What follows belongs to an exercise in optimizing a design on an open flow for small area, a short achievable clock period and few clock cycles; a production flow would make more cautious choices. At most, simulation tests tie the RTL to the original design; equivalence was not proved. Some runs may be left out. An edit can pass the tests and still lose a function that they never use. Function not checked in runs 3 to 11: the RTL went through the layout flow alone.

run_1/gate_families.png
The bar under the picture is 50 um long.
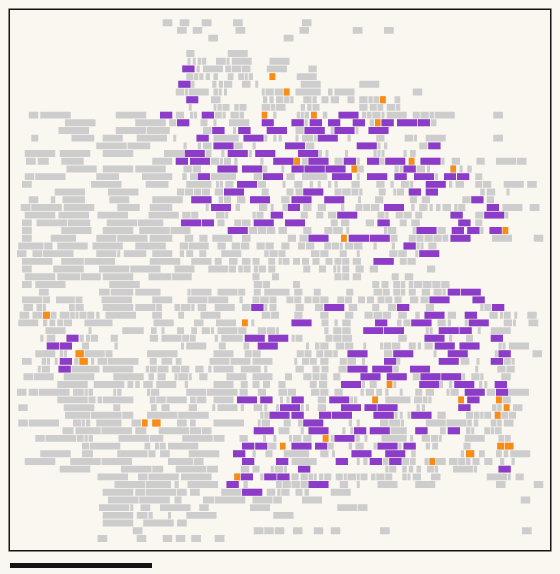
run_1/met2.png
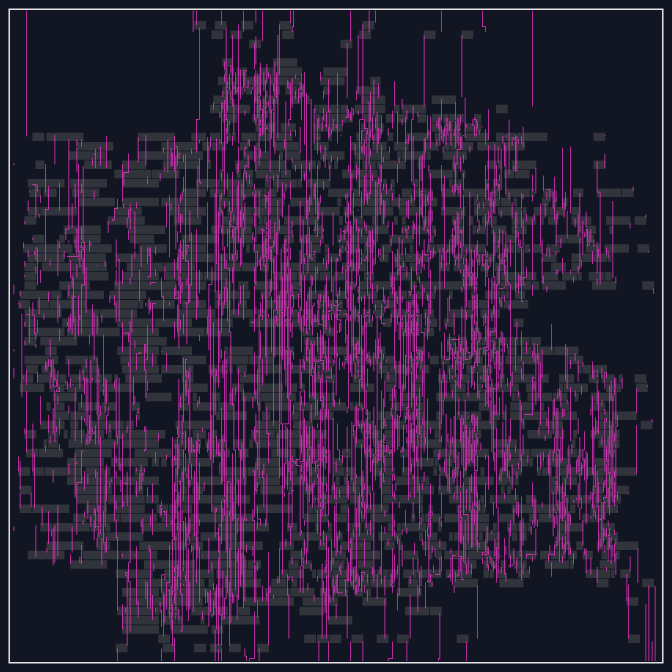
run_1/met3.png
The bar under the picture is 50 um long.
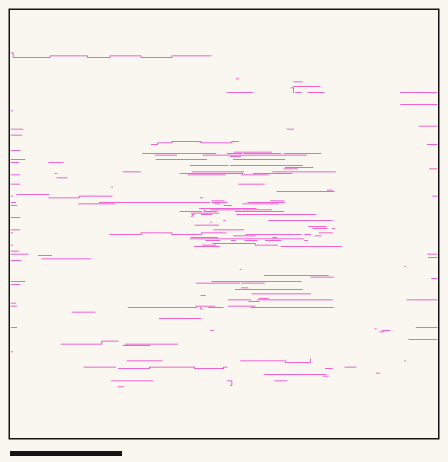
--- design/flow/design.v ---
module CONVCOR(clk, rst_n, in_valid, in_a, in_b, in_mode, out_valid, out);
input clk, rst_n, in_valid, in_mode;
input [15:0] in_a, in_b;
output reg out_valid;
output reg signed [35:0] out;
reg [15:0] A1, A2, A3, B1, B2, B3;
always @(posedge clk) begin
  if (in_valid) begin
    A1 <= in_a; A2 <= A1; A3 <= A2;
    B1 <= in_b; B2 <= B1; B3 <= B2;
  end
end
reg m;
reg [3:0] cnt;
reg acc;
wire mm = (cnt == 4'd0) ? in_mode : m;
wire last = m ? (cnt == 4'd4) : (cnt == 4'd10);
wire [3:0] ncnt = (cnt == 4'd0) ? {3'd0, in_valid} : (last ? 4'd0 : cnt + 4'd1);
reg [1:0] sx, sy;
reg nacc, nvalid;
always @(*) begin
  sx = 2'd0; sy = 2'd0; nacc = 1'b0; nvalid = 1'b0;
  if (mm) begin
    nacc = (cnt == 4'd1) || (cnt == 4'd2);
    nvalid = (cnt == 4'd3);
  end else begin
    case (cnt)
      4'd1: begin sx = 2'd1; sy = 2'd0; end
      4'd2: begin sx = 2'd1; sy = 2'd2; nacc = 1'b1; end
      4'd3: begin sx = 2'd3; sy = 2'd1; end
      4'd4: begin sx = 2'd2; sy = 2'd2; nacc = 1'b1; end
      4'd5: begin sx = 2'd1; sy = 2'd3; nacc = 1'b1; end
      4'd6: begin sx = 2'd2; sy = 2'd1; end
      4'd7: begin sx = 2'd1; sy = 2'd2; nacc = 1'b1; end
      4'd8: begin sx = 2'd1; sy = 2'd1; end
      default: ;
    endcase
    nvalid = (cnt == 4'd1) || (cnt == 4'd3) || (cnt == 4'd6) || (cnt == 4'd8) || (cnt == 4'd9);
  end
end
wire [15:0] nx = (sx == 2'd0) ? in_a : (sx == 2'd1) ? A1 : (sx == 2'd2) ? A2 : A3;
wire [15:0] ny = (sy == 2'd0) ? in_b : (sy == 2'd1) ? B1 : (sy == 2'd2) ? B2 : B3;
reg [3:0] n_r_one, n_r_two, n_r_neg, n_i_one, n_i_two, n_i_neg;
integer k;
always @(*) begin
  for (k = 0; k < 4; k = k + 1) begin
    n_r_one[k] = ny[8+2*k] ^ ((k == 0) ? 1'b0 : ny[8+2*k-1]);
    n_r_two[k] = (ny[8+2*k+1] & ~ny[8+2*k] & ~((k == 0) ? 1'b0 : ny[8+2*k-1])) |
                 (~ny[8+2*k+1] & ny[8+2*k] & ((k == 0) ? 1'b0 : ny[8+2*k-1]));
    n_r_neg[k] = ny[8+2*k+1];
    n_i_one[k] = ny[2*k] ^ ((k == 0) ? 1'b0 : ny[2*k-1]);
    n_i_two[k] = (ny[2*k+1] & ~ny[2*k] & ~((k == 0) ? 1'b0 : ny[2*k-1])) |
                 (~ny[2*k+1] & ny[2*k] & ((k == 0) ? 1'b0 : ny[2*k-1]));
    n_i_neg[k] = ny[2*k+1];
  end
end
reg [7:0] xr, xi;
reg [3:0] r_one, r_two, r_neg, i_one, i_two, i_nre, i_nim;
always @(posedge clk) begin
  xr <= nx[15:8]; xi <= nx[7:0];
  r_one <= n_r_one; r_two <= n_r_two; r_neg <= n_r_neg;
  i_one <= n_i_one; i_two <= n_i_two;
  i_nre <= n_i_neg ^ {4{~mm}};
  i_nim <= n_i_neg ^ {4{mm}};
end
always @(posedge clk) begin
  if (!rst_n) begin
    cnt <= 4'd0;
    out_valid <= 1'b0;
    acc <= 1'b0;
  end else begin
    cnt <= ncnt;
    m <= mm;
    out_valid <= nvalid;
    acc <= nacc;
  end
end
wire [17:0] sre, sim;
wire prr_p0_0 = (r_one[0] & xr[0]) ^ r_neg[0];
wire prr_p0_1 = ((r_one[0] & xr[1]) | (r_two[0] & xr[0])) ^ r_neg[0];
wire prr_p0_2 = ((r_one[0] & xr[2]) | (r_two[0] & xr[1])) ^ r_neg[0];
wire prr_p0_3 = ((r_one[0] & xr[3]) | (r_two[0] & xr[2])) ^ r_neg[0];
wire prr_p0_4 = ((r_one[0] & xr[4]) | (r_two[0] & xr[3])) ^ r_neg[0];
wire prr_p0_5 = ((r_one[0] & xr[5]) | (r_two[0] & xr[4])) ^ r_neg[0];
wire prr_p0_6 = ((r_one[0] & xr[6]) | (r_two[0] & xr[5])) ^ r_neg[0];
wire prr_p0_7 = ((r_one[0] & xr[7]) | (r_two[0] & xr[6])) ^ r_neg[0];
wire prr_p0_8 = ((r_one[0] & xr[7]) | (r_two[0] & xr[7])) ^ r_neg[0];
wire prr_p1_0 = (r_one[1] & xr[0]) ^ r_neg[1];
wire prr_p1_1 = ((r_one[1] & xr[1]) | (r_two[1] & xr[0])) ^ r_neg[1];
wire prr_p1_2 = ((r_one[1] & xr[2]) | (r_two[1] & xr[1])) ^ r_neg[1];
wire prr_p1_3 = ((r_one[1] & xr[3]) | (r_two[1] & xr[2])) ^ r_neg[1];
wire prr_p1_4 = ((r_one[1] & xr[4]) | (r_two[1] & xr[3])) ^ r_neg[1];
wire prr_p1_5 = ((r_one[1] & xr[5]) | (r_two[1] & xr[4])) ^ r_neg[1];
wire prr_p1_6 = ((r_one[1] & xr[6]) | (r_two[1] & xr[5])) ^ r_neg[1];
wire prr_p1_7 = ((r_one[1] & xr[7]) | (r_two[1] & xr[6])) ^ r_neg[1];
wire prr_p1_8 = ((r_one[1] & xr[7]) | (r_two[1] & xr[7])) ^ r_neg[1];
wire prr_p2_0 = (r_one[2] & xr[0]) ^ r_neg[2];
wire prr_p2_1 = ((r_one[2] & xr[1]) | (r_two[2] & xr[0])) ^ r_neg[2];
wire prr_p2_2 = ((r_one[2] & xr[2]) | (r_two[2] & xr[1])) ^ r_neg[2];
wire prr_p2_3 = ((r_one[2] & xr[3]) | (r_two[2] & xr[2])) ^ r_neg[2];
wire prr_p2_4 = ((r_one[2] & xr[4]) | (r_two[2] & xr[3])) ^ r_neg[2];
wire prr_p2_5 = ((r_one[2] & xr[5]) | (r_two[2] & xr[4])) ^ r_neg[2];
wire prr_p2_6 = ((r_one[2] & xr[6]) | (r_two[2] & xr[5])) ^ r_neg[2];
wire prr_p2_7 = ((r_one[2] & xr[7]) | (r_two[2] & xr[6])) ^ r_neg[2];
wire prr_p2_8 = ((r_one[2] & xr[7]) | (r_two[2] & xr[7])) ^ r_neg[2];
wire prr_p3_0 = (r_one[3] & xr[0]) ^ r_neg[3];
wire prr_p3_1 = ((r_one[3] & xr[1]) | (r_two[3] & xr[0])) ^ r_neg[3];
wire prr_p3_2 = ((r_one[3] & xr[2]) | (r_two[3] & xr[1])) ^ r_neg[3];
wire prr_p3_3 = ((r_one[3] & xr[3]) | (r_two[3] & xr[2])) ^ r_neg[3];
wire prr_p3_4 = ((r_one[3] & xr[4]) | (r_two[3] & xr[3])) ^ r_neg[3];
wire prr_p3_5 = ((r_one[3] & xr[5]) | (r_two[3] & xr[4])) ^ r_neg[3];
wire prr_p3_6 = ((r_one[3] & xr[6]) | (r_two[3] & xr[5])) ^ r_neg[3];
wire prr_p3_7 = ((r_one[3] & xr[7]) | (r_two[3] & xr[6])) ^ r_neg[3];
wire prr_p3_8 = ((r_one[3] & xr[7]) | (r_two[3] & xr[7])) ^ r_neg[3];
wire pii_p0_0 = (i_one[0] & xi[0]) ^ i_nre[0];
wire pii_p0_1 = ((i_one[0] & xi[1]) | (i_two[0] & xi[0])) ^ i_nre[0];
wire pii_p0_2 = ((i_one[0] & xi[2]) | (i_two[0] & xi[1])) ^ i_nre[0];
wire pii_p0_3 = ((i_one[0] & xi[3]) | (i_two[0] & xi[2])) ^ i_nre[0];
wire pii_p0_4 = ((i_one[0] & xi[4]) | (i_two[0] & xi[3])) ^ i_nre[0];
wire pii_p0_5 = ((i_one[0] & xi[5]) | (i_two[0] & xi[4])) ^ i_nre[0];
wire pii_p0_6 = ((i_one[0] & xi[6]) | (i_two[0] & xi[5])) ^ i_nre[0];
wire pii_p0_7 = ((i_one[0] & xi[7]) | (i_two[0] & xi[6])) ^ i_nre[0];
wire pii_p0_8 = ((i_one[0] & xi[7]) | (i_two[0] & xi[7])) ^ i_nre[0];
wire pii_p1_0 = (i_one[1] & xi[0]) ^ i_nre[1];
wire pii_p1_1 = ((i_one[1] & xi[1]) | (i_two[1] & xi[0])) ^ i_nre[1];
wire pii_p1_2 = ((i_one[1] & xi[2]) | (i_two[1] & xi[1])) ^ i_nre[1];
wire pii_p1_3 = ((i_one[1] & xi[3]) | (i_two[1] & xi[2])) ^ i_nre[1];
wire pii_p1_4 = ((i_one[1] & xi[4]) | (i_two[1] & xi[3])) ^ i_nre[1];
wire pii_p1_5 = ((i_one[1] & xi[5]) | (i_two[1] & xi[4])) ^ i_nre[1];
wire pii_p1_6 = ((i_one[1] & xi[6]) | (i_two[1] & xi[5])) ^ i_nre[1];
wire pii_p1_7 = ((i_one[1] & xi[7]) | (i_two[1] & xi[6])) ^ i_nre[1];
wire pii_p1_8 = ((i_one[1] & xi[7]) | (i_two[1] & xi[7])) ^ i_nre[1];
wire pii_p2_0 = (i_one[2] & xi[0]) ^ i_nre[2];
wire pii_p2_1 = ((i_one[2] & xi[1]) | (i_two[2] & xi[0])) ^ i_nre[2];
wire pii_p2_2 = ((i_one[2] & xi[2]) | (i_two[2] & xi[1])) ^ i_nre[2];
wire pii_p2_3 = ((i_one[2] & xi[3]) | (i_two[2] & xi[2])) ^ i_nre[2];
wire pii_p2_4 = ((i_one[2] & xi[4]) | (i_two[2] & xi[3])) ^ i_nre[2];
wire pii_p2_5 = ((i_one[2] & xi[5]) | (i_two[2] & xi[4])) ^ i_nre[2];
wire pii_p2_6 = ((i_one[2] & xi[6]) | (i_two[2] & xi[5])) ^ i_nre[2];
wire pii_p2_7 = ((i_one[2] & xi[7]) | (i_two[2] & xi[6])) ^ i_nre[2];
wire pii_p2_8 = ((i_one[2] & xi[7]) | (i_two[2] & xi[7])) ^ i_nre[2];
wire pii_p3_0 = (i_one[3] & xi[0]) ^ i_nre[3];
wire pii_p3_1 = ((i_one[3] & xi[1]) | (i_two[3] & xi[0])) ^ i_nre[3];
wire pii_p3_2 = ((i_one[3] & xi[2]) | (i_two[3] & xi[1])) ^ i_nre[3];
wire pii_p3_3 = ((i_one[3] & xi[3]) | (i_two[3] & xi[2])) ^ i_nre[3];
wire pii_p3_4 = ((i_one[3] & xi[4]) | (i_two[3] & xi[3])) ^ i_nre[3];
wire pii_p3_5 = ((i_one[3] & xi[5]) | (i_two[3] & xi[4])) ^ i_nre[3];
wire pii_p3_6 = ((i_one[3] & xi[6]) | (i_two[3] & xi[5])) ^ i_nre[3];
wire pii_p3_7 = ((i_one[3] & xi[7]) | (i_two[3] & xi[6])) ^ i_nre[3];
wire pii_p3_8 = ((i_one[3] & xi[7]) | (i_two[3] & xi[7])) ^ i_nre[3];
wire pri_p0_0 = (i_one[0] & xr[0]) ^ i_nim[0];
wire pri_p0_1 = ((i_one[0] & xr[1]) | (i_two[0] & xr[0])) ^ i_nim[0];
wire pri_p0_2 = ((i_one[0] & xr[2]) | (i_two[0] & xr[1])) ^ i_nim[0];
wire pri_p0_3 = ((i_one[0] & xr[3]) | (i_two[0] & xr[2])) ^ i_nim[0];
wire pri_p0_4 = ((i_one[0] & xr[4]) | (i_two[0] & xr[3])) ^ i_nim[0];
wire pri_p0_5 = ((i_one[0] & xr[5]) | (i_two[0] & xr[4])) ^ i_nim[0];
wire pri_p0_6 = ((i_one[0] & xr[6]) | (i_two[0] & xr[5])) ^ i_nim[0];
wire pri_p0_7 = ((i_one[0] & xr[7]) | (i_two[0] & xr[6])) ^ i_nim[0];
wire pri_p0_8 = ((i_one[0] & xr[7]) | (i_two[0] & xr[7])) ^ i_nim[0];
wire pri_p1_0 = (i_one[1] & xr[0]) ^ i_nim[1];
wire pri_p1_1 = ((i_one[1] & xr[1]) | (i_two[1] & xr[0])) ^ i_nim[1];
wire pri_p1_2 = ((i_one[1] & xr[2]) | (i_two[1] & xr[1])) ^ i_nim[1];
wire pri_p1_3 = ((i_one[1] & xr[3]) | (i_two[1] & xr[2])) ^ i_nim[1];
wire pri_p1_4 = ((i_one[1] & xr[4]) | (i_two[1] & xr[3])) ^ i_nim[1];
wire pri_p1_5 = ((i_one[1] & xr[5]) | (i_two[1] & xr[4])) ^ i_nim[1];
wire pri_p1_6 = ((i_one[1] & xr[6]) | (i_two[1] & xr[5])) ^ i_nim[1];
wire pri_p1_7 = ((i_one[1] & xr[7]) | (i_two[1] & xr[6])) ^ i_nim[1];
wire pri_p1_8 = ((i_one[1] & xr[7]) | (i_two[1] & xr[7])) ^ i_nim[1];
wire pri_p2_0 = (i_one[2] & xr[0]) ^ i_nim[2];
wire pri_p2_1 = ((i_one[2] & xr[1]) | (i_two[2] & xr[0])) ^ i_nim[2];
wire pri_p2_2 = ((i_one[2] & xr[2]) | (i_two[2] & xr[1])) ^ i_nim[2];
wire pri_p2_3 = ((i_one[2] & xr[3]) | (i_two[2] & xr[2])) ^ i_nim[2];
wire pri_p2_4 = ((i_one[2] & xr[4]) | (i_two[2] & xr[3])) ^ i_nim[2];
wire pri_p2_5 = ((i_one[2] & xr[5]) | (i_two[2] & xr[4])) ^ i_nim[2];
wire pri_p2_6 = ((i_one[2] & xr[6]) | (i_two[2] & xr[5])) ^ i_nim[2];
wire pri_p2_7 = ((i_one[2] & xr[7]) | (i_two[2] & xr[6])) ^ i_nim[2];
wire pri_p2_8 = ((i_one[2] & xr[7]) | (i_two[2] & xr[7])) ^ i_nim[2];
wire pri_p3_0 = (i_one[3] & xr[0]) ^ i_nim[3];
wire pri_p3_1 = ((i_one[3] & xr[1]) | (i_two[3] & xr[0])) ^ i_nim[3];
wire pri_p3_2 = ((i_one[3] & xr[2]) | (i_two[3] & xr[1])) ^ i_nim[3];
wire pri_p3_3 = ((i_one[3] & xr[3]) | (i_two[3] & xr[2])) ^ i_nim[3];
wire pri_p3_4 = ((i_one[3] & xr[4]) | (i_two[3] & xr[3])) ^ i_nim[3];
wire pri_p3_5 = ((i_one[3] & xr[5]) | (i_two[3] & xr[4])) ^ i_nim[3];
wire pri_p3_6 = ((i_one[3] & xr[6]) | (i_two[3] & xr[5])) ^ i_nim[3];
wire pri_p3_7 = ((i_one[3] & xr[7]) | (i_two[3] & xr[6])) ^ i_nim[3];
wire pri_p3_8 = ((i_one[3] & xr[7]) | (i_two[3] & xr[7])) ^ i_nim[3];
wire pir_p0_0 = (r_one[0] & xi[0]) ^ r_neg[0];
wire pir_p0_1 = ((r_one[0] & xi[1]) | (r_two[0] & xi[0])) ^ r_neg[0];
wire pir_p0_2 = ((r_one[0] & xi[2]) | (r_two[0] & xi[1])) ^ r_neg[0];
wire pir_p0_3 = ((r_one[0] & xi[3]) | (r_two[0] & xi[2])) ^ r_neg[0];
wire pir_p0_4 = ((r_one[0] & xi[4]) | (r_two[0] & xi[3])) ^ r_neg[0];
wire pir_p0_5 = ((r_one[0] & xi[5]) | (r_two[0] & xi[4])) ^ r_neg[0];
wire pir_p0_6 = ((r_one[0] & xi[6]) | (r_two[0] & xi[5])) ^ r_neg[0];
wire pir_p0_7 = ((r_one[0] & xi[7]) | (r_two[0] & xi[6])) ^ r_neg[0];
wire pir_p0_8 = ((r_one[0] & xi[7]) | (r_two[0] & xi[7])) ^ r_neg[0];
wire pir_p1_0 = (r_one[1] & xi[0]) ^ r_neg[1];
wire pir_p1_1 = ((r_one[1] & xi[1]) | (r_two[1] & xi[0])) ^ r_neg[1];
wire pir_p1_2 = ((r_one[1] & xi[2]) | (r_two[1] & xi[1])) ^ r_neg[1];
wire pir_p1_3 = ((r_one[1] & xi[3]) | (r_two[1] & xi[2])) ^ r_neg[1];
wire pir_p1_4 = ((r_one[1] & xi[4]) | (r_two[1] & xi[3])) ^ r_neg[1];
wire pir_p1_5 = ((r_one[1] & xi[5]) | (r_two[1] & xi[4])) ^ r_neg[1];
wire pir_p1_6 = ((r_one[1] & xi[6]) | (r_two[1] & xi[5])) ^ r_neg[1];
wire pir_p1_7 = ((r_one[1] & xi[7]) | (r_two[1] & xi[6])) ^ r_neg[1];
wire pir_p1_8 = ((r_one[1] & xi[7]) | (r_two[1] & xi[7])) ^ r_neg[1];
wire pir_p2_0 = (r_one[2] & xi[0]) ^ r_neg[2];
wire pir_p2_1 = ((r_one[2] & xi[1]) | (r_two[2] & xi[0])) ^ r_neg[2];
wire pir_p2_2 = ((r_one[2] & xi[2]) | (r_two[2] & xi[1])) ^ r_neg[2];
wire pir_p2_3 = ((r_one[2] & xi[3]) | (r_two[2] & xi[2])) ^ r_neg[2];
wire pir_p2_4 = ((r_one[2] & xi[4]) | (r_two[2] & xi[3])) ^ r_neg[2];
wire pir_p2_5 = ((r_one[2] & xi[5]) | (r_two[2] & xi[4])) ^ r_neg[2];
wire pir_p2_6 = ((r_one[2] & xi[6]) | (r_two[2] & xi[5])) ^ r_neg[2];
wire pir_p2_7 = ((r_one[2] & xi[7]) | (r_two[2] & xi[6])) ^ r_neg[2];
wire pir_p2_8 = ((r_one[2] & xi[7]) | (r_two[2] & xi[7])) ^ r_neg[2];
wire pir_p3_0 = (r_one[3] & xi[0]) ^ r_neg[3];
wire pir_p3_1 = ((r_one[3] & xi[1]) | (r_two[3] & xi[0])) ^ r_neg[3];
wire pir_p3_2 = ((r_one[3] & xi[2]) | (r_two[3] & xi[1])) ^ r_neg[3];
wire pir_p3_3 = ((r_one[3] & xi[3]) | (r_two[3] & xi[2])) ^ r_neg[3];
wire pir_p3_4 = ((r_one[3] & xi[4]) | (r_two[3] & xi[3])) ^ r_neg[3];
wire pir_p3_5 = ((r_one[3] & xi[5]) | (r_two[3] & xi[4])) ^ r_neg[3];
wire pir_p3_6 = ((r_one[3] & xi[6]) | (r_two[3] & xi[5])) ^ r_neg[3];
wire pir_p3_7 = ((r_one[3] & xi[7]) | (r_two[3] & xi[6])) ^ r_neg[3];
wire pir_p3_8 = ((r_one[3] & xi[7]) | (r_two[3] & xi[7])) ^ r_neg[3];
wire tre_w1 = prr_p0_6 ^ prr_p1_4 ^ prr_p2_2;
wire tre_w2 = (prr_p0_6 & prr_p1_4) | (prr_p0_6 & prr_p2_2) | (prr_p1_4 & prr_p2_2);
wire tre_w3 = prr_p0_7 ^ prr_p1_5;
wire tre_w4 = prr_p0_7 & prr_p1_5;
wire tre_w5 = ~(prr_p0_8) ^ prr_p1_6;
wire tre_w6 = ~(prr_p0_8) & prr_p1_6;
wire tre_w7 = prr_p0_2 ^ prr_p1_0;
wire tre_w8 = prr_p0_2 & prr_p1_0;
wire tre_w9 = prr_p0_4 ^ prr_p1_2 ^ prr_p2_0;
wire tre_w10 = (prr_p0_4 & prr_p1_2) | (prr_p0_4 & prr_p2_0) | (prr_p1_2 & prr_p2_0);
wire tre_w11 = r_neg[2] ^ pii_p0_4;
wire tre_w12 = r_neg[2] & pii_p0_4;
wire tre_w13 = prr_p0_5 ^ prr_p1_3 ^ prr_p2_1;
wire tre_w14 = (prr_p0_5 & prr_p1_3) | (prr_p0_5 & prr_p2_1) | (prr_p1_3 & prr_p2_1);
wire tre_w15 = pii_p0_5 ^ pii_p1_3;
wire tre_w16 = pii_p0_5 & pii_p1_3;
wire tre_w17 = tre_w1 ^ prr_p3_0 ^ r_neg[3];
wire tre_w18 = (tre_w1 & prr_p3_0) | (tre_w1 & r_neg[3]) | (prr_p3_0 & r_neg[3]);
wire tre_w19 = pii_p0_6 ^ pii_p1_4 ^ pii_p2_2;
wire tre_w20 = (pii_p0_6 & pii_p1_4) | (pii_p0_6 & pii_p2_2) | (pii_p1_4 & pii_p2_2);
wire tre_w21 = pii_p3_0 ^ i_nre[3];
wire tre_w22 = pii_p3_0 & i_nre[3];
wire tre_w23 = tre_w2 ^ tre_w3 ^ prr_p2_3;
wire tre_w24 = (tre_w2 & tre_w3) | (tre_w2 & prr_p2_3) | (tre_w3 & prr_p2_3);
wire tre_w25 = prr_p3_1 ^ pii_p0_7 ^ pii_p1_5;
wire tre_w26 = (prr_p3_1 & pii_p0_7) | (prr_p3_1 & pii_p1_5) | (pii_p0_7 & pii_p1_5);
wire tre_w27 = pii_p2_3 ^ pii_p3_1 ^ out[25] & acc;
wire tre_w28 = (pii_p2_3 & pii_p3_1) | (pii_p2_3 & out[25] & acc) | (pii_p3_1 & out[25] & acc);
wire tre_w29 = tre_w4 ^ tre_w5 ^ prr_p2_4;
wire tre_w30 = (tre_w4 & tre_w5) | (tre_w4 & prr_p2_4) | (tre_w5 & prr_p2_4);
wire tre_w31 = prr_p3_2 ^ ~(pii_p0_8) ^ pii_p1_6;
wire tre_w32 = (prr_p3_2 & ~(pii_p0_8)) | (prr_p3_2 & pii_p1_6) | (~(pii_p0_8) & pii_p1_6);
wire tre_w33 = pii_p2_4 ^ pii_p3_2 ^ out[26] & acc;
wire tre_w34 = (pii_p2_4 & pii_p3_2) | (pii_p2_4 & out[26] & acc) | (pii_p3_2 & out[26] & acc);
wire tre_w35 = tre_w6 ^ prr_p1_7 ^ prr_p2_5;
wire tre_w36 = (tre_w6 & prr_p1_7) | (tre_w6 & prr_p2_5) | (prr_p1_7 & prr_p2_5);
wire tre_w37 = prr_p3_3 ^ pii_p1_7 ^ pii_p2_5;
wire tre_w38 = (prr_p3_3 & pii_p1_7) | (prr_p3_3 & pii_p2_5) | (pii_p1_7 & pii_p2_5);
wire tre_w39 = pii_p3_3 ^ out[27] & acc ^ 1'b1;
wire tre_w40 = (pii_p3_3 & out[27] & acc) | (pii_p3_3 & 1'b1) | (out[27] & acc & 1'b1);
wire tre_w41 = ~(prr_p1_8) ^ prr_p2_6 ^ prr_p3_4;
wire tre_w42 = (~(prr_p1_8) & prr_p2_6) | (~(prr_p1_8) & prr_p3_4) | (prr_p2_6 & prr_p3_4);
wire tre_w43 = ~(pii_p1_8) ^ pii_p2_6 ^ pii_p3_4;
wire tre_w44 = (~(pii_p1_8) & pii_p2_6) | (~(pii_p1_8) & pii_p3_4) | (pii_p2_6 & pii_p3_4);
wire tre_w45 = out[28] & acc ^ 1'b1;
wire tre_w46 = out[28] & acc & 1'b1;
wire tre_w47 = prr_p2_7 ^ prr_p3_5 ^ pii_p2_7;
wire tre_w48 = (prr_p2_7 & prr_p3_5) | (prr_p2_7 & pii_p2_7) | (prr_p3_5 & pii_p2_7);
wire tre_w49 = ~(prr_p2_8) ^ prr_p3_6;
wire tre_w50 = ~(prr_p2_8) & prr_p3_6;
wire tre_w51 = prr_p0_0 ^ r_neg[0];
wire tre_w52 = prr_p0_0 & r_neg[0];
wire tre_w53 = tre_w7 ^ r_neg[1] ^ pii_p0_2;
wire tre_w54 = (tre_w7 & r_neg[1]) | (tre_w7 & pii_p0_2) | (r_neg[1] & pii_p0_2);
wire tre_w55 = tre_w8 ^ prr_p0_3 ^ prr_p1_1;
wire tre_w56 = (tre_w8 & prr_p0_3) | (tre_w8 & prr_p1_1) | (prr_p0_3 & prr_p1_1);
wire tre_w57 = pii_p0_3 ^ pii_p1_1;
wire tre_w58 = pii_p0_3 & pii_p1_1;
wire tre_w59 = tre_w9 ^ tre_w11 ^ pii_p1_2;
wire tre_w60 = (tre_w9 & tre_w11) | (tre_w9 & pii_p1_2) | (tre_w11 & pii_p1_2);
wire tre_w61 = pii_p2_0 ^ i_nre[2] ^ out[22] & acc;
wire tre_w62 = (pii_p2_0 & i_nre[2]) | (pii_p2_0 & out[22] & acc) | (i_nre[2] & out[22] & acc);
wire tre_w63 = tre_w10 ^ tre_w12 ^ tre_w13;
wire tre_w64 = (tre_w10 & tre_w12) | (tre_w10 & tre_w13) | (tre_w12 & tre_w13);
wire tre_w65 = tre_w15 ^ pii_p2_1 ^ out[23] & acc;
wire tre_w66 = (tre_w15 & pii_p2_1) | (tre_w15 & out[23] & acc) | (pii_p2_1 & out[23] & acc);
wire tre_w67 = tre_w14 ^ tre_w16 ^ tre_w17;
wire tre_w68 = (tre_w14 & tre_w16) | (tre_w14 & tre_w17) | (tre_w16 & tre_w17);
wire tre_w69 = tre_w19 ^ tre_w21 ^ out[24] & acc;
wire tre_w70 = (tre_w19 & tre_w21) | (tre_w19 & out[24] & acc) | (tre_w21 & out[24] & acc);
wire tre_w71 = tre_w18 ^ tre_w20 ^ tre_w22;
wire tre_w72 = (tre_w18 & tre_w20) | (tre_w18 & tre_w22) | (tre_w20 & tre_w22);
wire tre_w73 = tre_w23 ^ tre_w25 ^ tre_w27;
wire tre_w74 = (tre_w23 & tre_w25) | (tre_w23 & tre_w27) | (tre_w25 & tre_w27);
wire tre_w75 = tre_w24 ^ tre_w26 ^ tre_w28;
wire tre_w76 = (tre_w24 & tre_w26) | (tre_w24 & tre_w28) | (tre_w26 & tre_w28);
wire tre_w77 = tre_w29 ^ tre_w31 ^ tre_w33;
wire tre_w78 = (tre_w29 & tre_w31) | (tre_w29 & tre_w33) | (tre_w31 & tre_w33);
wire tre_w79 = tre_w30 ^ tre_w32 ^ tre_w34;
wire tre_w80 = (tre_w30 & tre_w32) | (tre_w30 & tre_w34) | (tre_w32 & tre_w34);
wire tre_w81 = tre_w35 ^ tre_w37 ^ tre_w39;
wire tre_w82 = (tre_w35 & tre_w37) | (tre_w35 & tre_w39) | (tre_w37 & tre_w39);
wire tre_w83 = tre_w36 ^ tre_w38 ^ tre_w40;
wire tre_w84 = (tre_w36 & tre_w38) | (tre_w36 & tre_w40) | (tre_w38 & tre_w40);
wire tre_w85 = tre_w41 ^ tre_w43 ^ tre_w45;
wire tre_w86 = (tre_w41 & tre_w43) | (tre_w41 & tre_w45) | (tre_w43 & tre_w45);
wire tre_w87 = tre_w42 ^ tre_w44 ^ tre_w46;
wire tre_w88 = (tre_w42 & tre_w44) | (tre_w42 & tre_w46) | (tre_w44 & tre_w46);
wire tre_w89 = tre_w47 ^ pii_p3_5 ^ out[29] & acc;
wire tre_w90 = (tre_w47 & pii_p3_5) | (tre_w47 & out[29] & acc) | (pii_p3_5 & out[29] & acc);
wire tre_w91 = tre_w48 ^ tre_w49 ^ ~(pii_p2_8);
wire tre_w92 = (tre_w48 & tre_w49) | (tre_w48 & ~(pii_p2_8)) | (tre_w49 & ~(pii_p2_8));
wire tre_w93 = pii_p3_6 ^ out[30] & acc ^ 1'b1;
wire tre_w94 = (pii_p3_6 & out[30] & acc) | (pii_p3_6 & 1'b1) | (out[30] & acc & 1'b1);
wire tre_w95 = tre_w50 ^ prr_p3_7 ^ pii_p3_7;
wire tre_w96 = (tre_w50 & prr_p3_7) | (tre_w50 & pii_p3_7) | (prr_p3_7 & pii_p3_7);
wire tre_w97 = ~(prr_p3_8) ^ ~(pii_p3_8);
wire tre_w98 = ~(prr_p3_8) & ~(pii_p3_8);
wire tre_w99 = tre_w51 ^ pii_p0_0;
wire tre_w100 = tre_w51 & pii_p0_0;
wire tre_w101 = tre_w52 ^ prr_p0_1 ^ pii_p0_1;
wire tre_w102 = (tre_w52 & prr_p0_1) | (tre_w52 & pii_p0_1) | (prr_p0_1 & pii_p0_1);
wire tre_w103 = tre_w53 ^ pii_p1_0 ^ i_nre[1];
wire tre_w104 = (tre_w53 & pii_p1_0) | (tre_w53 & i_nre[1]) | (pii_p1_0 & i_nre[1]);
wire tre_w105 = tre_w54 ^ tre_w55 ^ tre_w57;
wire tre_w106 = (tre_w54 & tre_w55) | (tre_w54 & tre_w57) | (tre_w55 & tre_w57);
wire tre_w107 = tre_w56 ^ tre_w58 ^ tre_w59;
wire tre_w108 = (tre_w56 & tre_w58) | (tre_w56 & tre_w59) | (tre_w58 & tre_w59);
wire tre_w109 = tre_w60 ^ tre_w62 ^ tre_w63;
wire tre_w110 = (tre_w60 & tre_w62) | (tre_w60 & tre_w63) | (tre_w62 & tre_w63);
wire tre_w111 = tre_w64 ^ tre_w66 ^ tre_w67;
wire tre_w112 = (tre_w64 & tre_w66) | (tre_w64 & tre_w67) | (tre_w66 & tre_w67);
wire tre_w113 = tre_w68 ^ tre_w70 ^ tre_w71;
wire tre_w114 = (tre_w68 & tre_w70) | (tre_w68 & tre_w71) | (tre_w70 & tre_w71);
wire tre_w115 = tre_w72 ^ tre_w74 ^ tre_w75;
wire tre_w116 = (tre_w72 & tre_w74) | (tre_w72 & tre_w75) | (tre_w74 & tre_w75);
wire tre_w117 = tre_w76 ^ tre_w78 ^ tre_w79;
wire tre_w118 = (tre_w76 & tre_w78) | (tre_w76 & tre_w79) | (tre_w78 & tre_w79);
wire tre_w119 = tre_w80 ^ tre_w82 ^ tre_w83;
wire tre_w120 = (tre_w80 & tre_w82) | (tre_w80 & tre_w83) | (tre_w82 & tre_w83);
wire tre_w121 = tre_w84 ^ tre_w86 ^ tre_w87;
wire tre_w122 = (tre_w84 & tre_w86) | (tre_w84 & tre_w87) | (tre_w86 & tre_w87);
wire tre_w123 = tre_w88 ^ tre_w90 ^ tre_w91;
wire tre_w124 = (tre_w88 & tre_w90) | (tre_w88 & tre_w91) | (tre_w90 & tre_w91);
wire tre_w125 = tre_w92 ^ tre_w94 ^ tre_w95;
wire tre_w126 = (tre_w92 & tre_w94) | (tre_w92 & tre_w95) | (tre_w94 & tre_w95);
wire tre_w127 = tre_w96 ^ tre_w97 ^ out[32] & acc;
wire tre_w128 = (tre_w96 & tre_w97) | (tre_w96 & out[32] & acc) | (tre_w97 & out[32] & acc);
wire tre_w129 = tre_w99 ^ i_nre[0];
wire tre_w130 = tre_w99 & i_nre[0];
wire tre_w131 = tre_w100 ^ tre_w101 ^ out[19] & acc;
wire tre_w132 = (tre_w100 & tre_w101) | (tre_w100 & out[19] & acc) | (tre_w101 & out[19] & acc);
wire tre_w133 = tre_w102 ^ tre_w103 ^ out[20] & acc;
wire tre_w134 = (tre_w102 & tre_w103) | (tre_w102 & out[20] & acc) | (tre_w103 & out[20] & acc);
wire tre_w135 = tre_w104 ^ tre_w105 ^ out[21] & acc;
wire tre_w136 = (tre_w104 & tre_w105) | (tre_w104 & out[21] & acc) | (tre_w105 & out[21] & acc);
wire tre_w137 = tre_w106 ^ tre_w107 ^ tre_w61;
wire tre_w138 = (tre_w106 & tre_w107) | (tre_w106 & tre_w61) | (tre_w107 & tre_w61);
wire tre_w139 = tre_w108 ^ tre_w109 ^ tre_w65;
wire tre_w140 = (tre_w108 & tre_w109) | (tre_w108 & tre_w65) | (tre_w109 & tre_w65);
wire tre_w141 = tre_w110 ^ tre_w111 ^ tre_w69;
wire tre_w142 = (tre_w110 & tre_w111) | (tre_w110 & tre_w69) | (tre_w111 & tre_w69);
wire tre_w143 = tre_w112 ^ tre_w113 ^ tre_w73;
wire tre_w144 = (tre_w112 & tre_w113) | (tre_w112 & tre_w73) | (tre_w113 & tre_w73);
wire tre_w145 = tre_w114 ^ tre_w115 ^ tre_w77;
wire tre_w146 = (tre_w114 & tre_w115) | (tre_w114 & tre_w77) | (tre_w115 & tre_w77);
wire tre_w147 = tre_w116 ^ tre_w117 ^ tre_w81;
wire tre_w148 = (tre_w116 & tre_w117) | (tre_w116 & tre_w81) | (tre_w117 & tre_w81);
wire tre_w149 = tre_w118 ^ tre_w119 ^ tre_w85;
wire tre_w150 = (tre_w118 & tre_w119) | (tre_w118 & tre_w85) | (tre_w119 & tre_w85);
wire tre_w151 = tre_w120 ^ tre_w121 ^ tre_w89;
wire tre_w152 = (tre_w120 & tre_w121) | (tre_w120 & tre_w89) | (tre_w121 & tre_w89);
wire tre_w153 = tre_w122 ^ tre_w123 ^ tre_w93;
wire tre_w154 = (tre_w122 & tre_w123) | (tre_w122 & tre_w93) | (tre_w123 & tre_w93);
wire tre_w155 = tre_w124 ^ tre_w125 ^ out[31] & acc;
wire tre_w156 = (tre_w124 & tre_w125) | (tre_w124 & out[31] & acc) | (tre_w125 & out[31] & acc);
wire tre_w157 = tre_w126 ^ tre_w127 ^ 1'b1;
wire tre_w158 = (tre_w126 & tre_w127) | (tre_w126 & 1'b1) | (tre_w127 & 1'b1);
wire tre_w159 = tre_w128 ^ tre_w98 ^ out[33] & acc;
wire tre_w160 = (tre_w128 & tre_w98) | (tre_w128 & out[33] & acc) | (tre_w98 & out[33] & acc);
wire tre_w161 = out[34] & acc ^ 1'b1;
wire tre_w162 = out[34] & acc & 1'b1;
wire tre_w163 = out[35] & acc ^ 1'b1;
wire tre_w164 = out[35] & acc & 1'b1;
wire [17:0] tre_r0 = {tre_w162, tre_w160, tre_w158, tre_w156, tre_w154, tre_w152, tre_w150, tre_w148, tre_w146, tre_w144, tre_w142, tre_w140, tre_w138, tre_w136, tre_w134, tre_w132, tre_w130, tre_w129};
wire [17:0] tre_r1 = {tre_w163, tre_w161, tre_w159, tre_w157, tre_w155, tre_w153, tre_w151, tre_w149, tre_w147, tre_w145, tre_w143, tre_w141, tre_w139, tre_w137, tre_w135, tre_w133, tre_w131, out[18] & acc};
assign sre = tre_r0 + tre_r1;
wire tim_w1 = pri_p0_6 ^ pri_p1_4 ^ pri_p2_2;
wire tim_w2 = (pri_p0_6 & pri_p1_4) | (pri_p0_6 & pri_p2_2) | (pri_p1_4 & pri_p2_2);
wire tim_w3 = pri_p0_7 ^ pri_p1_5;
wire tim_w4 = pri_p0_7 & pri_p1_5;
wire tim_w5 = ~(pri_p0_8) ^ pri_p1_6;
wire tim_w6 = ~(pri_p0_8) & pri_p1_6;
wire tim_w7 = pri_p0_2 ^ pri_p1_0;
wire tim_w8 = pri_p0_2 & pri_p1_0;
wire tim_w9 = pri_p0_4 ^ pri_p1_2 ^ pri_p2_0;
wire tim_w10 = (pri_p0_4 & pri_p1_2) | (pri_p0_4 & pri_p2_0) | (pri_p1_2 & pri_p2_0);
wire tim_w11 = i_nim[2] ^ pir_p0_4;
wire tim_w12 = i_nim[2] & pir_p0_4;
wire tim_w13 = pri_p0_5 ^ pri_p1_3 ^ pri_p2_1;
wire tim_w14 = (pri_p0_5 & pri_p1_3) | (pri_p0_5 & pri_p2_1) | (pri_p1_3 & pri_p2_1);
wire tim_w15 = pir_p0_5 ^ pir_p1_3;
wire tim_w16 = pir_p0_5 & pir_p1_3;
wire tim_w17 = tim_w1 ^ pri_p3_0 ^ i_nim[3];
wire tim_w18 = (tim_w1 & pri_p3_0) | (tim_w1 & i_nim[3]) | (pri_p3_0 & i_nim[3]);
wire tim_w19 = pir_p0_6 ^ pir_p1_4 ^ pir_p2_2;
wire tim_w20 = (pir_p0_6 & pir_p1_4) | (pir_p0_6 & pir_p2_2) | (pir_p1_4 & pir_p2_2);
wire tim_w21 = pir_p3_0 ^ r_neg[3];
wire tim_w22 = pir_p3_0 & r_neg[3];
wire tim_w23 = tim_w2 ^ tim_w3 ^ pri_p2_3;
wire tim_w24 = (tim_w2 & tim_w3) | (tim_w2 & pri_p2_3) | (tim_w3 & pri_p2_3);
wire tim_w25 = pri_p3_1 ^ pir_p0_7 ^ pir_p1_5;
wire tim_w26 = (pri_p3_1 & pir_p0_7) | (pri_p3_1 & pir_p1_5) | (pir_p0_7 & pir_p1_5);
wire tim_w27 = pir_p2_3 ^ pir_p3_1 ^ out[7] & acc;
wire tim_w28 = (pir_p2_3 & pir_p3_1) | (pir_p2_3 & out[7] & acc) | (pir_p3_1 & out[7] & acc);
wire tim_w29 = tim_w4 ^ tim_w5 ^ pri_p2_4;
wire tim_w30 = (tim_w4 & tim_w5) | (tim_w4 & pri_p2_4) | (tim_w5 & pri_p2_4);
wire tim_w31 = pri_p3_2 ^ ~(pir_p0_8) ^ pir_p1_6;
wire tim_w32 = (pri_p3_2 & ~(pir_p0_8)) | (pri_p3_2 & pir_p1_6) | (~(pir_p0_8) & pir_p1_6);
wire tim_w33 = pir_p2_4 ^ pir_p3_2 ^ out[8] & acc;
wire tim_w34 = (pir_p2_4 & pir_p3_2) | (pir_p2_4 & out[8] & acc) | (pir_p3_2 & out[8] & acc);
wire tim_w35 = tim_w6 ^ pri_p1_7 ^ pri_p2_5;
wire tim_w36 = (tim_w6 & pri_p1_7) | (tim_w6 & pri_p2_5) | (pri_p1_7 & pri_p2_5);
wire tim_w37 = pri_p3_3 ^ pir_p1_7 ^ pir_p2_5;
wire tim_w38 = (pri_p3_3 & pir_p1_7) | (pri_p3_3 & pir_p2_5) | (pir_p1_7 & pir_p2_5);
wire tim_w39 = pir_p3_3 ^ out[9] & acc ^ 1'b1;
wire tim_w40 = (pir_p3_3 & out[9] & acc) | (pir_p3_3 & 1'b1) | (out[9] & acc & 1'b1);
wire tim_w41 = ~(pri_p1_8) ^ pri_p2_6 ^ pri_p3_4;
wire tim_w42 = (~(pri_p1_8) & pri_p2_6) | (~(pri_p1_8) & pri_p3_4) | (pri_p2_6 & pri_p3_4);
wire tim_w43 = ~(pir_p1_8) ^ pir_p2_6 ^ pir_p3_4;
wire tim_w44 = (~(pir_p1_8) & pir_p2_6) | (~(pir_p1_8) & pir_p3_4) | (pir_p2_6 & pir_p3_4);
wire tim_w45 = out[10] & acc ^ 1'b1;
wire tim_w46 = out[10] & acc & 1'b1;
wire tim_w47 = pri_p2_7 ^ pri_p3_5 ^ pir_p2_7;
wire tim_w48 = (pri_p2_7 & pri_p3_5) | (pri_p2_7 & pir_p2_7) | (pri_p3_5 & pir_p2_7);
wire tim_w49 = ~(pri_p2_8) ^ pri_p3_6;
wire tim_w50 = ~(pri_p2_8) & pri_p3_6;
wire tim_w51 = pri_p0_0 ^ i_nim[0];
wire tim_w52 = pri_p0_0 & i_nim[0];
wire tim_w53 = tim_w7 ^ i_nim[1] ^ pir_p0_2;
wire tim_w54 = (tim_w7 & i_nim[1]) | (tim_w7 & pir_p0_2) | (i_nim[1] & pir_p0_2);
wire tim_w55 = tim_w8 ^ pri_p0_3 ^ pri_p1_1;
wire tim_w56 = (tim_w8 & pri_p0_3) | (tim_w8 & pri_p1_1) | (pri_p0_3 & pri_p1_1);
wire tim_w57 = pir_p0_3 ^ pir_p1_1;
wire tim_w58 = pir_p0_3 & pir_p1_1;
wire tim_w59 = tim_w9 ^ tim_w11 ^ pir_p1_2;
wire tim_w60 = (tim_w9 & tim_w11) | (tim_w9 & pir_p1_2) | (tim_w11 & pir_p1_2);
wire tim_w61 = pir_p2_0 ^ r_neg[2] ^ out[4] & acc;
wire tim_w62 = (pir_p2_0 & r_neg[2]) | (pir_p2_0 & out[4] & acc) | (r_neg[2] & out[4] & acc);
wire tim_w63 = tim_w10 ^ tim_w12 ^ tim_w13;
wire tim_w64 = (tim_w10 & tim_w12) | (tim_w10 & tim_w13) | (tim_w12 & tim_w13);
wire tim_w65 = tim_w15 ^ pir_p2_1 ^ out[5] & acc;
wire tim_w66 = (tim_w15 & pir_p2_1) | (tim_w15 & out[5] & acc) | (pir_p2_1 & out[5] & acc);
wire tim_w67 = tim_w14 ^ tim_w16 ^ tim_w17;
wire tim_w68 = (tim_w14 & tim_w16) | (tim_w14 & tim_w17) | (tim_w16 & tim_w17);
wire tim_w69 = tim_w19 ^ tim_w21 ^ out[6] & acc;
wire tim_w70 = (tim_w19 & tim_w21) | (tim_w19 & out[6] & acc) | (tim_w21 & out[6] & acc);
wire tim_w71 = tim_w18 ^ tim_w20 ^ tim_w22;
wire tim_w72 = (tim_w18 & tim_w20) | (tim_w18 & tim_w22) | (tim_w20 & tim_w22);
wire tim_w73 = tim_w23 ^ tim_w25 ^ tim_w27;
wire tim_w74 = (tim_w23 & tim_w25) | (tim_w23 & tim_w27) | (tim_w25 & tim_w27);
wire tim_w75 = tim_w24 ^ tim_w26 ^ tim_w28;
wire tim_w76 = (tim_w24 & tim_w26) | (tim_w24 & tim_w28) | (tim_w26 & tim_w28);
wire tim_w77 = tim_w29 ^ tim_w31 ^ tim_w33;
wire tim_w78 = (tim_w29 & tim_w31) | (tim_w29 & tim_w33) | (tim_w31 & tim_w33);
wire tim_w79 = tim_w30 ^ tim_w32 ^ tim_w34;
wire tim_w80 = (tim_w30 & tim_w32) | (tim_w30 & tim_w34) | (tim_w32 & tim_w34);
wire tim_w81 = tim_w35 ^ tim_w37 ^ tim_w39;
wire tim_w82 = (tim_w35 & tim_w37) | (tim_w35 & tim_w39) | (tim_w37 & tim_w39);
wire tim_w83 = tim_w36 ^ tim_w38 ^ tim_w40;
wire tim_w84 = (tim_w36 & tim_w38) | (tim_w36 & tim_w40) | (tim_w38 & tim_w40);
wire tim_w85 = tim_w41 ^ tim_w43 ^ tim_w45;
wire tim_w86 = (tim_w41 & tim_w43) | (tim_w41 & tim_w45) | (tim_w43 & tim_w45);
wire tim_w87 = tim_w42 ^ tim_w44 ^ tim_w46;
wire tim_w88 = (tim_w42 & tim_w44) | (tim_w42 & tim_w46) | (tim_w44 & tim_w46);
wire tim_w89 = tim_w47 ^ pir_p3_5 ^ out[11] & acc;
wire tim_w90 = (tim_w47 & pir_p3_5) | (tim_w47 & out[11] & acc) | (pir_p3_5 & out[11] & acc);
wire tim_w91 = tim_w48 ^ tim_w49 ^ ~(pir_p2_8);
wire tim_w92 = (tim_w48 & tim_w49) | (tim_w48 & ~(pir_p2_8)) | (tim_w49 & ~(pir_p2_8));
wire tim_w93 = pir_p3_6 ^ out[12] & acc ^ 1'b1;
wire tim_w94 = (pir_p3_6 & out[12] & acc) | (pir_p3_6 & 1'b1) | (out[12] & acc & 1'b1);
wire tim_w95 = tim_w50 ^ pri_p3_7 ^ pir_p3_7;
wire tim_w96 = (tim_w50 & pri_p3_7) | (tim_w50 & pir_p3_7) | (pri_p3_7 & pir_p3_7);
wire tim_w97 = ~(pri_p3_8) ^ ~(pir_p3_8);
wire tim_w98 = ~(pri_p3_8) & ~(pir_p3_8);
wire tim_w99 = tim_w51 ^ pir_p0_0;
wire tim_w100 = tim_w51 & pir_p0_0;
wire tim_w101 = tim_w52 ^ pri_p0_1 ^ pir_p0_1;
wire tim_w102 = (tim_w52 & pri_p0_1) | (tim_w52 & pir_p0_1) | (pri_p0_1 & pir_p0_1);
wire tim_w103 = tim_w53 ^ pir_p1_0 ^ r_neg[1];
wire tim_w104 = (tim_w53 & pir_p1_0) | (tim_w53 & r_neg[1]) | (pir_p1_0 & r_neg[1]);
wire tim_w105 = tim_w54 ^ tim_w55 ^ tim_w57;
wire tim_w106 = (tim_w54 & tim_w55) | (tim_w54 & tim_w57) | (tim_w55 & tim_w57);
wire tim_w107 = tim_w56 ^ tim_w58 ^ tim_w59;
wire tim_w108 = (tim_w56 & tim_w58) | (tim_w56 & tim_w59) | (tim_w58 & tim_w59);
wire tim_w109 = tim_w60 ^ tim_w62 ^ tim_w63;
wire tim_w110 = (tim_w60 & tim_w62) | (tim_w60 & tim_w63) | (tim_w62 & tim_w63);
wire tim_w111 = tim_w64 ^ tim_w66 ^ tim_w67;
wire tim_w112 = (tim_w64 & tim_w66) | (tim_w64 & tim_w67) | (tim_w66 & tim_w67);
wire tim_w113 = tim_w68 ^ tim_w70 ^ tim_w71;
wire tim_w114 = (tim_w68 & tim_w70) | (tim_w68 & tim_w71) | (tim_w70 & tim_w71);
wire tim_w115 = tim_w72 ^ tim_w74 ^ tim_w75;
wire tim_w116 = (tim_w72 & tim_w74) | (tim_w72 & tim_w75) | (tim_w74 & tim_w75);
wire tim_w117 = tim_w76 ^ tim_w78 ^ tim_w79;
wire tim_w118 = (tim_w76 & tim_w78) | (tim_w76 & tim_w79) | (tim_w78 & tim_w79);
wire tim_w119 = tim_w80 ^ tim_w82 ^ tim_w83;
wire tim_w120 = (tim_w80 & tim_w82) | (tim_w80 & tim_w83) | (tim_w82 & tim_w83);
wire tim_w121 = tim_w84 ^ tim_w86 ^ tim_w87;
wire tim_w122 = (tim_w84 & tim_w86) | (tim_w84 & tim_w87) | (tim_w86 & tim_w87);
wire tim_w123 = tim_w88 ^ tim_w90 ^ tim_w91;
wire tim_w124 = (tim_w88 & tim_w90) | (tim_w88 & tim_w91) | (tim_w90 & tim_w91);
wire tim_w125 = tim_w92 ^ tim_w94 ^ tim_w95;
wire tim_w126 = (tim_w92 & tim_w94) | (tim_w92 & tim_w95) | (tim_w94 & tim_w95);
wire tim_w127 = tim_w96 ^ tim_w97 ^ out[14] & acc;
wire tim_w128 = (tim_w96 & tim_w97) | (tim_w96 & out[14] & acc) | (tim_w97 & out[14] & acc);
wire tim_w129 = tim_w99 ^ r_neg[0];
wire tim_w130 = tim_w99 & r_neg[0];
wire tim_w131 = tim_w100 ^ tim_w101 ^ out[1] & acc;
wire tim_w132 = (tim_w100 & tim_w101) | (tim_w100 & out[1] & acc) | (tim_w101 & out[1] & acc);
wire tim_w133 = tim_w102 ^ tim_w103 ^ out[2] & acc;
wire tim_w134 = (tim_w102 & tim_w103) | (tim_w102 & out[2] & acc) | (tim_w103 & out[2] & acc);
wire tim_w135 = tim_w104 ^ tim_w105 ^ out[3] & acc;
wire tim_w136 = (tim_w104 & tim_w105) | (tim_w104 & out[3] & acc) | (tim_w105 & out[3] & acc);
wire tim_w137 = tim_w106 ^ tim_w107 ^ tim_w61;
wire tim_w138 = (tim_w106 & tim_w107) | (tim_w106 & tim_w61) | (tim_w107 & tim_w61);
wire tim_w139 = tim_w108 ^ tim_w109 ^ tim_w65;
wire tim_w140 = (tim_w108 & tim_w109) | (tim_w108 & tim_w65) | (tim_w109 & tim_w65);
wire tim_w141 = tim_w110 ^ tim_w111 ^ tim_w69;
wire tim_w142 = (tim_w110 & tim_w111) | (tim_w110 & tim_w69) | (tim_w111 & tim_w69);
wire tim_w143 = tim_w112 ^ tim_w113 ^ tim_w73;
wire tim_w144 = (tim_w112 & tim_w113) | (tim_w112 & tim_w73) | (tim_w113 & tim_w73);
wire tim_w145 = tim_w114 ^ tim_w115 ^ tim_w77;
wire tim_w146 = (tim_w114 & tim_w115) | (tim_w114 & tim_w77) | (tim_w115 & tim_w77);
wire tim_w147 = tim_w116 ^ tim_w117 ^ tim_w81;
wire tim_w148 = (tim_w116 & tim_w117) | (tim_w116 & tim_w81) | (tim_w117 & tim_w81);
wire tim_w149 = tim_w118 ^ tim_w119 ^ tim_w85;
wire tim_w150 = (tim_w118 & tim_w119) | (tim_w118 & tim_w85) | (tim_w119 & tim_w85);
wire tim_w151 = tim_w120 ^ tim_w121 ^ tim_w89;
wire tim_w152 = (tim_w120 & tim_w121) | (tim_w120 & tim_w89) | (tim_w121 & tim_w89);
wire tim_w153 = tim_w122 ^ tim_w123 ^ tim_w93;
wire tim_w154 = (tim_w122 & tim_w123) | (tim_w122 & tim_w93) | (tim_w123 & tim_w93);
wire tim_w155 = tim_w124 ^ tim_w125 ^ out[13] & acc;
wire tim_w156 = (tim_w124 & tim_w125) | (tim_w124 & out[13] & acc) | (tim_w125 & out[13] & acc);
wire tim_w157 = tim_w126 ^ tim_w127 ^ 1'b1;
wire tim_w158 = (tim_w126 & tim_w127) | (tim_w126 & 1'b1) | (tim_w127 & 1'b1);
wire tim_w159 = tim_w128 ^ tim_w98 ^ out[15] & acc;
wire tim_w160 = (tim_w128 & tim_w98) | (tim_w128 & out[15] & acc) | (tim_w98 & out[15] & acc);
wire tim_w161 = out[16] & acc ^ 1'b1;
wire tim_w162 = out[16] & acc & 1'b1;
wire tim_w163 = out[17] & acc ^ 1'b1;
wire tim_w164 = out[17] & acc & 1'b1;
wire [17:0] tim_r0 = {tim_w162, tim_w160, tim_w158, tim_w156, tim_w154, tim_w152, tim_w150, tim_w148, tim_w146, tim_w144, tim_w142, tim_w140, tim_w138, tim_w136, tim_w134, tim_w132, tim_w130, tim_w129};
wire [17:0] tim_r1 = {tim_w163, tim_w161, tim_w159, tim_w157, tim_w155, tim_w153, tim_w151, tim_w149, tim_w147, tim_w145, tim_w143, tim_w141, tim_w139, tim_w137, tim_w135, tim_w133, tim_w131, out[0] & acc};
assign sim = tim_r0 + tim_r1;
always @(posedge clk) out <= {sre, sim};
endmodule
--- design/flow/run.sh ---
#!/bin/bash
# synth_recipe.tcl (not shown) runs the flow's synth.tcl, then flattens the netlist and writes it again
# the make line also repeats each setting of config.mk as NAME=value (left out here)
make -C /OpenROAD-flow-scripts/flow DESIGN_CONFIG=/design/flow/config.mk WORK_HOME=/design/flow/orfs CLKGATE_MAP_FILE= SYNTH_SCRIPT=/design/flow/synth_recipe.tcl finish
--- design/flow/config.mk ---
export PLATFORM = sky130hd
export DESIGN_NAME = CONVCOR
export DESIGN_NICKNAME = CONVCOR
export VERILOG_FILES = /design/flow/design.v
export SDC_FILE = /design/flow/constraint.sdc
export NUM_CORES = 4
export LEC_CHECK = 0
export CAP_MARGIN = 20
export CORE_MARGIN = 2
export CORE_UTILIZATION = 40
export SLEW_MARGIN = 20
--- design/flow/constraint.sdc ---
create_clock -name core_clock -period 12.5 [get_ports {clk}]
set_input_delay 2.5000 -clock core_clock [delete_from_list [all_inputs] [get_ports {clk}]]
set_output_delay 2.5000 -clock core_clock [all_outputs]
set_load 0.01 [all_outputs]
==> results_dict.tcl, run 1 <==
set metrics [dict create \
    ctsHoldBuffers 0 \
    drv_cap 0 \
    fin_crit_sh 0.440 \
    cts_buffers 17 \
    synth_edf_count 97 \
    clk_latency_ns 0.45 \
    grt_setup_unrepaired "false" \
    n_antenna_cell 0 \
    vias 9671 \
    post_cts_resized 0 \
    synth_warnings 1 \
    hold_violations 0 \
    synth_top_flop_cell "edfxtp_1" \
    setup_viol_count_final 0 \
    io_pins 73 \
    end_kind "flop" \
    grt_usage 0.184 \
    antenna_found_initial 0 \
    portBuffers 72 \
    final_nets 1537 \
    worst-setup-path-type "reg2reg" \
    fin_crit_ns 5.49 \
    routed_wl_um 32100 \
    synth.distinct_cells 68 \
    grt.overflow.total 0 \
    clk_pin_slew_ns 0.08 \
    ant_nets 0 \
    place.gp.congestion 0.825 \
    maxSlewHeadroom 0.318 \
    grt_first_pass_wirelength_um 52400 \
    dpl_worst_slack_ns 7.03 \
    timing.fmax_mhz 182 \
    drt_first_pass_iters 6 \
    crit_path_max_fanout 18 \
    dieHeight_um 191 \
    area_growth_pct 11.7 \
    finalMaxSlewViolations 0 \
    syn_area_per_cell_sq_um 10.7 \
    outcome "complete, no violations" \
    start_util 0.405 \
    die_x_um 191 \
    layout-drive-gt1-share 0.0723 \
    synth_area_sq_um 14000 \
    dp_hpwl_um 23600 \
    grt_max_degree 89 \
    synth_common_cells "xnor2_1, a22oi_1, inv_1, fa_1, edfxtp_1" \
    fin_setup_tns_ns 0 \
    fin_skew_ns 0.0124 \
    die-area_sq_um 36400 \
    clock_sinks 183 \
    drt_iter0_drc 730 \
    postCtsSetupBuffers 0 \
    yosysSeqAreaShare 0.332 \
    remaining_drc_errors 0 \
    avgViaCountPerCell 5.43 \
    async_flop_share 0 \
    core_sq_um 34500 \
    startpoint_type "flop" \
    crit_arrival_ns 5.84 \
    cp.required_ns 12.85 \
    synthesis.instances 1301 \
    root_buffer "clkbuf_16" \
    worst_pin_slew_ns 1.02 \
    synth_top_area_cell "edfxtp_1" \
    syn_nets 1524 \
    fillers 3235 \
    synth.most_common_cell "xnor2_1" \
    ys_ff_latch 183 \
    grt_pass1_vias 9718 \
    row_count 68 \
    h-tree-depth 4 \
    routedWlPerCell_um 18.0 \
    holdCritPathClass "reg2reg" \
    synth_top_cell_area_share 0.209 \
    cts_tree "built" \
    clk_path_buf_depth 2 \
    ys_top_cells_by_area "edfxtp_1, fa_1, dfxtp_1" \
    fin_ws_ns 7.01 \
]
Testbench counts for the RTL of run 1, summed over its fixed seeds: cycles 12,944.
Back to the opening pictures, gate_families.png:
colour	family	cells	most used
orange	AND and OR gates	31	or2_2
purple	adder and majority cells	187	fa_1

Back to the opening pictures, met2.png:
wire length on this layer	15100 um
share of all routed wire	47%
longest straight run	70.4 um
main direction	vertical
nets with wire on the layer	1344

Back to the opening pictures, met3.png:
main direction	horizontal
share of all routed wire	6.5%
wire length on this layer	2070 um
nets with wire on the layer	113
longest straight run	50.6 um

[run 1: per-stage QoR]
| stage | hold slack, ns | instance area, sq um | utilization | instances |
|---|---|---|---|---|
| 2_1_floorplan | 0.417 | 14000 | - | 1301 |
| 6_report | 0.438 | 15600 | 0.453 | 1782 |
| 3_5_place_dp | 0.429 | 15000 | 0.434 | 1750 |
| 5_1_grt | 0.451 | 15600 | 0.453 | 1782 |
| 3_3_place_gp | 0.425 | 15000 | 0.434 | 1749 |
| 4_1_cts | 0.439 | 15600 | 0.452 | 1782 |
[run 1: final timing paths]
| path | to | startpoint | slack [ns] | depth (start not counted) |
|---|---|---|---|---|
| min | B3[1]$_DFFE_PP_ | B2[1]$_DFFE_PP_ | 0.44 | 0 |
| max reg2reg | out[15]$_DFF_P_ | i_one[2]$_DFF_P_ | 7.01 | 15 |
| max | out[15]$_DFF_P_ | i_one[2]$_DFF_P_ | 7.01 | 15 |
| min reg2reg | B3[1]$_DFFE_PP_ | B2[1]$_DFFE_PP_ | 0.44 | 0 |
[run 1: critical path, cell delays in order (launching register included)]
cell       delay [ns]
dfxtp_1          0.71
a22oi_1          0.21
xnor2_1          0.19
fa_1             0.54
xnor2_1          0.17
fa_1             0.54
inv_1            0.06
fa_1             0.52
inv_1            0.05
fa_1             0.45
ha_1             0.34
a2111oi_0        0.53
a21oi_1          0.21
o22ai_1          0.49
o21ai_0          0.15
a32o_1           0.22
[run 1: state kept, by name, summed over array words and instances (netlist names)]
name and cells:
r_one 4, B1 16, cnt 4, i_nim 4
xr 8, B3 16, acc 1, B2 16
r_two 4, m 1, A1 16, xi 8
i_one 4, i_two 4, A3 16, i_nre 4
out 36, r_neg 4, out_valid 1, A2 16
[run 1: cell families (layout without fill, tap and decap cells)]
kind of cell             count (synthesis)  in the layout  share of synthesized area
AO/OA/AOI/OAI                          287            287                      0.145
adder cells (fa/ha/maj)                187            187                      0.222
multiplexers                            43             43                     0.0462
flip-flops                             183            183                      0.332
AND/OR/NAND/NOR                        184            184                     0.0656
buffers and inverters                  210            236                     0.0591
XOR/XNOR                               207            207                      0.130
[run 1: layout by cell type, fill, tap and decap left out, types with 10 or more instances in the layout]
| master | synthesis | layout |
|---|---|---|
| xor2_1 | 61 | 61 |
| mux2i_1 | 15 | 15 |
| mux4_2 | 16 | 16 |
| a21oi_1 | 42 | 42 |
| clkdlybuf4s50_1 | 0 | 71 |
| a31oi_1 | 11 | 11 |
| fa_1 | 102 | 102 |
| o21bai_1 | 14 | 14 |
| edfxtp_1 | 97 | 97 |
| nor2_1 | 37 | 36 |
| ha_1 | 85 | 85 |
| clkbuf_16 | 0 | 19 |
| inv_1 | 121 | 121 |
| a21o_1 | 14 | 14 |
| nor2b_1 | 10 | 10 |
| dfxtp_1 | 86 | 84 |
| nand2_1 | 67 | 67 |
| xnor2_1 | 146 | 146 |
| or2_2 | 12 | 12 |
| a22oi_1 | 121 | 121 |
| mux2_2 | 12 | 12 |
| o21ai_0 | 38 | 38 |
| nand2b_1 | 17 | 17 |
[run 1: layout make-up]
class,count,area (sq um),area share
Clock buffer,21,493,0.0316
Clock inverter,11,128,0.00818
Inverter,124,465,0.0298
Multi-Input combinational cell,908,8520,0.546
Sequential cell,183,4640,0.297
Tap cell,455,569,0.0365
Timing Repair Buffer,80,786,0.0504
[run 1: routing by layer]
layer  part of all wire  vias up  GRT usage
met1               0.45     4798      0.256
met2               0.47      313      0.299
met5                  0        -          0
li1                   -     4532          -
met4              0.013        0     0.0435
met3              0.065       28     0.0324
==> inputs of run 2 (changes only) <==
==> design/flow/flow/run.sh (new file) <==
#!/bin/bash
set -euo pipefail
bash standard.sh SETUP_SLACK_MARGIN=8 finish > standard_flow.log 2>&1
==> design/flow/standard.sh (new file) <==
#!/bin/bash
# synth_recipe.tcl (not shown) runs the flow's synth.tcl, then flattens the netlist and writes it again
# the make line also repeats each setting of config.mk as NAME=value (left out here)
make -C /OpenROAD-flow-scripts/flow DESIGN_CONFIG=/design/flow/config.mk WORK_HOME=/design/flow/orfs CLKGATE_MAP_FILE= SYNTH_SCRIPT=/design/flow/synth_recipe.tcl "${@:-finish}"
removed: design/flow/run.sh
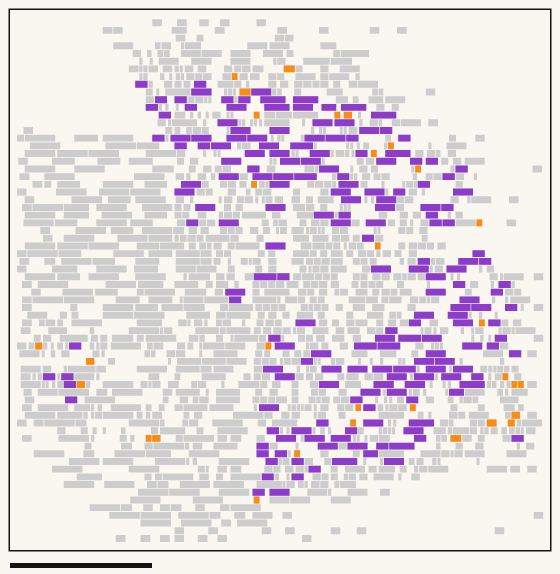
run_2/gate_families.png
The bar under the picture is 50 um long.
colour	family	cells	most used
purple	adder and majority cells	187	fa_1
orange	AND and OR gates	31	or2_2

==> run 2 against run 1 <==
  * Largest cell class unchanged
  * Cell count grew 5.0%
  * First-iteration DRC count grew 19%
  * Area after synthesis stayed put
  * Worst hold slack improved by 0.0027 ns
  * Core utilization grew 4.3 points
  * Clock-buffer cell count shrank 3
==> results_dict.tcl, run 2 <==
set metrics [dict create \
    cpMostUsedCell "fa_2" \
    synth.most_common_cell "xnor2_1" \
    grt_first_pass_wirelength_um 56300 \
    portBuffers 72 \
    crit_arrival_ns 5.03 \
    finalMaxSlewViolations 0 \
    timing.fmax_mhz 214 \
    outcome "complete, no violations" \
    fin_skew_ns 0.0203 \
    layout-drive-gt1-share 0.231 \
    ys_top_cells_by_area "edfxtp_1, fa_1, dfxtp_1" \
    fin_setup_tns_ns 0 \
    synth_top_area_cell "edfxtp_1" \
    final_cell_mix "xnor2_1, inv_1, a22oi_1" \
    dp_cells 1749 \
    vias 10210 \
    final_cells 1871 \
    cp_slowest_cell "fa_2" \
    row_count 68 \
    worst_pin_slew_ns 1.08 \
    fin_crit_sh 0.373 \
    place.gp.congestion 0.804 \
    syn_area_per_cell_sq_um 10.7 \
    fin_crit_ns 4.67 \
    grt_pass1_vias 10417 \
    ctsHoldBuffers 0 \
    synth_warnings 1 \
    clk_latency_ns 0.47 \
    async_flop_share 0 \
    clock_sinks 183 \
    startpoint_type "flop" \
    grt.overflow.total 0 \
    ys_ff_latch 183 \
    synth_area_sq_um 14000 \
    dieHeight_um 191 \
    drv_cap 0 \
    synthesis.instances 1301 \
    largest_reg_flops 36 \
    synth.distinct_cells 68 \
    drt_iter0_drc 866 \
    finalCoreUtilization 0.495 \
    synth_top_cell_area_share 0.209 \
    antenna_found_initial 0 \
    grt_max_degree 86 \
    cts_buffers 17 \
    avgViaCountPerCell 5.46 \
    h-tree-depth 4 \
    area_growth_pct 22.3 \
    synth_edf_count 97 \
    clk_path_buf_depth 2 \
    max_flop_register "out" \
    worst-setup-path-type "reg2reg" \
    routed_wl_um 35100 \
    final_common_cell "xnor2_1" \
    n_antenna_cell 0 \
    ant_nets 0 \
    cts_tree "built" \
    root_buffer "clkbuf_16" \
    maxSlewHeadroom 0.277 \
    path_cells "a22oi_2, xnor2_2, fa_2, fa_2, inv_1, fa_2, fa_1, fa_1, inv_2, ha_4, or3_4, o21ba_4, o21ai_0, a21o_1, or4_1, and4_1" \
    crit_path_max_fanout 6 \
    cp_top_family "adder cells" \
    clk_pin_slew_ns 0.09 \
    crit_buf_inv 2 \
    cp.required_ns 12.86 \
    yosysSeqAreaShare 0.332 \
    end_kind "flop" \
    synth_top_flop_cell "edfxtp_1" \
    holdCritPathClass "reg2reg" \
    grt_setup_unrepaired "true" \
    hold_violations 0 \
    core_sq_um 34500 \
    io_pins 73 \
    syn_nets 1524 \
    grt_usage 0.200 \
    die-area_sq_um 36400 \
    dp_hpwl_um 23700 \
    synth_common_cells "xnor2_1, a22oi_1, inv_1, fa_1, edfxtp_1" \
    setup_viol_count_final 0 \
    drt_first_pass_iters 5 \
    start_util 0.405 \
    critPathMaxStageDelay_ns 0.52 \
    routedWlPerCell_um 18.8 \
    final_nets 1626 \
    die_x_um 191 \
    remaining_drc_errors 0 \
]
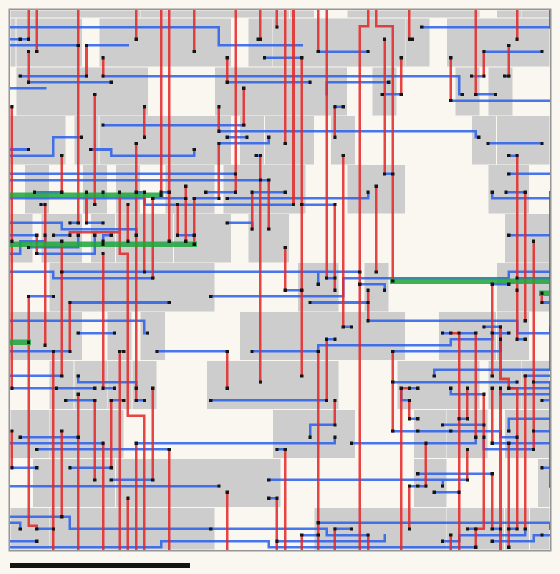
run_2/zoom.png
The bar under the picture is 10 um long. Window x 128 to 158, y 33 to 63 um. Cells in grey, sequential cells in the stronger grey; small squares are vias.
colour	layer
blue	met1
red	met2
green	met3
sequential cells in the window	0
cells with their middle in the window	61
most frequent	inv_1 (13), fa_1 (8)

==> run 2: path summary, 6_finish.rpt <==
kind,startpoint,end,slack [ns],depth (start not counted)
setup / recovery,xr[6]$_DFF_P_,out[35]$_DFF_P_,7.83,16
setup reg to reg,xr[6]$_DFF_P_,out[35]$_DFF_P_,7.83,16
hold / removal,A2[6]$_DFFE_PP_,A3[6]$_DFFE_PP_,0.44,0
hold reg to reg,A2[6]$_DFFE_PP_,A3[6]$_DFFE_PP_,0.44,0
==> run 2: final cells by class <==
type | count | area [sq um]
fill | 3125 | 17400
timing repair buffer | 169 | 1510
clock inverter | 14 | 150
tap | 455 | 569
multi-input combinational | 908 | 9150
clock buffer | 18 | 450
inverter | 124 | 468
sequential | 183 | 4770
==> run 2: through the flow <==
stage	hold slack (ns)	area, sq um	setup slack, ns
after floorplan	0.417	14200	7.78
after global placement	0.423	15100	7.13
after detailed placement	0.427	15100	7.03
after CTS	0.440	16500	7.84
after global routing	0.449	17100	7.64
final	0.440	17100	7.83
==> run 2: kinds of logic (layout without fill, tap and decap cells) <==
kind of cell	Yosys count	count (layout)	share of synthesized area
DFF	183	183	0.332
AOI/OAI and AO/OA	287	287	0.145
muxes	43	43	0.0462
and+or+nand+nor	184	184	0.0656
adders and majority gates	187	187	0.222
buffers and inverters	210	325	0.0591
xor gates and xnor gates	207	207	0.130
==> run 2: repair_timing <==
item / CTS / global route
pin swaps: 13 / 74
endpoints found under the setup margin: 23 / 23
buffers inserted: 65 / 25
endpoints found under the hold margin: 0 / 0
gates resized for setup: 106 / 85
==> run 2: metal layers <==
metal | share of wire | GRT usage
met1 | 0.45 | 0.272
met2 | 0.47 | 0.321
met4 | 0.026 | 0.0710
met3 | 0.056 | 0.0359
met5 | 0 | 0.00412
==> inputs of run 3 (changes only) <==
--- a/design/flow/design.v
+++ b/design/flow/design.v
@@ -4,63 +4,84 @@
 output reg out_valid;
 output reg signed [35:0] out;
+reg m;
+reg [3:0] cnt;
+reg acc;
+wire idle = (cnt == 4'd0);
+wire mm = idle ? in_mode : m;
+wire last = m ? (cnt == 4'd4) : (cnt == 4'd10);
+wire [3:0] ncnt = idle ? {3'd0, in_valid} : (last ? 4'd0 : cnt + 4'd1);
 reg [15:0] A1, A2, A3, B1, B2, B3;
+wire shift = (cnt[3:2] == 2'b00) && (cnt[1:0] != 2'b11);
 always @(posedge clk) begin
-  if (in_valid) begin
+  if (shift) begin
     A1 <= in_a; A2 <= A1; A3 <= A2;
     B1 <= in_b; B2 <= B1; B3 <= B2;
   end
 end
-reg m;
-reg [3:0] cnt;
-reg acc;
-wire mm = (cnt == 4'd0) ? in_mode : m;
-wire last = m ? (cnt == 4'd4) : (cnt == 4'd10);
-wire [3:0] ncnt = (cnt == 4'd0) ? {3'd0, in_valid} : (last ? 4'd0 : cnt + 4'd1);
-reg [1:0] sx, sy;
-reg nacc, nvalid;
+reg [2:0] nax, nay;
+reg npx, npy, nacc, nvalid;
 always @(*) begin
-  sx = 2'd0; sy = 2'd0; nacc = 1'b0; nvalid = 1'b0;
-  if (mm) begin
+  nax = 3'b000; nay = 3'b000; npx = 1'b1; npy = 1'b1; nacc = 1'b0; nvalid = 1'b0;
+  if (m) begin
     nacc = (cnt == 4'd1) || (cnt == 4'd2);
     nvalid = (cnt == 4'd3);
   end else begin
     case (cnt)
-      4'd1: begin sx = 2'd1; sy = 2'd0; end
-      4'd2: begin sx = 2'd1; sy = 2'd2; nacc = 1'b1; end
-      4'd3: begin sx = 2'd3; sy = 2'd1; end
-      4'd4: begin sx = 2'd2; sy = 2'd2; nacc = 1'b1; end
-      4'd5: begin sx = 2'd1; sy = 2'd3; nacc = 1'b1; end
-      4'd6: begin sx = 2'd2; sy = 2'd1; end
-      4'd7: begin sx = 2'd1; sy = 2'd2; nacc = 1'b1; end
-      4'd8: begin sx = 2'd1; sy = 2'd1; end
+      4'd0: begin npx = 1'b0; nax = 3'b001; end
+      4'd1: begin npx = 1'b0; npy = 1'b0; nax = 3'b001; nay = 3'b010; end
+      4'd2: begin npx = 1'b0; npy = 1'b0; nax = 3'b100; nay = 3'b001; end
+      4'd3: begin npx = 1'b0; npy = 1'b0; nax = 3'b010; nay = 3'b010; end
+      4'd4: begin npx = 1'b0; npy = 1'b0; nax = 3'b001; nay = 3'b100; end
+      4'd5: begin npx = 1'b0; npy = 1'b0; nax = 3'b010; nay = 3'b001; end
+      4'd6: begin npx = 1'b0; npy = 1'b0; nax = 3'b001; nay = 3'b010; end
+      4'd7: begin npx = 1'b0; npy = 1'b0; nax = 3'b001; nay = 3'b001; end
       default: ;
     endcase
+    nacc = (cnt == 4'd2) || (cnt == 4'd4) || (cnt == 4'd5) || (cnt == 4'd7);
     nvalid = (cnt == 4'd1) || (cnt == 4'd3) || (cnt == 4'd6) || (cnt == 4'd8) || (cnt == 4'd9);
   end
+  if (idle) begin
+    nax = 3'b000; nay = 3'b000; npx = 1'b1; npy = 1'b1; nacc = 1'b0; nvalid = 1'b0;
+  end
 end
-wire [15:0] nx = (sx == 2'd0) ? in_a : (sx == 2'd1) ? A1 : (sx == 2'd2) ? A2 : A3;
-wire [15:0] ny = (sy == 2'd0) ? in_b : (sy == 2'd1) ? B1 : (sy == 2'd2) ? B2 : B3;
-reg [3:0] n_r_one, n_r_two, n_r_neg, n_i_one, n_i_two, n_i_neg;
-integer k;
-always @(*) begin
-  for (k = 0; k < 4; k = k + 1) begin
-    n_r_one[k] = ny[8+2*k] ^ ((k == 0) ? 1'b0 : ny[8+2*k-1]);
-    n_r_two[k] = (ny[8+2*k+1] & ~ny[8+2*k] & ~((k == 0) ? 1'b0 : ny[8+2*k-1])) |
-                 (~ny[8+2*k+1] & ny[8+2*k] & ((k == 0) ? 1'b0 : ny[8+2*k-1]));
-    n_r_neg[k] = ny[8+2*k+1];
-    n_i_one[k] = ny[2*k] ^ ((k == 0) ? 1'b0 : ny[2*k-1]);
-    n_i_two[k] = (ny[2*k+1] & ~ny[2*k] & ~((k == 0) ? 1'b0 : ny[2*k-1])) |
-                 (~ny[2*k+1] & ny[2*k] & ((k == 0) ? 1'b0 : ny[2*k-1]));
-    n_i_neg[k] = ny[2*k+1];
+reg [2:0] ax, ay;
+reg px, py;
+always @(posedge clk) begin
+  if (!rst_n) begin
+    px <= 1'b1; py <= 1'b1; ax <= 3'b000; ay <= 3'b000;
+  end else if (idle) begin
+    px <= 1'b1; py <= 1'b1; ax <= 3'b000; ay <= 3'b000;
+    if (in_valid && !in_mode) begin px <= 1'b0; ax <= 3'b001; end
+  end else begin
+    px <= npx; py <= npy; ax <= nax; ay <= nay;
   end
 end
+wire [15:0] sx = ({16{ax[0]}} & A1) | ({16{ax[1]}} & A2) | ({16{ax[2]}} & A3);
+wire [15:0] sy = ({16{ay[0]}} & B1) | ({16{ay[1]}} & B2) | ({16{ay[2]}} & B3);
+function [11:0] benc(input [7:0] y);    
+  integer k;
+  reg ym;
+  begin
+    for (k = 0; k < 4; k = k + 1) begin
+      ym = (k == 0) ? 1'b0 : y[2*k-1];
+      benc[k] = y[2*k] ^ ym;
+      benc[4+k] = (y[2*k+1] & ~y[2*k] & ~ym) | (~y[2*k+1] & y[2*k] & ym);
+      benc[8+k] = y[2*k+1];
+    end
+  end
+endfunction
+wire [11:0] er_pin = benc(in_b[15:8]), ei_pin = benc(in_b[7:0]);
+wire [11:0] er_st = benc(sy[15:8]), ei_st = benc(sy[7:0]);
+wire [11:0] ner = py ? er_pin : er_st;
+wire [11:0] nei = py ? ei_pin : ei_st;
+wire [15:0] nx = px ? in_a : sx;
 reg [7:0] xr, xi;
 reg [3:0] r_one, r_two, r_neg, i_one, i_two, i_nre, i_nim;
 always @(posedge clk) begin
   xr <= nx[15:8]; xi <= nx[7:0];
-  r_one <= n_r_one; r_two <= n_r_two; r_neg <= n_r_neg;
-  i_one <= n_i_one; i_two <= n_i_two;
-  i_nre <= n_i_neg ^ {4{~mm}};
-  i_nim <= n_i_neg ^ {4{mm}};
+  r_one <= ner[3:0]; r_two <= ner[7:4]; r_neg <= ner[11:8];
+  i_one <= nei[3:0]; i_two <= nei[7:4];
+  i_nre <= nei[11:8] ^ {4{~mm}};
+  i_nim <= nei[11:8] ^ {4{mm}};
 end
 always @(posedge clk) begin
==> design/flow/flow/run.sh (replaced) <==
#!/bin/bash
set -euo pipefail
bash standard.sh SETUP_SLACK_MARGIN=8.5 finish > standard_flow.log 2>&1
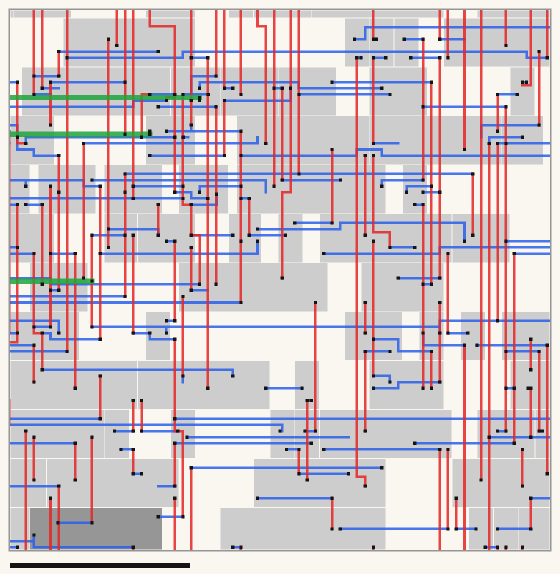
run_3/zoom.png
The bar under the picture is 10 um long. Window x 130 to 160, y 33 to 63 um. Cells in grey, sequential cells in the stronger grey; small squares are vias.
colour	layer
red	met2
green	met3
blue	met1
cells with their middle in the window	56
sequential cells in the window	1
netlist names of flops here include	out (1)
most frequent	inv_1 (13), fa_1 (11), xnor2_1 (9)

==> run 3 against run 2 <==
  * Register-to-register slack better by 0.13 ns
  * Die area grew 2.3%
  * Area after synthesis rose by 2.3%
  * Via count increased by 6.7%
  * Core utilization grew 0.44 points
  * First-iteration DRC count up 11%
  * Global-route usage up 0.45 points
  * Non-clock buffer count increased by 13
  * Sequential share of layout area fell by 0.069 points
  * Critical path type unchanged
  * Highest routed layer unchanged
==> results_dict.tcl, run 3 <==
set metrics [dict create \
    cts_tree "built" \
    io_pins 73 \
    grt_usage 0.205 \
    core_sq_um 35400 \
    cp_slowest_cell "fa_1" \
    cpMostUsedCell "fa_1" \
    final_cell_mix "inv_1, xnor2_1, edfxtp_1" \
    ys_top_cells_by_area "edfxtp_1, fa_1, dfxtp_1" \
    final_common_cell "inv_1" \
    crit_arrival_ns 4.92 \
    startpoint_type "flop" \
    postLayoutCellArea_sq_um 17700 \
    dp_cells 1852 \
    grt_first_pass_wirelength_um 58900 \
    drt_iter0_drc 958 \
    largest_reg_flops 36 \
    grtUsageMet2 0.324 \
    grt.overflow.total 0 \
    finalCoreUtilization 0.500 \
    dieHeight_um 193 \
    clk_latency_ns 0.45 \
    critPathMaxStageDelay_ns 0.58 \
    grt.busiest_layer "met2" \
    avgViaCountPerCell 5.48 \
    setup_viol_count_final 0 \
    path_cells "buf_6, a22oi_2, xnor2_1, ha_1, fa_1, inv_1, fa_1, inv_1, fa_1, fa_1, ha_4, a21oi_2, nor2_1, nor2_1, a31oi_4, a41oi_2, a21boi_2" \
    synth_area_sq_um 14300 \
    routed_wl_um 37400 \
    fin_setup_tns_ns 0 \
    outcome "complete, no violations" \
    synth.distinct_cells 59 \
    dp_hpwl_um 25000 \
    n_antenna_cell 0 \
    layout-drive-gt1-share 0.223 \
    synth_edf_count 97 \
    clk_path_buf_depth 2 \
    syn_area_per_cell_sq_um 10.1 \
    grt_max_degree 54 \
    portBuffers 72 \
    cts_buffers 17 \
    die_x_um 193 \
    fin_skew_ns 0.0110 \
    synth_common_cells "inv_1, xnor2_1, a22oi_1, fa_1, nand2_1" \
    fin_crit_sh 0.363 \
    grt_pass1_vias 10767 \
    timing.fmax_mhz 221 \
    clock_sinks 191 \
    routedWlPerCell_um 18.8 \
    maxSlewHeadroom 0.306 \
    grt_setup_unrepaired "true" \
    clk_pin_slew_ns 0.08 \
    synthesis.instances 1417 \
    drt_first_pass_iters 7 \
    h-tree-depth 4 \
    fin_crit_ns 4.53 \
    synth_top_flop_cell "edfxtp_1" \
    final_cells 1989 \
    row_count 69 \
    holdCritPathClass "reg2reg" \
    ant_nets 0 \
    synth_warnings 1 \
    remaining_drc_errors 0 \
    syn_nets 1639 \
    final_nets 1737 \
    synth.most_common_cell "inv_1" \
    yosysSeqAreaShare 0.336 \
    vias 10896 \
    crit_path_max_fanout 8 \
    place_area_sq_um 15400 \
    worst_pin_slew_ns 1.04 \
    drv_cap 0 \
    async_flop_share 0 \
    synth_top_cell_area_share 0.204 \
    hold_violations 0 \
    max_flop_register "out" \
    root_buffer "clkbuf_16" \
    use_met1 0.286 \
    synth_top_area_cell "edfxtp_1" \
    die-area_sq_um 37200 \
    cp.required_ns 12.89 \
    antenna_found_initial 0 \
    finalMaxSlewViolations 0 \
    worst-setup-path-type "reg2reg" \
    ys_ff_latch 191 \
    globalRouteMet3Util 0.0320 \
    place.gp.congestion 0.823 \
    area_growth_pct 23.8 \
    end_kind "flop" \
    start_util 0.404 \
]
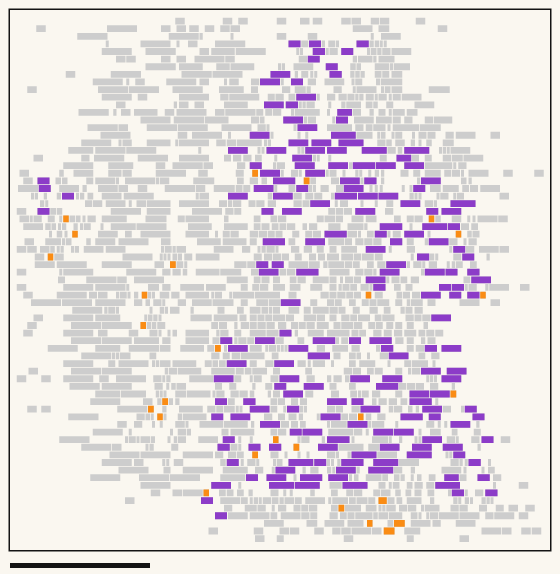
run_3/gate_families.png
The bar under the picture is 50 um long.
colour	family	cells	most used
orange	AND and OR gates	27	and3_1
purple	adder and majority cells	186	fa_1

[run 3: changes by cell type in the layout (fill, tap and decap cells not counted), moves of 10 or more]
| cell | delta |
|---|---|
| mux4_2 | -16 |
| nor2_1 | +19 |
| nand2b_1 | -14 |
| a222oi_1 | +21 |
| mux2i_1 | +10 |
| inv_1 | +25 |
| nand2_1 | +29 |
[run 3: layout make-up]
| cell class | instances | area (sq um) |
|---|---|---|
| fillers | 3151 | 17700 |
| well taps | 461 | 577 |
| multi-input cells | 973 | 9350 |
| repair buffers | 182 | 1650 |
| inverters | 150 | 564 |
| clock inverters | 12 | 139 |
| flip-flops and latches | 191 | 4930 |
| clock buffers | 20 | 478 |
[run 3: stage by stage]
stage | worst slack (ns) | hold slack [ns]
global placement | 7.31 | 0.429
CTS | 8.04 | 0.456
finish | 7.97 | 0.453
detailed placement | 7.20 | 0.434
global route | 7.83 | 0.460
floorplan | 7.89 | 0.425
[run 3: cells by family after synthesis]
group	after synthesis	share of synthesized area
AO/OA/AOI/OAI	322	0.161
XOR/XNOR	212	0.130
flip-flops	191	0.336
AND/OR/NAND/NOR	223	0.0690
multiplexers	30	0.0214
adder cells (fa/ha/maj)	186	0.216
buffers and inverters	253	0.0666
[run 3: worst max-delay path, delay by kind of cell, from the launching register on]
kind / cells / cell delay (ns)
simple gates: 2 / 0.37
fa+ha+maj: 6 / 2.38
flops: 1 / 0.39
compound gates: 5 / 0.92
xor+xnor: 1 / 0.11
buf+inv: 3 / 0.29
[run 3: what timing repair did]
item                                    CTS  global route
gates resized for setup                 158            71
pin swaps                                63            47
endpoints found under the setup margin   27            25
hold buffers                              0             0
hold endpoints to repair                  0             0
buffers inserted                         78            27
[run 3: final timing paths]
path                    from              end  slack [ns]  cells after the start
max            xr[5]$_DFF_P_  out[35]$_DFF_P_        7.97                     17
min          A1[2]$_DFFE_PP_  A2[2]$_DFFE_PP_        0.45                      0
max reg2reg    xr[5]$_DFF_P_  out[35]$_DFF_P_        7.97                     17
min reg2reg  A1[2]$_DFFE_PP_  A2[2]$_DFFE_PP_        0.45                      0
[run 3: routing by layer]
layer | part of all wire | wire length, um | vias up
met5 | 0 | 0 | -
met4 | 0.026 | 956 | 0
met3 | 0.052 | 1940 | 65
met2 | 0.47 | 17600 | 341
met1 | 0.45 | 16900 | 5414
li1 | - | - | 5076
==> inputs of run 4 (changes only) <==
==> design/flow/flow/run.sh (replaced) <==
#!/bin/bash
set -euo pipefail
bash standard.sh SETUP_SLACK_MARGIN=10 finish > standard_flow.log 2>&1
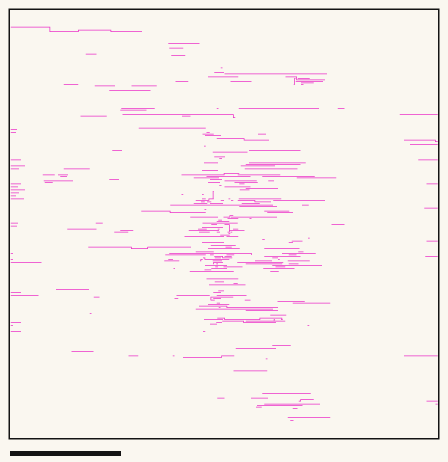
run_4/met3.png
The bar under the picture is 50 um long.
share of all routed wire	6.0%
longest straight run	49.9 um
nets with wire on the layer	153
wire length on this layer	2330 um

==> run 4 against run 3 <==
  * Non-clock buffer count increased by 57
  * Core utilization is 4.0 points higher
  * Critical endpoint unchanged
  * Wire length rose by 3.9%
  * Worst setup slack improved by 0.0071 ns
  * Critical path depth down 1
  * Maximum frequency grew 0.16%
==> results_dict.tcl, run 4 <==
set metrics [dict create \
    core_sq_um 35400 \
    cp.required_ns 12.86 \
    synth_edf_count 97 \
    cp_top_family "adder cells" \
    outcome "complete, no violations" \
    fillers 3078 \
    min_from "B2[4]$_DFFE_PP_" \
    io_pins 73 \
    holdCritPathClass "reg2reg" \
    setup_viol_count_final 0 \
    drt_iter0_drc 1006 \
    final_nets 1794 \
    dp_hpwl_um 25400 \
    worst-setup-path-type "reg2reg" \
    worst_pin_slew_ns 1.00 \
    clock_sinks 191 \
    synth_top_family_by_area "adder cells" \
    largest_reg_flops 36 \
    startpoint_type "flop" \
    seqCellArea_sq_um 4990 \
    grt.overflow.total 0 \
    regToRegSetupSlack_ns 7.97 \
    remaining_drc_errors 0 \
    cp_slowest_cell "fa_1" \
    n_antenna_cell 0 \
    dieHeight_um 193 \
    synthesis.instances 1417 \
    drv_cap 0 \
    synth-xor-area-share 0.130 \
    ctsHoldBuffers 0 \
    synth.distinct_cells 59 \
    fin_ws_ns 7.97 \
    synth_area_sq_um 14300 \
    place.gp.congestion 0.845 \
    synth_top_flop_cell "edfxtp_1" \
    start_util 0.404 \
    grt_max_degree 79 \
    fin_crit_sh 0.362 \
    grt_setup_unrepaired "true" \
    h-tree-depth 4 \
    die_x_um 193 \
    maxSlewHeadroom 0.332 \
    grt_usage 0.208 \
    finalMaxSlewViolations 0 \
    area_growth_pct 33.7 \
    ys_ff_latch 191 \
    max_flop_register "out" \
    synth-simple-area-share 0.0690 \
    fin_crit_ns 4.53 \
    root_buffer "clkbuf_16" \
    crit_path_max_fanout 13 \
    synth_top_area_cell "edfxtp_1" \
    end_kind "flop" \
    synth.most_common_cell "inv_1" \
    vias 11318 \
    cts_tree "built" \
    drt_first_pass_iters 8 \
    row_count 69 \
    rr_endpoint "out[35]$_DFF_P_" \
    synth_warnings 1 \
    crit_buf_inv 3 \
    async_flop_share 0 \
    portBuffers 72 \
    synth_top_cell_area_share 0.204 \
    finalCoreUtilization 0.540 \
    dpl_worst_slack_ns 7.22 \
    routed_wl_um 38900 \
    r2r-start "r_one[2]$_DFF_P_" \
    reg2reg_depth 16 \
    ant_nets 0 \
    ys_top_cells_by_area "edfxtp_1, fa_1, dfxtp_1" \
    grt_first_pass_wirelength_um 60100 \
    synth-compound-area-share 0.161 \
    crit_path_end "out[35]$_DFF_P_" \
    final_cell_mix "xnor2_1, buf_4, inv_1" \
    clk_pin_slew_ns 0.08 \
]
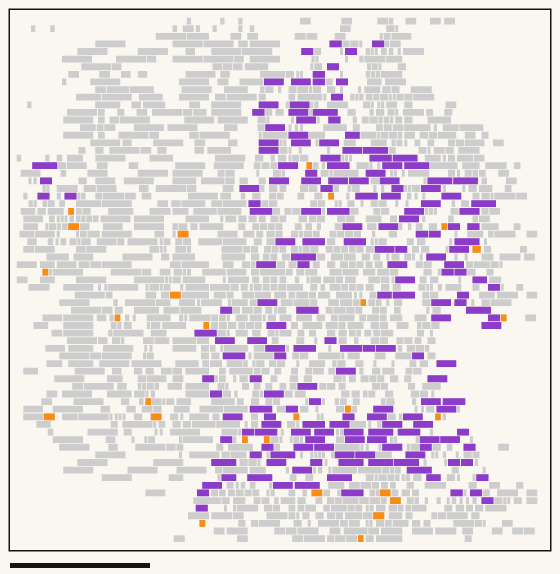
run_4/gate_families.png
The bar under the picture is 50 um long.
colour	family	cells
orange	AND and OR gates	27
purple	adder and majority cells	186

==> run 4: cell count changes in the layout (fill, tap and decap cells not counted), sizes merged <==
cell           previous run  this run
buf                     109       237
bufinv                    1         0
clkbuf                   21        17
clkdlybuf4s15             0         2
clkdlybuf4s50            72         0
clkinv                    7         8
inv                     154       157
==> run 4: cell type report <==
class                      instances  share of cell area
tap                              461              0.0302
timing repair buffer             239               0.117
multi-input combinational        973               0.521
sequential                       191               0.261
inverter                         150              0.0375
clock buffer                      17              0.0223
clock inverter                    15             0.00982
==> run 4: how the worst min path moves through the flow <==
stage,end,slack [ns],cells after the start
6_report,B3[4]$_DFFE_PP_,0.45,0
5_1_grt,B3[4]$_DFFE_PP_,0.45,0
4_1_cts,B3[4]$_DFFE_PP_,0.45,0
3_5_place_dp,A3[2]$_DFFE_PP_,0.43,0
3_3_place_gp,B3[0]$_DFFE_PP_,0.43,0
2_1_floorplan,A2[14]$_DFFE_PP_,0.43,0
==> run 4: through the flow <==
stage,instances,instance area (sq um)
final,2046,19100
after global routing,2046,19100
after CTS,1993,18100
after detailed placement,1851,15800
after global placement,1851,15800
after floorplan,1417,15000
==> run 4: layer usage <==
layer / up-vias / share of wire / routed length [um] / global-route usage
met5: - / 0 / 0 / 0
met4: 0 / 0.030 / 1170 / 0.0737
met3: 88 / 0.060 / 2330 / 0.0290
met2: 428 / 0.47 / 18400 / 0.338
met1: 5609 / 0.44 / 17000 / 0.284
li1: 5193 / - / - / -
==> run 4: cells by family (layout without fill, tap and decap cells) <==
family	Yosys count	after routing
xor+xnor	212	212
simple gates	223	223
mux	30	30
buf+inv	253	421
compound gates	322	322
flops	191	191
fa+ha+maj	186	186
==> run 4: repair_timing <==
item,in CTS,in global routing
setup buffers,109,53
setup endpoints to repair,241,147
resized for setup,614,126
gates cloned,1,0
pin swaps,84,125
==> run 4: worst register-to-register path: cells and delay by family, from the launching register on <==
family          cells  cell delay [ns]
simple gates        2             0.28
fa+ha+maj           5             2.42
buf+inv             3             0.29
flops               1             0.38
compound gates      5             0.91
xor+xnor            1             0.14
==> inputs of run 5 (changes only) <==
--- a/design/flow/design.v
+++ b/design/flow/design.v
@@ -14,8 +14,6 @@
 wire shift = (cnt[3:2] == 2'b00) && (cnt[1:0] != 2'b11);
 always @(posedge clk) begin
-  if (shift) begin
-    A1 <= in_a; A2 <= A1; A3 <= A2;
-    B1 <= in_b; B2 <= B1; B3 <= B2;
-  end
+  A1 <= shift ? in_a : A3; A2 <= A1; A3 <= A2;
+  B1 <= shift ? in_b : B3; B2 <= B1; B3 <= B2;
 end
 reg [2:0] nax, nay;
@@ -28,12 +26,11 @@
   end else begin
     case (cnt)
-      4'd0: begin npx = 1'b0; nax = 3'b001; end
       4'd1: begin npx = 1'b0; npy = 1'b0; nax = 3'b001; nay = 3'b010; end
       4'd2: begin npx = 1'b0; npy = 1'b0; nax = 3'b100; nay = 3'b001; end
-      4'd3: begin npx = 1'b0; npy = 1'b0; nax = 3'b010; nay = 3'b010; end
-      4'd4: begin npx = 1'b0; npy = 1'b0; nax = 3'b001; nay = 3'b100; end
+      4'd3: begin npx = 1'b0; npy = 1'b0; nax = 3'b100; nay = 3'b100; end
+      4'd4: begin npx = 1'b0; npy = 1'b0; nax = 3'b100; nay = 3'b010; end
       4'd5: begin npx = 1'b0; npy = 1'b0; nax = 3'b010; nay = 3'b001; end
-      4'd6: begin npx = 1'b0; npy = 1'b0; nax = 3'b001; nay = 3'b010; end
-      4'd7: begin npx = 1'b0; npy = 1'b0; nax = 3'b001; nay = 3'b001; end
+      4'd6: begin npx = 1'b0; npy = 1'b0; nax = 3'b010; nay = 3'b100; end
+      4'd7: begin npx = 1'b0; npy = 1'b0; nax = 3'b100; nay = 3'b100; end
       default: ;
     endcase
==> design/flow/flow/run.sh (replaced) <==
#!/bin/bash
set -euo pipefail
bash standard.sh SETUP_SLACK_MARGIN=8 finish > standard_flow.log 2>&1
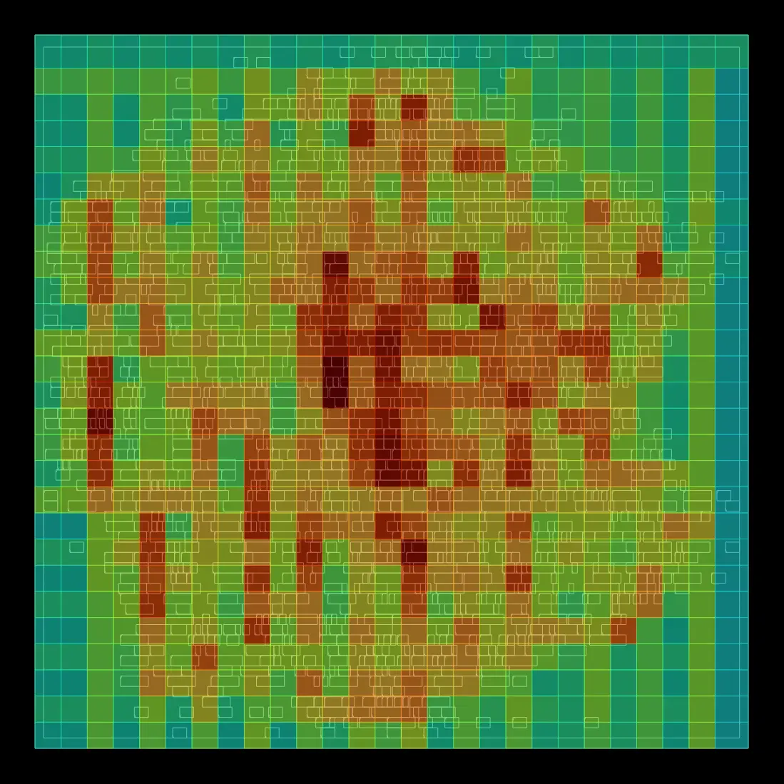
run_5/final_congestion.png
GRT met3 Usage: 0.0331
grt met2 use: 0.328

==> run 5 against run 4 <==
  * Still clean on timing, DRC and antenna
  * Non-clock buffer count down 86
  * Cell count down 4.6%
  * Core utilization down 4.7 points
  * Sequential share of layout area down 2.2 points
  * Worst hold slack worse by 0.11 ns
  * First-iteration DRC count down 1.1%
  * Clock-buffer cell count unchanged
  * Clock skew about the same
  * Area after synthesis down 5.1%
  * Largest cell class unchanged
  * Highest routed layer is now met5
==> results_dict.tcl, run 5 <==
set metrics [dict create \
    outcome "complete, no violations" \
    critPathMaxStageDelay_ns 0.55 \
    final_cell_mix "dfxtp_1, inv_1, xnor2_1" \
    vias 10577 \
    path_cells "o21ai_1, xor2_1, ha_1, fa_1, inv_1, fa_1, fa_1, inv_1, fa_1, ha_4, a21o_1, a21o_1, a21oi_2, o31ai_4, nor3b_2, a2111oi_2" \
    synth_common_cells "dfxtp_1, inv_1, xnor2_1, a22oi_1, fa_1" \
    synth_edf_count 1 \
    fin_setup_tns_ns 0 \
    routed_wl_um 35300 \
    crit_buf_inv 2 \
    synth.distinct_cells 58 \
    h-tree-depth 4 \
    clk_latency_ns 0.46 \
    timing.fmax_mhz 221 \
    holdCritPathClass "reg2reg" \
    drt_iter0_drc 995 \
    row_count 67 \
    end_kind "flop" \
    synthesis.instances 1419 \
    clock_sinks 191 \
    io_pins 73 \
    synth_top_cell_area_share 0.280 \
    finalMaxSlewViolations 0 \
    syn_area_per_cell_sq_um 9.56 \
    ant_nets 0 \
    n_antenna_cell 0 \
    synth_area_sq_um 13600 \
    crit_arrival_ns 4.86 \
    synth.most_common_cell "dfxtp_1" \
    grt.overflow.total 0 \
    die-area_sq_um 35400 \
    cts_tree "built" \
    final_common_cell "dfxtp_1" \
    synth_top_area_cell "dfxtp_1" \
    drv_cap 0 \
    maxSlewHeadroom 0.343 \
    antenna_found_initial 1 \
    clk_pin_slew_ns 0.09 \
    max_flop_register "out" \
    grt_max_degree 48 \
    remaining_drc_errors 0 \
    routedWlPerCell_um 18.1 \
    area_growth_pct 21.6 \
    ys_ff_latch 191 \
    async_flop_share 0 \
    setup_viol_count_final 0 \
    fin_crit_sh 0.363 \
    grt_usage 0.200 \
    syn_nets 1641 \
    final_nets 1713 \
    grt_pass1_vias 10770 \
    hold_violations 0 \
    grt_setup_unrepaired "true" \
    fin_skew_ns 0.0139 \
    yosysSeqAreaShare 0.283 \
    cpMostUsedCell "fa_1" \
    place.gp.congestion 0.813 \
    worst-setup-path-type "reg2reg" \
    largest_reg_flops 36 \
    ctsHoldBuffers 0 \
    portBuffers 72 \
    ys_top_cells_by_area "dfxtp_1, fa_1, xnor2_1" \
    grt_first_pass_wirelength_um 56500 \
    worst_pin_slew_ns 0.983 \
    dp_hpwl_um 23500 \
    startpoint_type "flop" \
    die_x_um 188 \
    fillers 3106 \
    layout-drive-gt1-share 0.203 \
    start_util 0.406 \
    core_sq_um 33400 \
    fin_crit_ns 4.53 \
    crit_path_max_fanout 8 \
    clk_path_buf_depth 2 \
    cp.required_ns 12.83 \
    drt_first_pass_iters 8 \
    cp_top_family "adder cells" \
    root_buffer "clkbuf_16" \
    cp_slowest_cell "fa_1" \
    synth_warnings 1 \
    avgViaCountPerCell 5.42 \
    synth_top_flop_cell "dfxtp_1" \
    dieHeight_um 188 \
    timing.hold.ws_ns 0.345 \
    cts_buffers 17 \
]
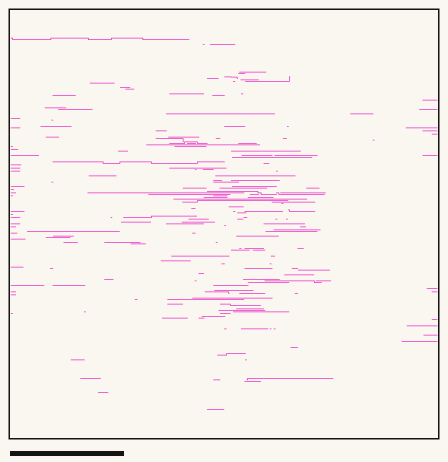
run_5/met3.png
The bar under the picture is 50 um long.
longest straight run	68.5 um
main direction	horizontal
share of all routed wire	6.0%

run 5: cell types whose count changed after synthesis, moves of 4 or more:
| cell | delta |
|---|---|
| nand3_1 | -5 |
| o21a_1 | -8 |
| clkbuf_1 | -6 |
| mux2_2 | +32 |
| nand2_1 | -10 |
| o21ai_0 | -12 |
| edfxtp_1 | -96 |
| dfxtp_1 | +96 |
| a21o_1 | +4 |
| nor2b_1 | -4 |
run 5: per-stage QoR:
step                      utilization  instances  setup WS [ns]  area (sq um)
after global placement          0.438       1845           7.24         14600
final                           0.493       1952           7.97         16500
after global routing            0.493       1952           7.80         16500
after detailed placement        0.438       1845           7.17         14600
after floorplan                     -       1419           7.97         13900
after CTS                       0.477       1930           7.99         16000
run 5: layer usage:
layer  share of wire  GRT usage
met1            0.43      0.268
met2            0.48      0.328
met3           0.060     0.0331
met4           0.026     0.0700
met5         0.00031          0
run 5: what timing repair did:
| action | 4_1_cts | 5_1_grt |
|---|---|---|
| gates resized for setup | 102 | 81 |
| pin swaps | 25 | 58 |
| setup buffers | 53 | 22 |
| setup endpoints to repair | 24 | 15 |
run 5: kinds of logic after synthesis:
family                   Yosys count  share of synthesized area
flip-flops                       191                      0.283
buffers and inverters            247                     0.0687
AND/OR/NAND/NOR                  208                     0.0678
adder cells (fa/ha/maj)          186                      0.228
XOR/XNOR                         216                      0.139
AO/OA/AOI/OAI                    309                      0.164
multiplexers                      62                     0.0491
run 5: path summary, 6_finish.rpt:
| check | cells past startpoint | end | startpoint | slack (ns) |
|---|---|---|---|---|
| hold reg to reg | 0 | B2[4]$_DFF_P_ | B1[4]$_DFF_P_ | 0.35 |
| hold / removal | 0 | B2[4]$_DFF_P_ | B1[4]$_DFF_P_ | 0.35 |
| setup / recovery | 16 | out[16]$_DFF_P_ | i_two[0]$_DFF_P_ | 7.97 |
| setup reg to reg | 16 | out[16]$_DFF_P_ | i_two[0]$_DFF_P_ | 7.97 |
run 5: area by class of cell:
| type | count | area, sq um | area share |
|---|---|---|---|
| Multi-Input combinational cell | 981 | 9470 | 0.574 |
| Sequential cell | 191 | 3960 | 0.240 |
| Timing Repair Buffer | 153 | 1360 | 0.0821 |
| Tap cell | 448 | 561 | 0.0340 |
| Inverter | 147 | 553 | 0.0335 |
| Clock buffer | 17 | 425 | 0.0258 |
| Clock inverter | 15 | 181 | 0.0110 |
run 5: worst reg2reg max path: stages (launching register included):
cell       delay, ns
dfxtp_4         0.39
o21ai_1         0.17
xor2_1          0.23
ha_1            0.30
fa_1            0.41
inv_1           0.08
fa_1            0.43
fa_1            0.55
inv_1           0.05
fa_1            0.48
ha_4            0.30
a21o_1          0.21
a21o_1          0.20
a21oi_2         0.19
o31ai_4         0.13
nor3b_2         0.24
a2111oi_2       0.05
## Run 6: files that changed since run 5, shown whole
==> design/flow/design.v <==
module CONVCOR(clk, rst_n, in_valid, in_a, in_b, in_mode, out_valid, out);
input clk, rst_n, in_valid, in_mode;
input [15:0] in_a, in_b;
output reg out_valid;
output reg signed [35:0] out;
reg m;
reg [3:0] cnt;
reg acc;
wire idle = (cnt == 4'd0);
wire mm = idle ? in_mode : m;
wire last = m ? (cnt == 4'd4) : (cnt == 4'd10);
wire [3:0] ncnt = idle ? {3'd0, in_valid} : (last ? 4'd0 : cnt + 4'd1);
reg [15:0] A1, A2, A3, B1, B2, B3;
wire shift = (cnt[3:2] == 2'b00) && (cnt[1:0] != 2'b11);
always @(posedge clk) begin
  if (shift) begin
    A1 <= in_a; A2 <= A1; A3 <= A2;
    B1 <= in_b; B2 <= B1; B3 <= B2;
  end
end
reg [2:0] nax, nay;
reg npx, npy, nacc, nvalid;
always @(*) begin
  nax = 3'b000; nay = 3'b000; npx = 1'b1; npy = 1'b1; nacc = 1'b0; nvalid = 1'b0;
  if (m) begin
    nacc = (cnt == 4'd1) || (cnt == 4'd2);
    nvalid = (cnt == 4'd3);
  end else begin
    case (cnt)
      4'd0: begin npx = 1'b0; nax = 3'b001; end
      4'd1: begin npx = 1'b0; npy = 1'b0; nax = 3'b001; nay = 3'b010; end
      4'd2: begin npx = 1'b0; npy = 1'b0; nax = 3'b100; nay = 3'b001; end
      4'd3: begin npx = 1'b0; npy = 1'b0; nax = 3'b010; nay = 3'b010; end
      4'd4: begin npx = 1'b0; npy = 1'b0; nax = 3'b001; nay = 3'b100; end
      4'd5: begin npx = 1'b0; npy = 1'b0; nax = 3'b010; nay = 3'b001; end
      4'd6: begin npx = 1'b0; npy = 1'b0; nax = 3'b001; nay = 3'b010; end
      4'd7: begin npx = 1'b0; npy = 1'b0; nax = 3'b001; nay = 3'b001; end
      default: ;
    endcase
    nacc = (cnt == 4'd2) || (cnt == 4'd4) || (cnt == 4'd5) || (cnt == 4'd7);
    nvalid = (cnt == 4'd1) || (cnt == 4'd3) || (cnt == 4'd6) || (cnt == 4'd8) || (cnt == 4'd9);
  end
  if (idle) begin
    nax = 3'b000; nay = 3'b000; npx = 1'b1; npy = 1'b1; nacc = 1'b0; nvalid = 1'b0;
  end
end
reg [2:0] ax, ay;
reg px, py;
always @(posedge clk) begin
  if (!rst_n) begin
    px <= 1'b1; py <= 1'b1; ax <= 3'b000; ay <= 3'b000;
  end else if (idle) begin
    px <= 1'b1; py <= 1'b1; ax <= 3'b000; ay <= 3'b000;
    if (in_valid && !in_mode) begin px <= 1'b0; ax <= 3'b001; end
  end else begin
    px <= npx; py <= npy; ax <= nax; ay <= nay;
  end
end
wire [15:0] sx = ({16{ax[0]}} & A1) | ({16{ax[1]}} & A2) | ({16{ax[2]}} & A3);
wire [15:0] sy = ({16{ay[0]}} & B1) | ({16{ay[1]}} & B2) | ({16{ay[2]}} & B3);
function [16:0] benc(input [7:0] y);    
  integer k;
  reg ym, z;
  begin
    for (k = 0; k < 3; k = k + 1) begin
      ym = (k == 0) ? 1'b0 : y[2*k-1];
      benc[k] = y[2*k] ^ ym;
      benc[3+k] = (y[2*k+1] & ~y[2*k] & ~ym) | (~y[2*k+1] & y[2*k] & ym);
      benc[6+k] = y[2*k+1];
    end
    z = y[6] ^ y[5];
    benc[9]  = ~y[7] & z;                    
    benc[10] = y[7] & z;                     
    benc[11] = ~y[7] & y[6] & y[5];          
    benc[12] = y[7] & ~y[6] & ~y[5];         
    benc[16:13] = {benc[11], benc[12], benc[9], benc[10]};
  end
endfunction
wire [16:0] er_pin = benc(in_b[15:8]), ei_pin = benc(in_b[7:0]);
wire [16:0] er_st = benc(sy[15:8]), ei_st = benc(sy[7:0]);
wire [16:0] ner = py ? er_pin : er_st;
wire [16:0] nei = py ? ei_pin : ei_st;
wire [15:0] nx = px ? in_a : sx;
wire [8:0] nnxr = -{nx[15], nx[15:8]};
wire [8:0] nnxi = -{nx[7], nx[7:0]};
reg [7:0] xr, xi;
reg [8:0] nxr, nxi;
reg [2:0] r_one, r_two, r_neg, i_one, i_two, i_nre, i_nim;
reg [3:0] r_top, i_tre, i_tim;
always @(posedge clk) begin
  xr <= nx[15:8]; xi <= nx[7:0];
  nxr <= nnxr; nxi <= nnxi;
  r_one <= ner[2:0]; r_two <= ner[5:3]; r_neg <= ner[8:6]; r_top <= ner[12:9];
  i_one <= nei[2:0]; i_two <= nei[5:3];
  i_nre <= nei[8:6] ^ {3{~mm}};
  i_nim <= nei[8:6] ^ {3{mm}};
  i_tre <= mm ? nei[12:9] : nei[16:13];
  i_tim <= mm ? nei[16:13] : nei[12:9];
end
always @(posedge clk) begin
  if (!rst_n) begin
    cnt <= 4'd0;
    out_valid <= 1'b0;
    acc <= 1'b0;
  end else begin
    cnt <= ncnt;
    m <= mm;
    out_valid <= nvalid;
    acc <= nacc;
  end
end
wire [17:0] sre, sim;
wire prr_p0_0 = (r_one[0] & xr[0]) ^ r_neg[0];
wire prr_p0_1 = ((r_one[0] & xr[1]) | (r_two[0] & xr[0])) ^ r_neg[0];
wire prr_p0_2 = ((r_one[0] & xr[2]) | (r_two[0] & xr[1])) ^ r_neg[0];
wire prr_p0_3 = ((r_one[0] & xr[3]) | (r_two[0] & xr[2])) ^ r_neg[0];
wire prr_p0_4 = ((r_one[0] & xr[4]) | (r_two[0] & xr[3])) ^ r_neg[0];
wire prr_p0_5 = ((r_one[0] & xr[5]) | (r_two[0] & xr[4])) ^ r_neg[0];
wire prr_p0_6 = ((r_one[0] & xr[6]) | (r_two[0] & xr[5])) ^ r_neg[0];
wire prr_p0_7 = ((r_one[0] & xr[7]) | (r_two[0] & xr[6])) ^ r_neg[0];
wire prr_p0_8 = ((r_one[0] & xr[7]) | (r_two[0] & xr[7])) ^ r_neg[0];
wire prr_p1_0 = (r_one[1] & xr[0]) ^ r_neg[1];
wire prr_p1_1 = ((r_one[1] & xr[1]) | (r_two[1] & xr[0])) ^ r_neg[1];
wire prr_p1_2 = ((r_one[1] & xr[2]) | (r_two[1] & xr[1])) ^ r_neg[1];
wire prr_p1_3 = ((r_one[1] & xr[3]) | (r_two[1] & xr[2])) ^ r_neg[1];
wire prr_p1_4 = ((r_one[1] & xr[4]) | (r_two[1] & xr[3])) ^ r_neg[1];
wire prr_p1_5 = ((r_one[1] & xr[5]) | (r_two[1] & xr[4])) ^ r_neg[1];
wire prr_p1_6 = ((r_one[1] & xr[6]) | (r_two[1] & xr[5])) ^ r_neg[1];
wire prr_p1_7 = ((r_one[1] & xr[7]) | (r_two[1] & xr[6])) ^ r_neg[1];
wire prr_p1_8 = ((r_one[1] & xr[7]) | (r_two[1] & xr[7])) ^ r_neg[1];
wire prr_p2_0 = (r_one[2] & xr[0]) ^ r_neg[2];
wire prr_p2_1 = ((r_one[2] & xr[1]) | (r_two[2] & xr[0])) ^ r_neg[2];
wire prr_p2_2 = ((r_one[2] & xr[2]) | (r_two[2] & xr[1])) ^ r_neg[2];
wire prr_p2_3 = ((r_one[2] & xr[3]) | (r_two[2] & xr[2])) ^ r_neg[2];
wire prr_p2_4 = ((r_one[2] & xr[4]) | (r_two[2] & xr[3])) ^ r_neg[2];
wire prr_p2_5 = ((r_one[2] & xr[5]) | (r_two[2] & xr[4])) ^ r_neg[2];
wire prr_p2_6 = ((r_one[2] & xr[6]) | (r_two[2] & xr[5])) ^ r_neg[2];
wire prr_p2_7 = ((r_one[2] & xr[7]) | (r_two[2] & xr[6])) ^ r_neg[2];
wire prr_p2_8 = ((r_one[2] & xr[7]) | (r_two[2] & xr[7])) ^ r_neg[2];
wire prr_p3_0 = (r_top[0] & xr[0]) | (r_top[1] & nxr[0]);
wire prr_p3_1 = (r_top[0] & xr[1]) | (r_top[1] & nxr[1]) | (r_top[2] & xr[0]) | (r_top[3] & nxr[0]);
wire prr_p3_2 = (r_top[0] & xr[2]) | (r_top[1] & nxr[2]) | (r_top[2] & xr[1]) | (r_top[3] & nxr[1]);
wire prr_p3_3 = (r_top[0] & xr[3]) | (r_top[1] & nxr[3]) | (r_top[2] & xr[2]) | (r_top[3] & nxr[2]);
wire prr_p3_4 = (r_top[0] & xr[4]) | (r_top[1] & nxr[4]) | (r_top[2] & xr[3]) | (r_top[3] & nxr[3]);
wire prr_p3_5 = (r_top[0] & xr[5]) | (r_top[1] & nxr[5]) | (r_top[2] & xr[4]) | (r_top[3] & nxr[4]);
wire prr_p3_6 = (r_top[0] & xr[6]) | (r_top[1] & nxr[6]) | (r_top[2] & xr[5]) | (r_top[3] & nxr[5]);
wire prr_p3_7 = (r_top[0] & xr[7]) | (r_top[1] & nxr[7]) | (r_top[2] & xr[6]) | (r_top[3] & nxr[6]);
wire prr_p3_8 = (r_top[0] & xr[7]) | (r_top[1] & nxr[8]) | (r_top[2] & xr[7]) | (r_top[3] & nxr[7]);
wire prr_p3_9 = (r_top[0] & xr[7]) | (r_top[1] & nxr[8]) | (r_top[2] & xr[7]) | (r_top[3] & nxr[8]);
wire pii_p0_0 = (i_one[0] & xi[0]) ^ i_nre[0];
wire pii_p0_1 = ((i_one[0] & xi[1]) | (i_two[0] & xi[0])) ^ i_nre[0];
wire pii_p0_2 = ((i_one[0] & xi[2]) | (i_two[0] & xi[1])) ^ i_nre[0];
wire pii_p0_3 = ((i_one[0] & xi[3]) | (i_two[0] & xi[2])) ^ i_nre[0];
wire pii_p0_4 = ((i_one[0] & xi[4]) | (i_two[0] & xi[3])) ^ i_nre[0];
wire pii_p0_5 = ((i_one[0] & xi[5]) | (i_two[0] & xi[4])) ^ i_nre[0];
wire pii_p0_6 = ((i_one[0] & xi[6]) | (i_two[0] & xi[5])) ^ i_nre[0];
wire pii_p0_7 = ((i_one[0] & xi[7]) | (i_two[0] & xi[6])) ^ i_nre[0];
wire pii_p0_8 = ((i_one[0] & xi[7]) | (i_two[0] & xi[7])) ^ i_nre[0];
wire pii_p1_0 = (i_one[1] & xi[0]) ^ i_nre[1];
wire pii_p1_1 = ((i_one[1] & xi[1]) | (i_two[1] & xi[0])) ^ i_nre[1];
wire pii_p1_2 = ((i_one[1] & xi[2]) | (i_two[1] & xi[1])) ^ i_nre[1];
wire pii_p1_3 = ((i_one[1] & xi[3]) | (i_two[1] & xi[2])) ^ i_nre[1];
wire pii_p1_4 = ((i_one[1] & xi[4]) | (i_two[1] & xi[3])) ^ i_nre[1];
wire pii_p1_5 = ((i_one[1] & xi[5]) | (i_two[1] & xi[4])) ^ i_nre[1];
wire pii_p1_6 = ((i_one[1] & xi[6]) | (i_two[1] & xi[5])) ^ i_nre[1];
wire pii_p1_7 = ((i_one[1] & xi[7]) | (i_two[1] & xi[6])) ^ i_nre[1];
wire pii_p1_8 = ((i_one[1] & xi[7]) | (i_two[1] & xi[7])) ^ i_nre[1];
wire pii_p2_0 = (i_one[2] & xi[0]) ^ i_nre[2];
wire pii_p2_1 = ((i_one[2] & xi[1]) | (i_two[2] & xi[0])) ^ i_nre[2];
wire pii_p2_2 = ((i_one[2] & xi[2]) | (i_two[2] & xi[1])) ^ i_nre[2];
wire pii_p2_3 = ((i_one[2] & xi[3]) | (i_two[2] & xi[2])) ^ i_nre[2];
wire pii_p2_4 = ((i_one[2] & xi[4]) | (i_two[2] & xi[3])) ^ i_nre[2];
wire pii_p2_5 = ((i_one[2] & xi[5]) | (i_two[2] & xi[4])) ^ i_nre[2];
wire pii_p2_6 = ((i_one[2] & xi[6]) | (i_two[2] & xi[5])) ^ i_nre[2];
wire pii_p2_7 = ((i_one[2] & xi[7]) | (i_two[2] & xi[6])) ^ i_nre[2];
wire pii_p2_8 = ((i_one[2] & xi[7]) | (i_two[2] & xi[7])) ^ i_nre[2];
wire pii_p3_0 = (i_tre[0] & xi[0]) | (i_tre[1] & nxi[0]);
wire pii_p3_1 = (i_tre[0] & xi[1]) | (i_tre[1] & nxi[1]) | (i_tre[2] & xi[0]) | (i_tre[3] & nxi[0]);
wire pii_p3_2 = (i_tre[0] & xi[2]) | (i_tre[1] & nxi[2]) | (i_tre[2] & xi[1]) | (i_tre[3] & nxi[1]);
wire pii_p3_3 = (i_tre[0] & xi[3]) | (i_tre[1] & nxi[3]) | (i_tre[2] & xi[2]) | (i_tre[3] & nxi[2]);
wire pii_p3_4 = (i_tre[0] & xi[4]) | (i_tre[1] & nxi[4]) | (i_tre[2] & xi[3]) | (i_tre[3] & nxi[3]);
wire pii_p3_5 = (i_tre[0] & xi[5]) | (i_tre[1] & nxi[5]) | (i_tre[2] & xi[4]) | (i_tre[3] & nxi[4]);
wire pii_p3_6 = (i_tre[0] & xi[6]) | (i_tre[1] & nxi[6]) | (i_tre[2] & xi[5]) | (i_tre[3] & nxi[5]);
wire pii_p3_7 = (i_tre[0] & xi[7]) | (i_tre[1] & nxi[7]) | (i_tre[2] & xi[6]) | (i_tre[3] & nxi[6]);
wire pii_p3_8 = (i_tre[0] & xi[7]) | (i_tre[1] & nxi[8]) | (i_tre[2] & xi[7]) | (i_tre[3] & nxi[7]);
wire pii_p3_9 = (i_tre[0] & xi[7]) | (i_tre[1] & nxi[8]) | (i_tre[2] & xi[7]) | (i_tre[3] & nxi[8]);
wire pri_p0_0 = (i_one[0] & xr[0]) ^ i_nim[0];
wire pri_p0_1 = ((i_one[0] & xr[1]) | (i_two[0] & xr[0])) ^ i_nim[0];
wire pri_p0_2 = ((i_one[0] & xr[2]) | (i_two[0] & xr[1])) ^ i_nim[0];
wire pri_p0_3 = ((i_one[0] & xr[3]) | (i_two[0] & xr[2])) ^ i_nim[0];
wire pri_p0_4 = ((i_one[0] & xr[4]) | (i_two[0] & xr[3])) ^ i_nim[0];
wire pri_p0_5 = ((i_one[0] & xr[5]) | (i_two[0] & xr[4])) ^ i_nim[0];
wire pri_p0_6 = ((i_one[0] & xr[6]) | (i_two[0] & xr[5])) ^ i_nim[0];
wire pri_p0_7 = ((i_one[0] & xr[7]) | (i_two[0] & xr[6])) ^ i_nim[0];
wire pri_p0_8 = ((i_one[0] & xr[7]) | (i_two[0] & xr[7])) ^ i_nim[0];
wire pri_p1_0 = (i_one[1] & xr[0]) ^ i_nim[1];
wire pri_p1_1 = ((i_one[1] & xr[1]) | (i_two[1] & xr[0])) ^ i_nim[1];
wire pri_p1_2 = ((i_one[1] & xr[2]) | (i_two[1] & xr[1])) ^ i_nim[1];
wire pri_p1_3 = ((i_one[1] & xr[3]) | (i_two[1] & xr[2])) ^ i_nim[1];
wire pri_p1_4 = ((i_one[1] & xr[4]) | (i_two[1] & xr[3])) ^ i_nim[1];
wire pri_p1_5 = ((i_one[1] & xr[5]) | (i_two[1] & xr[4])) ^ i_nim[1];
wire pri_p1_6 = ((i_one[1] & xr[6]) | (i_two[1] & xr[5])) ^ i_nim[1];
wire pri_p1_7 = ((i_one[1] & xr[7]) | (i_two[1] & xr[6])) ^ i_nim[1];
wire pri_p1_8 = ((i_one[1] & xr[7]) | (i_two[1] & xr[7])) ^ i_nim[1];
wire pri_p2_0 = (i_one[2] & xr[0]) ^ i_nim[2];
wire pri_p2_1 = ((i_one[2] & xr[1]) | (i_two[2] & xr[0])) ^ i_nim[2];
wire pri_p2_2 = ((i_one[2] & xr[2]) | (i_two[2] & xr[1])) ^ i_nim[2];
wire pri_p2_3 = ((i_one[2] & xr[3]) | (i_two[2] & xr[2])) ^ i_nim[2];
wire pri_p2_4 = ((i_one[2] & xr[4]) | (i_two[2] & xr[3])) ^ i_nim[2];
wire pri_p2_5 = ((i_one[2] & xr[5]) | (i_two[2] & xr[4])) ^ i_nim[2];
wire pri_p2_6 = ((i_one[2] & xr[6]) | (i_two[2] & xr[5])) ^ i_nim[2];
wire pri_p2_7 = ((i_one[2] & xr[7]) | (i_two[2] & xr[6])) ^ i_nim[2];
wire pri_p2_8 = ((i_one[2] & xr[7]) | (i_two[2] & xr[7])) ^ i_nim[2];
wire pri_p3_0 = (i_tim[0] & xr[0]) | (i_tim[1] & nxr[0]);
wire pri_p3_1 = (i_tim[0] & xr[1]) | (i_tim[1] & nxr[1]) | (i_tim[2] & xr[0]) | (i_tim[3] & nxr[0]);
wire pri_p3_2 = (i_tim[0] & xr[2]) | (i_tim[1] & nxr[2]) | (i_tim[2] & xr[1]) | (i_tim[3] & nxr[1]);
wire pri_p3_3 = (i_tim[0] & xr[3]) | (i_tim[1] & nxr[3]) | (i_tim[2] & xr[2]) | (i_tim[3] & nxr[2]);
wire pri_p3_4 = (i_tim[0] & xr[4]) | (i_tim[1] & nxr[4]) | (i_tim[2] & xr[3]) | (i_tim[3] & nxr[3]);
wire pri_p3_5 = (i_tim[0] & xr[5]) | (i_tim[1] & nxr[5]) | (i_tim[2] & xr[4]) | (i_tim[3] & nxr[4]);
wire pri_p3_6 = (i_tim[0] & xr[6]) | (i_tim[1] & nxr[6]) | (i_tim[2] & xr[5]) | (i_tim[3] & nxr[5]);
wire pri_p3_7 = (i_tim[0] & xr[7]) | (i_tim[1] & nxr[7]) | (i_tim[2] & xr[6]) | (i_tim[3] & nxr[6]);
wire pri_p3_8 = (i_tim[0] & xr[7]) | (i_tim[1] & nxr[8]) | (i_tim[2] & xr[7]) | (i_tim[3] & nxr[7]);
wire pri_p3_9 = (i_tim[0] & xr[7]) | (i_tim[1] & nxr[8]) | (i_tim[2] & xr[7]) | (i_tim[3] & nxr[8]);
wire pir_p0_0 = (r_one[0] & xi[0]) ^ r_neg[0];
wire pir_p0_1 = ((r_one[0] & xi[1]) | (r_two[0] & xi[0])) ^ r_neg[0];
wire pir_p0_2 = ((r_one[0] & xi[2]) | (r_two[0] & xi[1])) ^ r_neg[0];
wire pir_p0_3 = ((r_one[0] & xi[3]) | (r_two[0] & xi[2])) ^ r_neg[0];
wire pir_p0_4 = ((r_one[0] & xi[4]) | (r_two[0] & xi[3])) ^ r_neg[0];
wire pir_p0_5 = ((r_one[0] & xi[5]) | (r_two[0] & xi[4])) ^ r_neg[0];
wire pir_p0_6 = ((r_one[0] & xi[6]) | (r_two[0] & xi[5])) ^ r_neg[0];
wire pir_p0_7 = ((r_one[0] & xi[7]) | (r_two[0] & xi[6])) ^ r_neg[0];
wire pir_p0_8 = ((r_one[0] & xi[7]) | (r_two[0] & xi[7])) ^ r_neg[0];
wire pir_p1_0 = (r_one[1] & xi[0]) ^ r_neg[1];
wire pir_p1_1 = ((r_one[1] & xi[1]) | (r_two[1] & xi[0])) ^ r_neg[1];
wire pir_p1_2 = ((r_one[1] & xi[2]) | (r_two[1] & xi[1])) ^ r_neg[1];
wire pir_p1_3 = ((r_one[1] & xi[3]) | (r_two[1] & xi[2])) ^ r_neg[1];
wire pir_p1_4 = ((r_one[1] & xi[4]) | (r_two[1] & xi[3])) ^ r_neg[1];
wire pir_p1_5 = ((r_one[1] & xi[5]) | (r_two[1] & xi[4])) ^ r_neg[1];
wire pir_p1_6 = ((r_one[1] & xi[6]) | (r_two[1] & xi[5])) ^ r_neg[1];
wire pir_p1_7 = ((r_one[1] & xi[7]) | (r_two[1] & xi[6])) ^ r_neg[1];
wire pir_p1_8 = ((r_one[1] & xi[7]) | (r_two[1] & xi[7])) ^ r_neg[1];
wire pir_p2_0 = (r_one[2] & xi[0]) ^ r_neg[2];
wire pir_p2_1 = ((r_one[2] & xi[1]) | (r_two[2] & xi[0])) ^ r_neg[2];
wire pir_p2_2 = ((r_one[2] & xi[2]) | (r_two[2] & xi[1])) ^ r_neg[2];
wire pir_p2_3 = ((r_one[2] & xi[3]) | (r_two[2] & xi[2])) ^ r_neg[2];
wire pir_p2_4 = ((r_one[2] & xi[4]) | (r_two[2] & xi[3])) ^ r_neg[2];
wire pir_p2_5 = ((r_one[2] & xi[5]) | (r_two[2] & xi[4])) ^ r_neg[2];
wire pir_p2_6 = ((r_one[2] & xi[6]) | (r_two[2] & xi[5])) ^ r_neg[2];
wire pir_p2_7 = ((r_one[2] & xi[7]) | (r_two[2] & xi[6])) ^ r_neg[2];
wire pir_p2_8 = ((r_one[2] & xi[7]) | (r_two[2] & xi[7])) ^ r_neg[2];
wire pir_p3_0 = (r_top[0] & xi[0]) | (r_top[1] & nxi[0]);
wire pir_p3_1 = (r_top[0] & xi[1]) | (r_top[1] & nxi[1]) | (r_top[2] & xi[0]) | (r_top[3] & nxi[0]);
wire pir_p3_2 = (r_top[0] & xi[2]) | (r_top[1] & nxi[2]) | (r_top[2] & xi[1]) | (r_top[3] & nxi[1]);
wire pir_p3_3 = (r_top[0] & xi[3]) | (r_top[1] & nxi[3]) | (r_top[2] & xi[2]) | (r_top[3] & nxi[2]);
wire pir_p3_4 = (r_top[0] & xi[4]) | (r_top[1] & nxi[4]) | (r_top[2] & xi[3]) | (r_top[3] & nxi[3]);
wire pir_p3_5 = (r_top[0] & xi[5]) | (r_top[1] & nxi[5]) | (r_top[2] & xi[4]) | (r_top[3] & nxi[4]);
wire pir_p3_6 = (r_top[0] & xi[6]) | (r_top[1] & nxi[6]) | (r_top[2] & xi[5]) | (r_top[3] & nxi[5]);
wire pir_p3_7 = (r_top[0] & xi[7]) | (r_top[1] & nxi[7]) | (r_top[2] & xi[6]) | (r_top[3] & nxi[6]);
wire pir_p3_8 = (r_top[0] & xi[7]) | (r_top[1] & nxi[8]) | (r_top[2] & xi[7]) | (r_top[3] & nxi[7]);
wire pir_p3_9 = (r_top[0] & xi[7]) | (r_top[1] & nxi[8]) | (r_top[2] & xi[7]) | (r_top[3] & nxi[8]);
wire tre_w1 = prr_p0_2 ^ prr_p1_0;
wire tre_w2 = prr_p0_2 & prr_p1_0;
wire tre_w3 = prr_p0_4 ^ prr_p1_2 ^ prr_p2_0;
wire tre_w4 = (prr_p0_4 & prr_p1_2) | (prr_p0_4 & prr_p2_0) | (prr_p1_2 & prr_p2_0);
wire tre_w5 = r_neg[2] ^ pii_p0_4;
wire tre_w6 = r_neg[2] & pii_p0_4;
wire tre_w7 = prr_p0_5 ^ prr_p1_3 ^ prr_p2_1;
wire tre_w8 = (prr_p0_5 & prr_p1_3) | (prr_p0_5 & prr_p2_1) | (prr_p1_3 & prr_p2_1);
wire tre_w9 = pii_p0_5 ^ pii_p1_3;
wire tre_w10 = pii_p0_5 & pii_p1_3;
wire tre_w11 = prr_p0_6 ^ prr_p1_4 ^ prr_p2_2;
wire tre_w12 = (prr_p0_6 & prr_p1_4) | (prr_p0_6 & prr_p2_2) | (prr_p1_4 & prr_p2_2);
wire tre_w13 = prr_p3_0 ^ pii_p0_6 ^ pii_p1_4;
wire tre_w14 = (prr_p3_0 & pii_p0_6) | (prr_p3_0 & pii_p1_4) | (pii_p0_6 & pii_p1_4);
wire tre_w15 = pii_p2_2 ^ pii_p3_0;
wire tre_w16 = pii_p2_2 & pii_p3_0;
wire tre_w17 = prr_p0_7 ^ prr_p1_5 ^ prr_p2_3;
wire tre_w18 = (prr_p0_7 & prr_p1_5) | (prr_p0_7 & prr_p2_3) | (prr_p1_5 & prr_p2_3);
wire tre_w19 = prr_p3_1 ^ pii_p0_7 ^ pii_p1_5;
wire tre_w20 = (prr_p3_1 & pii_p0_7) | (prr_p3_1 & pii_p1_5) | (pii_p0_7 & pii_p1_5);
wire tre_w21 = pii_p2_3 ^ pii_p3_1 ^ out[25] & acc;
wire tre_w22 = (pii_p2_3 & pii_p3_1) | (pii_p2_3 & out[25] & acc) | (pii_p3_1 & out[25] & acc);
wire tre_w23 = ~(prr_p0_8) ^ prr_p1_6 ^ prr_p2_4;
wire tre_w24 = (~(prr_p0_8) & prr_p1_6) | (~(prr_p0_8) & prr_p2_4) | (prr_p1_6 & prr_p2_4);
wire tre_w25 = prr_p3_2 ^ ~(pii_p0_8) ^ pii_p1_6;
wire tre_w26 = (prr_p3_2 & ~(pii_p0_8)) | (prr_p3_2 & pii_p1_6) | (~(pii_p0_8) & pii_p1_6);
wire tre_w27 = pii_p2_4 ^ pii_p3_2 ^ out[26] & acc;
wire tre_w28 = (pii_p2_4 & pii_p3_2) | (pii_p2_4 & out[26] & acc) | (pii_p3_2 & out[26] & acc);
wire tre_w29 = prr_p1_7 ^ prr_p2_5 ^ prr_p3_3;
wire tre_w30 = (prr_p1_7 & prr_p2_5) | (prr_p1_7 & prr_p3_3) | (prr_p2_5 & prr_p3_3);
wire tre_w31 = pii_p1_7 ^ pii_p2_5 ^ pii_p3_3;
wire tre_w32 = (pii_p1_7 & pii_p2_5) | (pii_p1_7 & pii_p3_3) | (pii_p2_5 & pii_p3_3);
wire tre_w33 = out[27] & acc ^ 1'b1;
wire tre_w34 = out[27] & acc & 1'b1;
wire tre_w35 = ~(prr_p1_8) ^ prr_p2_6 ^ prr_p3_4;
wire tre_w36 = (~(prr_p1_8) & prr_p2_6) | (~(prr_p1_8) & prr_p3_4) | (prr_p2_6 & prr_p3_4);
wire tre_w37 = ~(pii_p1_8) ^ pii_p2_6 ^ pii_p3_4;
wire tre_w38 = (~(pii_p1_8) & pii_p2_6) | (~(pii_p1_8) & pii_p3_4) | (pii_p2_6 & pii_p3_4);
wire tre_w39 = out[28] & acc ^ 1'b1;
wire tre_w40 = out[28] & acc & 1'b1;
wire tre_w41 = prr_p2_7 ^ prr_p3_5 ^ pii_p2_7;
wire tre_w42 = (prr_p2_7 & prr_p3_5) | (prr_p2_7 & pii_p2_7) | (prr_p3_5 & pii_p2_7);
wire tre_w43 = ~(prr_p2_8) ^ prr_p3_6;
wire tre_w44 = ~(prr_p2_8) & prr_p3_6;
wire tre_w45 = prr_p0_0 ^ r_neg[0];
wire tre_w46 = prr_p0_0 & r_neg[0];
wire tre_w47 = tre_w1 ^ r_neg[1] ^ pii_p0_2;
wire tre_w48 = (tre_w1 & r_neg[1]) | (tre_w1 & pii_p0_2) | (r_neg[1] & pii_p0_2);
wire tre_w49 = tre_w2 ^ prr_p0_3 ^ prr_p1_1;
wire tre_w50 = (tre_w2 & prr_p0_3) | (tre_w2 & prr_p1_1) | (prr_p0_3 & prr_p1_1);
wire tre_w51 = pii_p0_3 ^ pii_p1_1;
wire tre_w52 = pii_p0_3 & pii_p1_1;
wire tre_w53 = tre_w3 ^ tre_w5 ^ pii_p1_2;
wire tre_w54 = (tre_w3 & tre_w5) | (tre_w3 & pii_p1_2) | (tre_w5 & pii_p1_2);
wire tre_w55 = pii_p2_0 ^ i_nre[2] ^ out[22] & acc;
wire tre_w56 = (pii_p2_0 & i_nre[2]) | (pii_p2_0 & out[22] & acc) | (i_nre[2] & out[22] & acc);
wire tre_w57 = tre_w4 ^ tre_w6 ^ tre_w7;
wire tre_w58 = (tre_w4 & tre_w6) | (tre_w4 & tre_w7) | (tre_w6 & tre_w7);
wire tre_w59 = tre_w9 ^ pii_p2_1 ^ out[23] & acc;
wire tre_w60 = (tre_w9 & pii_p2_1) | (tre_w9 & out[23] & acc) | (pii_p2_1 & out[23] & acc);
wire tre_w61 = tre_w8 ^ tre_w10 ^ tre_w11;
wire tre_w62 = (tre_w8 & tre_w10) | (tre_w8 & tre_w11) | (tre_w10 & tre_w11);
wire tre_w63 = tre_w13 ^ tre_w15 ^ out[24] & acc;
wire tre_w64 = (tre_w13 & tre_w15) | (tre_w13 & out[24] & acc) | (tre_w15 & out[24] & acc);
wire tre_w65 = tre_w12 ^ tre_w14 ^ tre_w16;
wire tre_w66 = (tre_w12 & tre_w14) | (tre_w12 & tre_w16) | (tre_w14 & tre_w16);
wire tre_w67 = tre_w17 ^ tre_w19 ^ tre_w21;
wire tre_w68 = (tre_w17 & tre_w19) | (tre_w17 & tre_w21) | (tre_w19 & tre_w21);
wire tre_w69 = tre_w18 ^ tre_w20 ^ tre_w22;
wire tre_w70 = (tre_w18 & tre_w20) | (tre_w18 & tre_w22) | (tre_w20 & tre_w22);
wire tre_w71 = tre_w23 ^ tre_w25 ^ tre_w27;
wire tre_w72 = (tre_w23 & tre_w25) | (tre_w23 & tre_w27) | (tre_w25 & tre_w27);
wire tre_w73 = tre_w24 ^ tre_w26 ^ tre_w28;
wire tre_w74 = (tre_w24 & tre_w26) | (tre_w24 & tre_w28) | (tre_w26 & tre_w28);
wire tre_w75 = tre_w29 ^ tre_w31 ^ tre_w33;
wire tre_w76 = (tre_w29 & tre_w31) | (tre_w29 & tre_w33) | (tre_w31 & tre_w33);
wire tre_w77 = tre_w30 ^ tre_w32 ^ tre_w34;
wire tre_w78 = (tre_w30 & tre_w32) | (tre_w30 & tre_w34) | (tre_w32 & tre_w34);
wire tre_w79 = tre_w35 ^ tre_w37 ^ tre_w39;
wire tre_w80 = (tre_w35 & tre_w37) | (tre_w35 & tre_w39) | (tre_w37 & tre_w39);
wire tre_w81 = tre_w36 ^ tre_w38 ^ tre_w40;
wire tre_w82 = (tre_w36 & tre_w38) | (tre_w36 & tre_w40) | (tre_w38 & tre_w40);
wire tre_w83 = tre_w41 ^ pii_p3_5 ^ out[29] & acc;
wire tre_w84 = (tre_w41 & pii_p3_5) | (tre_w41 & out[29] & acc) | (pii_p3_5 & out[29] & acc);
wire tre_w85 = tre_w42 ^ tre_w43 ^ ~(pii_p2_8);
wire tre_w86 = (tre_w42 & tre_w43) | (tre_w42 & ~(pii_p2_8)) | (tre_w43 & ~(pii_p2_8));
wire tre_w87 = pii_p3_6 ^ out[30] & acc ^ 1'b1;
wire tre_w88 = (pii_p3_6 & out[30] & acc) | (pii_p3_6 & 1'b1) | (out[30] & acc & 1'b1);
wire tre_w89 = tre_w44 ^ prr_p3_7 ^ pii_p3_7;
wire tre_w90 = (tre_w44 & prr_p3_7) | (tre_w44 & pii_p3_7) | (prr_p3_7 & pii_p3_7);
wire tre_w91 = prr_p3_8 ^ pii_p3_8;
wire tre_w92 = prr_p3_8 & pii_p3_8;
wire tre_w93 = ~(prr_p3_9) ^ ~(pii_p3_9);
wire tre_w94 = ~(prr_p3_9) & ~(pii_p3_9);
wire tre_w95 = tre_w45 ^ pii_p0_0;
wire tre_w96 = tre_w45 & pii_p0_0;
wire tre_w97 = tre_w46 ^ prr_p0_1 ^ pii_p0_1;
wire tre_w98 = (tre_w46 & prr_p0_1) | (tre_w46 & pii_p0_1) | (prr_p0_1 & pii_p0_1);
wire tre_w99 = tre_w47 ^ pii_p1_0 ^ i_nre[1];
wire tre_w100 = (tre_w47 & pii_p1_0) | (tre_w47 & i_nre[1]) | (pii_p1_0 & i_nre[1]);
wire tre_w101 = tre_w48 ^ tre_w49 ^ tre_w51;
wire tre_w102 = (tre_w48 & tre_w49) | (tre_w48 & tre_w51) | (tre_w49 & tre_w51);
wire tre_w103 = tre_w50 ^ tre_w52 ^ tre_w53;
wire tre_w104 = (tre_w50 & tre_w52) | (tre_w50 & tre_w53) | (tre_w52 & tre_w53);
wire tre_w105 = tre_w54 ^ tre_w56 ^ tre_w57;
wire tre_w106 = (tre_w54 & tre_w56) | (tre_w54 & tre_w57) | (tre_w56 & tre_w57);
wire tre_w107 = tre_w58 ^ tre_w60 ^ tre_w61;
wire tre_w108 = (tre_w58 & tre_w60) | (tre_w58 & tre_w61) | (tre_w60 & tre_w61);
wire tre_w109 = tre_w62 ^ tre_w64 ^ tre_w65;
wire tre_w110 = (tre_w62 & tre_w64) | (tre_w62 & tre_w65) | (tre_w64 & tre_w65);
wire tre_w111 = tre_w66 ^ tre_w68 ^ tre_w69;
wire tre_w112 = (tre_w66 & tre_w68) | (tre_w66 & tre_w69) | (tre_w68 & tre_w69);
wire tre_w113 = tre_w70 ^ tre_w72 ^ tre_w73;
wire tre_w114 = (tre_w70 & tre_w72) | (tre_w70 & tre_w73) | (tre_w72 & tre_w73);
wire tre_w115 = tre_w74 ^ tre_w76 ^ tre_w77;
wire tre_w116 = (tre_w74 & tre_w76) | (tre_w74 & tre_w77) | (tre_w76 & tre_w77);
wire tre_w117 = tre_w78 ^ tre_w80 ^ tre_w81;
wire tre_w118 = (tre_w78 & tre_w80) | (tre_w78 & tre_w81) | (tre_w80 & tre_w81);
wire tre_w119 = tre_w82 ^ tre_w84 ^ tre_w85;
wire tre_w120 = (tre_w82 & tre_w84) | (tre_w82 & tre_w85) | (tre_w84 & tre_w85);
wire tre_w121 = tre_w86 ^ tre_w88 ^ tre_w89;
wire tre_w122 = (tre_w86 & tre_w88) | (tre_w86 & tre_w89) | (tre_w88 & tre_w89);
wire tre_w123 = tre_w90 ^ tre_w91 ^ out[32] & acc;
wire tre_w124 = (tre_w90 & tre_w91) | (tre_w90 & out[32] & acc) | (tre_w91 & out[32] & acc);
wire tre_w125 = tre_w92 ^ tre_w93 ^ out[33] & acc;
wire tre_w126 = (tre_w92 & tre_w93) | (tre_w92 & out[33] & acc) | (tre_w93 & out[33] & acc);
wire tre_w127 = tre_w95 ^ i_nre[0];
wire tre_w128 = tre_w95 & i_nre[0];
wire tre_w129 = tre_w96 ^ tre_w97 ^ out[19] & acc;
wire tre_w130 = (tre_w96 & tre_w97) | (tre_w96 & out[19] & acc) | (tre_w97 & out[19] & acc);
wire tre_w131 = tre_w98 ^ tre_w99 ^ out[20] & acc;
wire tre_w132 = (tre_w98 & tre_w99) | (tre_w98 & out[20] & acc) | (tre_w99 & out[20] & acc);
wire tre_w133 = tre_w100 ^ tre_w101 ^ out[21] & acc;
wire tre_w134 = (tre_w100 & tre_w101) | (tre_w100 & out[21] & acc) | (tre_w101 & out[21] & acc);
wire tre_w135 = tre_w102 ^ tre_w103 ^ tre_w55;
wire tre_w136 = (tre_w102 & tre_w103) | (tre_w102 & tre_w55) | (tre_w103 & tre_w55);
wire tre_w137 = tre_w104 ^ tre_w105 ^ tre_w59;
wire tre_w138 = (tre_w104 & tre_w105) | (tre_w104 & tre_w59) | (tre_w105 & tre_w59);
wire tre_w139 = tre_w106 ^ tre_w107 ^ tre_w63;
wire tre_w140 = (tre_w106 & tre_w107) | (tre_w106 & tre_w63) | (tre_w107 & tre_w63);
wire tre_w141 = tre_w108 ^ tre_w109 ^ tre_w67;
wire tre_w142 = (tre_w108 & tre_w109) | (tre_w108 & tre_w67) | (tre_w109 & tre_w67);
wire tre_w143 = tre_w110 ^ tre_w111 ^ tre_w71;
wire tre_w144 = (tre_w110 & tre_w111) | (tre_w110 & tre_w71) | (tre_w111 & tre_w71);
wire tre_w145 = tre_w112 ^ tre_w113 ^ tre_w75;
wire tre_w146 = (tre_w112 & tre_w113) | (tre_w112 & tre_w75) | (tre_w113 & tre_w75);
wire tre_w147 = tre_w114 ^ tre_w115 ^ tre_w79;
wire tre_w148 = (tre_w114 & tre_w115) | (tre_w114 & tre_w79) | (tre_w115 & tre_w79);
wire tre_w149 = tre_w116 ^ tre_w117 ^ tre_w83;
wire tre_w150 = (tre_w116 & tre_w117) | (tre_w116 & tre_w83) | (tre_w117 & tre_w83);
wire tre_w151 = tre_w118 ^ tre_w119 ^ tre_w87;
wire tre_w152 = (tre_w118 & tre_w119) | (tre_w118 & tre_w87) | (tre_w119 & tre_w87);
wire tre_w153 = tre_w120 ^ tre_w121 ^ out[31] & acc;
wire tre_w154 = (tre_w120 & tre_w121) | (tre_w120 & out[31] & acc) | (tre_w121 & out[31] & acc);
wire tre_w155 = tre_w122 ^ tre_w123 ^ 1'b1;
wire tre_w156 = (tre_w122 & tre_w123) | (tre_w122 & 1'b1) | (tre_w123 & 1'b1);
wire tre_w157 = tre_w124 ^ tre_w125 ^ 1'b1;
wire tre_w158 = (tre_w124 & tre_w125) | (tre_w124 & 1'b1) | (tre_w125 & 1'b1);
wire tre_w159 = tre_w126 ^ tre_w94 ^ out[34] & acc;
wire tre_w160 = (tre_w126 & tre_w94) | (tre_w126 & out[34] & acc) | (tre_w94 & out[34] & acc);
wire tre_w161 = out[35] & acc ^ 1'b1;
wire tre_w162 = out[35] & acc & 1'b1;
wire [17:0] tre_r0 = {tre_w160, tre_w158, tre_w156, tre_w154, tre_w152, tre_w150, tre_w148, tre_w146, tre_w144, tre_w142, tre_w140, tre_w138, tre_w136, tre_w134, tre_w132, tre_w130, tre_w128, tre_w127};
wire [17:0] tre_r1 = {tre_w161, tre_w159, tre_w157, tre_w155, tre_w153, tre_w151, tre_w149, tre_w147, tre_w145, tre_w143, tre_w141, tre_w139, tre_w137, tre_w135, tre_w133, tre_w131, tre_w129, out[18] & acc};
assign sre = tre_r0 + tre_r1;
wire tim_w1 = pri_p0_2 ^ pri_p1_0;
wire tim_w2 = pri_p0_2 & pri_p1_0;
wire tim_w3 = pri_p0_4 ^ pri_p1_2 ^ pri_p2_0;
wire tim_w4 = (pri_p0_4 & pri_p1_2) | (pri_p0_4 & pri_p2_0) | (pri_p1_2 & pri_p2_0);
wire tim_w5 = i_nim[2] ^ pir_p0_4;
wire tim_w6 = i_nim[2] & pir_p0_4;
wire tim_w7 = pri_p0_5 ^ pri_p1_3 ^ pri_p2_1;
wire tim_w8 = (pri_p0_5 & pri_p1_3) | (pri_p0_5 & pri_p2_1) | (pri_p1_3 & pri_p2_1);
wire tim_w9 = pir_p0_5 ^ pir_p1_3;
wire tim_w10 = pir_p0_5 & pir_p1_3;
wire tim_w11 = pri_p0_6 ^ pri_p1_4 ^ pri_p2_2;
wire tim_w12 = (pri_p0_6 & pri_p1_4) | (pri_p0_6 & pri_p2_2) | (pri_p1_4 & pri_p2_2);
wire tim_w13 = pri_p3_0 ^ pir_p0_6 ^ pir_p1_4;
wire tim_w14 = (pri_p3_0 & pir_p0_6) | (pri_p3_0 & pir_p1_4) | (pir_p0_6 & pir_p1_4);
wire tim_w15 = pir_p2_2 ^ pir_p3_0;
wire tim_w16 = pir_p2_2 & pir_p3_0;
wire tim_w17 = pri_p0_7 ^ pri_p1_5 ^ pri_p2_3;
wire tim_w18 = (pri_p0_7 & pri_p1_5) | (pri_p0_7 & pri_p2_3) | (pri_p1_5 & pri_p2_3);
wire tim_w19 = pri_p3_1 ^ pir_p0_7 ^ pir_p1_5;
wire tim_w20 = (pri_p3_1 & pir_p0_7) | (pri_p3_1 & pir_p1_5) | (pir_p0_7 & pir_p1_5);
wire tim_w21 = pir_p2_3 ^ pir_p3_1 ^ out[7] & acc;
wire tim_w22 = (pir_p2_3 & pir_p3_1) | (pir_p2_3 & out[7] & acc) | (pir_p3_1 & out[7] & acc);
wire tim_w23 = ~(pri_p0_8) ^ pri_p1_6 ^ pri_p2_4;
wire tim_w24 = (~(pri_p0_8) & pri_p1_6) | (~(pri_p0_8) & pri_p2_4) | (pri_p1_6 & pri_p2_4);
wire tim_w25 = pri_p3_2 ^ ~(pir_p0_8) ^ pir_p1_6;
wire tim_w26 = (pri_p3_2 & ~(pir_p0_8)) | (pri_p3_2 & pir_p1_6) | (~(pir_p0_8) & pir_p1_6);
wire tim_w27 = pir_p2_4 ^ pir_p3_2 ^ out[8] & acc;
wire tim_w28 = (pir_p2_4 & pir_p3_2) | (pir_p2_4 & out[8] & acc) | (pir_p3_2 & out[8] & acc);
wire tim_w29 = pri_p1_7 ^ pri_p2_5 ^ pri_p3_3;
wire tim_w30 = (pri_p1_7 & pri_p2_5) | (pri_p1_7 & pri_p3_3) | (pri_p2_5 & pri_p3_3);
wire tim_w31 = pir_p1_7 ^ pir_p2_5 ^ pir_p3_3;
wire tim_w32 = (pir_p1_7 & pir_p2_5) | (pir_p1_7 & pir_p3_3) | (pir_p2_5 & pir_p3_3);
wire tim_w33 = out[9] & acc ^ 1'b1;
wire tim_w34 = out[9] & acc & 1'b1;
wire tim_w35 = ~(pri_p1_8) ^ pri_p2_6 ^ pri_p3_4;
wire tim_w36 = (~(pri_p1_8) & pri_p2_6) | (~(pri_p1_8) & pri_p3_4) | (pri_p2_6 & pri_p3_4);
wire tim_w37 = ~(pir_p1_8) ^ pir_p2_6 ^ pir_p3_4;
wire tim_w38 = (~(pir_p1_8) & pir_p2_6) | (~(pir_p1_8) & pir_p3_4) | (pir_p2_6 & pir_p3_4);
wire tim_w39 = out[10] & acc ^ 1'b1;
wire tim_w40 = out[10] & acc & 1'b1;
wire tim_w41 = pri_p2_7 ^ pri_p3_5 ^ pir_p2_7;
wire tim_w42 = (pri_p2_7 & pri_p3_5) | (pri_p2_7 & pir_p2_7) | (pri_p3_5 & pir_p2_7);
wire tim_w43 = ~(pri_p2_8) ^ pri_p3_6;
wire tim_w44 = ~(pri_p2_8) & pri_p3_6;
wire tim_w45 = pri_p0_0 ^ i_nim[0];
wire tim_w46 = pri_p0_0 & i_nim[0];
wire tim_w47 = tim_w1 ^ i_nim[1] ^ pir_p0_2;
wire tim_w48 = (tim_w1 & i_nim[1]) | (tim_w1 & pir_p0_2) | (i_nim[1] & pir_p0_2);
wire tim_w49 = tim_w2 ^ pri_p0_3 ^ pri_p1_1;
wire tim_w50 = (tim_w2 & pri_p0_3) | (tim_w2 & pri_p1_1) | (pri_p0_3 & pri_p1_1);
wire tim_w51 = pir_p0_3 ^ pir_p1_1;
wire tim_w52 = pir_p0_3 & pir_p1_1;
wire tim_w53 = tim_w3 ^ tim_w5 ^ pir_p1_2;
wire tim_w54 = (tim_w3 & tim_w5) | (tim_w3 & pir_p1_2) | (tim_w5 & pir_p1_2);
wire tim_w55 = pir_p2_0 ^ r_neg[2] ^ out[4] & acc;
wire tim_w56 = (pir_p2_0 & r_neg[2]) | (pir_p2_0 & out[4] & acc) | (r_neg[2] & out[4] & acc);
wire tim_w57 = tim_w4 ^ tim_w6 ^ tim_w7;
wire tim_w58 = (tim_w4 & tim_w6) | (tim_w4 & tim_w7) | (tim_w6 & tim_w7);
wire tim_w59 = tim_w9 ^ pir_p2_1 ^ out[5] & acc;
wire tim_w60 = (tim_w9 & pir_p2_1) | (tim_w9 & out[5] & acc) | (pir_p2_1 & out[5] & acc);
wire tim_w61 = tim_w8 ^ tim_w10 ^ tim_w11;
wire tim_w62 = (tim_w8 & tim_w10) | (tim_w8 & tim_w11) | (tim_w10 & tim_w11);
wire tim_w63 = tim_w13 ^ tim_w15 ^ out[6] & acc;
wire tim_w64 = (tim_w13 & tim_w15) | (tim_w13 & out[6] & acc) | (tim_w15 & out[6] & acc);
wire tim_w65 = tim_w12 ^ tim_w14 ^ tim_w16;
wire tim_w66 = (tim_w12 & tim_w14) | (tim_w12 & tim_w16) | (tim_w14 & tim_w16);
wire tim_w67 = tim_w17 ^ tim_w19 ^ tim_w21;
wire tim_w68 = (tim_w17 & tim_w19) | (tim_w17 & tim_w21) | (tim_w19 & tim_w21);
wire tim_w69 = tim_w18 ^ tim_w20 ^ tim_w22;
wire tim_w70 = (tim_w18 & tim_w20) | (tim_w18 & tim_w22) | (tim_w20 & tim_w22);
wire tim_w71 = tim_w23 ^ tim_w25 ^ tim_w27;
wire tim_w72 = (tim_w23 & tim_w25) | (tim_w23 & tim_w27) | (tim_w25 & tim_w27);
wire tim_w73 = tim_w24 ^ tim_w26 ^ tim_w28;
wire tim_w74 = (tim_w24 & tim_w26) | (tim_w24 & tim_w28) | (tim_w26 & tim_w28);
wire tim_w75 = tim_w29 ^ tim_w31 ^ tim_w33;
wire tim_w76 = (tim_w29 & tim_w31) | (tim_w29 & tim_w33) | (tim_w31 & tim_w33);
wire tim_w77 = tim_w30 ^ tim_w32 ^ tim_w34;
wire tim_w78 = (tim_w30 & tim_w32) | (tim_w30 & tim_w34) | (tim_w32 & tim_w34);
wire tim_w79 = tim_w35 ^ tim_w37 ^ tim_w39;
wire tim_w80 = (tim_w35 & tim_w37) | (tim_w35 & tim_w39) | (tim_w37 & tim_w39);
wire tim_w81 = tim_w36 ^ tim_w38 ^ tim_w40;
wire tim_w82 = (tim_w36 & tim_w38) | (tim_w36 & tim_w40) | (tim_w38 & tim_w40);
wire tim_w83 = tim_w41 ^ pir_p3_5 ^ out[11] & acc;
wire tim_w84 = (tim_w41 & pir_p3_5) | (tim_w41 & out[11] & acc) | (pir_p3_5 & out[11] & acc);
wire tim_w85 = tim_w42 ^ tim_w43 ^ ~(pir_p2_8);
wire tim_w86 = (tim_w42 & tim_w43) | (tim_w42 & ~(pir_p2_8)) | (tim_w43 & ~(pir_p2_8));
wire tim_w87 = pir_p3_6 ^ out[12] & acc ^ 1'b1;
wire tim_w88 = (pir_p3_6 & out[12] & acc) | (pir_p3_6 & 1'b1) | (out[12] & acc & 1'b1);
wire tim_w89 = tim_w44 ^ pri_p3_7 ^ pir_p3_7;
wire tim_w90 = (tim_w44 & pri_p3_7) | (tim_w44 & pir_p3_7) | (pri_p3_7 & pir_p3_7);
wire tim_w91 = pri_p3_8 ^ pir_p3_8;
wire tim_w92 = pri_p3_8 & pir_p3_8;
wire tim_w93 = ~(pri_p3_9) ^ ~(pir_p3_9);
wire tim_w94 = ~(pri_p3_9) & ~(pir_p3_9);
wire tim_w95 = tim_w45 ^ pir_p0_0;
wire tim_w96 = tim_w45 & pir_p0_0;
wire tim_w97 = tim_w46 ^ pri_p0_1 ^ pir_p0_1;
wire tim_w98 = (tim_w46 & pri_p0_1) | (tim_w46 & pir_p0_1) | (pri_p0_1 & pir_p0_1);
wire tim_w99 = tim_w47 ^ pir_p1_0 ^ r_neg[1];
wire tim_w100 = (tim_w47 & pir_p1_0) | (tim_w47 & r_neg[1]) | (pir_p1_0 & r_neg[1]);
wire tim_w101 = tim_w48 ^ tim_w49 ^ tim_w51;
wire tim_w102 = (tim_w48 & tim_w49) | (tim_w48 & tim_w51) | (tim_w49 & tim_w51);
wire tim_w103 = tim_w50 ^ tim_w52 ^ tim_w53;
wire tim_w104 = (tim_w50 & tim_w52) | (tim_w50 & tim_w53) | (tim_w52 & tim_w53);
wire tim_w105 = tim_w54 ^ tim_w56 ^ tim_w57;
wire tim_w106 = (tim_w54 & tim_w56) | (tim_w54 & tim_w57) | (tim_w56 & tim_w57);
wire tim_w107 = tim_w58 ^ tim_w60 ^ tim_w61;
wire tim_w108 = (tim_w58 & tim_w60) | (tim_w58 & tim_w61) | (tim_w60 & tim_w61);
wire tim_w109 = tim_w62 ^ tim_w64 ^ tim_w65;
wire tim_w110 = (tim_w62 & tim_w64) | (tim_w62 & tim_w65) | (tim_w64 & tim_w65);
wire tim_w111 = tim_w66 ^ tim_w68 ^ tim_w69;
wire tim_w112 = (tim_w66 & tim_w68) | (tim_w66 & tim_w69) | (tim_w68 & tim_w69);
wire tim_w113 = tim_w70 ^ tim_w72 ^ tim_w73;
wire tim_w114 = (tim_w70 & tim_w72) | (tim_w70 & tim_w73) | (tim_w72 & tim_w73);
wire tim_w115 = tim_w74 ^ tim_w76 ^ tim_w77;
wire tim_w116 = (tim_w74 & tim_w76) | (tim_w74 & tim_w77) | (tim_w76 & tim_w77);
wire tim_w117 = tim_w78 ^ tim_w80 ^ tim_w81;
wire tim_w118 = (tim_w78 & tim_w80) | (tim_w78 & tim_w81) | (tim_w80 & tim_w81);
wire tim_w119 = tim_w82 ^ tim_w84 ^ tim_w85;
wire tim_w120 = (tim_w82 & tim_w84) | (tim_w82 & tim_w85) | (tim_w84 & tim_w85);
wire tim_w121 = tim_w86 ^ tim_w88 ^ tim_w89;
wire tim_w122 = (tim_w86 & tim_w88) | (tim_w86 & tim_w89) | (tim_w88 & tim_w89);
wire tim_w123 = tim_w90 ^ tim_w91 ^ out[14] & acc;
wire tim_w124 = (tim_w90 & tim_w91) | (tim_w90 & out[14] & acc) | (tim_w91 & out[14] & acc);
wire tim_w125 = tim_w92 ^ tim_w93 ^ out[15] & acc;
wire tim_w126 = (tim_w92 & tim_w93) | (tim_w92 & out[15] & acc) | (tim_w93 & out[15] & acc);
wire tim_w127 = tim_w95 ^ r_neg[0];
wire tim_w128 = tim_w95 & r_neg[0];
wire tim_w129 = tim_w96 ^ tim_w97 ^ out[1] & acc;
wire tim_w130 = (tim_w96 & tim_w97) | (tim_w96 & out[1] & acc) | (tim_w97 & out[1] & acc);
wire tim_w131 = tim_w98 ^ tim_w99 ^ out[2] & acc;
wire tim_w132 = (tim_w98 & tim_w99) | (tim_w98 & out[2] & acc) | (tim_w99 & out[2] & acc);
wire tim_w133 = tim_w100 ^ tim_w101 ^ out[3] & acc;
wire tim_w134 = (tim_w100 & tim_w101) | (tim_w100 & out[3] & acc) | (tim_w101 & out[3] & acc);
wire tim_w135 = tim_w102 ^ tim_w103 ^ tim_w55;
wire tim_w136 = (tim_w102 & tim_w103) | (tim_w102 & tim_w55) | (tim_w103 & tim_w55);
wire tim_w137 = tim_w104 ^ tim_w105 ^ tim_w59;
wire tim_w138 = (tim_w104 & tim_w105) | (tim_w104 & tim_w59) | (tim_w105 & tim_w59);
wire tim_w139 = tim_w106 ^ tim_w107 ^ tim_w63;
wire tim_w140 = (tim_w106 & tim_w107) | (tim_w106 & tim_w63) | (tim_w107 & tim_w63);
wire tim_w141 = tim_w108 ^ tim_w109 ^ tim_w67;
wire tim_w142 = (tim_w108 & tim_w109) | (tim_w108 & tim_w67) | (tim_w109 & tim_w67);
wire tim_w143 = tim_w110 ^ tim_w111 ^ tim_w71;
wire tim_w144 = (tim_w110 & tim_w111) | (tim_w110 & tim_w71) | (tim_w111 & tim_w71);
wire tim_w145 = tim_w112 ^ tim_w113 ^ tim_w75;
wire tim_w146 = (tim_w112 & tim_w113) | (tim_w112 & tim_w75) | (tim_w113 & tim_w75);
wire tim_w147 = tim_w114 ^ tim_w115 ^ tim_w79;
wire tim_w148 = (tim_w114 & tim_w115) | (tim_w114 & tim_w79) | (tim_w115 & tim_w79);
wire tim_w149 = tim_w116 ^ tim_w117 ^ tim_w83;
wire tim_w150 = (tim_w116 & tim_w117) | (tim_w116 & tim_w83) | (tim_w117 & tim_w83);
wire tim_w151 = tim_w118 ^ tim_w119 ^ tim_w87;
wire tim_w152 = (tim_w118 & tim_w119) | (tim_w118 & tim_w87) | (tim_w119 & tim_w87);
wire tim_w153 = tim_w120 ^ tim_w121 ^ out[13] & acc;
wire tim_w154 = (tim_w120 & tim_w121) | (tim_w120 & out[13] & acc) | (tim_w121 & out[13] & acc);
wire tim_w155 = tim_w122 ^ tim_w123 ^ 1'b1;
wire tim_w156 = (tim_w122 & tim_w123) | (tim_w122 & 1'b1) | (tim_w123 & 1'b1);
wire tim_w157 = tim_w124 ^ tim_w125 ^ 1'b1;
wire tim_w158 = (tim_w124 & tim_w125) | (tim_w124 & 1'b1) | (tim_w125 & 1'b1);
wire tim_w159 = tim_w126 ^ tim_w94 ^ out[16] & acc;
wire tim_w160 = (tim_w126 & tim_w94) | (tim_w126 & out[16] & acc) | (tim_w94 & out[16] & acc);
wire tim_w161 = out[17] & acc ^ 1'b1;
wire tim_w162 = out[17] & acc & 1'b1;
wire [17:0] tim_r0 = {tim_w160, tim_w158, tim_w156, tim_w154, tim_w152, tim_w150, tim_w148, tim_w146, tim_w144, tim_w142, tim_w140, tim_w138, tim_w136, tim_w134, tim_w132, tim_w130, tim_w128, tim_w127};
wire [17:0] tim_r1 = {tim_w161, tim_w159, tim_w157, tim_w155, tim_w153, tim_w151, tim_w149, tim_w147, tim_w145, tim_w143, tim_w141, tim_w139, tim_w137, tim_w135, tim_w133, tim_w131, tim_w129, out[0] & acc};
assign sim = tim_r0 + tim_r1;
always @(posedge clk) out <= {sre, sim};
endmodule
==> design/flow/flow/run.sh <==
#!/bin/bash
set -euo pipefail
bash standard.sh SETUP_SLACK_MARGIN=7 finish > standard_flow.log 2>&1
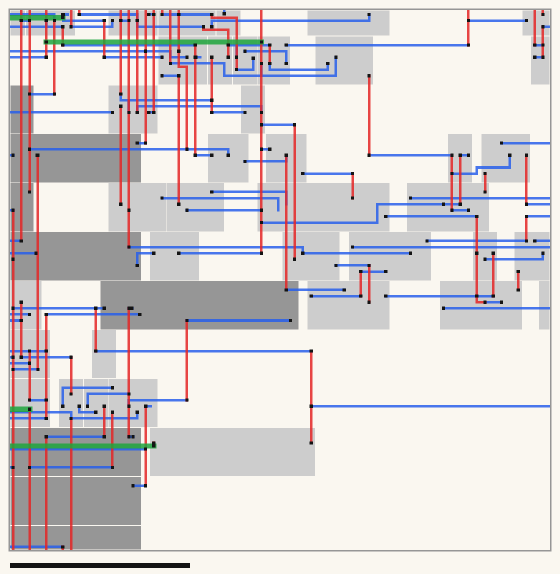
run_6/zoom.png
The bar under the picture is 10 um long. Window x 133 to 163, y 34 to 64 um. Cells in grey, sequential cells in the stronger grey; small squares are vias.
colour	layer
red	met2
blue	met1
green	met3
sequential cells in the window	6
netlist names of flops here include	B3 (2)
most frequent	nand2_1 (6), a22oi_1 (5), ha_1 (5)
cells with their middle in the window	42

==> run 6 against run 5 <==
  * Cell count is 1.6% higher
  * Via count is 4.0% higher
  * Worst hold slack better by 0.10 ns
  * Maximum frequency is 14% lower
  * Global-route usage is 0.12 points lower
  * Largest cell class unchanged
  * Non-clock buffer count is 73 lower
==> results_dict.tcl, run 6 <==
set metrics [dict create \
    vias 11001 \
    async_flop_share 0 \
    avgViaCountPerCell 5.54 \
    routed_wl_um 37200 \
    grt_pass1_vias 11222 \
    clk_latency_ns 0.55 \
    globalRouteMet3Util 0.0278 \
    cp_slowest_cell "dfxtp_1" \
    area_growth_pct 12.1 \
    root_buffer "clkbuf_16" \
    remaining_drc_errors 0 \
    fin_crit_sh 0.419 \
    crit_arrival_ns 5.72 \
    hold_violations 0 \
    fin_crit_ns 5.24 \
    synth.distinct_cells 66 \
    worst_pin_slew_ns 0.889 \
    final_common_cell "inv_1" \
    synth_top_area_cell "edfxtp_1" \
    h-tree-depth 1 \
    fin_skew_ns 0.00844 \
    synth_top_cell_area_share 0.195 \
    largest_reg_flops 36 \
    grt.overflow.total 0 \
    reg2reg_depth 14 \
    cp.required_ns 12.98 \
    grt_usage 0.199 \
    critPathMaxStageDelay_ns 0.78 \
    max_flop_register "out" \
    syn_nets 1718 \
    clock_sinks 208 \
    antenna_found_initial 0 \
    row_count 70 \
    io_pins 73 \
    finalCoreUtilization 0.457 \
    holdPathStages 0 \
    grt.busiest_layer "met2" \
    synth_common_cells "inv_1, a22oi_1, nand2_1, xnor2_1, dfxtp_1" \
    path_cells "inv_2, xnor2_1, fa_1, fa_1, fa_1, inv_1, fa_1, ha_1, a21o_1, a2111oi_2, a21oi_1, a221oi_1, o21ba_2, xnor2_1" \
    yosysSeqAreaShare 0.344 \
    n_antenna_cell 0 \
    place.gp.congestion 0.864 \
    die_x_um 197 \
    cpMostUsedCell "fa_1" \
    end_kind "flop" \
    drt_first_pass_iters 5 \
    timing.fmax_mhz 191 \
    grtUsageMet2 0.320 \
    routedWlPerCell_um 18.7 \
    startpoint_type "flop" \
    crit_path_max_fanout 11 \
    cts_buffers 24 \
    use_met1 0.283 \
    synth_edf_count 97 \
    synth_top_flop_cell "dfxtp_1" \
    finalMaxSlewViolations 0 \
    drt_iter0_drc 1006 \
    core_sq_um 36700 \
    ant_nets 0 \
    outcome "complete, no violations" \
    drv_cap 0 \
    start_util 0.407 \
    ys_top_cells_by_area "edfxtp_1, dfxtp_1, fa_1" \
    grt_setup_unrepaired "false" \
    cts_tree "built" \
    synth_warnings 1 \
    maxSlewHeadroom 0.407 \
    grt_max_degree 97 \
    synthesis.instances 1490 \
    clk_pin_slew_ns 0.06 \
    die-area_sq_um 38900 \
    synth.most_common_cell "inv_1" \
    holdCritPathClass "reg2reg" \
    clk_path_buf_depth 3 \
    fin_setup_tns_ns 0 \
    worst-setup-path-type "reg2reg" \
    dieHeight_um 197 \
    final_nets 1727 \
    ys_ff_latch 208 \
    synth_area_sq_um 14900 \
    portBuffers 72 \
    layout-drive-gt1-share 0.0541 \
    final_cell_mix "inv_1, a22oi_1, nand2_1" \
    dp_hpwl_um 26800 \
    syn_area_per_cell_sq_um 10.0 \
    setup_viol_count_final 0 \
    grt_first_pass_wirelength_um 61700 \
]
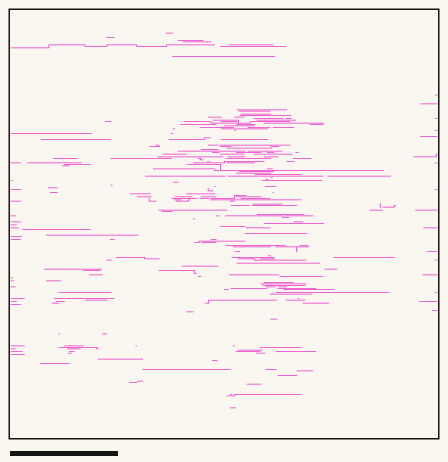
run_6/met3.png
The bar under the picture is 50 um long.
share of all routed wire	8.0%
longest straight run	75.2 um

## run 6: cell count changes after synthesis, moves of 10 or more
cell / previous run / this run
a222oi_1: 28 / 18
inv_1: 145 / 135
mux2_2: 36 / 11
nand2_1: 89 / 126
a221oi_1: 1 / 13
dfxtp_1: 190 / 111
xnor2_1: 144 / 120
nor2_1: 58 / 68
edfxtp_1: 1 / 97
a22oi_1: 116 / 127
mux2i_1: 26 / 6
a22o_1: 0 / 13
## run 6: area by class of cell
cell class                      instances  area (sq um)
Clock inverter                         12           159
Inverter                              138           522
Timing Repair Buffer                   80           785
Fill cell                            3422         19900
Clock buffer                           31           644
Sequential cell                       208          5140
Tap cell                              468           586
Multi-Input combinational cell       1047          8920
## run 6: final timing paths
kind	from	to	slack (ns)
max	r_neg[2]$_DFF_P_	out[34]$_DFF_P_	7.26
min	A2[4]$_DFFE_PP_	A3[4]$_DFFE_PP_	0.45
max reg2reg	r_neg[2]$_DFF_P_	out[34]$_DFF_P_	7.26
min reg2reg	A2[4]$_DFFE_PP_	A3[4]$_DFFE_PP_	0.45
## run 6: worst max-delay path, delay by kind of cell, from the launching register on
kind            cells  cell delay [ns]
xor+xnor            2             0.36
compound gates      5             1.30
flops               1             0.78
buf+inv             2             0.39
fa+ha+maj           5             2.36
## run 6: kinds of logic (layout without fill, tap and decap cells)
family / Yosys count / count (layout) / share of synthesized area
buf+inv: 235 / 261 / 0.0599
mux: 18 / 18 / 0.0138
flops: 208 / 208 / 0.344
fa+ha+maj: 192 / 192 / 0.212
xor+xnor: 187 / 187 / 0.110
compound gates: 360 / 360 / 0.174
simple gates: 290 / 290 / 0.0875
## run 6: stage by stage
| stage | setup WS, ns | instances | cell area [sq um] | hold slack [ns] |
|---|---|---|---|---|
| floorplan | 7.68 | 1490 | 14900 | 0.425 |
| global placement | 7.25 | 1937 | 15900 | 0.431 |
| detailed placement | 7.09 | 1937 | 15900 | 0.433 |
| CTS | 7.08 | 1980 | 16700 | 0.448 |
| global route | 7.00 | 1984 | 16800 | 0.464 |
| finish | 7.26 | 1984 | 16800 | 0.446 |
## run 6: timing repair
item | CTS | global route
hold endpoints to repair | 0 | 0
buffers inserted | 0 | 4
resized for setup | 0 | 1
setup endpoints to repair | 0 | 6
hold buffers | 0 | 0
## run 6: routing by layer
layer	part of all wire	routed length, um	vias up
met4	0.023	856	0
li1	-	-	5200
met3	0.080	2960	55
met2	0.46	16900	439
met5	0	0	-
met1	0.44	16400	5307
==> inputs of run 7 (changes only) <==
==> design/flow/flow/run.sh (replaced) <==
#!/bin/bash
set -euo pipefail
bash standard.sh SETUP_SLACK_MARGIN=8 finish > standard_flow.log 2>&1
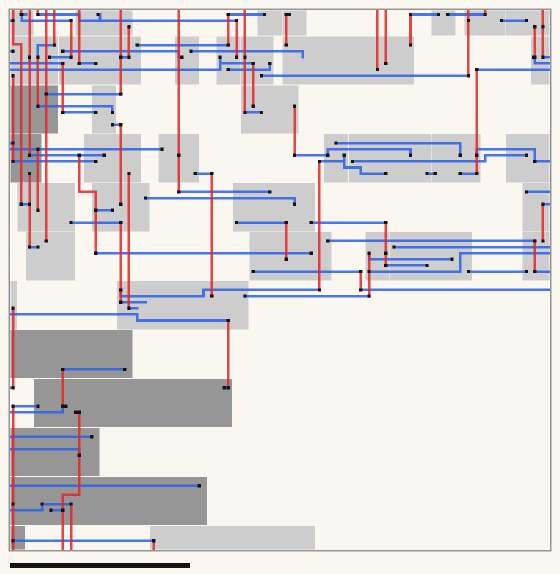
run_7/zoom.png
The bar under the picture is 10 um long. Window x 133 to 163, y 34 to 64 um. Cells in grey, sequential cells in the stronger grey; small squares are vias.
colour	layer
red	met2
blue	met1
most frequent	xnor2_1 (5), ha_1 (5), inv_1 (4)
netlist names of flops here include	B3 (2), B2 (1)
sequential cells in the window	3
cells with their middle in the window	34

==> run 7 against run 6 <==
  * Cell count rose by 3.4%
  * Maximum frequency rose by 15%
  * Global-route usage rose by 0.19 points
  * First-iteration DRC count fell by 14%
  * Area after synthesis did not move
  * Worst hold slack got worse by 0.00063 ns
  * Non-clock buffer count rose by 66
  * Clock-buffer cell count rose by 1
  * Cell area rose by 7.2%
  * Die area did not move
==> results_dict.tcl, run 7 <==
set metrics [dict create \
    remaining_drc_errors 0 \
    clk_latency_ns 0.56 \
    portBuffers 72 \
    cts_buffers 24 \
    synth_top_area_cell "edfxtp_1" \
    root_buffer "clkbuf_16" \
    syn_area_per_cell_sq_um 10.0 \
    clock_sinks 208 \
    synth_top_cell_area_share 0.195 \
    grt_max_degree 49 \
    drt_first_pass_iters 6 \
    layout-drive-gt1-share 0.169 \
    dieHeight_um 197 \
    regToRegSetupSlack_ns 7.92 \
    io_pins 73 \
    maxSlewHeadroom 0.407 \
    fin_ws_ns 7.92 \
    cp_slowest_cell "fa_1" \
    cp_top_family "adder cells" \
    place.gp.congestion 0.902 \
    finalCoreUtilization 0.489 \
    dpl_worst_slack_ns 7.15 \
    synthesis.instances 1490 \
    place_area_sq_um 16000 \
    cp.required_ns 12.99 \
    ctsHoldBuffers 0 \
    outcome "complete, no violations" \
    synth_common_cells "inv_1, a22oi_1, nand2_1, xnor2_1, dfxtp_1" \
    grt_usage 0.201 \
    max_flop_register "out" \
    fin_skew_ns 0.0108 \
    start_util 0.407 \
    grt_pass1_vias 11384 \
    core_sq_um 36700 \
    setup_viol_count_final 0 \
    finalMaxSlewViolations 0 \
    fin_crit_ns 4.58 \
    synth.most_common_cell "inv_1" \
    die-area_sq_um 38900 \
    fin_setup_tns_ns 0 \
    area_growth_pct 20.2 \
    die_x_um 197 \
    dp_hpwl_um 27200 \
    synth.distinct_cells 66 \
    clk_path_buf_depth 3 \
    timing.fmax_mhz 219 \
    async_flop_share 0 \
    crit_path_max_fanout 3 \
    startpoint_type "flop" \
    crit_arrival_ns 5.06 \
    path_cells "or2_4, a222oi_1, fa_1, fa_2, fa_1, inv_2, fa_1, ha_4, a21o_4, a2111oi_4, a21oi_2, a221oi_2, o21ba_2, xnor2_1" \
    crit_buf_inv 1 \
    postLayoutCellArea_sq_um 18000 \
    critPathMaxStageDelay_ns 0.55 \
    synth_top_flop_cell "dfxtp_1" \
    ant_nets 0 \
    synth_warnings 1 \
    fillers 3331 \
    grt_setup_unrepaired "true" \
    avgViaCountPerCell 5.54 \
    synth_edf_count 97 \
    largest_reg_flops 36 \
    final_common_cell "inv_1" \
    multi_input_area_sq_um 9390 \
    seqCellArea_sq_um 5280 \
    syn_nets 1718 \
    fin_crit_sh 0.366 \
    hold_violations 0 \
    routed_wl_um 38800 \
    ys_top_cells_by_area "edfxtp_1, dfxtp_1, fa_1" \
    final_nets 1793 \
    holdCritPathClass "reg2reg" \
    drv_cap 0 \
    ys_ff_latch 208 \
    row_count 70 \
]
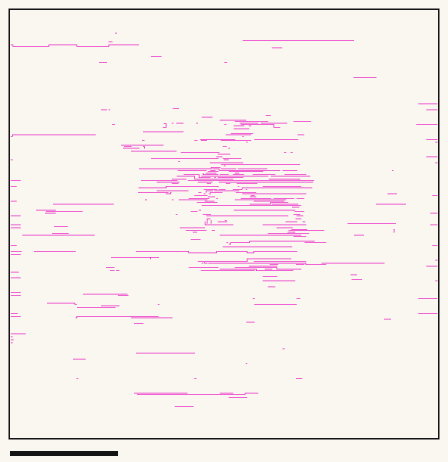
run_7/met3.png
The bar under the picture is 50 um long.
main direction	horizontal
share of all routed wire	7.1%
wire length on this layer	2740 um

## run 7: changes by cell type in the layout (fill, tap and decap cells not counted), moves of 6 or more
| cell | previous run | this run |
|---|---|---|
| dfxtp_1 | 110 | 66 |
| ha_4 | 0 | 10 |
| buf_4 | 7 | 65 |
| a221oi_1 | 13 | 3 |
| a22oi_2 | 0 | 14 |
| fa_2 | 0 | 6 |
| ha_2 | 0 | 6 |
| a221oi_2 | 1 | 8 |
| a22oi_1 | 127 | 113 |
| dfxtp_4 | 0 | 36 |
| fa_1 | 102 | 96 |
| ha_1 | 90 | 74 |
| dfxtp_2 | 1 | 9 |
## run 7: cells by family after synthesis
kind of cell / Yosys count / share of synthesized area
AOI/OAI and AO/OA: 360 / 0.174
xor gates and xnor gates: 187 / 0.110
adders and majority gates: 192 / 0.212
buffers and inverters: 235 / 0.0599
DFF: 208 / 0.344
muxes: 18 / 0.0138
and+or+nand+nor: 290 / 0.0875
## run 7: final cells by class
class,count,area share
Timing Repair Buffer,146,0.0735
Clock inverter,12,0.00648
Clock buffer,32,0.0409
Tap cell,468,0.0326
Sequential cell,208,0.294
Inverter,138,0.0299
Multi-Input combinational cell,1047,0.523
## run 7: stage by stage
step	std cells	hold WS [ns]
2_1_floorplan	1490	0.425
3_3_place_gp	1939	0.427
3_5_place_dp	1939	0.432
4_1_cts	2011	0.444
5_1_grt	2051	0.452
6_report	2051	0.445
## run 7: repair_timing
item,in CTS,in global routing
buffers inserted,28,39
setup endpoints to repair,22,14
pin swaps,21,33
cloned,0,1
gates resized for setup,113,53
## run 7: per-layer routing
layer / wire, um / up-vias / global-route usage / part of all wire
met3: 2740 / 97 / 0.0307 / 0.071
met5: 18 / - / 0 / 0.00046
met1: 17000 / 5445 / 0.274 / 0.44
li1: - / 5358 / - / -
met2: 17600 / 459 / 0.329 / 0.46
met4: 1340 / 2 / 0.0618 / 0.035
## run 7: final timing paths
kind | cells after the start | startpoint | end
max | 14 | r_top[2]$_DFF_P_ | out[34]$_DFF_P_
min | 0 | A2[8]$_DFFE_PP_ | A3[8]$_DFFE_PP_
max reg2reg | 14 | r_top[2]$_DFF_P_ | out[34]$_DFF_P_
min reg2reg | 0 | A2[8]$_DFFE_PP_ | A3[8]$_DFFE_PP_
==> inputs of run 8 (changes only) <==
--- a/design/flow/design.v
+++ b/design/flow/design.v
@@ -14,8 +14,6 @@
 wire shift = (cnt[3:2] == 2'b00) && (cnt[1:0] != 2'b11);
 always @(posedge clk) begin
-  if (shift) begin
-    A1 <= in_a; A2 <= A1; A3 <= A2;
-    B1 <= in_b; B2 <= B1; B3 <= B2;
-  end
+  A1 <= shift ? in_a : A3; A2 <= A1; A3 <= A2;
+  B1 <= shift ? in_b : B3; B2 <= B1; B3 <= B2;
 end
 reg [2:0] nax, nay;
@@ -28,12 +26,11 @@
   end else begin
     case (cnt)
-      4'd0: begin npx = 1'b0; nax = 3'b001; end
       4'd1: begin npx = 1'b0; npy = 1'b0; nax = 3'b001; nay = 3'b010; end
       4'd2: begin npx = 1'b0; npy = 1'b0; nax = 3'b100; nay = 3'b001; end
-      4'd3: begin npx = 1'b0; npy = 1'b0; nax = 3'b010; nay = 3'b010; end
-      4'd4: begin npx = 1'b0; npy = 1'b0; nax = 3'b001; nay = 3'b100; end
+      4'd3: begin npx = 1'b0; npy = 1'b0; nax = 3'b100; nay = 3'b100; end
+      4'd4: begin npx = 1'b0; npy = 1'b0; nax = 3'b100; nay = 3'b010; end
       4'd5: begin npx = 1'b0; npy = 1'b0; nax = 3'b010; nay = 3'b001; end
-      4'd6: begin npx = 1'b0; npy = 1'b0; nax = 3'b001; nay = 3'b010; end
-      4'd7: begin npx = 1'b0; npy = 1'b0; nax = 3'b001; nay = 3'b001; end
+      4'd6: begin npx = 1'b0; npy = 1'b0; nax = 3'b010; nay = 3'b100; end
+      4'd7: begin npx = 1'b0; npy = 1'b0; nax = 3'b100; nay = 3'b100; end
       default: ;
     endcase
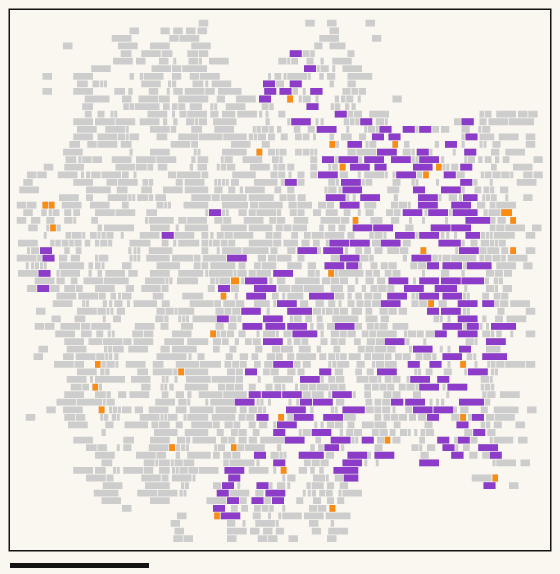
run_8/gate_families.png
The bar under the picture is 50 um long.
colour	family	cells
purple	adder and majority cells	192
orange	AND and OR gates	34

==> run 8 against run 7 <==
  * Worst hold slack worse by 0.11 ns
  * Worst setup slack better by 0.044 ns
==> results_dict.tcl, run 8 <==
set metrics [dict create \
    yosysSeqAreaShare 0.290 \
    ys_ff_latch 208 \
    clk_path_buf_depth 3 \
    maxSlewHeadroom 0.407 \
    finalMaxSlewViolations 0 \
    fin_ws_ns 7.97 \
    postLayoutCellArea_sq_um 17700 \
    ctsHoldBuffers 0 \
    final_nets 1854 \
    finalCoreUtilization 0.498 \
    cts_buffers 25 \
    hold_violations 0 \
    cts_tree "built" \
    area_growth_pct 22.8 \
    dp_cells 1963 \
    final_cells 2106 \
    syn_nets 1758 \
    regToRegSetupSlack_ns 7.97 \
    worst-setup-path-type "reg2reg" \
    reg2reg_depth 16 \
    largest_reg_flops 36 \
    drv_cap 0 \
    synth_edf_count 1 \
    n_antenna_cell 0 \
    die_x_um 194 \
    synthesis.instances 1530 \
    max_flop_register "out" \
    layout-drive-gt1-share 0.206 \
    grt_usage 0.202 \
    setup_viol_count_final 0 \
    drt_first_pass_iters 6 \
    place.gp.congestion 0.882 \
    syn_area_per_cell_sq_um 9.42 \
    ant_nets 0 \
    startpoint_type "flop" \
    timing.fmax_mhz 221 \
    cp.required_ns 12.94 \
    synth_common_cells "dfxtp_1, inv_1, a22oi_1, nand2_1, xnor2_1" \
    clk_latency_ns 0.55 \
    die-area_sq_um 37600 \
    grt_setup_unrepaired "true" \
    grt_max_degree 51 \
    core_sq_um 35500 \
    row_count 69 \
    synth.distinct_cells 63 \
    dieHeight_um 194 \
    start_util 0.406 \
    async_flop_share 0 \
    dp_hpwl_um 26700 \
    remaining_drc_errors 0 \
    final_common_cell "dfxtp_1" \
    avgViaCountPerCell 5.39 \
    place_area_sq_um 15400 \
    synth.most_common_cell "dfxtp_1" \
    outcome "complete, no violations" \
    grt_pass1_vias 11415 \
    fin_skew_ns 0.0167 \
    crit_path_end "out[32]$_DFF_P_" \
    portBuffers 72 \
    holdCritPathClass "reg2reg" \
    r2r-start "xr[6]$_DFF_P_" \
    dpl_worst_slack_ns 7.12 \
    synth_top_cell_area_share 0.288 \
    crit_path_max_fanout 9 \
    synth_warnings 1 \
    rr_endpoint "out[32]$_DFF_P_" \
    clock_sinks 208 \
    ys_top_cells_by_area "dfxtp_1, fa_1, ha_1" \
    io_pins 73 \
    startpoint "xr[6]$_DFF_P_" \
    fin_setup_tns_ns 0 \
    root_buffer "clkbuf_16" \
    synth_top_flop_cell "dfxtp_1" \
    fin_crit_sh 0.363 \
    synth_top_area_cell "dfxtp_1" \
    routed_wl_um 39000 \
    crit_arrival_ns 4.97 \
]
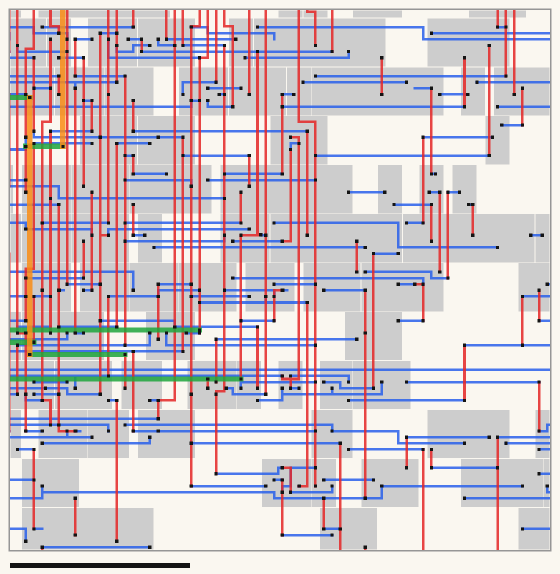
run_8/zoom.png
The bar under the picture is 10 um long. Window x 130 to 160, y 33 to 63 um. Cells in grey, sequential cells in the stronger grey; small squares are vias.
colour	layer
orange	met4
red	met2
green	met3
blue	met1
most frequent	xnor2_1 (16), a22oi_1 (10), inv_1 (9)
cells with their middle in the window	65
sequential cells in the window	0

==> run 8: cell families after synthesis <==
family | share of synthesized area
compound gates | 0.179
xor+xnor | 0.115
fa+ha+maj | 0.220
buf+inv | 0.0685
flops | 0.290
mux | 0.0439
simple gates | 0.0842
==> run 8: worst min-delay path by stage <==
stage	start	to	slack, ns	cells past startpoint
3_5_place_dp	A1[1]$_DFF_P_	A2[1]$_DFF_P_	0.34	0
2_1_floorplan	A1[15]$_DFF_P_	A2[15]$_DFF_P_	0.33	0
4_1_cts	A1[8]$_DFF_P_	A2[8]$_DFF_P_	0.34	0
5_1_grt	B1[0]$_DFF_P_	B2[0]$_DFF_P_	0.35	0
3_3_place_gp	A1[7]$_DFF_P_	A2[7]$_DFF_P_	0.33	0
6_report	A1[8]$_DFF_P_	A2[8]$_DFF_P_	0.34	0
==> run 8: repair_timing <==
action | 4_1_cts | 5_1_grt
gates resized for setup | 126 | 57
setup buffers | 65 | 32
pin swaps | 16 | 40
setup endpoints to repair | 21 | 12
gates cloned | 0 | 0
==> run 8: cell type report <==
cell class,count,area (sq um)
flip-flops and latches,208,4320
clock inverters,17,211
repair buffers,175,1550
inverters,150,571
fillers,3193,17800
well taps,461,577
multi-input cells,1066,9800
clock buffers,29,661
==> run 8: metrics by stage <==
step,hold slack (ns)
3_3_place_gp,0.332
3_5_place_dp,0.336
2_1_floorplan,0.330
4_1_cts,0.338
6_report,0.338
5_1_grt,0.352
==> run 8: worst max-delay path, stage by stage, from the launching register on <==
cell      delay, ns
dfxtp_4        0.40
a22oi_1        0.23
xor2_1         0.25
fa_1           0.48
fa_1           0.42
fa_1           0.55
inv_1          0.05
fa_1           0.55
ha_4           0.23
a21o_1         0.18
nor2b_2        0.12
o21ai_2        0.11
a311oi_4       0.31
buf_6          0.16
o21bai_1       0.06
a21o_1         0.18
xor2_1         0.13
==> run 8: metal layers <==
| layer | GRT usage | wire, um |
|---|---|---|
| met1 | 0.271 | 17200 |
| met4 | 0.0718 | 1150 |
| met2 | 0.323 | 17900 |
| met3 | 0.0405 | 2740 |
| met5 | 0 | 0 |
## Run 9: large edit since run 8, in outline
design/flow/design.v: 589 -> 525 lines; modules unchanged: 0
  CONVCOR: edited, 589 -> 525 lines
==> design/flow/flow/run.sh (replaced) <==
#!/bin/bash
set -euo pipefail
bash standard.sh SETUP_SLACK_MARGIN=9 finish > standard_flow.log 2>&1
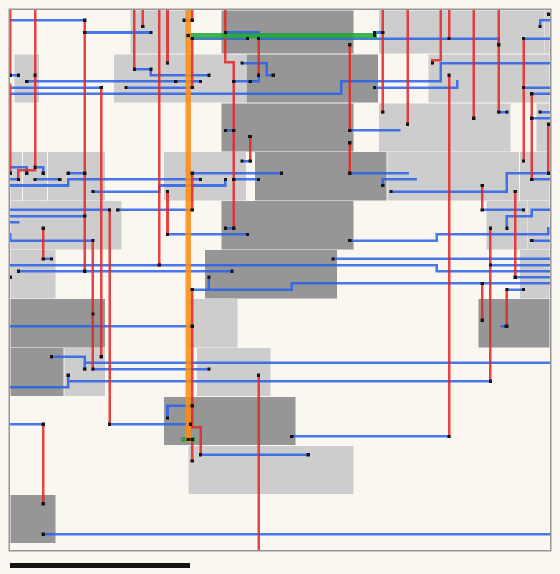
run_9/zoom.png
The bar under the picture is 10 um long. Window x 135 to 165, y 35 to 65 um. Cells in grey, sequential cells in the stronger grey; small squares are vias.
colour	layer
green	met3
red	met2
blue	met1
orange	met4
cells with their middle in the window	27
netlist names of flops here include	cre0 (4), cre1 (3), out (2)
sequential cells in the window	9
most frequent	dfxtp_1 (7), xnor2_1 (4), fa_1 (4)

==> run 9 against run 8 <==
  * Clock-buffer cell count increased by 15
  * Global-route usage shrank 2.2 points
  * Non-clock buffer count down 83
  * Largest cell class unchanged
  * Sequential share of layout area grew 7.4 points
  * Clock skew fell by 0.0068 ns
  * Maximum frequency is 28% higher
  * Worst setup slack improved by 1.0 ns
  * Sequential cell count grew 69
  * Highest routed layer unchanged
  * Still clean
==> results_dict.tcl, run 9 <==
set metrics [dict create \
    outcome "complete, no violations" \
    grt_max_degree 44 \
    multi_input_area_sq_um 9040 \
    grt_setup_unrepaired "true" \
    antenna_found_initial 0 \
    row_count 71 \
    place.gp.congestion 0.833 \
    die-area_sq_um 40200 \
    core_sq_um 37800 \
    cp_top_family "flip-flops" \
    grt.overflow.total 0 \
    min_from "A2[10]$_DFF_P_" \
    io_pins 73 \
    cp_slowest_cell "dfxtp_4" \
    avgViaCountPerCell 5.29 \
    cts_buffers 30 \
    largest_reg_flops 36 \
    grt_pass1_vias 11097 \
    root_buffer "clkbuf_16" \
    start_util 0.408 \
    n_antenna_cell 0 \
    yosysSeqAreaShare 0.360 \
    synth.most_common_cell "dfxtp_1" \
    startpoint "out[7]$_DFF_P_" \
    dp_hpwl_um 26100 \
    ys_top_cells_by_area "dfxtp_1, fa_1, a22oi_1" \
    synthesis.instances 1516 \
    seqCellArea_sq_um 5640 \
    dpl_worst_slack_ns 8.38 \
    syn_area_per_cell_sq_um 10.2 \
    clk_latency_ns 0.56 \
    fin_skew_ns 0.00990 \
    layout-drive-gt1-share 0.144 \
    timing.fmax_mhz 283 \
    routed_wl_um 36900 \
    async_flop_share 0 \
    crit_path_max_fanout 2 \
    fin_crit_ns 3.53 \
    holdCritPathClass "reg2reg" \
    final_common_cell "dfxtp_1" \
    setup_viol_count_final 0 \
    startpoint_type "flop" \
    worst-setup-path-type "reg2out" \
    dieHeight_um 200 \
    synth_common_cells "dfxtp_1, inv_1, a22oi_1, fa_1, xnor2_1" \
    maxSlewHeadroom 0.372 \
    ant_nets 0 \
    synth_warnings 1 \
    synth_top_area_cell "dfxtp_1" \
    hold_violations 0 \
    cts_tree "built" \
    path_cells "buf_6" \
    max_flop_register "out" \
    finalMaxSlewViolations 0 \
    fillers 3575 \
    portBuffers 72 \
    clock_sinks 277 \
    drt_first_pass_iters 5 \
    critPathMaxStageDelay_ns 0.35 \
    synth_edf_count 1 \
    ctsHoldBuffers 0 \
    grt_usage 0.180 \
    final_nets 1763 \
    synth_top_flop_cell "dfxtp_1" \
    fin_setup_tns_ns 0 \
    area_growth_pct 14.8 \
    crit_arrival_ns 1.03 \
    synth_area_sq_um 15400 \
    cp.required_ns 10.00 \
    drv_cap 0 \
    fin_crit_sh 0.282 \
    fin_ws_ns 8.97 \
    syn_nets 1744 \
    synth.distinct_cells 64 \
    die_x_um 200 \
    r2r-start "i_tim[1]$_DFF_P_" \
    remaining_drc_errors 0 \
    clk_path_buf_depth 3 \
    ys_ff_latch 277 \
    synth_top_cell_area_share 0.358 \
    crit_buf_inv 1 \
]
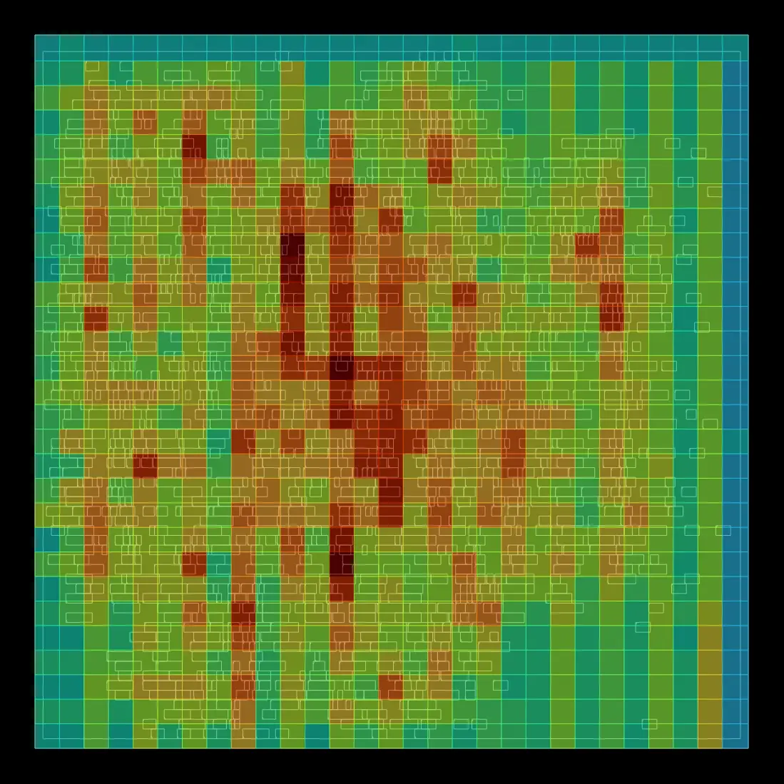
run_9/final_congestion.png
drt wl/cell: 17.9 um
GRT met3 Usage: 0.0312
grt peak-use layer: met2
Final Util: 0.468

run 9: changes by cell type in the layout (fill, tap and decap cells not counted), moves of 26 or more:
cell / delta
buf_6: +34
nand2_1: -26
buf_4: -76
dfxtp_2: +49
dfxtp_1: +53
and2_1: +30
clkdlybuf4s50_1: -37
dfxtp_4: -33
fa_1: +30
run 9: layout make-up:
type | instances | share of cell area
Clock buffer | 44 | 0.0499
Clock inverter | 8 | 0.00522
Inverter | 130 | 0.0275
Multi-Input combinational cell | 1004 | 0.510
Sequential cell | 277 | 0.318
Tap cell | 511 | 0.0361
Timing Repair Buffer | 92 | 0.0531
run 9: timing repair:
| item | 4_1_cts | 5_1_grt |
|---|---|---|
| gates resized for setup | 237 | 33 |
| buffers inserted | 7 | 4 |
| pin swaps | 1 | 3 |
| gates cloned | 0 | 1 |
| setup endpoints to repair | 46 | 65 |
run 9: logic make-up (layout without fill, tap and decap cells):
| group | after synthesis | count (layout) | synth area share |
|---|---|---|---|
| fa+ha+maj | 192 | 192 | 0.217 |
| buf+inv | 235 | 274 | 0.0584 |
| mux | 52 | 52 | 0.0373 |
| compound gates | 342 | 342 | 0.158 |
| flops | 277 | 277 | 0.360 |
| xor+xnor | 161 | 161 | 0.0913 |
| simple gates | 257 | 257 | 0.0787 |
run 9: layer usage:
metal / vias up / track usage / wire length (um)
li1: 5204 / - / -
met1: 5293 / 0.242 / 16600
met2: 358 / 0.295 / 17000
met3: 68 / 0.0312 / 2270
met4: 0 / 0.0606 / 1100
met5: - / 0 / 0
run 9: worst paths after layout:
kind	to	slack, ns	cells after the start
hold reg to reg	A3[10]$_DFF_P_	0.34	0
setup / recovery	out[7]	8.97	1
setup reg to reg	cim1[9]$_DFF_P_	9.12	7
hold / removal	A3[10]$_DFF_P_	0.34	0
run 9: through the flow:
step                      std cells  hold WS [ns]  instance area [sq um]
after global routing           2066         0.353                  17700
final                          2066         0.344                  17700
after CTS                      2061         0.348                  17600
after detailed placement       2002         0.336                  16500
after floorplan                1516         0.310                  15400
after global placement         2002         0.326                  16500
==> inputs of run 10 (changes only) <==
==> design/flow/flow/run.sh (replaced) <==
#!/bin/bash
set -euo pipefail
bash standard.sh SETUP_SLACK_MARGIN=9 "BUFFER_PORTS_ARGS=-buffer_cell sky130_fd_sc_hd__buf_1" finish > standard_flow.log 2>&1
--- a/design/flow/config.mk
+++ b/design/flow/config.mk
@@ -8,4 +8,7 @@
 export CAP_MARGIN = 20
 export CORE_MARGIN = 2
-export CORE_UTILIZATION = 40
+export CORE_UTILIZATION = 60
+export CTS_BUF_LIST = sky130_fd_sc_hd__clkbuf_16
+export CTS_CLUSTER_DIAMETER = 150
+export CTS_CLUSTER_SIZE = 20
 export SLEW_MARGIN = 20
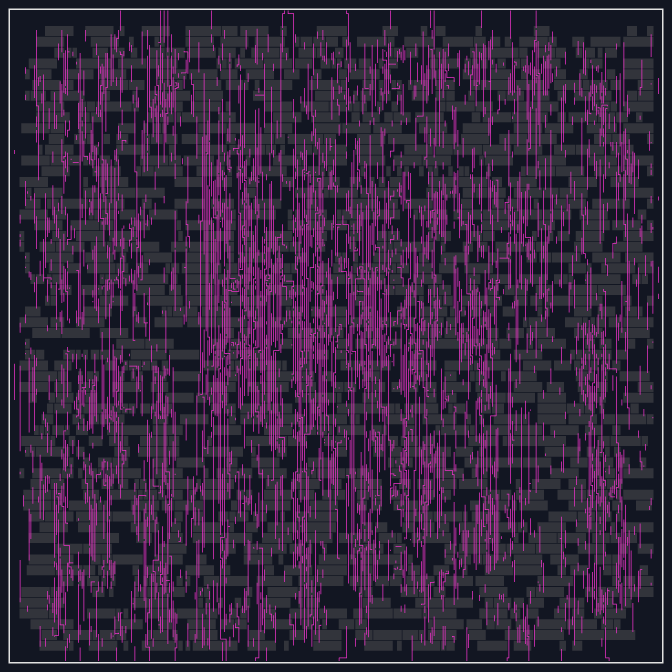
run_10/met2.png
nets with wire on the layer	1445
wire length on this layer	15600 um
share of all routed wire	45%
main direction	vertical
longest straight run	67.0 um

==> run 10 against run 9 <==
  * Synthesized cell count is the same
  * Non-clock buffer count shrank 3
  * Critical endpoint is now out[33]
  * First-iteration DRC count grew 31%
  * Core utilization grew 19 points
  * Via count shrank 0.20%
  * Die area shrank 33%
  * Still clean
  * Wire length shrank 6.0%
  * Register-to-register slack lost 0.04 ns
  * Sequential share of layout area grew 2.2 points
==> results_dict.tcl, run 10 <==
set metrics [dict create \
    outcome "complete, no violations" \
    hold_violations 0 \
    largest_reg_flops 36 \
    portBuffers 72 \
    routed_wl_um 34700 \
    clk_path_buf_depth 3 \
    cp_top_family "flip-flops" \
    grt_setup_unrepaired "true" \
    vias 10901 \
    synth.distinct_cells 64 \
    final_cell_mix "dfxtp_1, inv_1, a22oi_1" \
    fin_skew_ns 0.0113 \
    place.gp.congestion 0.883 \
    row_count 58 \
    crit_path_max_fanout 2 \
    ys_ff_latch 277 \
    synth_common_cells "dfxtp_1, inv_1, a22oi_1, fa_1, xnor2_1" \
    ant_nets 0 \
    die_x_um 164 \
    synth_warnings 1 \
    area_growth_pct 7.10 \
    maxSlewHeadroom 0.382 \
    fin_crit_ns 3.47 \
    grt_max_degree 44 \
    clk_pin_slew_ns 0.08 \
    io_pins 73 \
    avgViaCountPerCell 5.89 \
    worst-setup-path-type "reg2out" \
    ys_top_cells_by_area "dfxtp_1, fa_1, a22oi_1" \
    clock_sinks 277 \
    max_flop_register "out" \
    synthesis.instances 1516 \
    clk_latency_ns 0.51 \
    synth_edf_count 1 \
    holdCritPathClass "reg2reg" \
    ctsHoldBuffers 0 \
    synth_top_cell_area_share 0.358 \
    h-tree-depth 1 \
    finalMaxSlewViolations 0 \
    cp_slowest_cell "dfxtp_2" \
    async_flop_share 0 \
    setup_viol_count_final 0 \
    drv_cap 0 \
    final_common_cell "dfxtp_1" \
    cts_tree "built" \
    timing.fmax_mhz 288 \
    die-area_sq_um 27000 \
    grt_pass1_vias 10852 \
    fillers 2067 \
    drt_first_pass_iters 8 \
    syn_nets 1744 \
    crit_buf_inv 1 \
    start_util 0.612 \
    cts_buffers 17 \
    cp.required_ns 10.00 \
    yosysSeqAreaShare 0.360 \
    syn_area_per_cell_sq_um 10.2 \
    antenna_found_initial 1 \
    routedWlPerCell_um 18.8 \
    fin_crit_sh 0.277 \
    multi_input_area_sq_um 9010 \
    synth_top_area_cell "dfxtp_1" \
    grt_usage 0.267 \
    crit_arrival_ns 0.97 \
    seqCellArea_sq_um 5630 \
    path_cells "buf_2" \
    fin_ws_ns 9.03 \
    dp_hpwl_um 24400 \
    worst_pin_slew_ns 0.926 \
    synth_top_flop_cell "dfxtp_1" \
    dpl_worst_slack_ns 8.62 \
    dieHeight_um 164 \
    synth_area_sq_um 15400 \
    root_buffer "clkbuf_16" \
    layout-drive-gt1-share 0.122 \
    remaining_drc_errors 0 \
    drt_iter0_drc 928 \
    grt.overflow.total 0 \
    end_kind "output port" \
    critPathMaxStageDelay_ns 0.34 \
    startpoint_type "flop" \
    core_sq_um 25300 \
    synth.most_common_cell "dfxtp_1" \
    fin_setup_tns_ns 0 \
    final_nets 1747 \
    grt_first_pass_wirelength_um 57100 \
]
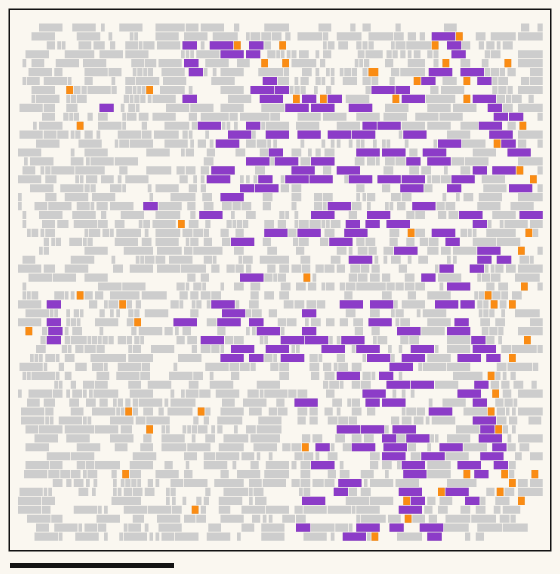
run_10/gate_families.png
The bar under the picture is 50 um long.
colour	family	cells	most used
purple	adder and majority cells	192	fa_1
orange	AND and OR gates	57	and2_1

## run 10: cell counts after synthesis
Identical to the previous run, type by type.
## run 10: final timing paths
check | startpoint | end | slack (ns) | cells past startpoint
min reg2reg | B2[6]$_DFF_P_ | B3[6]$_DFF_P_ | 0.35 | 0
max | out[33]$_DFF_P_ | out[33] | 9.03 | 1
min | B2[6]$_DFF_P_ | B3[6]$_DFF_P_ | 0.35 | 0
max reg2reg | i_tim[0]$_DFF_P_ | cim1[9]$_DFF_P_ | 9.08 | 7
## run 10: metrics by stage
| stage | util | hold slack (ns) | cell area (sq um) | cells |
|---|---|---|---|---|
| 3_3_place_gp | 0.625 | 0.332 | 15800 | 1821 |
| 3_5_place_dp | 0.625 | 0.338 | 15800 | 1821 |
| 2_1_floorplan | - | 0.310 | 15400 | 1516 |
| 6_report | 0.655 | 0.350 | 16500 | 1851 |
| 5_1_grt | 0.655 | 0.347 | 16500 | 1850 |
| 4_1_cts | 0.645 | 0.348 | 16300 | 1841 |
## run 10: cells by family (layout without fill, tap and decap cells)
group,after synthesis,after routing,share of synthesized area
XOR/XNOR,161,161,0.0913
buffers and inverters,235,239,0.0584
multiplexers,52,52,0.0373
other,0,1,0
flip-flops,277,277,0.360
AND/OR/NAND/NOR,257,257,0.0787
adder cells (fa/ha/maj),192,192,0.217
AO/OA/AOI/OAI,342,342,0.158
## run 10: final cells by class
class,instances,area share
multi-input combinational,1004,0.545
clock buffer,17,0.0257
sequential,277,0.340
inverter,130,0.0295
antenna,1,0.000151
tap,330,0.0250
clock inverter,3,0.00106
timing repair buffer,89,0.0334
## run 10: routing by layer
layer	wire, um	vias to the layer above	global-route usage
met5	0	-	0
met4	987	0	0.0719
met3	2100	72	0.0384
met2	15600	358	0.425
met1	16100	5314	0.383
li1	-	5157	-
## run 10: timing repair
action / 4_1_cts / 5_1_grt
buffers inserted: 0 / 9
gates resized for setup: 52 / 71
endpoints found under the setup margin: 45 / 61
pin swaps: 0 / 2
## Run 11: large edit since run 10, in outline
design/flow/design.v: 525 -> 748 lines; modules unchanged: 0
  CONVCOR: edited, 525 -> 748 lines
==> design/flow/flow/run.sh (replaced) <==
#!/bin/bash
set -euo pipefail
bash standard.sh SETUP_SLACK_MARGIN=8 finish > standard_flow.log 2>&1
--- a/design/flow/config.mk
+++ b/design/flow/config.mk
@@ -8,7 +8,4 @@
 export CAP_MARGIN = 20
 export CORE_MARGIN = 2
-export CORE_UTILIZATION = 60
-export CTS_BUF_LIST = sky130_fd_sc_hd__clkbuf_16
-export CTS_CLUSTER_DIAMETER = 150
-export CTS_CLUSTER_SIZE = 20
+export CORE_UTILIZATION = 40
 export SLEW_MARGIN = 20
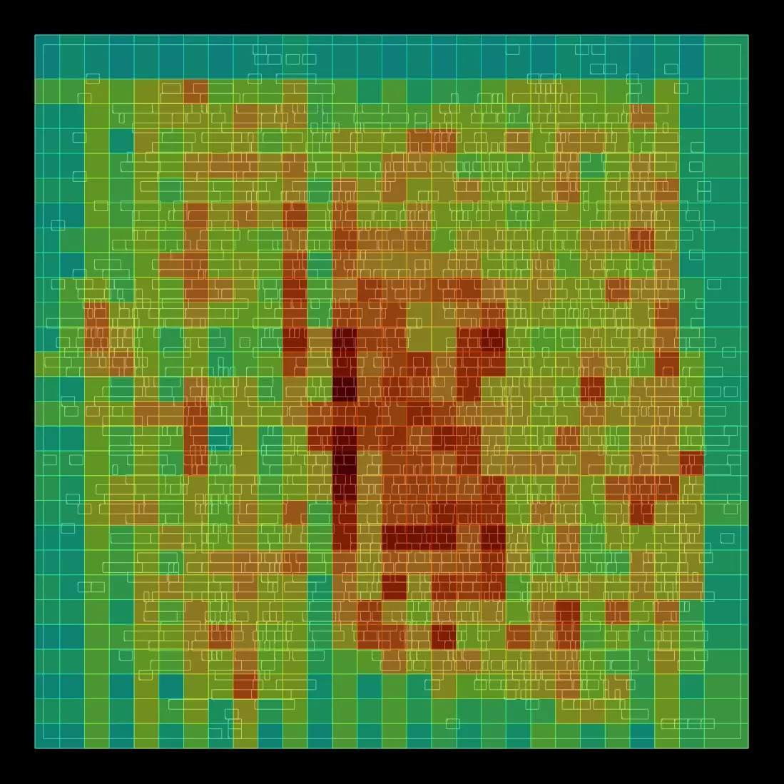
run_11/final_congestion.png
GRT Total Usage: 0.200
met1 Resource Use GR: 0.284
drt wl/cell: 18.1 um
grt met2 use: 0.318
GRT met3 Usage: 0.0302

==> run 11 against run 10 <==
  * Highest routed layer unchanged
  * Core utilization fell by 17 points
  * Die area up 46%
  * Synthesized cell count increased by 4.7%
  * Still clean
  * Worst setup slack lost 1.6 ns
  * Critical path type is now reg2reg
  * Largest cell class unchanged
  * Critical path depth grew 23
  * Maximum frequency shrank 32%
  * Via count increased by 9.4%
==> results_dict.tcl, run 11 <==
set metrics [dict create \
    hold_end "B3[5]$_DFFE_PP_" \
    synthesis.instances 1587 \
    synth_edf_count 97 \
    worst_pin_slew_ns 1.02 \
    layout-drive-gt1-share 0.165 \
    final_nets 1767 \
    drt_iter0_drc 1301 \
    path_cells "buf_6, buf_6, a22oi_2, xnor2_2, xnor2_1, xnor2_1, xor2_1, xnor2_1, xor2_1, buf_4, xnor3_2, nor2_4, xnor2_2, nor2b_4, fa_2, ha_4, o211a_1, o21a_1, o21a_1, o21ai_2, a21oi_2, o21a_1, o21ai_1, xnor2_1" \
    startpoint_type "flop" \
    cp_slowest_cell "xnor3_2" \
    clk_latency_ns 0.55 \
    die-area_sq_um 39400 \
    finalMaxSlewViolations 0 \
    synth_area_sq_um 15100 \
    maxSlewHeadroom 0.317 \
    drv_cap 0 \
    synth.distinct_cells 66 \
    drt_first_pass_iters 9 \
    regToRegSetupSlack_ns 7.40 \
    portBuffers 72 \
    grt_max_degree 49 \
    routed_wl_um 39700 \
    rr_endpoint "out[34]$_DFF_P_" \
    dp_hpwl_um 28100 \
    max_flop_register "out" \
    n_antenna_cell 0 \
    avgViaCountPerCell 5.44 \
    io_pins 73 \
    row_count 71 \
    grt_first_pass_wirelength_um 62800 \
    antenna_found_initial 0 \
    synth_top_area_cell "edfxtp_1" \
    end_kind "flop" \
    synth_common_cells "xnor2_1, nand2_1, a22oi_1, dfxtp_1, xor2_1" \
    fin_skew_ns 0.0157 \
    critPathMaxStageDelay_ns 0.47 \
    crit_arrival_ns 5.57 \
    holdPathStages 0 \
    clk_path_buf_depth 3 \
    ys_ff_latch 208 \
    area_growth_pct 20.2 \
    dieHeight_um 199 \
    r2r-start "xr[3]$_DFF_P_" \
    dr_wl_met2_um 17800 \
    timing.fmax_mhz 196 \
    cp.required_ns 12.97 \
    root_buffer "clkbuf_16" \
    core_sq_um 37500 \
    h-tree-depth 1 \
    remaining_drc_errors 0 \
    holdCritPathClass "reg2reg" \
    grt_pass1_vias 11361 \
    finalCoreUtilization 0.485 \
    min_from "B2[5]$_DFFE_PP_" \
    final_cell_mix "xnor2_1, nand2_1, a22oi_1" \
    clk_pin_slew_ns 0.06 \
    setup_viol_count_final 0 \
    fin_crit_ns 5.10 \
    top_layer_used "met4" \
    outcome "complete, no violations" \
    grt.overflow.total 0 \
    synth_top_flop_cell "dfxtp_1" \
    worst-setup-path-type "reg2reg" \
    reg2reg_depth 24 \
    fin_crit_sh 0.408 \
    die_x_um 199 \
    syn_area_per_cell_sq_um 9.54 \
    start_util 0.404 \
    cpMostUsedCell "xnor2_1" \
    synth.most_common_cell "xnor2_1" \
    hold_violations 0 \
    synth_warnings 1 \
    async_flop_share 0 \
    largest_reg_flops 36 \
    clock_sinks 208 \
    synth_top_cell_area_share 0.192 \
    crit_path_max_fanout 5 \
    final_common_cell "xnor2_1" \
    ctsHoldBuffers 0 \
    place.gp.congestion 0.900 \
    ant_nets 0 \
    grt_setup_unrepaired "true" \
    wl_met1_um 18400 \
    vias 11927 \
    yosysSeqAreaShare 0.339 \
    syn_nets 1689 \
    ys_top_cells_by_area "edfxtp_1, xnor2_1, dfxtp_1" \
    fin_setup_tns_ns 0 \
    cts_tree "built" \
    fillers 3515 \
    cts_buffers 24 \
    route.met3.wl_um 2560 \
]
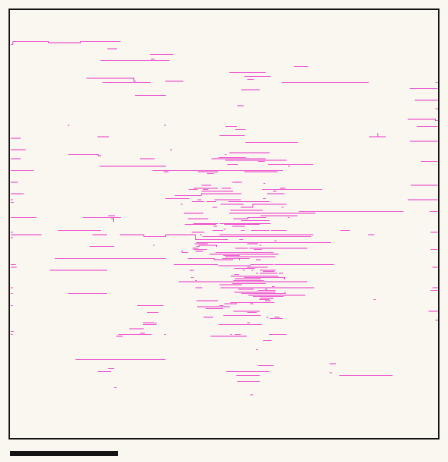
run_11/met3.png
The bar under the picture is 50 um long.
main direction	horizontal
longest straight run	62.1 um
wire length on this layer	2560 um

-- run 11: changes by cell type after synthesis, sizes merged, moves of 28 or more --
cell | previous run | this run
nand2 | 94 | 151
maj3 | 0 | 72
xnor2 | 107 | 267
mux2 | 41 | 8
fa | 126 | 20
dfxtp | 276 | 111
clkbuf | 91 | 63
xor2 | 54 | 108
inv | 130 | 88
edfxtp | 1 | 97
-- run 11: per-layer routing --
| layer | vias to the layer above | track usage |
|---|---|---|
| li1 | 5681 | - |
| met1 | 5736 | 0.284 |
| met2 | 435 | 0.318 |
| met3 | 75 | 0.0302 |
| met4 | 0 | 0.0514 |
| met5 | - | 0 |
-- run 11: logic make-up after synthesis --
logic type / synth area share
DFF: 0.339
adders and majority gates: 0.112
muxes: 0.0254
and+or+nand+nor: 0.0850
buffers and inverters: 0.0507
AOI/OAI and AO/OA: 0.157
xor gates and xnor gates: 0.231
-- run 11: critical path: cells and delay by family, from the launching register on --
| family | cells | cell delay (ns) |
|---|---|---|
| and+or+nand+nor | 2 | 0.30 |
| adders and majority gates | 2 | 0.69 |
| buffers and inverters | 3 | 0.38 |
| DFF | 1 | 0.38 |
| xor gates and xnor gates | 9 | 1.88 |
| AOI/OAI and AO/OA | 8 | 1.38 |
-- run 11: repair_timing --
action                     4_1_cts  5_1_grt
resized for setup               94       53
pin swaps                       56       58
gates cloned                     0        0
setup buffers                   45       27
setup endpoints to repair       22       16
-- run 11: final cells by class --
class | count | area (sq um) | share of cell area
clock buffers | 37 | 711 | 0.0391
clock inverters | 7 | 110 | 0.00605
inverters | 89 | 335 | 0.0184
multi-input cells | 1189 | 9800 | 0.539
flip-flops and latches | 208 | 5230 | 0.288
well taps | 511 | 639 | 0.0351
repair buffers | 153 | 1370 | 0.0751
-- run 11: how the worst max path moves through the flow --
| stage | start | endpoint | slack [ns] | cells past startpoint |
|---|---|---|---|---|
| finish | xr[3]$_DFF_P_ | out[34]$_DFF_P_ | 7.40 | 24 |
| global route | xr[3]$_DFF_P_ | out[34]$_DFF_P_ | 7.24 | 24 |
| CTS | nxi[0]$_DFF_P_ | out[34]$_DFF_P_ | 7.45 | 23 |
| detailed placement | r_neg[1]$_DFF_P_ | out[16]$_DFF_P_ | 6.77 | 20 |
| global placement | r_neg[1]$_DFF_P_ | out[16]$_DFF_P_ | 6.78 | 20 |
| floorplan | xi[2]$_DFF_P_ | out[34]$_DFF_P_ | 7.78 | 23 |
-- run 11: stage by stage --
step	cell area [sq um]	std cells	setup slack (ns)	hold slack, ns
finish	18200	2194	7.40	0.447
global route	18200	2194	7.24	0.461
detailed placement	16300	2078	6.77	0.436
CTS	17700	2167	7.45	0.451
global placement	16300	2078	6.78	0.428
floorplan	15300	1587	7.78	0.425
==> run 12: too many edits to list; what changed since run 11 <==
design/flow/design.v: 748 -> 512 lines; modules unchanged: 0
  CONVCOR: edited, 748 -> 512 lines
==> design/flow/flow/run.sh (replaced) <==
#!/bin/bash
set -euo pipefail
bash standard.sh SETUP_SLACK_MARGIN=9 finish > standard_flow.log 2>&1
--- a/design/flow/config.mk
+++ b/design/flow/config.mk
@@ -9,3 +9,5 @@
 export CORE_MARGIN = 2
 export CORE_UTILIZATION = 40
+export CTS_BUF_LIST = sky130_fd_sc_hd__clkbuf_8
+export CTS_CLUSTER_SIZE = 30
 export SLEW_MARGIN = 20
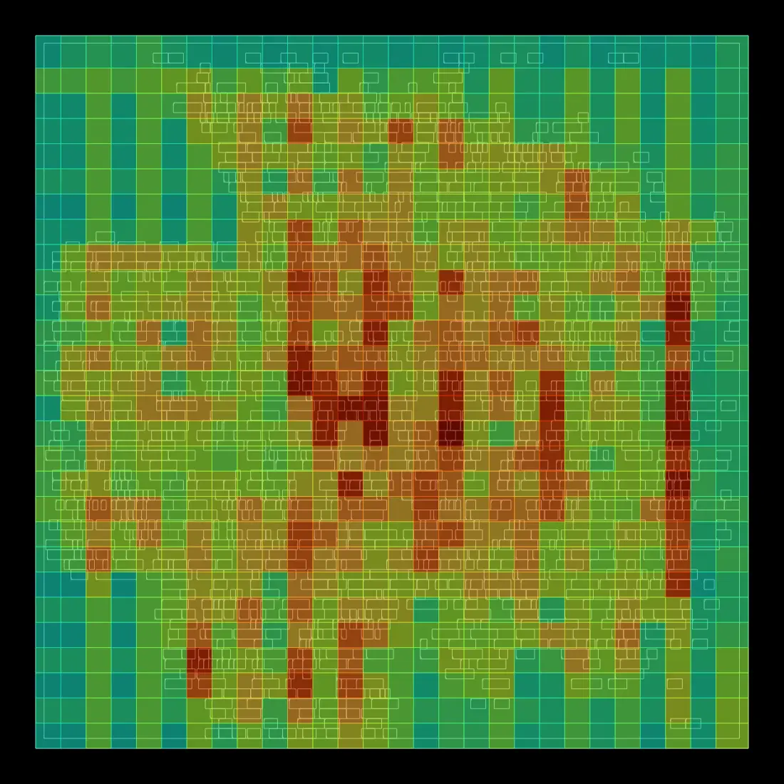
run_12/final_congestion.png
met1 Resource Use GR: 0.241
drt wl/cell: 16.9 um
GRT met3 Usage: 0.0318
Final Util: 0.473
grt met2 use: 0.293

==> run 12 against run 11 <==
  * Maximum frequency rose by 44%
  * Die area is 3.4% lower
  * Area after synthesis is 3.4% lower
  * Wire length is 16% lower
  * Register-to-register slack better by 1.7 ns
  * Clock-buffer cell count increased by 22
  * Sequential cell count increased by 48
  * Sequential share of layout area rose by 1.9 points
  * Worst setup slack improved by 1.6 ns
  * Critical path type is now reg2out
  * Critical endpoint is now out[16]
==> results_dict.tcl, run 12 <==
set metrics [dict create \
    synth_warnings 1 \
    crit_buf_inv 1 \
    fillers 3414 \
    place_area_sq_um 15600 \
    crit_arrival_ns 1.04 \
    clock_sinks 256 \
    yosysSeqAreaShare 0.351 \
    drv_cap 0 \
    startpoint_type "flop" \
    setup_viol_count_final 0 \
    n_antenna_cell 0 \
    cp_slowest_cell "dfxtp_2" \
    row_count 70 \
    ys_ff_latch 256 \
    h-tree-depth 2 \
    die_x_um 195 \
    die-area_sq_um 38100 \
    fin_setup_tns_ns 0 \
    synth_common_cells "dfxtp_1, inv_1, fa_1, xnor2_1, a22oi_1" \
    root_buffer "clkbuf_8" \
    fin_crit_ns 3.54 \
    end_kind "output port" \
    portBuffers 72 \
    path_depth 1 \
    synth_top_cell_area_share 0.349 \
    grt_usage 0.180 \
    grt_first_pass_wirelength_um 55100 \
    synth.most_common_cell "dfxtp_1" \
    hold_violations 0 \
    path_cells "buf_6" \
    synth_top_area_cell "dfxtp_1" \
    final_cells 1980 \
    final_common_cell "dfxtp_1" \
    core_sq_um 36300 \
    ys_top_cells_by_area "dfxtp_1, fa_1, xnor2_1" \
    ctsHoldBuffers 0 \
    io_pins 73 \
    grt_setup_unrepaired "true" \
    layout-drive-gt1-share 0.177 \
    routed_wl_um 33400 \
    reg2reg_depth 11 \
    cts_buffers 46 \
    synth_top_flop_cell "dfxtp_1" \
    avgViaCountPerCell 5.15 \
    final_cell_mix "dfxtp_1, inv_1, fa_1" \
    postLayoutCellArea_sq_um 17100 \
    area_growth_pct 17.3 \
    holdCritPathClass "reg2reg" \
    antenna_found_initial 0 \
    holdPathStages 0 \
    start_util 0.403 \
    syn_nets 1637 \
    maxSlewHeadroom 0.328 \
    dp_hpwl_um 23000 \
    largest_reg_flops 36 \
    synth_edf_count 1 \
    worst-setup-path-type "reg2out" \
    outcome "complete, no violations" \
    async_flop_share 0 \
    timing.fmax_mhz 282 \
    synth.distinct_cells 58 \
    final_nets 1698 \
    multi_input_area_sq_um 8590 \
    remaining_drc_errors 0 \
    place.gp.congestion 0.808 \
    dieHeight_um 195 \
    dp_cells 1866 \
    max_flop_register "out" \
    fin_skew_ns 0.0427 \
    drt_first_pass_iters 5 \
    clk_pin_slew_ns 0.06 \
    fin_crit_sh 0.283 \
    drt_iter0_drc 692 \
    cp_top_family "flip-flops" \
    cp.required_ns 10.00 \
    grt_max_degree 39 \
    syn_area_per_cell_sq_um 10.3 \
    vias 10201 \
    seqCellArea_sq_um 5250 \
    synth_area_sq_um 14600 \
    crit_path_max_fanout 3 \
    finalMaxSlewViolations 0 \
    cts_tree "built" \
    synthesis.instances 1413 \
    worst_pin_slew_ns 1.01 \
    critPathMaxStageDelay_ns 0.35 \
    ant_nets 0 \
    grt_pass1_vias 10480 \
    clk_latency_ns 0.59 \
    clk_path_buf_depth 3 \
    grt.overflow.total 0 \
]
Testbench counts for the RTL of run 12, summed over its fixed seeds: cycles 14,544.
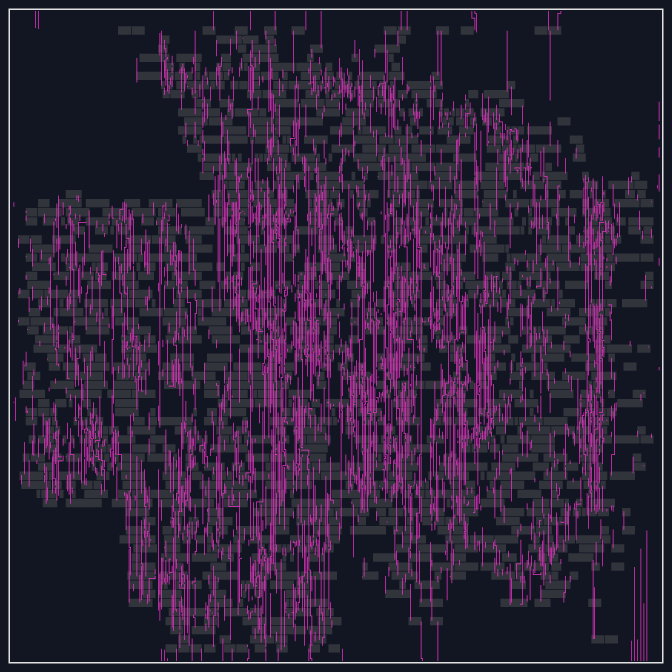
run_12/met2.png
nets with wire on the layer	1422
main direction	vertical
share of all routed wire	46%
wire length on this layer	15400 um

## run 12: changes by cell type after synthesis, sizes merged, moves of 35 or more
cell / previous run / this run
nand2: 151 / 64
edfxtp: 97 / 1
inv: 88 / 148
maj3: 72 / 0
nor2: 73 / 38
dfxtp: 111 / 255
fa: 20 / 126
xor2: 108 / 66
xnor2: 267 / 119
## run 12: metrics by stage
stage / setup WS, ns / hold slack (ns) / utilization
after floorplan: 8.94 / 0.310 / -
after global placement: 8.66 / 0.312 / 0.431
after detailed placement: 8.61 / 0.314 / 0.431
after CTS: 8.91 / 0.322 / 0.469
after global routing: 8.91 / 0.329 / 0.473
final: 8.96 / 0.323 / 0.473
## run 12: cells by family after synthesis
group                      after synthesis  share of synthesized area
AOI/OAI and AO/OA                      281                      0.136
DFF                                    256                      0.351
buffers and inverters                  245                     0.0632
and+or+nand+nor                        193                     0.0658
adders and majority gates              188                      0.226
xor gates and xnor gates               185                      0.111
muxes                                   65                     0.0478
## run 12: per-layer routing
| metal | share of wire | track usage |
|---|---|---|
| met1 | 0.46 | 0.241 |
| met2 | 0.46 | 0.293 |
| met3 | 0.055 | 0.0318 |
| met4 | 0.025 | 0.0608 |
| met5 | 0 | 0 |
## run 12: worst reg2reg max path: stages (launching register included)
cell      delay, ns
dfxtp_4        0.37
buf_12         0.16
and2_1         0.17
fa_1           0.47
ha_1           0.33
a21o_1         0.21
a311oi_1       0.34
o21bai_1       0.17
nor3_2         0.22
o31ai_1        0.24
or4b_1         0.50
nand4b_1       0.11
## run 12: final cells by class
| type | instances | area share |
|---|---|---|
| multi-input cells | 912 | 0.501 |
| flip-flops and latches | 256 | 0.306 |
| repair buffers | 110 | 0.0638 |
| clock buffers | 59 | 0.0474 |
| well taps | 468 | 0.0341 |
| inverters | 148 | 0.0324 |
| clock inverters | 27 | 0.0150 |
## run 12: repair_timing
item | 4_1_cts | 5_1_grt
gates resized for setup | 249 | 27
endpoints found under the setup margin | 52 | 55
pin swaps | 4 | 6
setup buffers | 17 | 10
cloned | 1 | 0
## run 12: worst paths after layout
check / from / end / slack [ns]
setup / recovery: out[16]$_DFF_P_ / out[16] / 8.96
hold / removal: acc$_SDFF_PP0_ / acc2$_DFF_P_ / 0.32
setup reg to reg: acc2$_DFF_P_ / out[34]$_DFF_P_ / 9.12
hold reg to reg: acc$_SDFF_PP0_ / acc2$_DFF_P_ / 0.32
==> inputs of run 13 (changes only) <==
--- a/design/flow/config.mk
+++ b/design/flow/config.mk
@@ -8,5 +8,5 @@
 export CAP_MARGIN = 20
 export CORE_MARGIN = 2
-export CORE_UTILIZATION = 40
+export CORE_UTILIZATION = 60
 export CTS_BUF_LIST = sky130_fd_sc_hd__clkbuf_8
 export CTS_CLUSTER_SIZE = 30
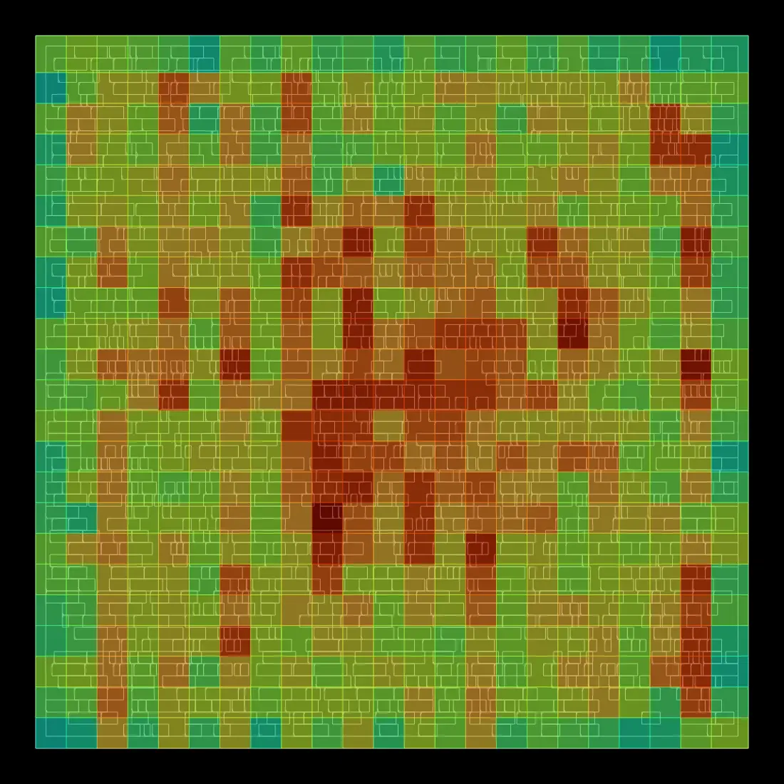
run_13/final_congestion.png
drt wl/cell: 18.0 um
GRT Total Usage: 0.254
met1 Resource Use GR: 0.344
Final Util: 0.689
GRT met3 Usage: 0.0429

==> run 13 against run 12 <==
  * Still clean on timing, DRC and antenna
  * Synthesized cell count unchanged
  * Die area decreased by 33%
  * Sequential cell count unchanged
  * Register-to-register slack improved by 0.02 ns
  * Via count increased by 0.12%
  * Non-clock buffer count decreased by 20
  * Core utilization increased by 22 points
  * Maximum frequency increased by 1.1%
  * Largest cell class unchanged
==> results_dict.tcl, run 13 <==
set metrics [dict create \
    outcome "complete, no violations" \
    clock_sinks 256 \
    place.gp.congestion 0.840 \
    synth_top_flop_cell "dfxtp_1" \
    io_pins 73 \
    fillers 1962 \
    die_x_um 160 \
    n_antenna_cell 0 \
    fin_ws_ns 8.99 \
    place_area_sq_um 15400 \
    ant_nets 0 \
    crit_path_max_fanout 2 \
    fin_crit_sh 0.280 \
    grt.overflow.total 0 \
    final_cell_mix "dfxtp_1, inv_1, fa_1" \
    syn_nets 1637 \
    ys_ff_latch 256 \
    avgViaCountPerCell 5.68 \
    h-tree-depth 2 \
    synth_top_area_cell "dfxtp_1" \
    crit_arrival_ns 1.01 \
    synth_edf_count 1 \
    synth_warnings 1 \
    critPathMaxStageDelay_ns 0.33 \
    start_util 0.607 \
    grt_first_pass_wirelength_um 52500 \
    holdCritPathClass "reg2reg" \
    hold_violations 0 \
    fin_crit_ns 3.51 \
    end_kind "output port" \
    dieHeight_um 160 \
    timing.hold.ws_ns 0.324 \
    setup_viol_count_final 0 \
    synthesis.instances 1413 \
    fin_skew_ns 0.0263 \
    clk_path_buf_depth 3 \
    finalMaxSlewViolations 0 \
    vias 10213 \
    path_cells "buf_6" \
    worst-setup-path-type "reg2out" \
    cp.required_ns 10.00 \
    remaining_drc_errors 0 \
    max_flop_register "out" \
    crit_buf_inv 1 \
    drt_iter0_drc 833 \
    portBuffers 72 \
    die-area_sq_um 25600 \
    routed_wl_um 32300 \
    grt_setup_unrepaired "true" \
    row_count 57 \
    worst_pin_slew_ns 0.975 \
    antenna_found_initial 0 \
    cp_top_family "flip-flops" \
    synth.distinct_cells 58 \
    synth_area_sq_um 14600 \
    cts_tree "built" \
    cts_buffers 43 \
    postLayoutCellArea_sq_um 16600 \
    clk_latency_ns 0.56 \
    grt_pass1_vias 10476 \
    final_nets 1675 \
    synth_top_cell_area_share 0.349 \
    layout-drive-gt1-share 0.153 \
    area_growth_pct 13.5 \
    root_buffer "clkbuf_8" \
    maxSlewHeadroom 0.349 \
    yosysSeqAreaShare 0.351 \
    drt_first_pass_iters 6 \
    grt_max_degree 39 \
    synth.most_common_cell "dfxtp_1" \
    core_sq_um 24100 \
    fin_setup_tns_ns 0 \
    largest_reg_flops 36 \
]
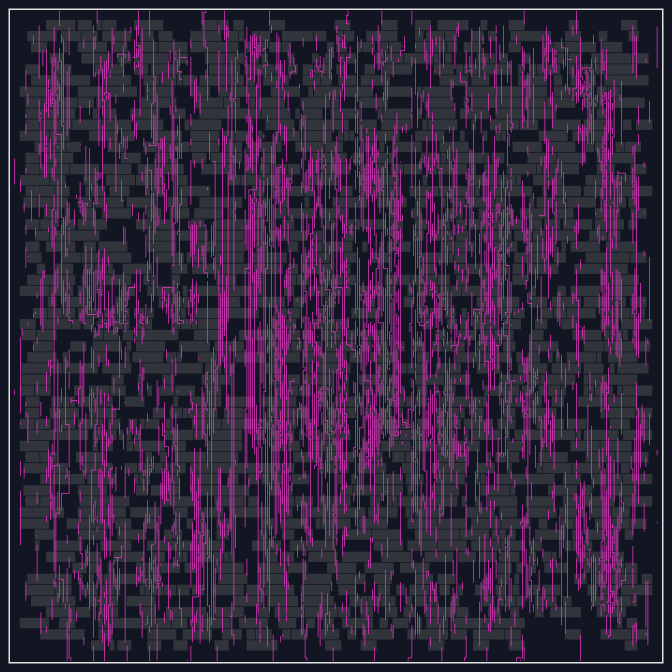
run_13/met2.png
longest straight run	66.6 um
wire length on this layer	14900 um

==> run 13: logic make-up after synthesis <==
family | share of synthesized area
muxes | 0.0478
DFF | 0.351
buffers and inverters | 0.0632
and+or+nand+nor | 0.0658
adders and majority gates | 0.226
AOI/OAI and AO/OA | 0.136
xor gates and xnor gates | 0.111
==> run 13: per-stage QoR <==
step                      std cells  utilization
after detailed placement       1720        0.641
final                          1798        0.689
after global routing           1798        0.689
after CTS                      1794        0.683
after floorplan                1413            -
after global placement         1720        0.641
==> run 13: per-layer routing <==
| layer | track usage | up-vias | part of all wire |
|---|---|---|---|
| met5 | 0 | - | 0 |
| met4 | 0.0786 | 0 | 0.029 |
| met3 | 0.0429 | 77 | 0.071 |
| met2 | 0.421 | 379 | 0.46 |
| met1 | 0.344 | 4935 | 0.44 |
| li1 | - | 4822 | - |
==> run 13: worst paths after layout <==
check,start,endpoint,slack [ns],depth (start not counted)
setup / recovery,out[12]$_DFF_P_,out[12],8.99,1
hold / removal,acc$_SDFF_PP0_,acc2$_DFF_P_,0.32,0
setup reg to reg,i_two[1]$_DFF_P_,cim1[6]$_DFF_P_,9.14,11
hold reg to reg,acc$_SDFF_PP0_,acc2$_DFF_P_,0.32,0
==> run 13: cell type report <==
type / instances / area, sq um / area share
clock inverter: 19 / 215 / 0.0130
tap: 324 / 405 / 0.0244
timing repair buffer: 90 / 932 / 0.0562
sequential: 256 / 5250 / 0.316
multi-input combinational: 912 / 8570 / 0.516
clock buffer: 49 / 674 / 0.0406
inverter: 148 / 556 / 0.0335
==> run 13: repair_timing <==
action,4_1_cts,5_1_grt
setup endpoints to repair,49,54
pin swaps,0,1
hold buffers,0,0
gates resized for setup,236,32
setup buffers,6,3
gates cloned,0,1
==> inputs of run 14 (changes only) <==
--- a/design/flow/config.mk
+++ b/design/flow/config.mk
@@ -8,6 +8,5 @@
 export CAP_MARGIN = 20
 export CORE_MARGIN = 2
-export CORE_UTILIZATION = 60
-export CTS_BUF_LIST = sky130_fd_sc_hd__clkbuf_8
+export CORE_UTILIZATION = 70
 export CTS_CLUSTER_SIZE = 30
 export SLEW_MARGIN = 20
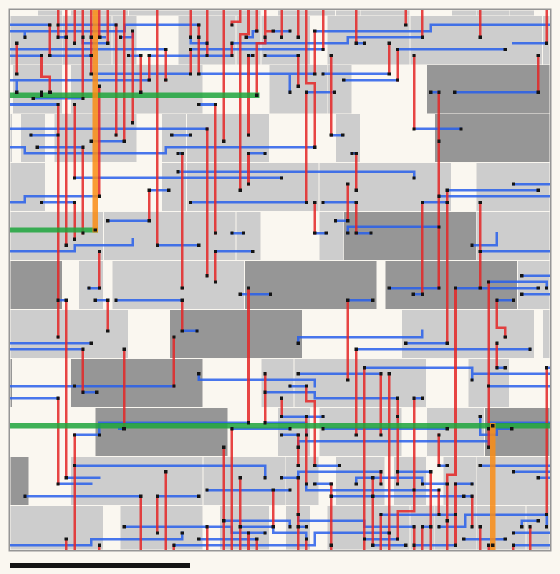
run_14/zoom.png
The bar under the picture is 10 um long. Window x 96 to 126, y 22 to 52 um. Cells in grey, sequential cells in the stronger grey; small squares are vias.
colour	layer
red	met2
blue	met1
green	met3
orange	met4
most frequent	fa_1 (13), inv_1 (10), ha_1 (9)
cells with their middle in the window	61
sequential cells in the window	8
netlist names of flops here include	cre0 (4), cre1 (4)

==> run 14 against run 13 <==
  * Worst setup slack improved by 0.021 ns
  * Still clean on timing, DRC and antenna
  * Cell count down 4.5%
  * Worst hold slack better by 0.013 ns
==> results_dict.tcl, run 14 <==
set metrics [dict create \
    clk_latency_ns 0.54 \
    start_util 0.718 \
    path_cells "buf_6" \
    final_cells 1717 \
    area_growth_pct 12.4 \
    critPathMaxStageDelay_ns 0.33 \
    synth_top_area_cell "dfxtp_1" \
    drt_first_pass_iters 7 \
    crit_buf_inv 1 \
    avgViaCountPerCell 6.05 \
    synth.distinct_cells 58 \
    synth-compound-area-share 0.136 \
    max_flop_register "out" \
    dieHeight_um 149 \
    grt_max_degree 39 \
    die_x_um 149 \
    cts_tree "built" \
    syn_nets 1637 \
    clock_sinks 256 \
    worst_pin_slew_ns 0.989 \
    cp_top_family "flip-flops" \
    setup_viol_count_final 0 \
    grt_usage 0.299 \
    grt_setup_unrepaired "true" \
    routed_wl_um 32800 \
    fin_ws_ns 9.02 \
    final_nets 1652 \
    grt.overflow.total 0 \
    async_flop_share 0 \
    clk_path_buf_depth 3 \
    crit_path_max_fanout 2 \
    synth_top_flop_cell "dfxtp_1" \
    vias 10395 \
    synth-xor-area-share 0.111 \
    h-tree-depth 1 \
    cts_buffers 25 \
    grt_first_pass_wirelength_um 53200 \
    synth-adder-area-share 0.226 \
    synth.most_common_cell "dfxtp_1" \
    place.gp.congestion 0.871 \
    fin_setup_tns_ns 0 \
    hold_violations 0 \
    synth_top_family_by_area "adder cells" \
    layout-drive-gt1-share 0.140 \
    die-area_sq_um 22100 \
    fin_crit_sh 0.279 \
    outcome "complete, no violations" \
    synth-simple-area-share 0.0658 \
    synth_top_cell_area_share 0.349 \
    synth_area_sq_um 14600 \
    io_pins 73 \
    fin_skew_ns 0.0203 \
    seqCellArea_sq_um 5240 \
    dp_cells 1666 \
    drt_iter0_drc 881 \
    grt_pass1_vias 10569 \
    ys_ff_latch 256 \
    fillers 1253 \
    antenna_found_initial 1 \
    holdCritPathClass "reg2reg" \
    root_buffer "clkbuf_16" \
    row_count 52 \
    core_sq_um 20400 \
    final_cell_mix "dfxtp_1, inv_1, fa_1" \
    synth_warnings 1 \
    remaining_drc_errors 0 \
    startpoint_type "flop" \
    routedWlPerCell_um 19.1 \
    cp.required_ns 10.00 \
    yosysSeqAreaShare 0.351 \
    maxSlewHeadroom 0.340 \
]
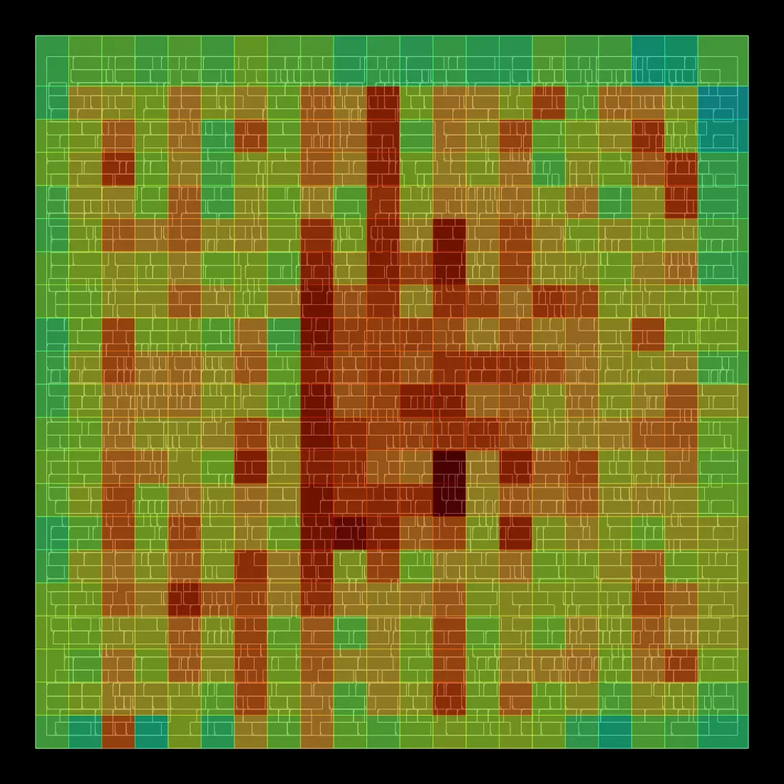
run_14/final_congestion.png
Final Util: 0.807
grt met2 use: 0.497
GRT met3 Usage: 0.0454

run 14: per-stage QoR:
stage | hold slack, ns | area, sq um
after floorplan | 0.310 | 14600
after global placement | 0.311 | 15400
after detailed placement | 0.312 | 15400
after CTS | 0.348 | 16200
after global routing | 0.345 | 16400
final | 0.337 | 16400
run 14: logic make-up after synthesis:
kind of cell | count (synthesis)
AOI/OAI and AO/OA | 281
buffers and inverters | 245
muxes | 65
xor gates and xnor gates | 185
and+or+nand+nor | 193
DFF | 256
adders and majority gates | 188
run 14: path summary, 6_finish.rpt:
check                   start               to  slack, ns  cells after the start
min            acc$_SDFF_PP0_     acc2$_DFF_P_       0.34                      0
max           out[28]$_DFF_P_          out[28]       9.02                      1
max reg2reg  i_two[0]$_DFF_P_  cim1[6]$_DFF_P_       9.09                     11
min reg2reg    acc$_SDFF_PP0_     acc2$_DFF_P_       0.34                      0
run 14: layout make-up:
type / instances / share of cell area
Timing Repair Buffer: 85 / 0.0537
Clock buffer: 36 / 0.0442
Tap cell: 270 / 0.0206
Inverter: 148 / 0.0338
Sequential cell: 256 / 0.319
Multi-Input combinational cell: 912 / 0.522
Clock inverter: 10 / 0.00754
run 14: what timing repair did:
action / 4_1_cts / 5_1_grt
pin swaps: 0 / 2
hold endpoints to repair: 0 / 0
hold buffers: 0 / 0
setup buffers: 1 / 3
gates cloned: 0 / 1
resized for setup: 196 / 65
setup endpoints to repair: 49 / 50
run 14: routing by layer:
| layer | global-route usage | wire, um | up-vias |
|---|---|---|---|
| met3 | 0.0454 | 2500 | 78 |
| met5 | 0 | 15 | - |
| met2 | 0.497 | 15600 | 454 |
| met4 | 0.0919 | 935 | 2 |
| met1 | 0.406 | 13700 | 5081 |
| li1 | - | - | 4780 |
==> inputs of run 15 (changes only) <==
--- a/design/flow/config.mk
+++ b/design/flow/config.mk
@@ -8,5 +8,4 @@
 export CAP_MARGIN = 20
 export CORE_MARGIN = 2
-export CORE_UTILIZATION = 70
-export CTS_CLUSTER_SIZE = 30
+export CORE_UTILIZATION = 40
 export SLEW_MARGIN = 20
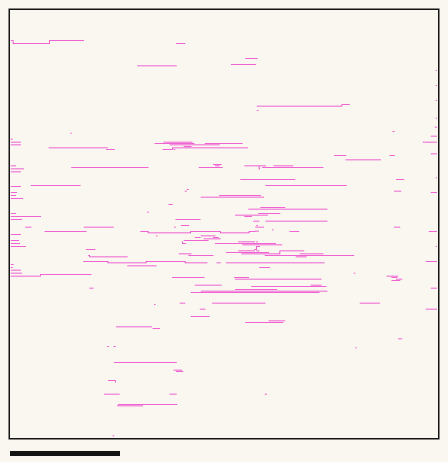
run_15/met3.png
The bar under the picture is 50 um long.
longest straight run	58.4 um
share of all routed wire	5.1%
main direction	horizontal

==> run 15 against run 14 <==
  * Still clean
  * Worst hold slack lost 0.012 ns
  * Die area grew 73%
  * First-iteration DRC count shrank 26%
  * Critical path depth is the same
  * Maximum frequency shrank 1.0%
  * Cell area grew 3.8%
  * Sequential share of layout area shrank 1.1 points
  * Global-route usage shrank 12 points
  * Via count shrank 3.1%
  * Largest cell class unchanged
==> results_dict.tcl, run 15 <==
set metrics [dict create \
    outcome "complete, no violations" \
    final_common_cell "dfxtp_1" \
    grt_setup_unrepaired "true" \
    critPathMaxStageDelay_ns 0.35 \
    fin_crit_ns 3.52 \
    place.gp.congestion 0.808 \
    dp_cells 1866 \
    grt_pass1_vias 10362 \
    maxSlewHeadroom 0.325 \
    cp_slowest_cell "dfxtp_2" \
    path_cells "buf_6" \
    synth_area_sq_um 14600 \
    final_nets 1678 \
    grt_max_degree 39 \
    synth_top_flop_cell "dfxtp_1" \
    grt_first_pass_wirelength_um 54900 \
    cts_buffers 28 \
    grt.overflow.total 0 \
    cp_top_family "flip-flops" \
    clock_sinks 256 \
    h-tree-depth 1 \
    dp_hpwl_um 23000 \
    timing.hold.ws_ns 0.325 \
    synth.most_common_cell "dfxtp_1" \
    fin_crit_sh 0.282 \
    remaining_drc_errors 0 \
    portBuffers 72 \
    syn_nets 1637 \
    synth.distinct_cells 58 \
    syn_area_per_cell_sq_um 10.3 \
    ys_top_cells_by_area "dfxtp_1, fa_1, xnor2_1" \
    multi_input_area_sq_um 8590 \
    drt_first_pass_iters 5 \
    crit_path_max_fanout 3 \
    io_pins 73 \
    final_cells 1944 \
    holdCritPathClass "reg2reg" \
    end_kind "output port" \
    routed_wl_um 33100 \
    antenna_found_initial 0 \
    synth_edf_count 1 \
    drv_cap 0 \
    layout-drive-gt1-share 0.162 \
    startpoint_type "flop" \
    area_growth_pct 16.6 \
    crit_buf_inv 1 \
    synth_top_cell_area_share 0.349 \
    r2r-start "acc2$_DFF_P_" \
    finalMaxSlewViolations 0 \
    setup_viol_count_final 0 \
    cp.required_ns 10.00 \
    vias 10077 \
    timing.fmax_mhz 284 \
    synth_common_cells "dfxtp_1, inv_1, fa_1, xnor2_1, a22oi_1" \
    hold_violations 0 \
    ys_ff_latch 256 \
    min_from "acc$_SDFF_PP0_" \
    fin_setup_tns_ns 0 \
    worst-setup-path-type "reg2out" \
    largest_reg_flops 36 \
    core_sq_um 36300 \
    routedWlPerCell_um 17.0 \
    clk_pin_slew_ns 0.06 \
    fin_skew_ns 0.00955 \
    root_buffer "clkbuf_16" \
    die-area_sq_um 38100 \
    final_cell_mix "dfxtp_1, inv_1, fa_1" \
    max_flop_register "out" \
    synth_warnings 1 \
    dieHeight_um 195 \
    grt_usage 0.178 \
    start_util 0.403 \
    drt_iter0_drc 648 \
    die_x_um 195 \
    startpoint "out[16]$_DFF_P_" \
    async_flop_share 0 \
    seqCellArea_sq_um 5250 \
    yosysSeqAreaShare 0.351 \
    fillers 3410 \
    synth_top_area_cell "dfxtp_1" \
    row_count 70 \
    avgViaCountPerCell 5.18 \
    n_antenna_cell 0 \
    worst_pin_slew_ns 1.01 \
    ant_nets 0 \
    clk_latency_ns 0.56 \
    synthesis.instances 1413 \
    crit_arrival_ns 1.02 \
    clk_path_buf_depth 3 \
    cts_tree "built" \
]
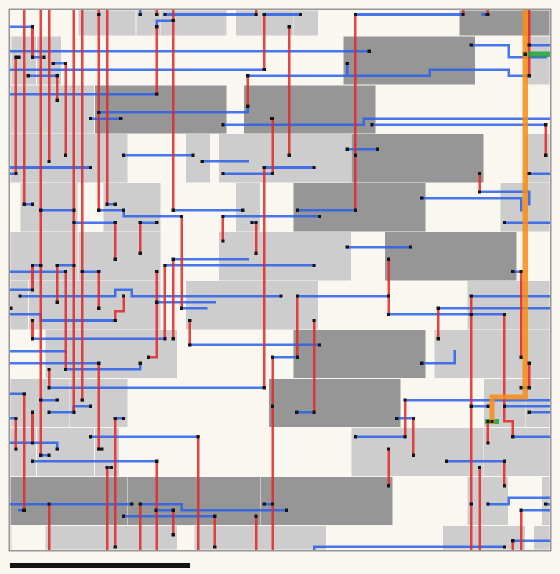
run_15/zoom.png
The bar under the picture is 10 um long. Window x 131 to 161, y 34 to 64 um. Cells in grey, sequential cells in the stronger grey; small squares are vias.
colour	layer
orange	met4
red	met2
blue	met1
green	met3
netlist names of flops here include	cre0 (6), cre1 (6)
most frequent	fa_1 (12), dfxtp_1 (12), inv_1 (7)
sequential cells in the window	12
cells with their middle in the window	45

[run 15: cell types whose count changed in the layout (fill, tap and decap cells not counted), moves of 4 or more]
cell        delta
buf_4         +23
dfxtp_4        +5
clkbuf_1       -4
clkinvlp_4     +4
dfxtp_2        -4
[run 15: path summary, 6_finish.rpt]
| kind | end | slack (ns) | depth (start not counted) |
|---|---|---|---|
| max | out[16] | 8.98 | 1 |
| max reg2reg | out[35]$_DFF_P_ | 9.13 | 12 |
| min reg2reg | acc2$_DFF_P_ | 0.32 | 0 |
| min | acc2$_DFF_P_ | 0.32 | 0 |
[run 15: logic make-up after synthesis]
logic type	synth area share
AOI/OAI and AO/OA	0.136
xor gates and xnor gates	0.111
adders and majority gates	0.226
buffers and inverters	0.0632
DFF	0.351
muxes	0.0478
and+or+nand+nor	0.0658
[run 15: per-layer routing]
| layer | GRT usage | vias up | share of wire |
|---|---|---|---|
| met4 | 0.0563 | 0 | 0.027 |
| met5 | 0 | - | 0 |
| met2 | 0.296 | 257 | 0.46 |
| li1 | - | 4827 | - |
| met1 | 0.241 | 4930 | 0.46 |
| met3 | 0.0237 | 63 | 0.051 |
[run 15: repair_timing]
action	CTS	global route
hold buffers	0	0
endpoints found under the setup margin	46	51
pin swaps	2	5
gates cloned	1	0
setup buffers	16	9
gates resized for setup	247	27
[run 15: metrics by stage]
step                cell area, sq um  utilization  worst slack, ns
finish                         17100        0.470             8.98
global route                   17100        0.470             8.95
CTS                            16900        0.467             8.95
detailed placement             15600        0.431             8.61
global placement               15600        0.431             8.66
floorplan                      14600            -             8.94
[run 15: layout make-up]
class,count,share of cell area
multi-input combinational,912,0.504
sequential,256,0.308
timing repair buffer,108,0.0630
clock buffer,33,0.0445
tap,468,0.0343
inverter,148,0.0326
clock inverter,19,0.0141
==> inputs of run 16 (changes only) <==
--- a/design/flow/config.mk
+++ b/design/flow/config.mk
@@ -8,4 +8,7 @@
 export CAP_MARGIN = 20
 export CORE_MARGIN = 2
-export CORE_UTILIZATION = 40
+export CORE_UTILIZATION = 75
+export CTS_BUF_LIST = sky130_fd_sc_hd__clkbuf_16
+export CTS_CLUSTER_DIAMETER = 100
+export CTS_CLUSTER_SIZE = 30
 export SLEW_MARGIN = 20
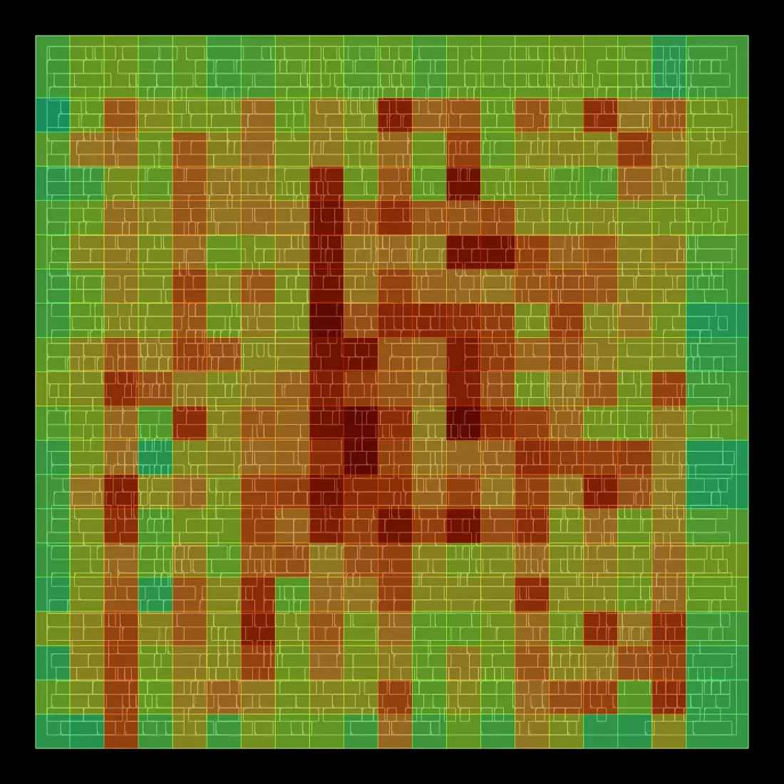
run_16/final_congestion.png
met1 Resource Use GR: 0.413
Final Util: 0.816

==> run 16 against run 15 <==
  * Synthesized cell count did not move
  * Clock skew rose by 0.018 ns
  * Core utilization grew 35 points
  * Die area fell by 46%
  * Worst setup slack gained 0.050 ns
  * Register-to-register slack worse by 0.05 ns
  * Wire length decreased by 3.5%
  * Area after synthesis stayed put
  * Critical endpoint unchanged
  * Largest cell class unchanged
==> results_dict.tcl, run 16 <==
set metrics [dict create \
    outcome "complete, no violations" \
    final_cell_mix "dfxtp_1, inv_1, fa_1" \
    reg2reg_depth 7 \
    route.met3.wl_um 2430 \
    place.gp.congestion 0.906 \
    dr_wl_met2_um 15600 \
    io_pins 73 \
    timing.hold.ws_ns 0.344 \
    regToRegSetupSlack_ns 9.08 \
    worst-setup-path-type "reg2out" \
    fin_setup_tns_ns 0 \
    syn_area_per_cell_sq_um 10.3 \
    synth_edf_count 1 \
    holdPathStages 0 \
    grt_usage 0.313 \
    synth_common_cells "dfxtp_1, inv_1, fa_1, xnor2_1, a22oi_1" \
    crit_path_max_fanout 2 \
    cp_slowest_cell "dfxtp_2" \
    yosysSeqAreaShare 0.351 \
    synth-compound-area-share 0.136 \
    grt_pass1_vias 10366 \
    synth_top_flop_cell "dfxtp_1" \
    cp_top_family "flip-flops" \
    startpoint_type "flop" \
    synth-adder-area-share 0.226 \
    holdCritPathClass "reg2reg" \
    hold_end "acc2$_DFF_P_" \
    finalMaxSlewViolations 0 \
    setup_viol_count_final 0 \
    fin_ws_ns 9.03 \
    start_util 0.759 \
    synth_top_family_by_area "adder cells" \
    die_x_um 144 \
    fin_crit_ns 3.47 \
    vias 10284 \
    synth_top_cell_area_share 0.349 \
    area_growth_pct 7.54 \
    crit_buf_inv 1 \
    synth.distinct_cells 58 \
    synthesis.instances 1413 \
    startpoint "out[16]$_DFF_P_" \
    clock_sinks 256 \
    path_cells "buf_2" \
    synth-simple-area-share 0.0658 \
    grt_max_degree 39 \
    row_count 51 \
    synth.most_common_cell "dfxtp_1" \
    grt_first_pass_wirelength_um 50900 \
    fin_skew_ns 0.0274 \
    synth_warnings 1 \
    dpl_worst_slack_ns 8.66 \
    root_buffer "clkbuf_16" \
    end_kind "output port" \
    max_flop_register "out" \
    portBuffers 72 \
    largest_reg_flops 36 \
    routed_wl_um 32000 \
    h-tree-depth 1 \
    routedWlPerCell_um 19.0 \
    final_common_cell "dfxtp_1" \
    rr_endpoint "cim1[9]$_DFF_P_" \
    grt_setup_unrepaired "true" \
    synth_top_area_cell "dfxtp_1" \
    n_antenna_cell 0 \
    fin_crit_sh 0.278 \
    dieHeight_um 144 \
    clk_path_buf_depth 3 \
    clk_pin_slew_ns 0.11 \
    ys_ff_latch 256 \
    clk_latency_ns 0.50 \
    drt_iter0_drc 931 \
    layout-drive-gt1-share 0.127 \
    die-area_sq_um 20600 \
    worst_pin_slew_ns 1.02 \
    async_flop_share 0 \
    muxShareOfSynthArea 0.0478 \
    core_sq_um 19300 \
    ctsHoldBuffers 0 \
    grt.overflow.total 0 \
    cts_buffers 12 \
    antenna_found_initial 0 \
    critPathMaxStageDelay_ns 0.35 \
    avgViaCountPerCell 6.11 \
    ys_top_cells_by_area "dfxtp_1, fa_1, xnor2_1" \
    timing.fmax_mhz 288 \
    drt_first_pass_iters 6 \
    ant_nets 0 \
]
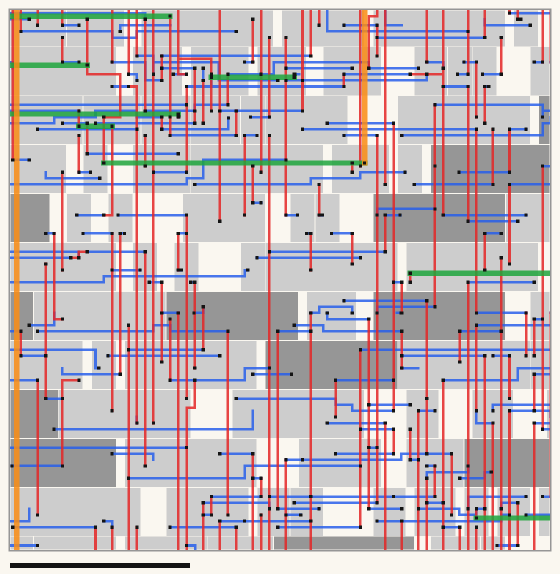
run_16/zoom.png
The bar under the picture is 10 um long. Window x 93 to 123, y 21 to 51 um. Cells in grey, sequential cells in the stronger grey; small squares are vias.
colour	layer
green	met3
blue	met1
red	met2
orange	met4
cells with their middle in the window	67
netlist names of flops here include	cre1 (4), cre0 (2)
sequential cells in the window	7
most frequent	fa_1 (16), inv_1 (14)

run 16: cell counts after synthesis:
Identical to the previous run, type by type.
run 16: stage by stage:
step | utilization | instances | cell area (sq um)
floorplan | - | 1413 | 14600
global placement | 0.797 | 1660 | 15400
detailed placement | 0.797 | 1660 | 15400
CTS | 0.811 | 1682 | 15600
global route | 0.816 | 1684 | 15700
finish | 0.816 | 1684 | 15700
run 16: kinds of logic (layout without fill, tap and decap cells):
logic type      after synthesis  after routing
buf+inv                     245            251
simple gates                193            193
flops                       256            256
xor+xnor                    185            185
compound gates              281            281
fa+ha+maj                   188            188
mux                          65             65
run 16: timing repair:
item                       4_1_cts  5_1_grt
resized for setup              206       29
setup buffers                    5        1
pin swaps                        0        2
setup endpoints to repair       50       17
gates cloned                     0        1
run 16: metal layers:
| layer | vias up | track usage |
|---|---|---|
| li1 | 4726 | - |
| met1 | 5008 | 0.413 |
| met2 | 466 | 0.539 |
| met3 | 84 | 0.0457 |
| met4 | 0 | 0.0929 |
| met5 | - | 0 |
run 16: cell type report:
class,count,area [sq um]
Tap cell,265,332
Clock inverter,5,37.5
Fill cell,1231,3550
Timing Repair Buffer,86,677
Multi-Input combinational cell,912,8570
Clock buffer,12,300
Inverter,148,556
Sequential cell,256,5250
run 16: worst max path at each step:
stage	slack, ns	cells after the start	endpoint
final	9.03	1	out[16]
after global routing	8.96	12	out[35]$_DFF_P_
after CTS	9.00	1	out[19]
after detailed placement	8.66	4	i_nim[1]$_DFF_P_
after global placement	8.72	4	i_nim[0]$_DFF_P_
after floorplan	8.94	12	cre1[6]$_DFF_P_

==> notes/layouts.md <==
Pictures saved along the way, in no particular order.

Selected gate families.
The bar under the picture is 50 um long.
Plate I
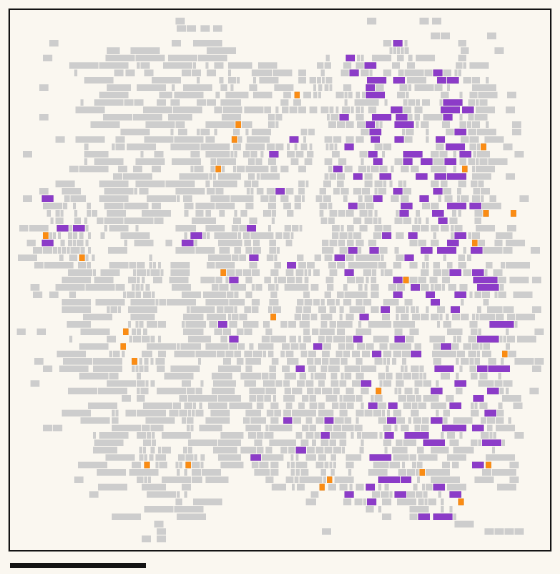
Plate II
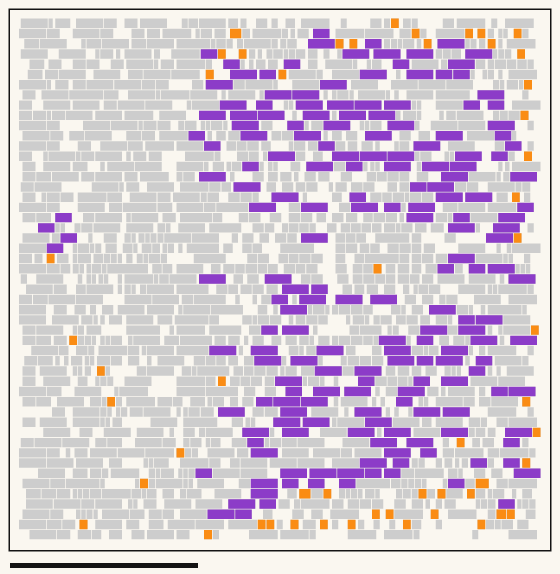
Plate III
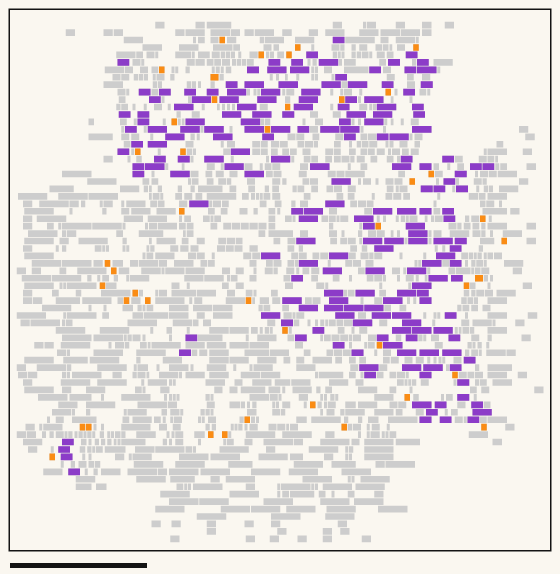
Plate IV
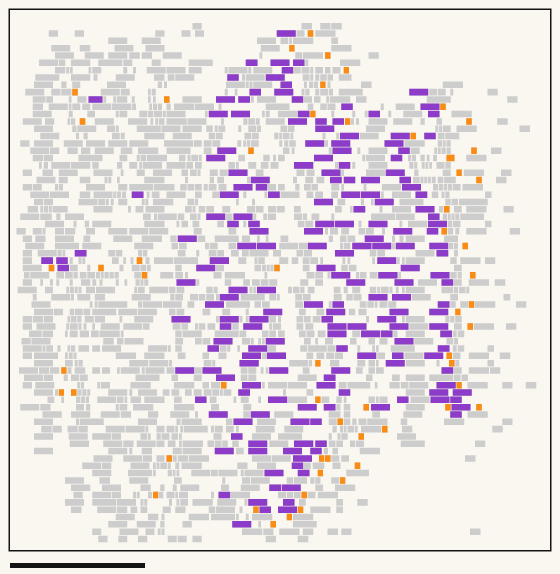
Plate V
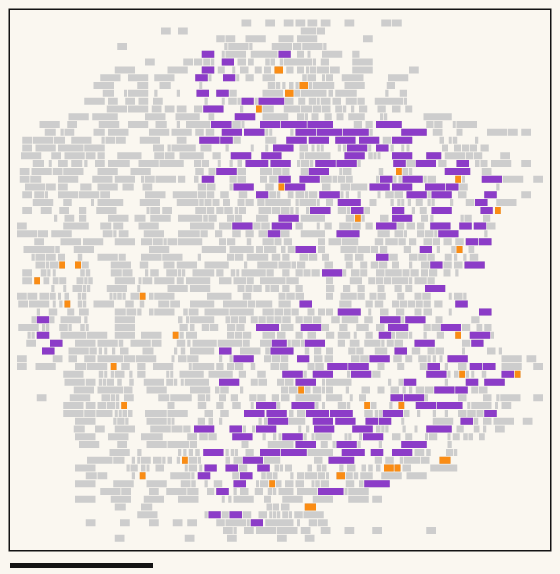
run 9: Plate IV
run 16: Plate II
run 6: Plate III
run 5: Plate V
run 11: Plate I
Of these, fewest cells: Plate II
Of these, smallest die: Plate II


==> layout pictures side by side <==
Met3 routing.
The bar under the picture is 50 um long.
picture 1
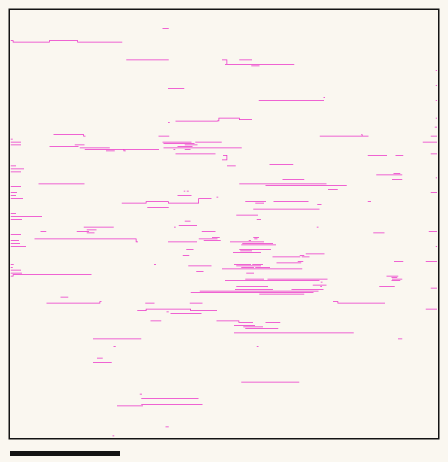
picture 2
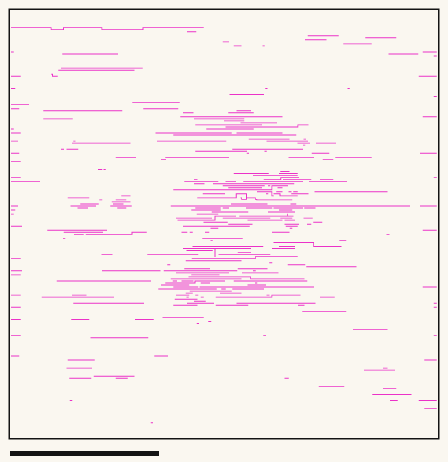
run 16 -> picture 2
run 12 -> picture 1
- largest die: picture 1

Key to picture 2:
nets with wire on the layer	156
longest straight run	80.0 um
share of all routed wire	7.6%
wire length on this layer	2430 um

[what the ideal ports hide]
Ports are ideal in the flow. The routed layouts listed here were re-timed in OpenROAD. Step 1 assumes that a clkbuf_16 drives the clock port and a buf_2 every other input. Step 2 adds t to the input delays and takes it off the output delays; t is the mean of the earliest and latest rising clock arrival at the registers after step 1. Input paths then give back, and output paths get back, about the clock's delay inside the block. Slacks: no drivers / after step 1 / after step 2; pairs: no drivers / after step 1.
| run | shift t [ns] | slack for setup (ns) | clock arrival spread, ns | worst slew at a driven data input, ns |
|---|---|---|---|---|
| run 1 | 0.497 | 7.006 / 7.006 / 7.006 | 0.014 / 0.014 | 0.04 |
| run 2 | 0.508 | 7.833 / 7.833 / 7.681 | 0.024 / 0.024 | 0.04 |
| run 3 | 0.496 | 7.965 / 7.965 / 7.965 | 0.011 / 0.011 | 0.04 |
| run 4 | 0.503 | 7.972 / 7.972 / 7.972 | 0.014 / 0.014 | 0.07 |
| run 5 | 0.500 | 7.966 / 7.966 / 7.966 | 0.016 / 0.016 | 0.03 |
| run 6 | 0.597 | 7.257 / 7.257 / 7.257 | 0.008 / 0.009 | 0.04 |
| run 7 | 0.602 | 7.924 / 7.924 / 7.924 | 0.014 / 0.014 | 0.03 |
| run 8 | 0.597 | 7.968 / 7.968 / 7.968 | 0.019 / 0.019 | 0.04 |
| run 9 | 0.610 | 8.972 / 8.918 / 8.455 | 0.010 / 0.010 | 0.04 |
| run 10 | 0.549 | 9.033 / 8.985 / 8.713 | 0.011 / 0.012 | 0.06 |
| run 11 | 0.598 | 7.396 / 7.396 / 7.396 | 0.016 / 0.016 | 0.05 |
| run 12 | 0.615 | 8.957 / 8.911 / 8.620 | 0.043 / 0.043 | 0.05 |
| run 13 | 0.593 | 8.994 / 8.948 / 8.666 | 0.026 / 0.027 | 0.04 |
| run 14 | 0.582 | 9.015 / 8.966 / 8.629 | 0.021 / 0.022 | 0.03 |
| run 15 | 0.612 | 8.978 / 8.925 / 8.621 | 0.010 / 0.010 | 0.05 |
| run 16 | 0.538 | 9.029 / 8.981 / 8.617 | 0.028 / 0.027 | 0.04 |
After both steps every run listed still meets setup and hold. For run 9, which loses most, drivers alone change the setup slack by -0.054 ns; drivers and shift together by -0.517 ns.
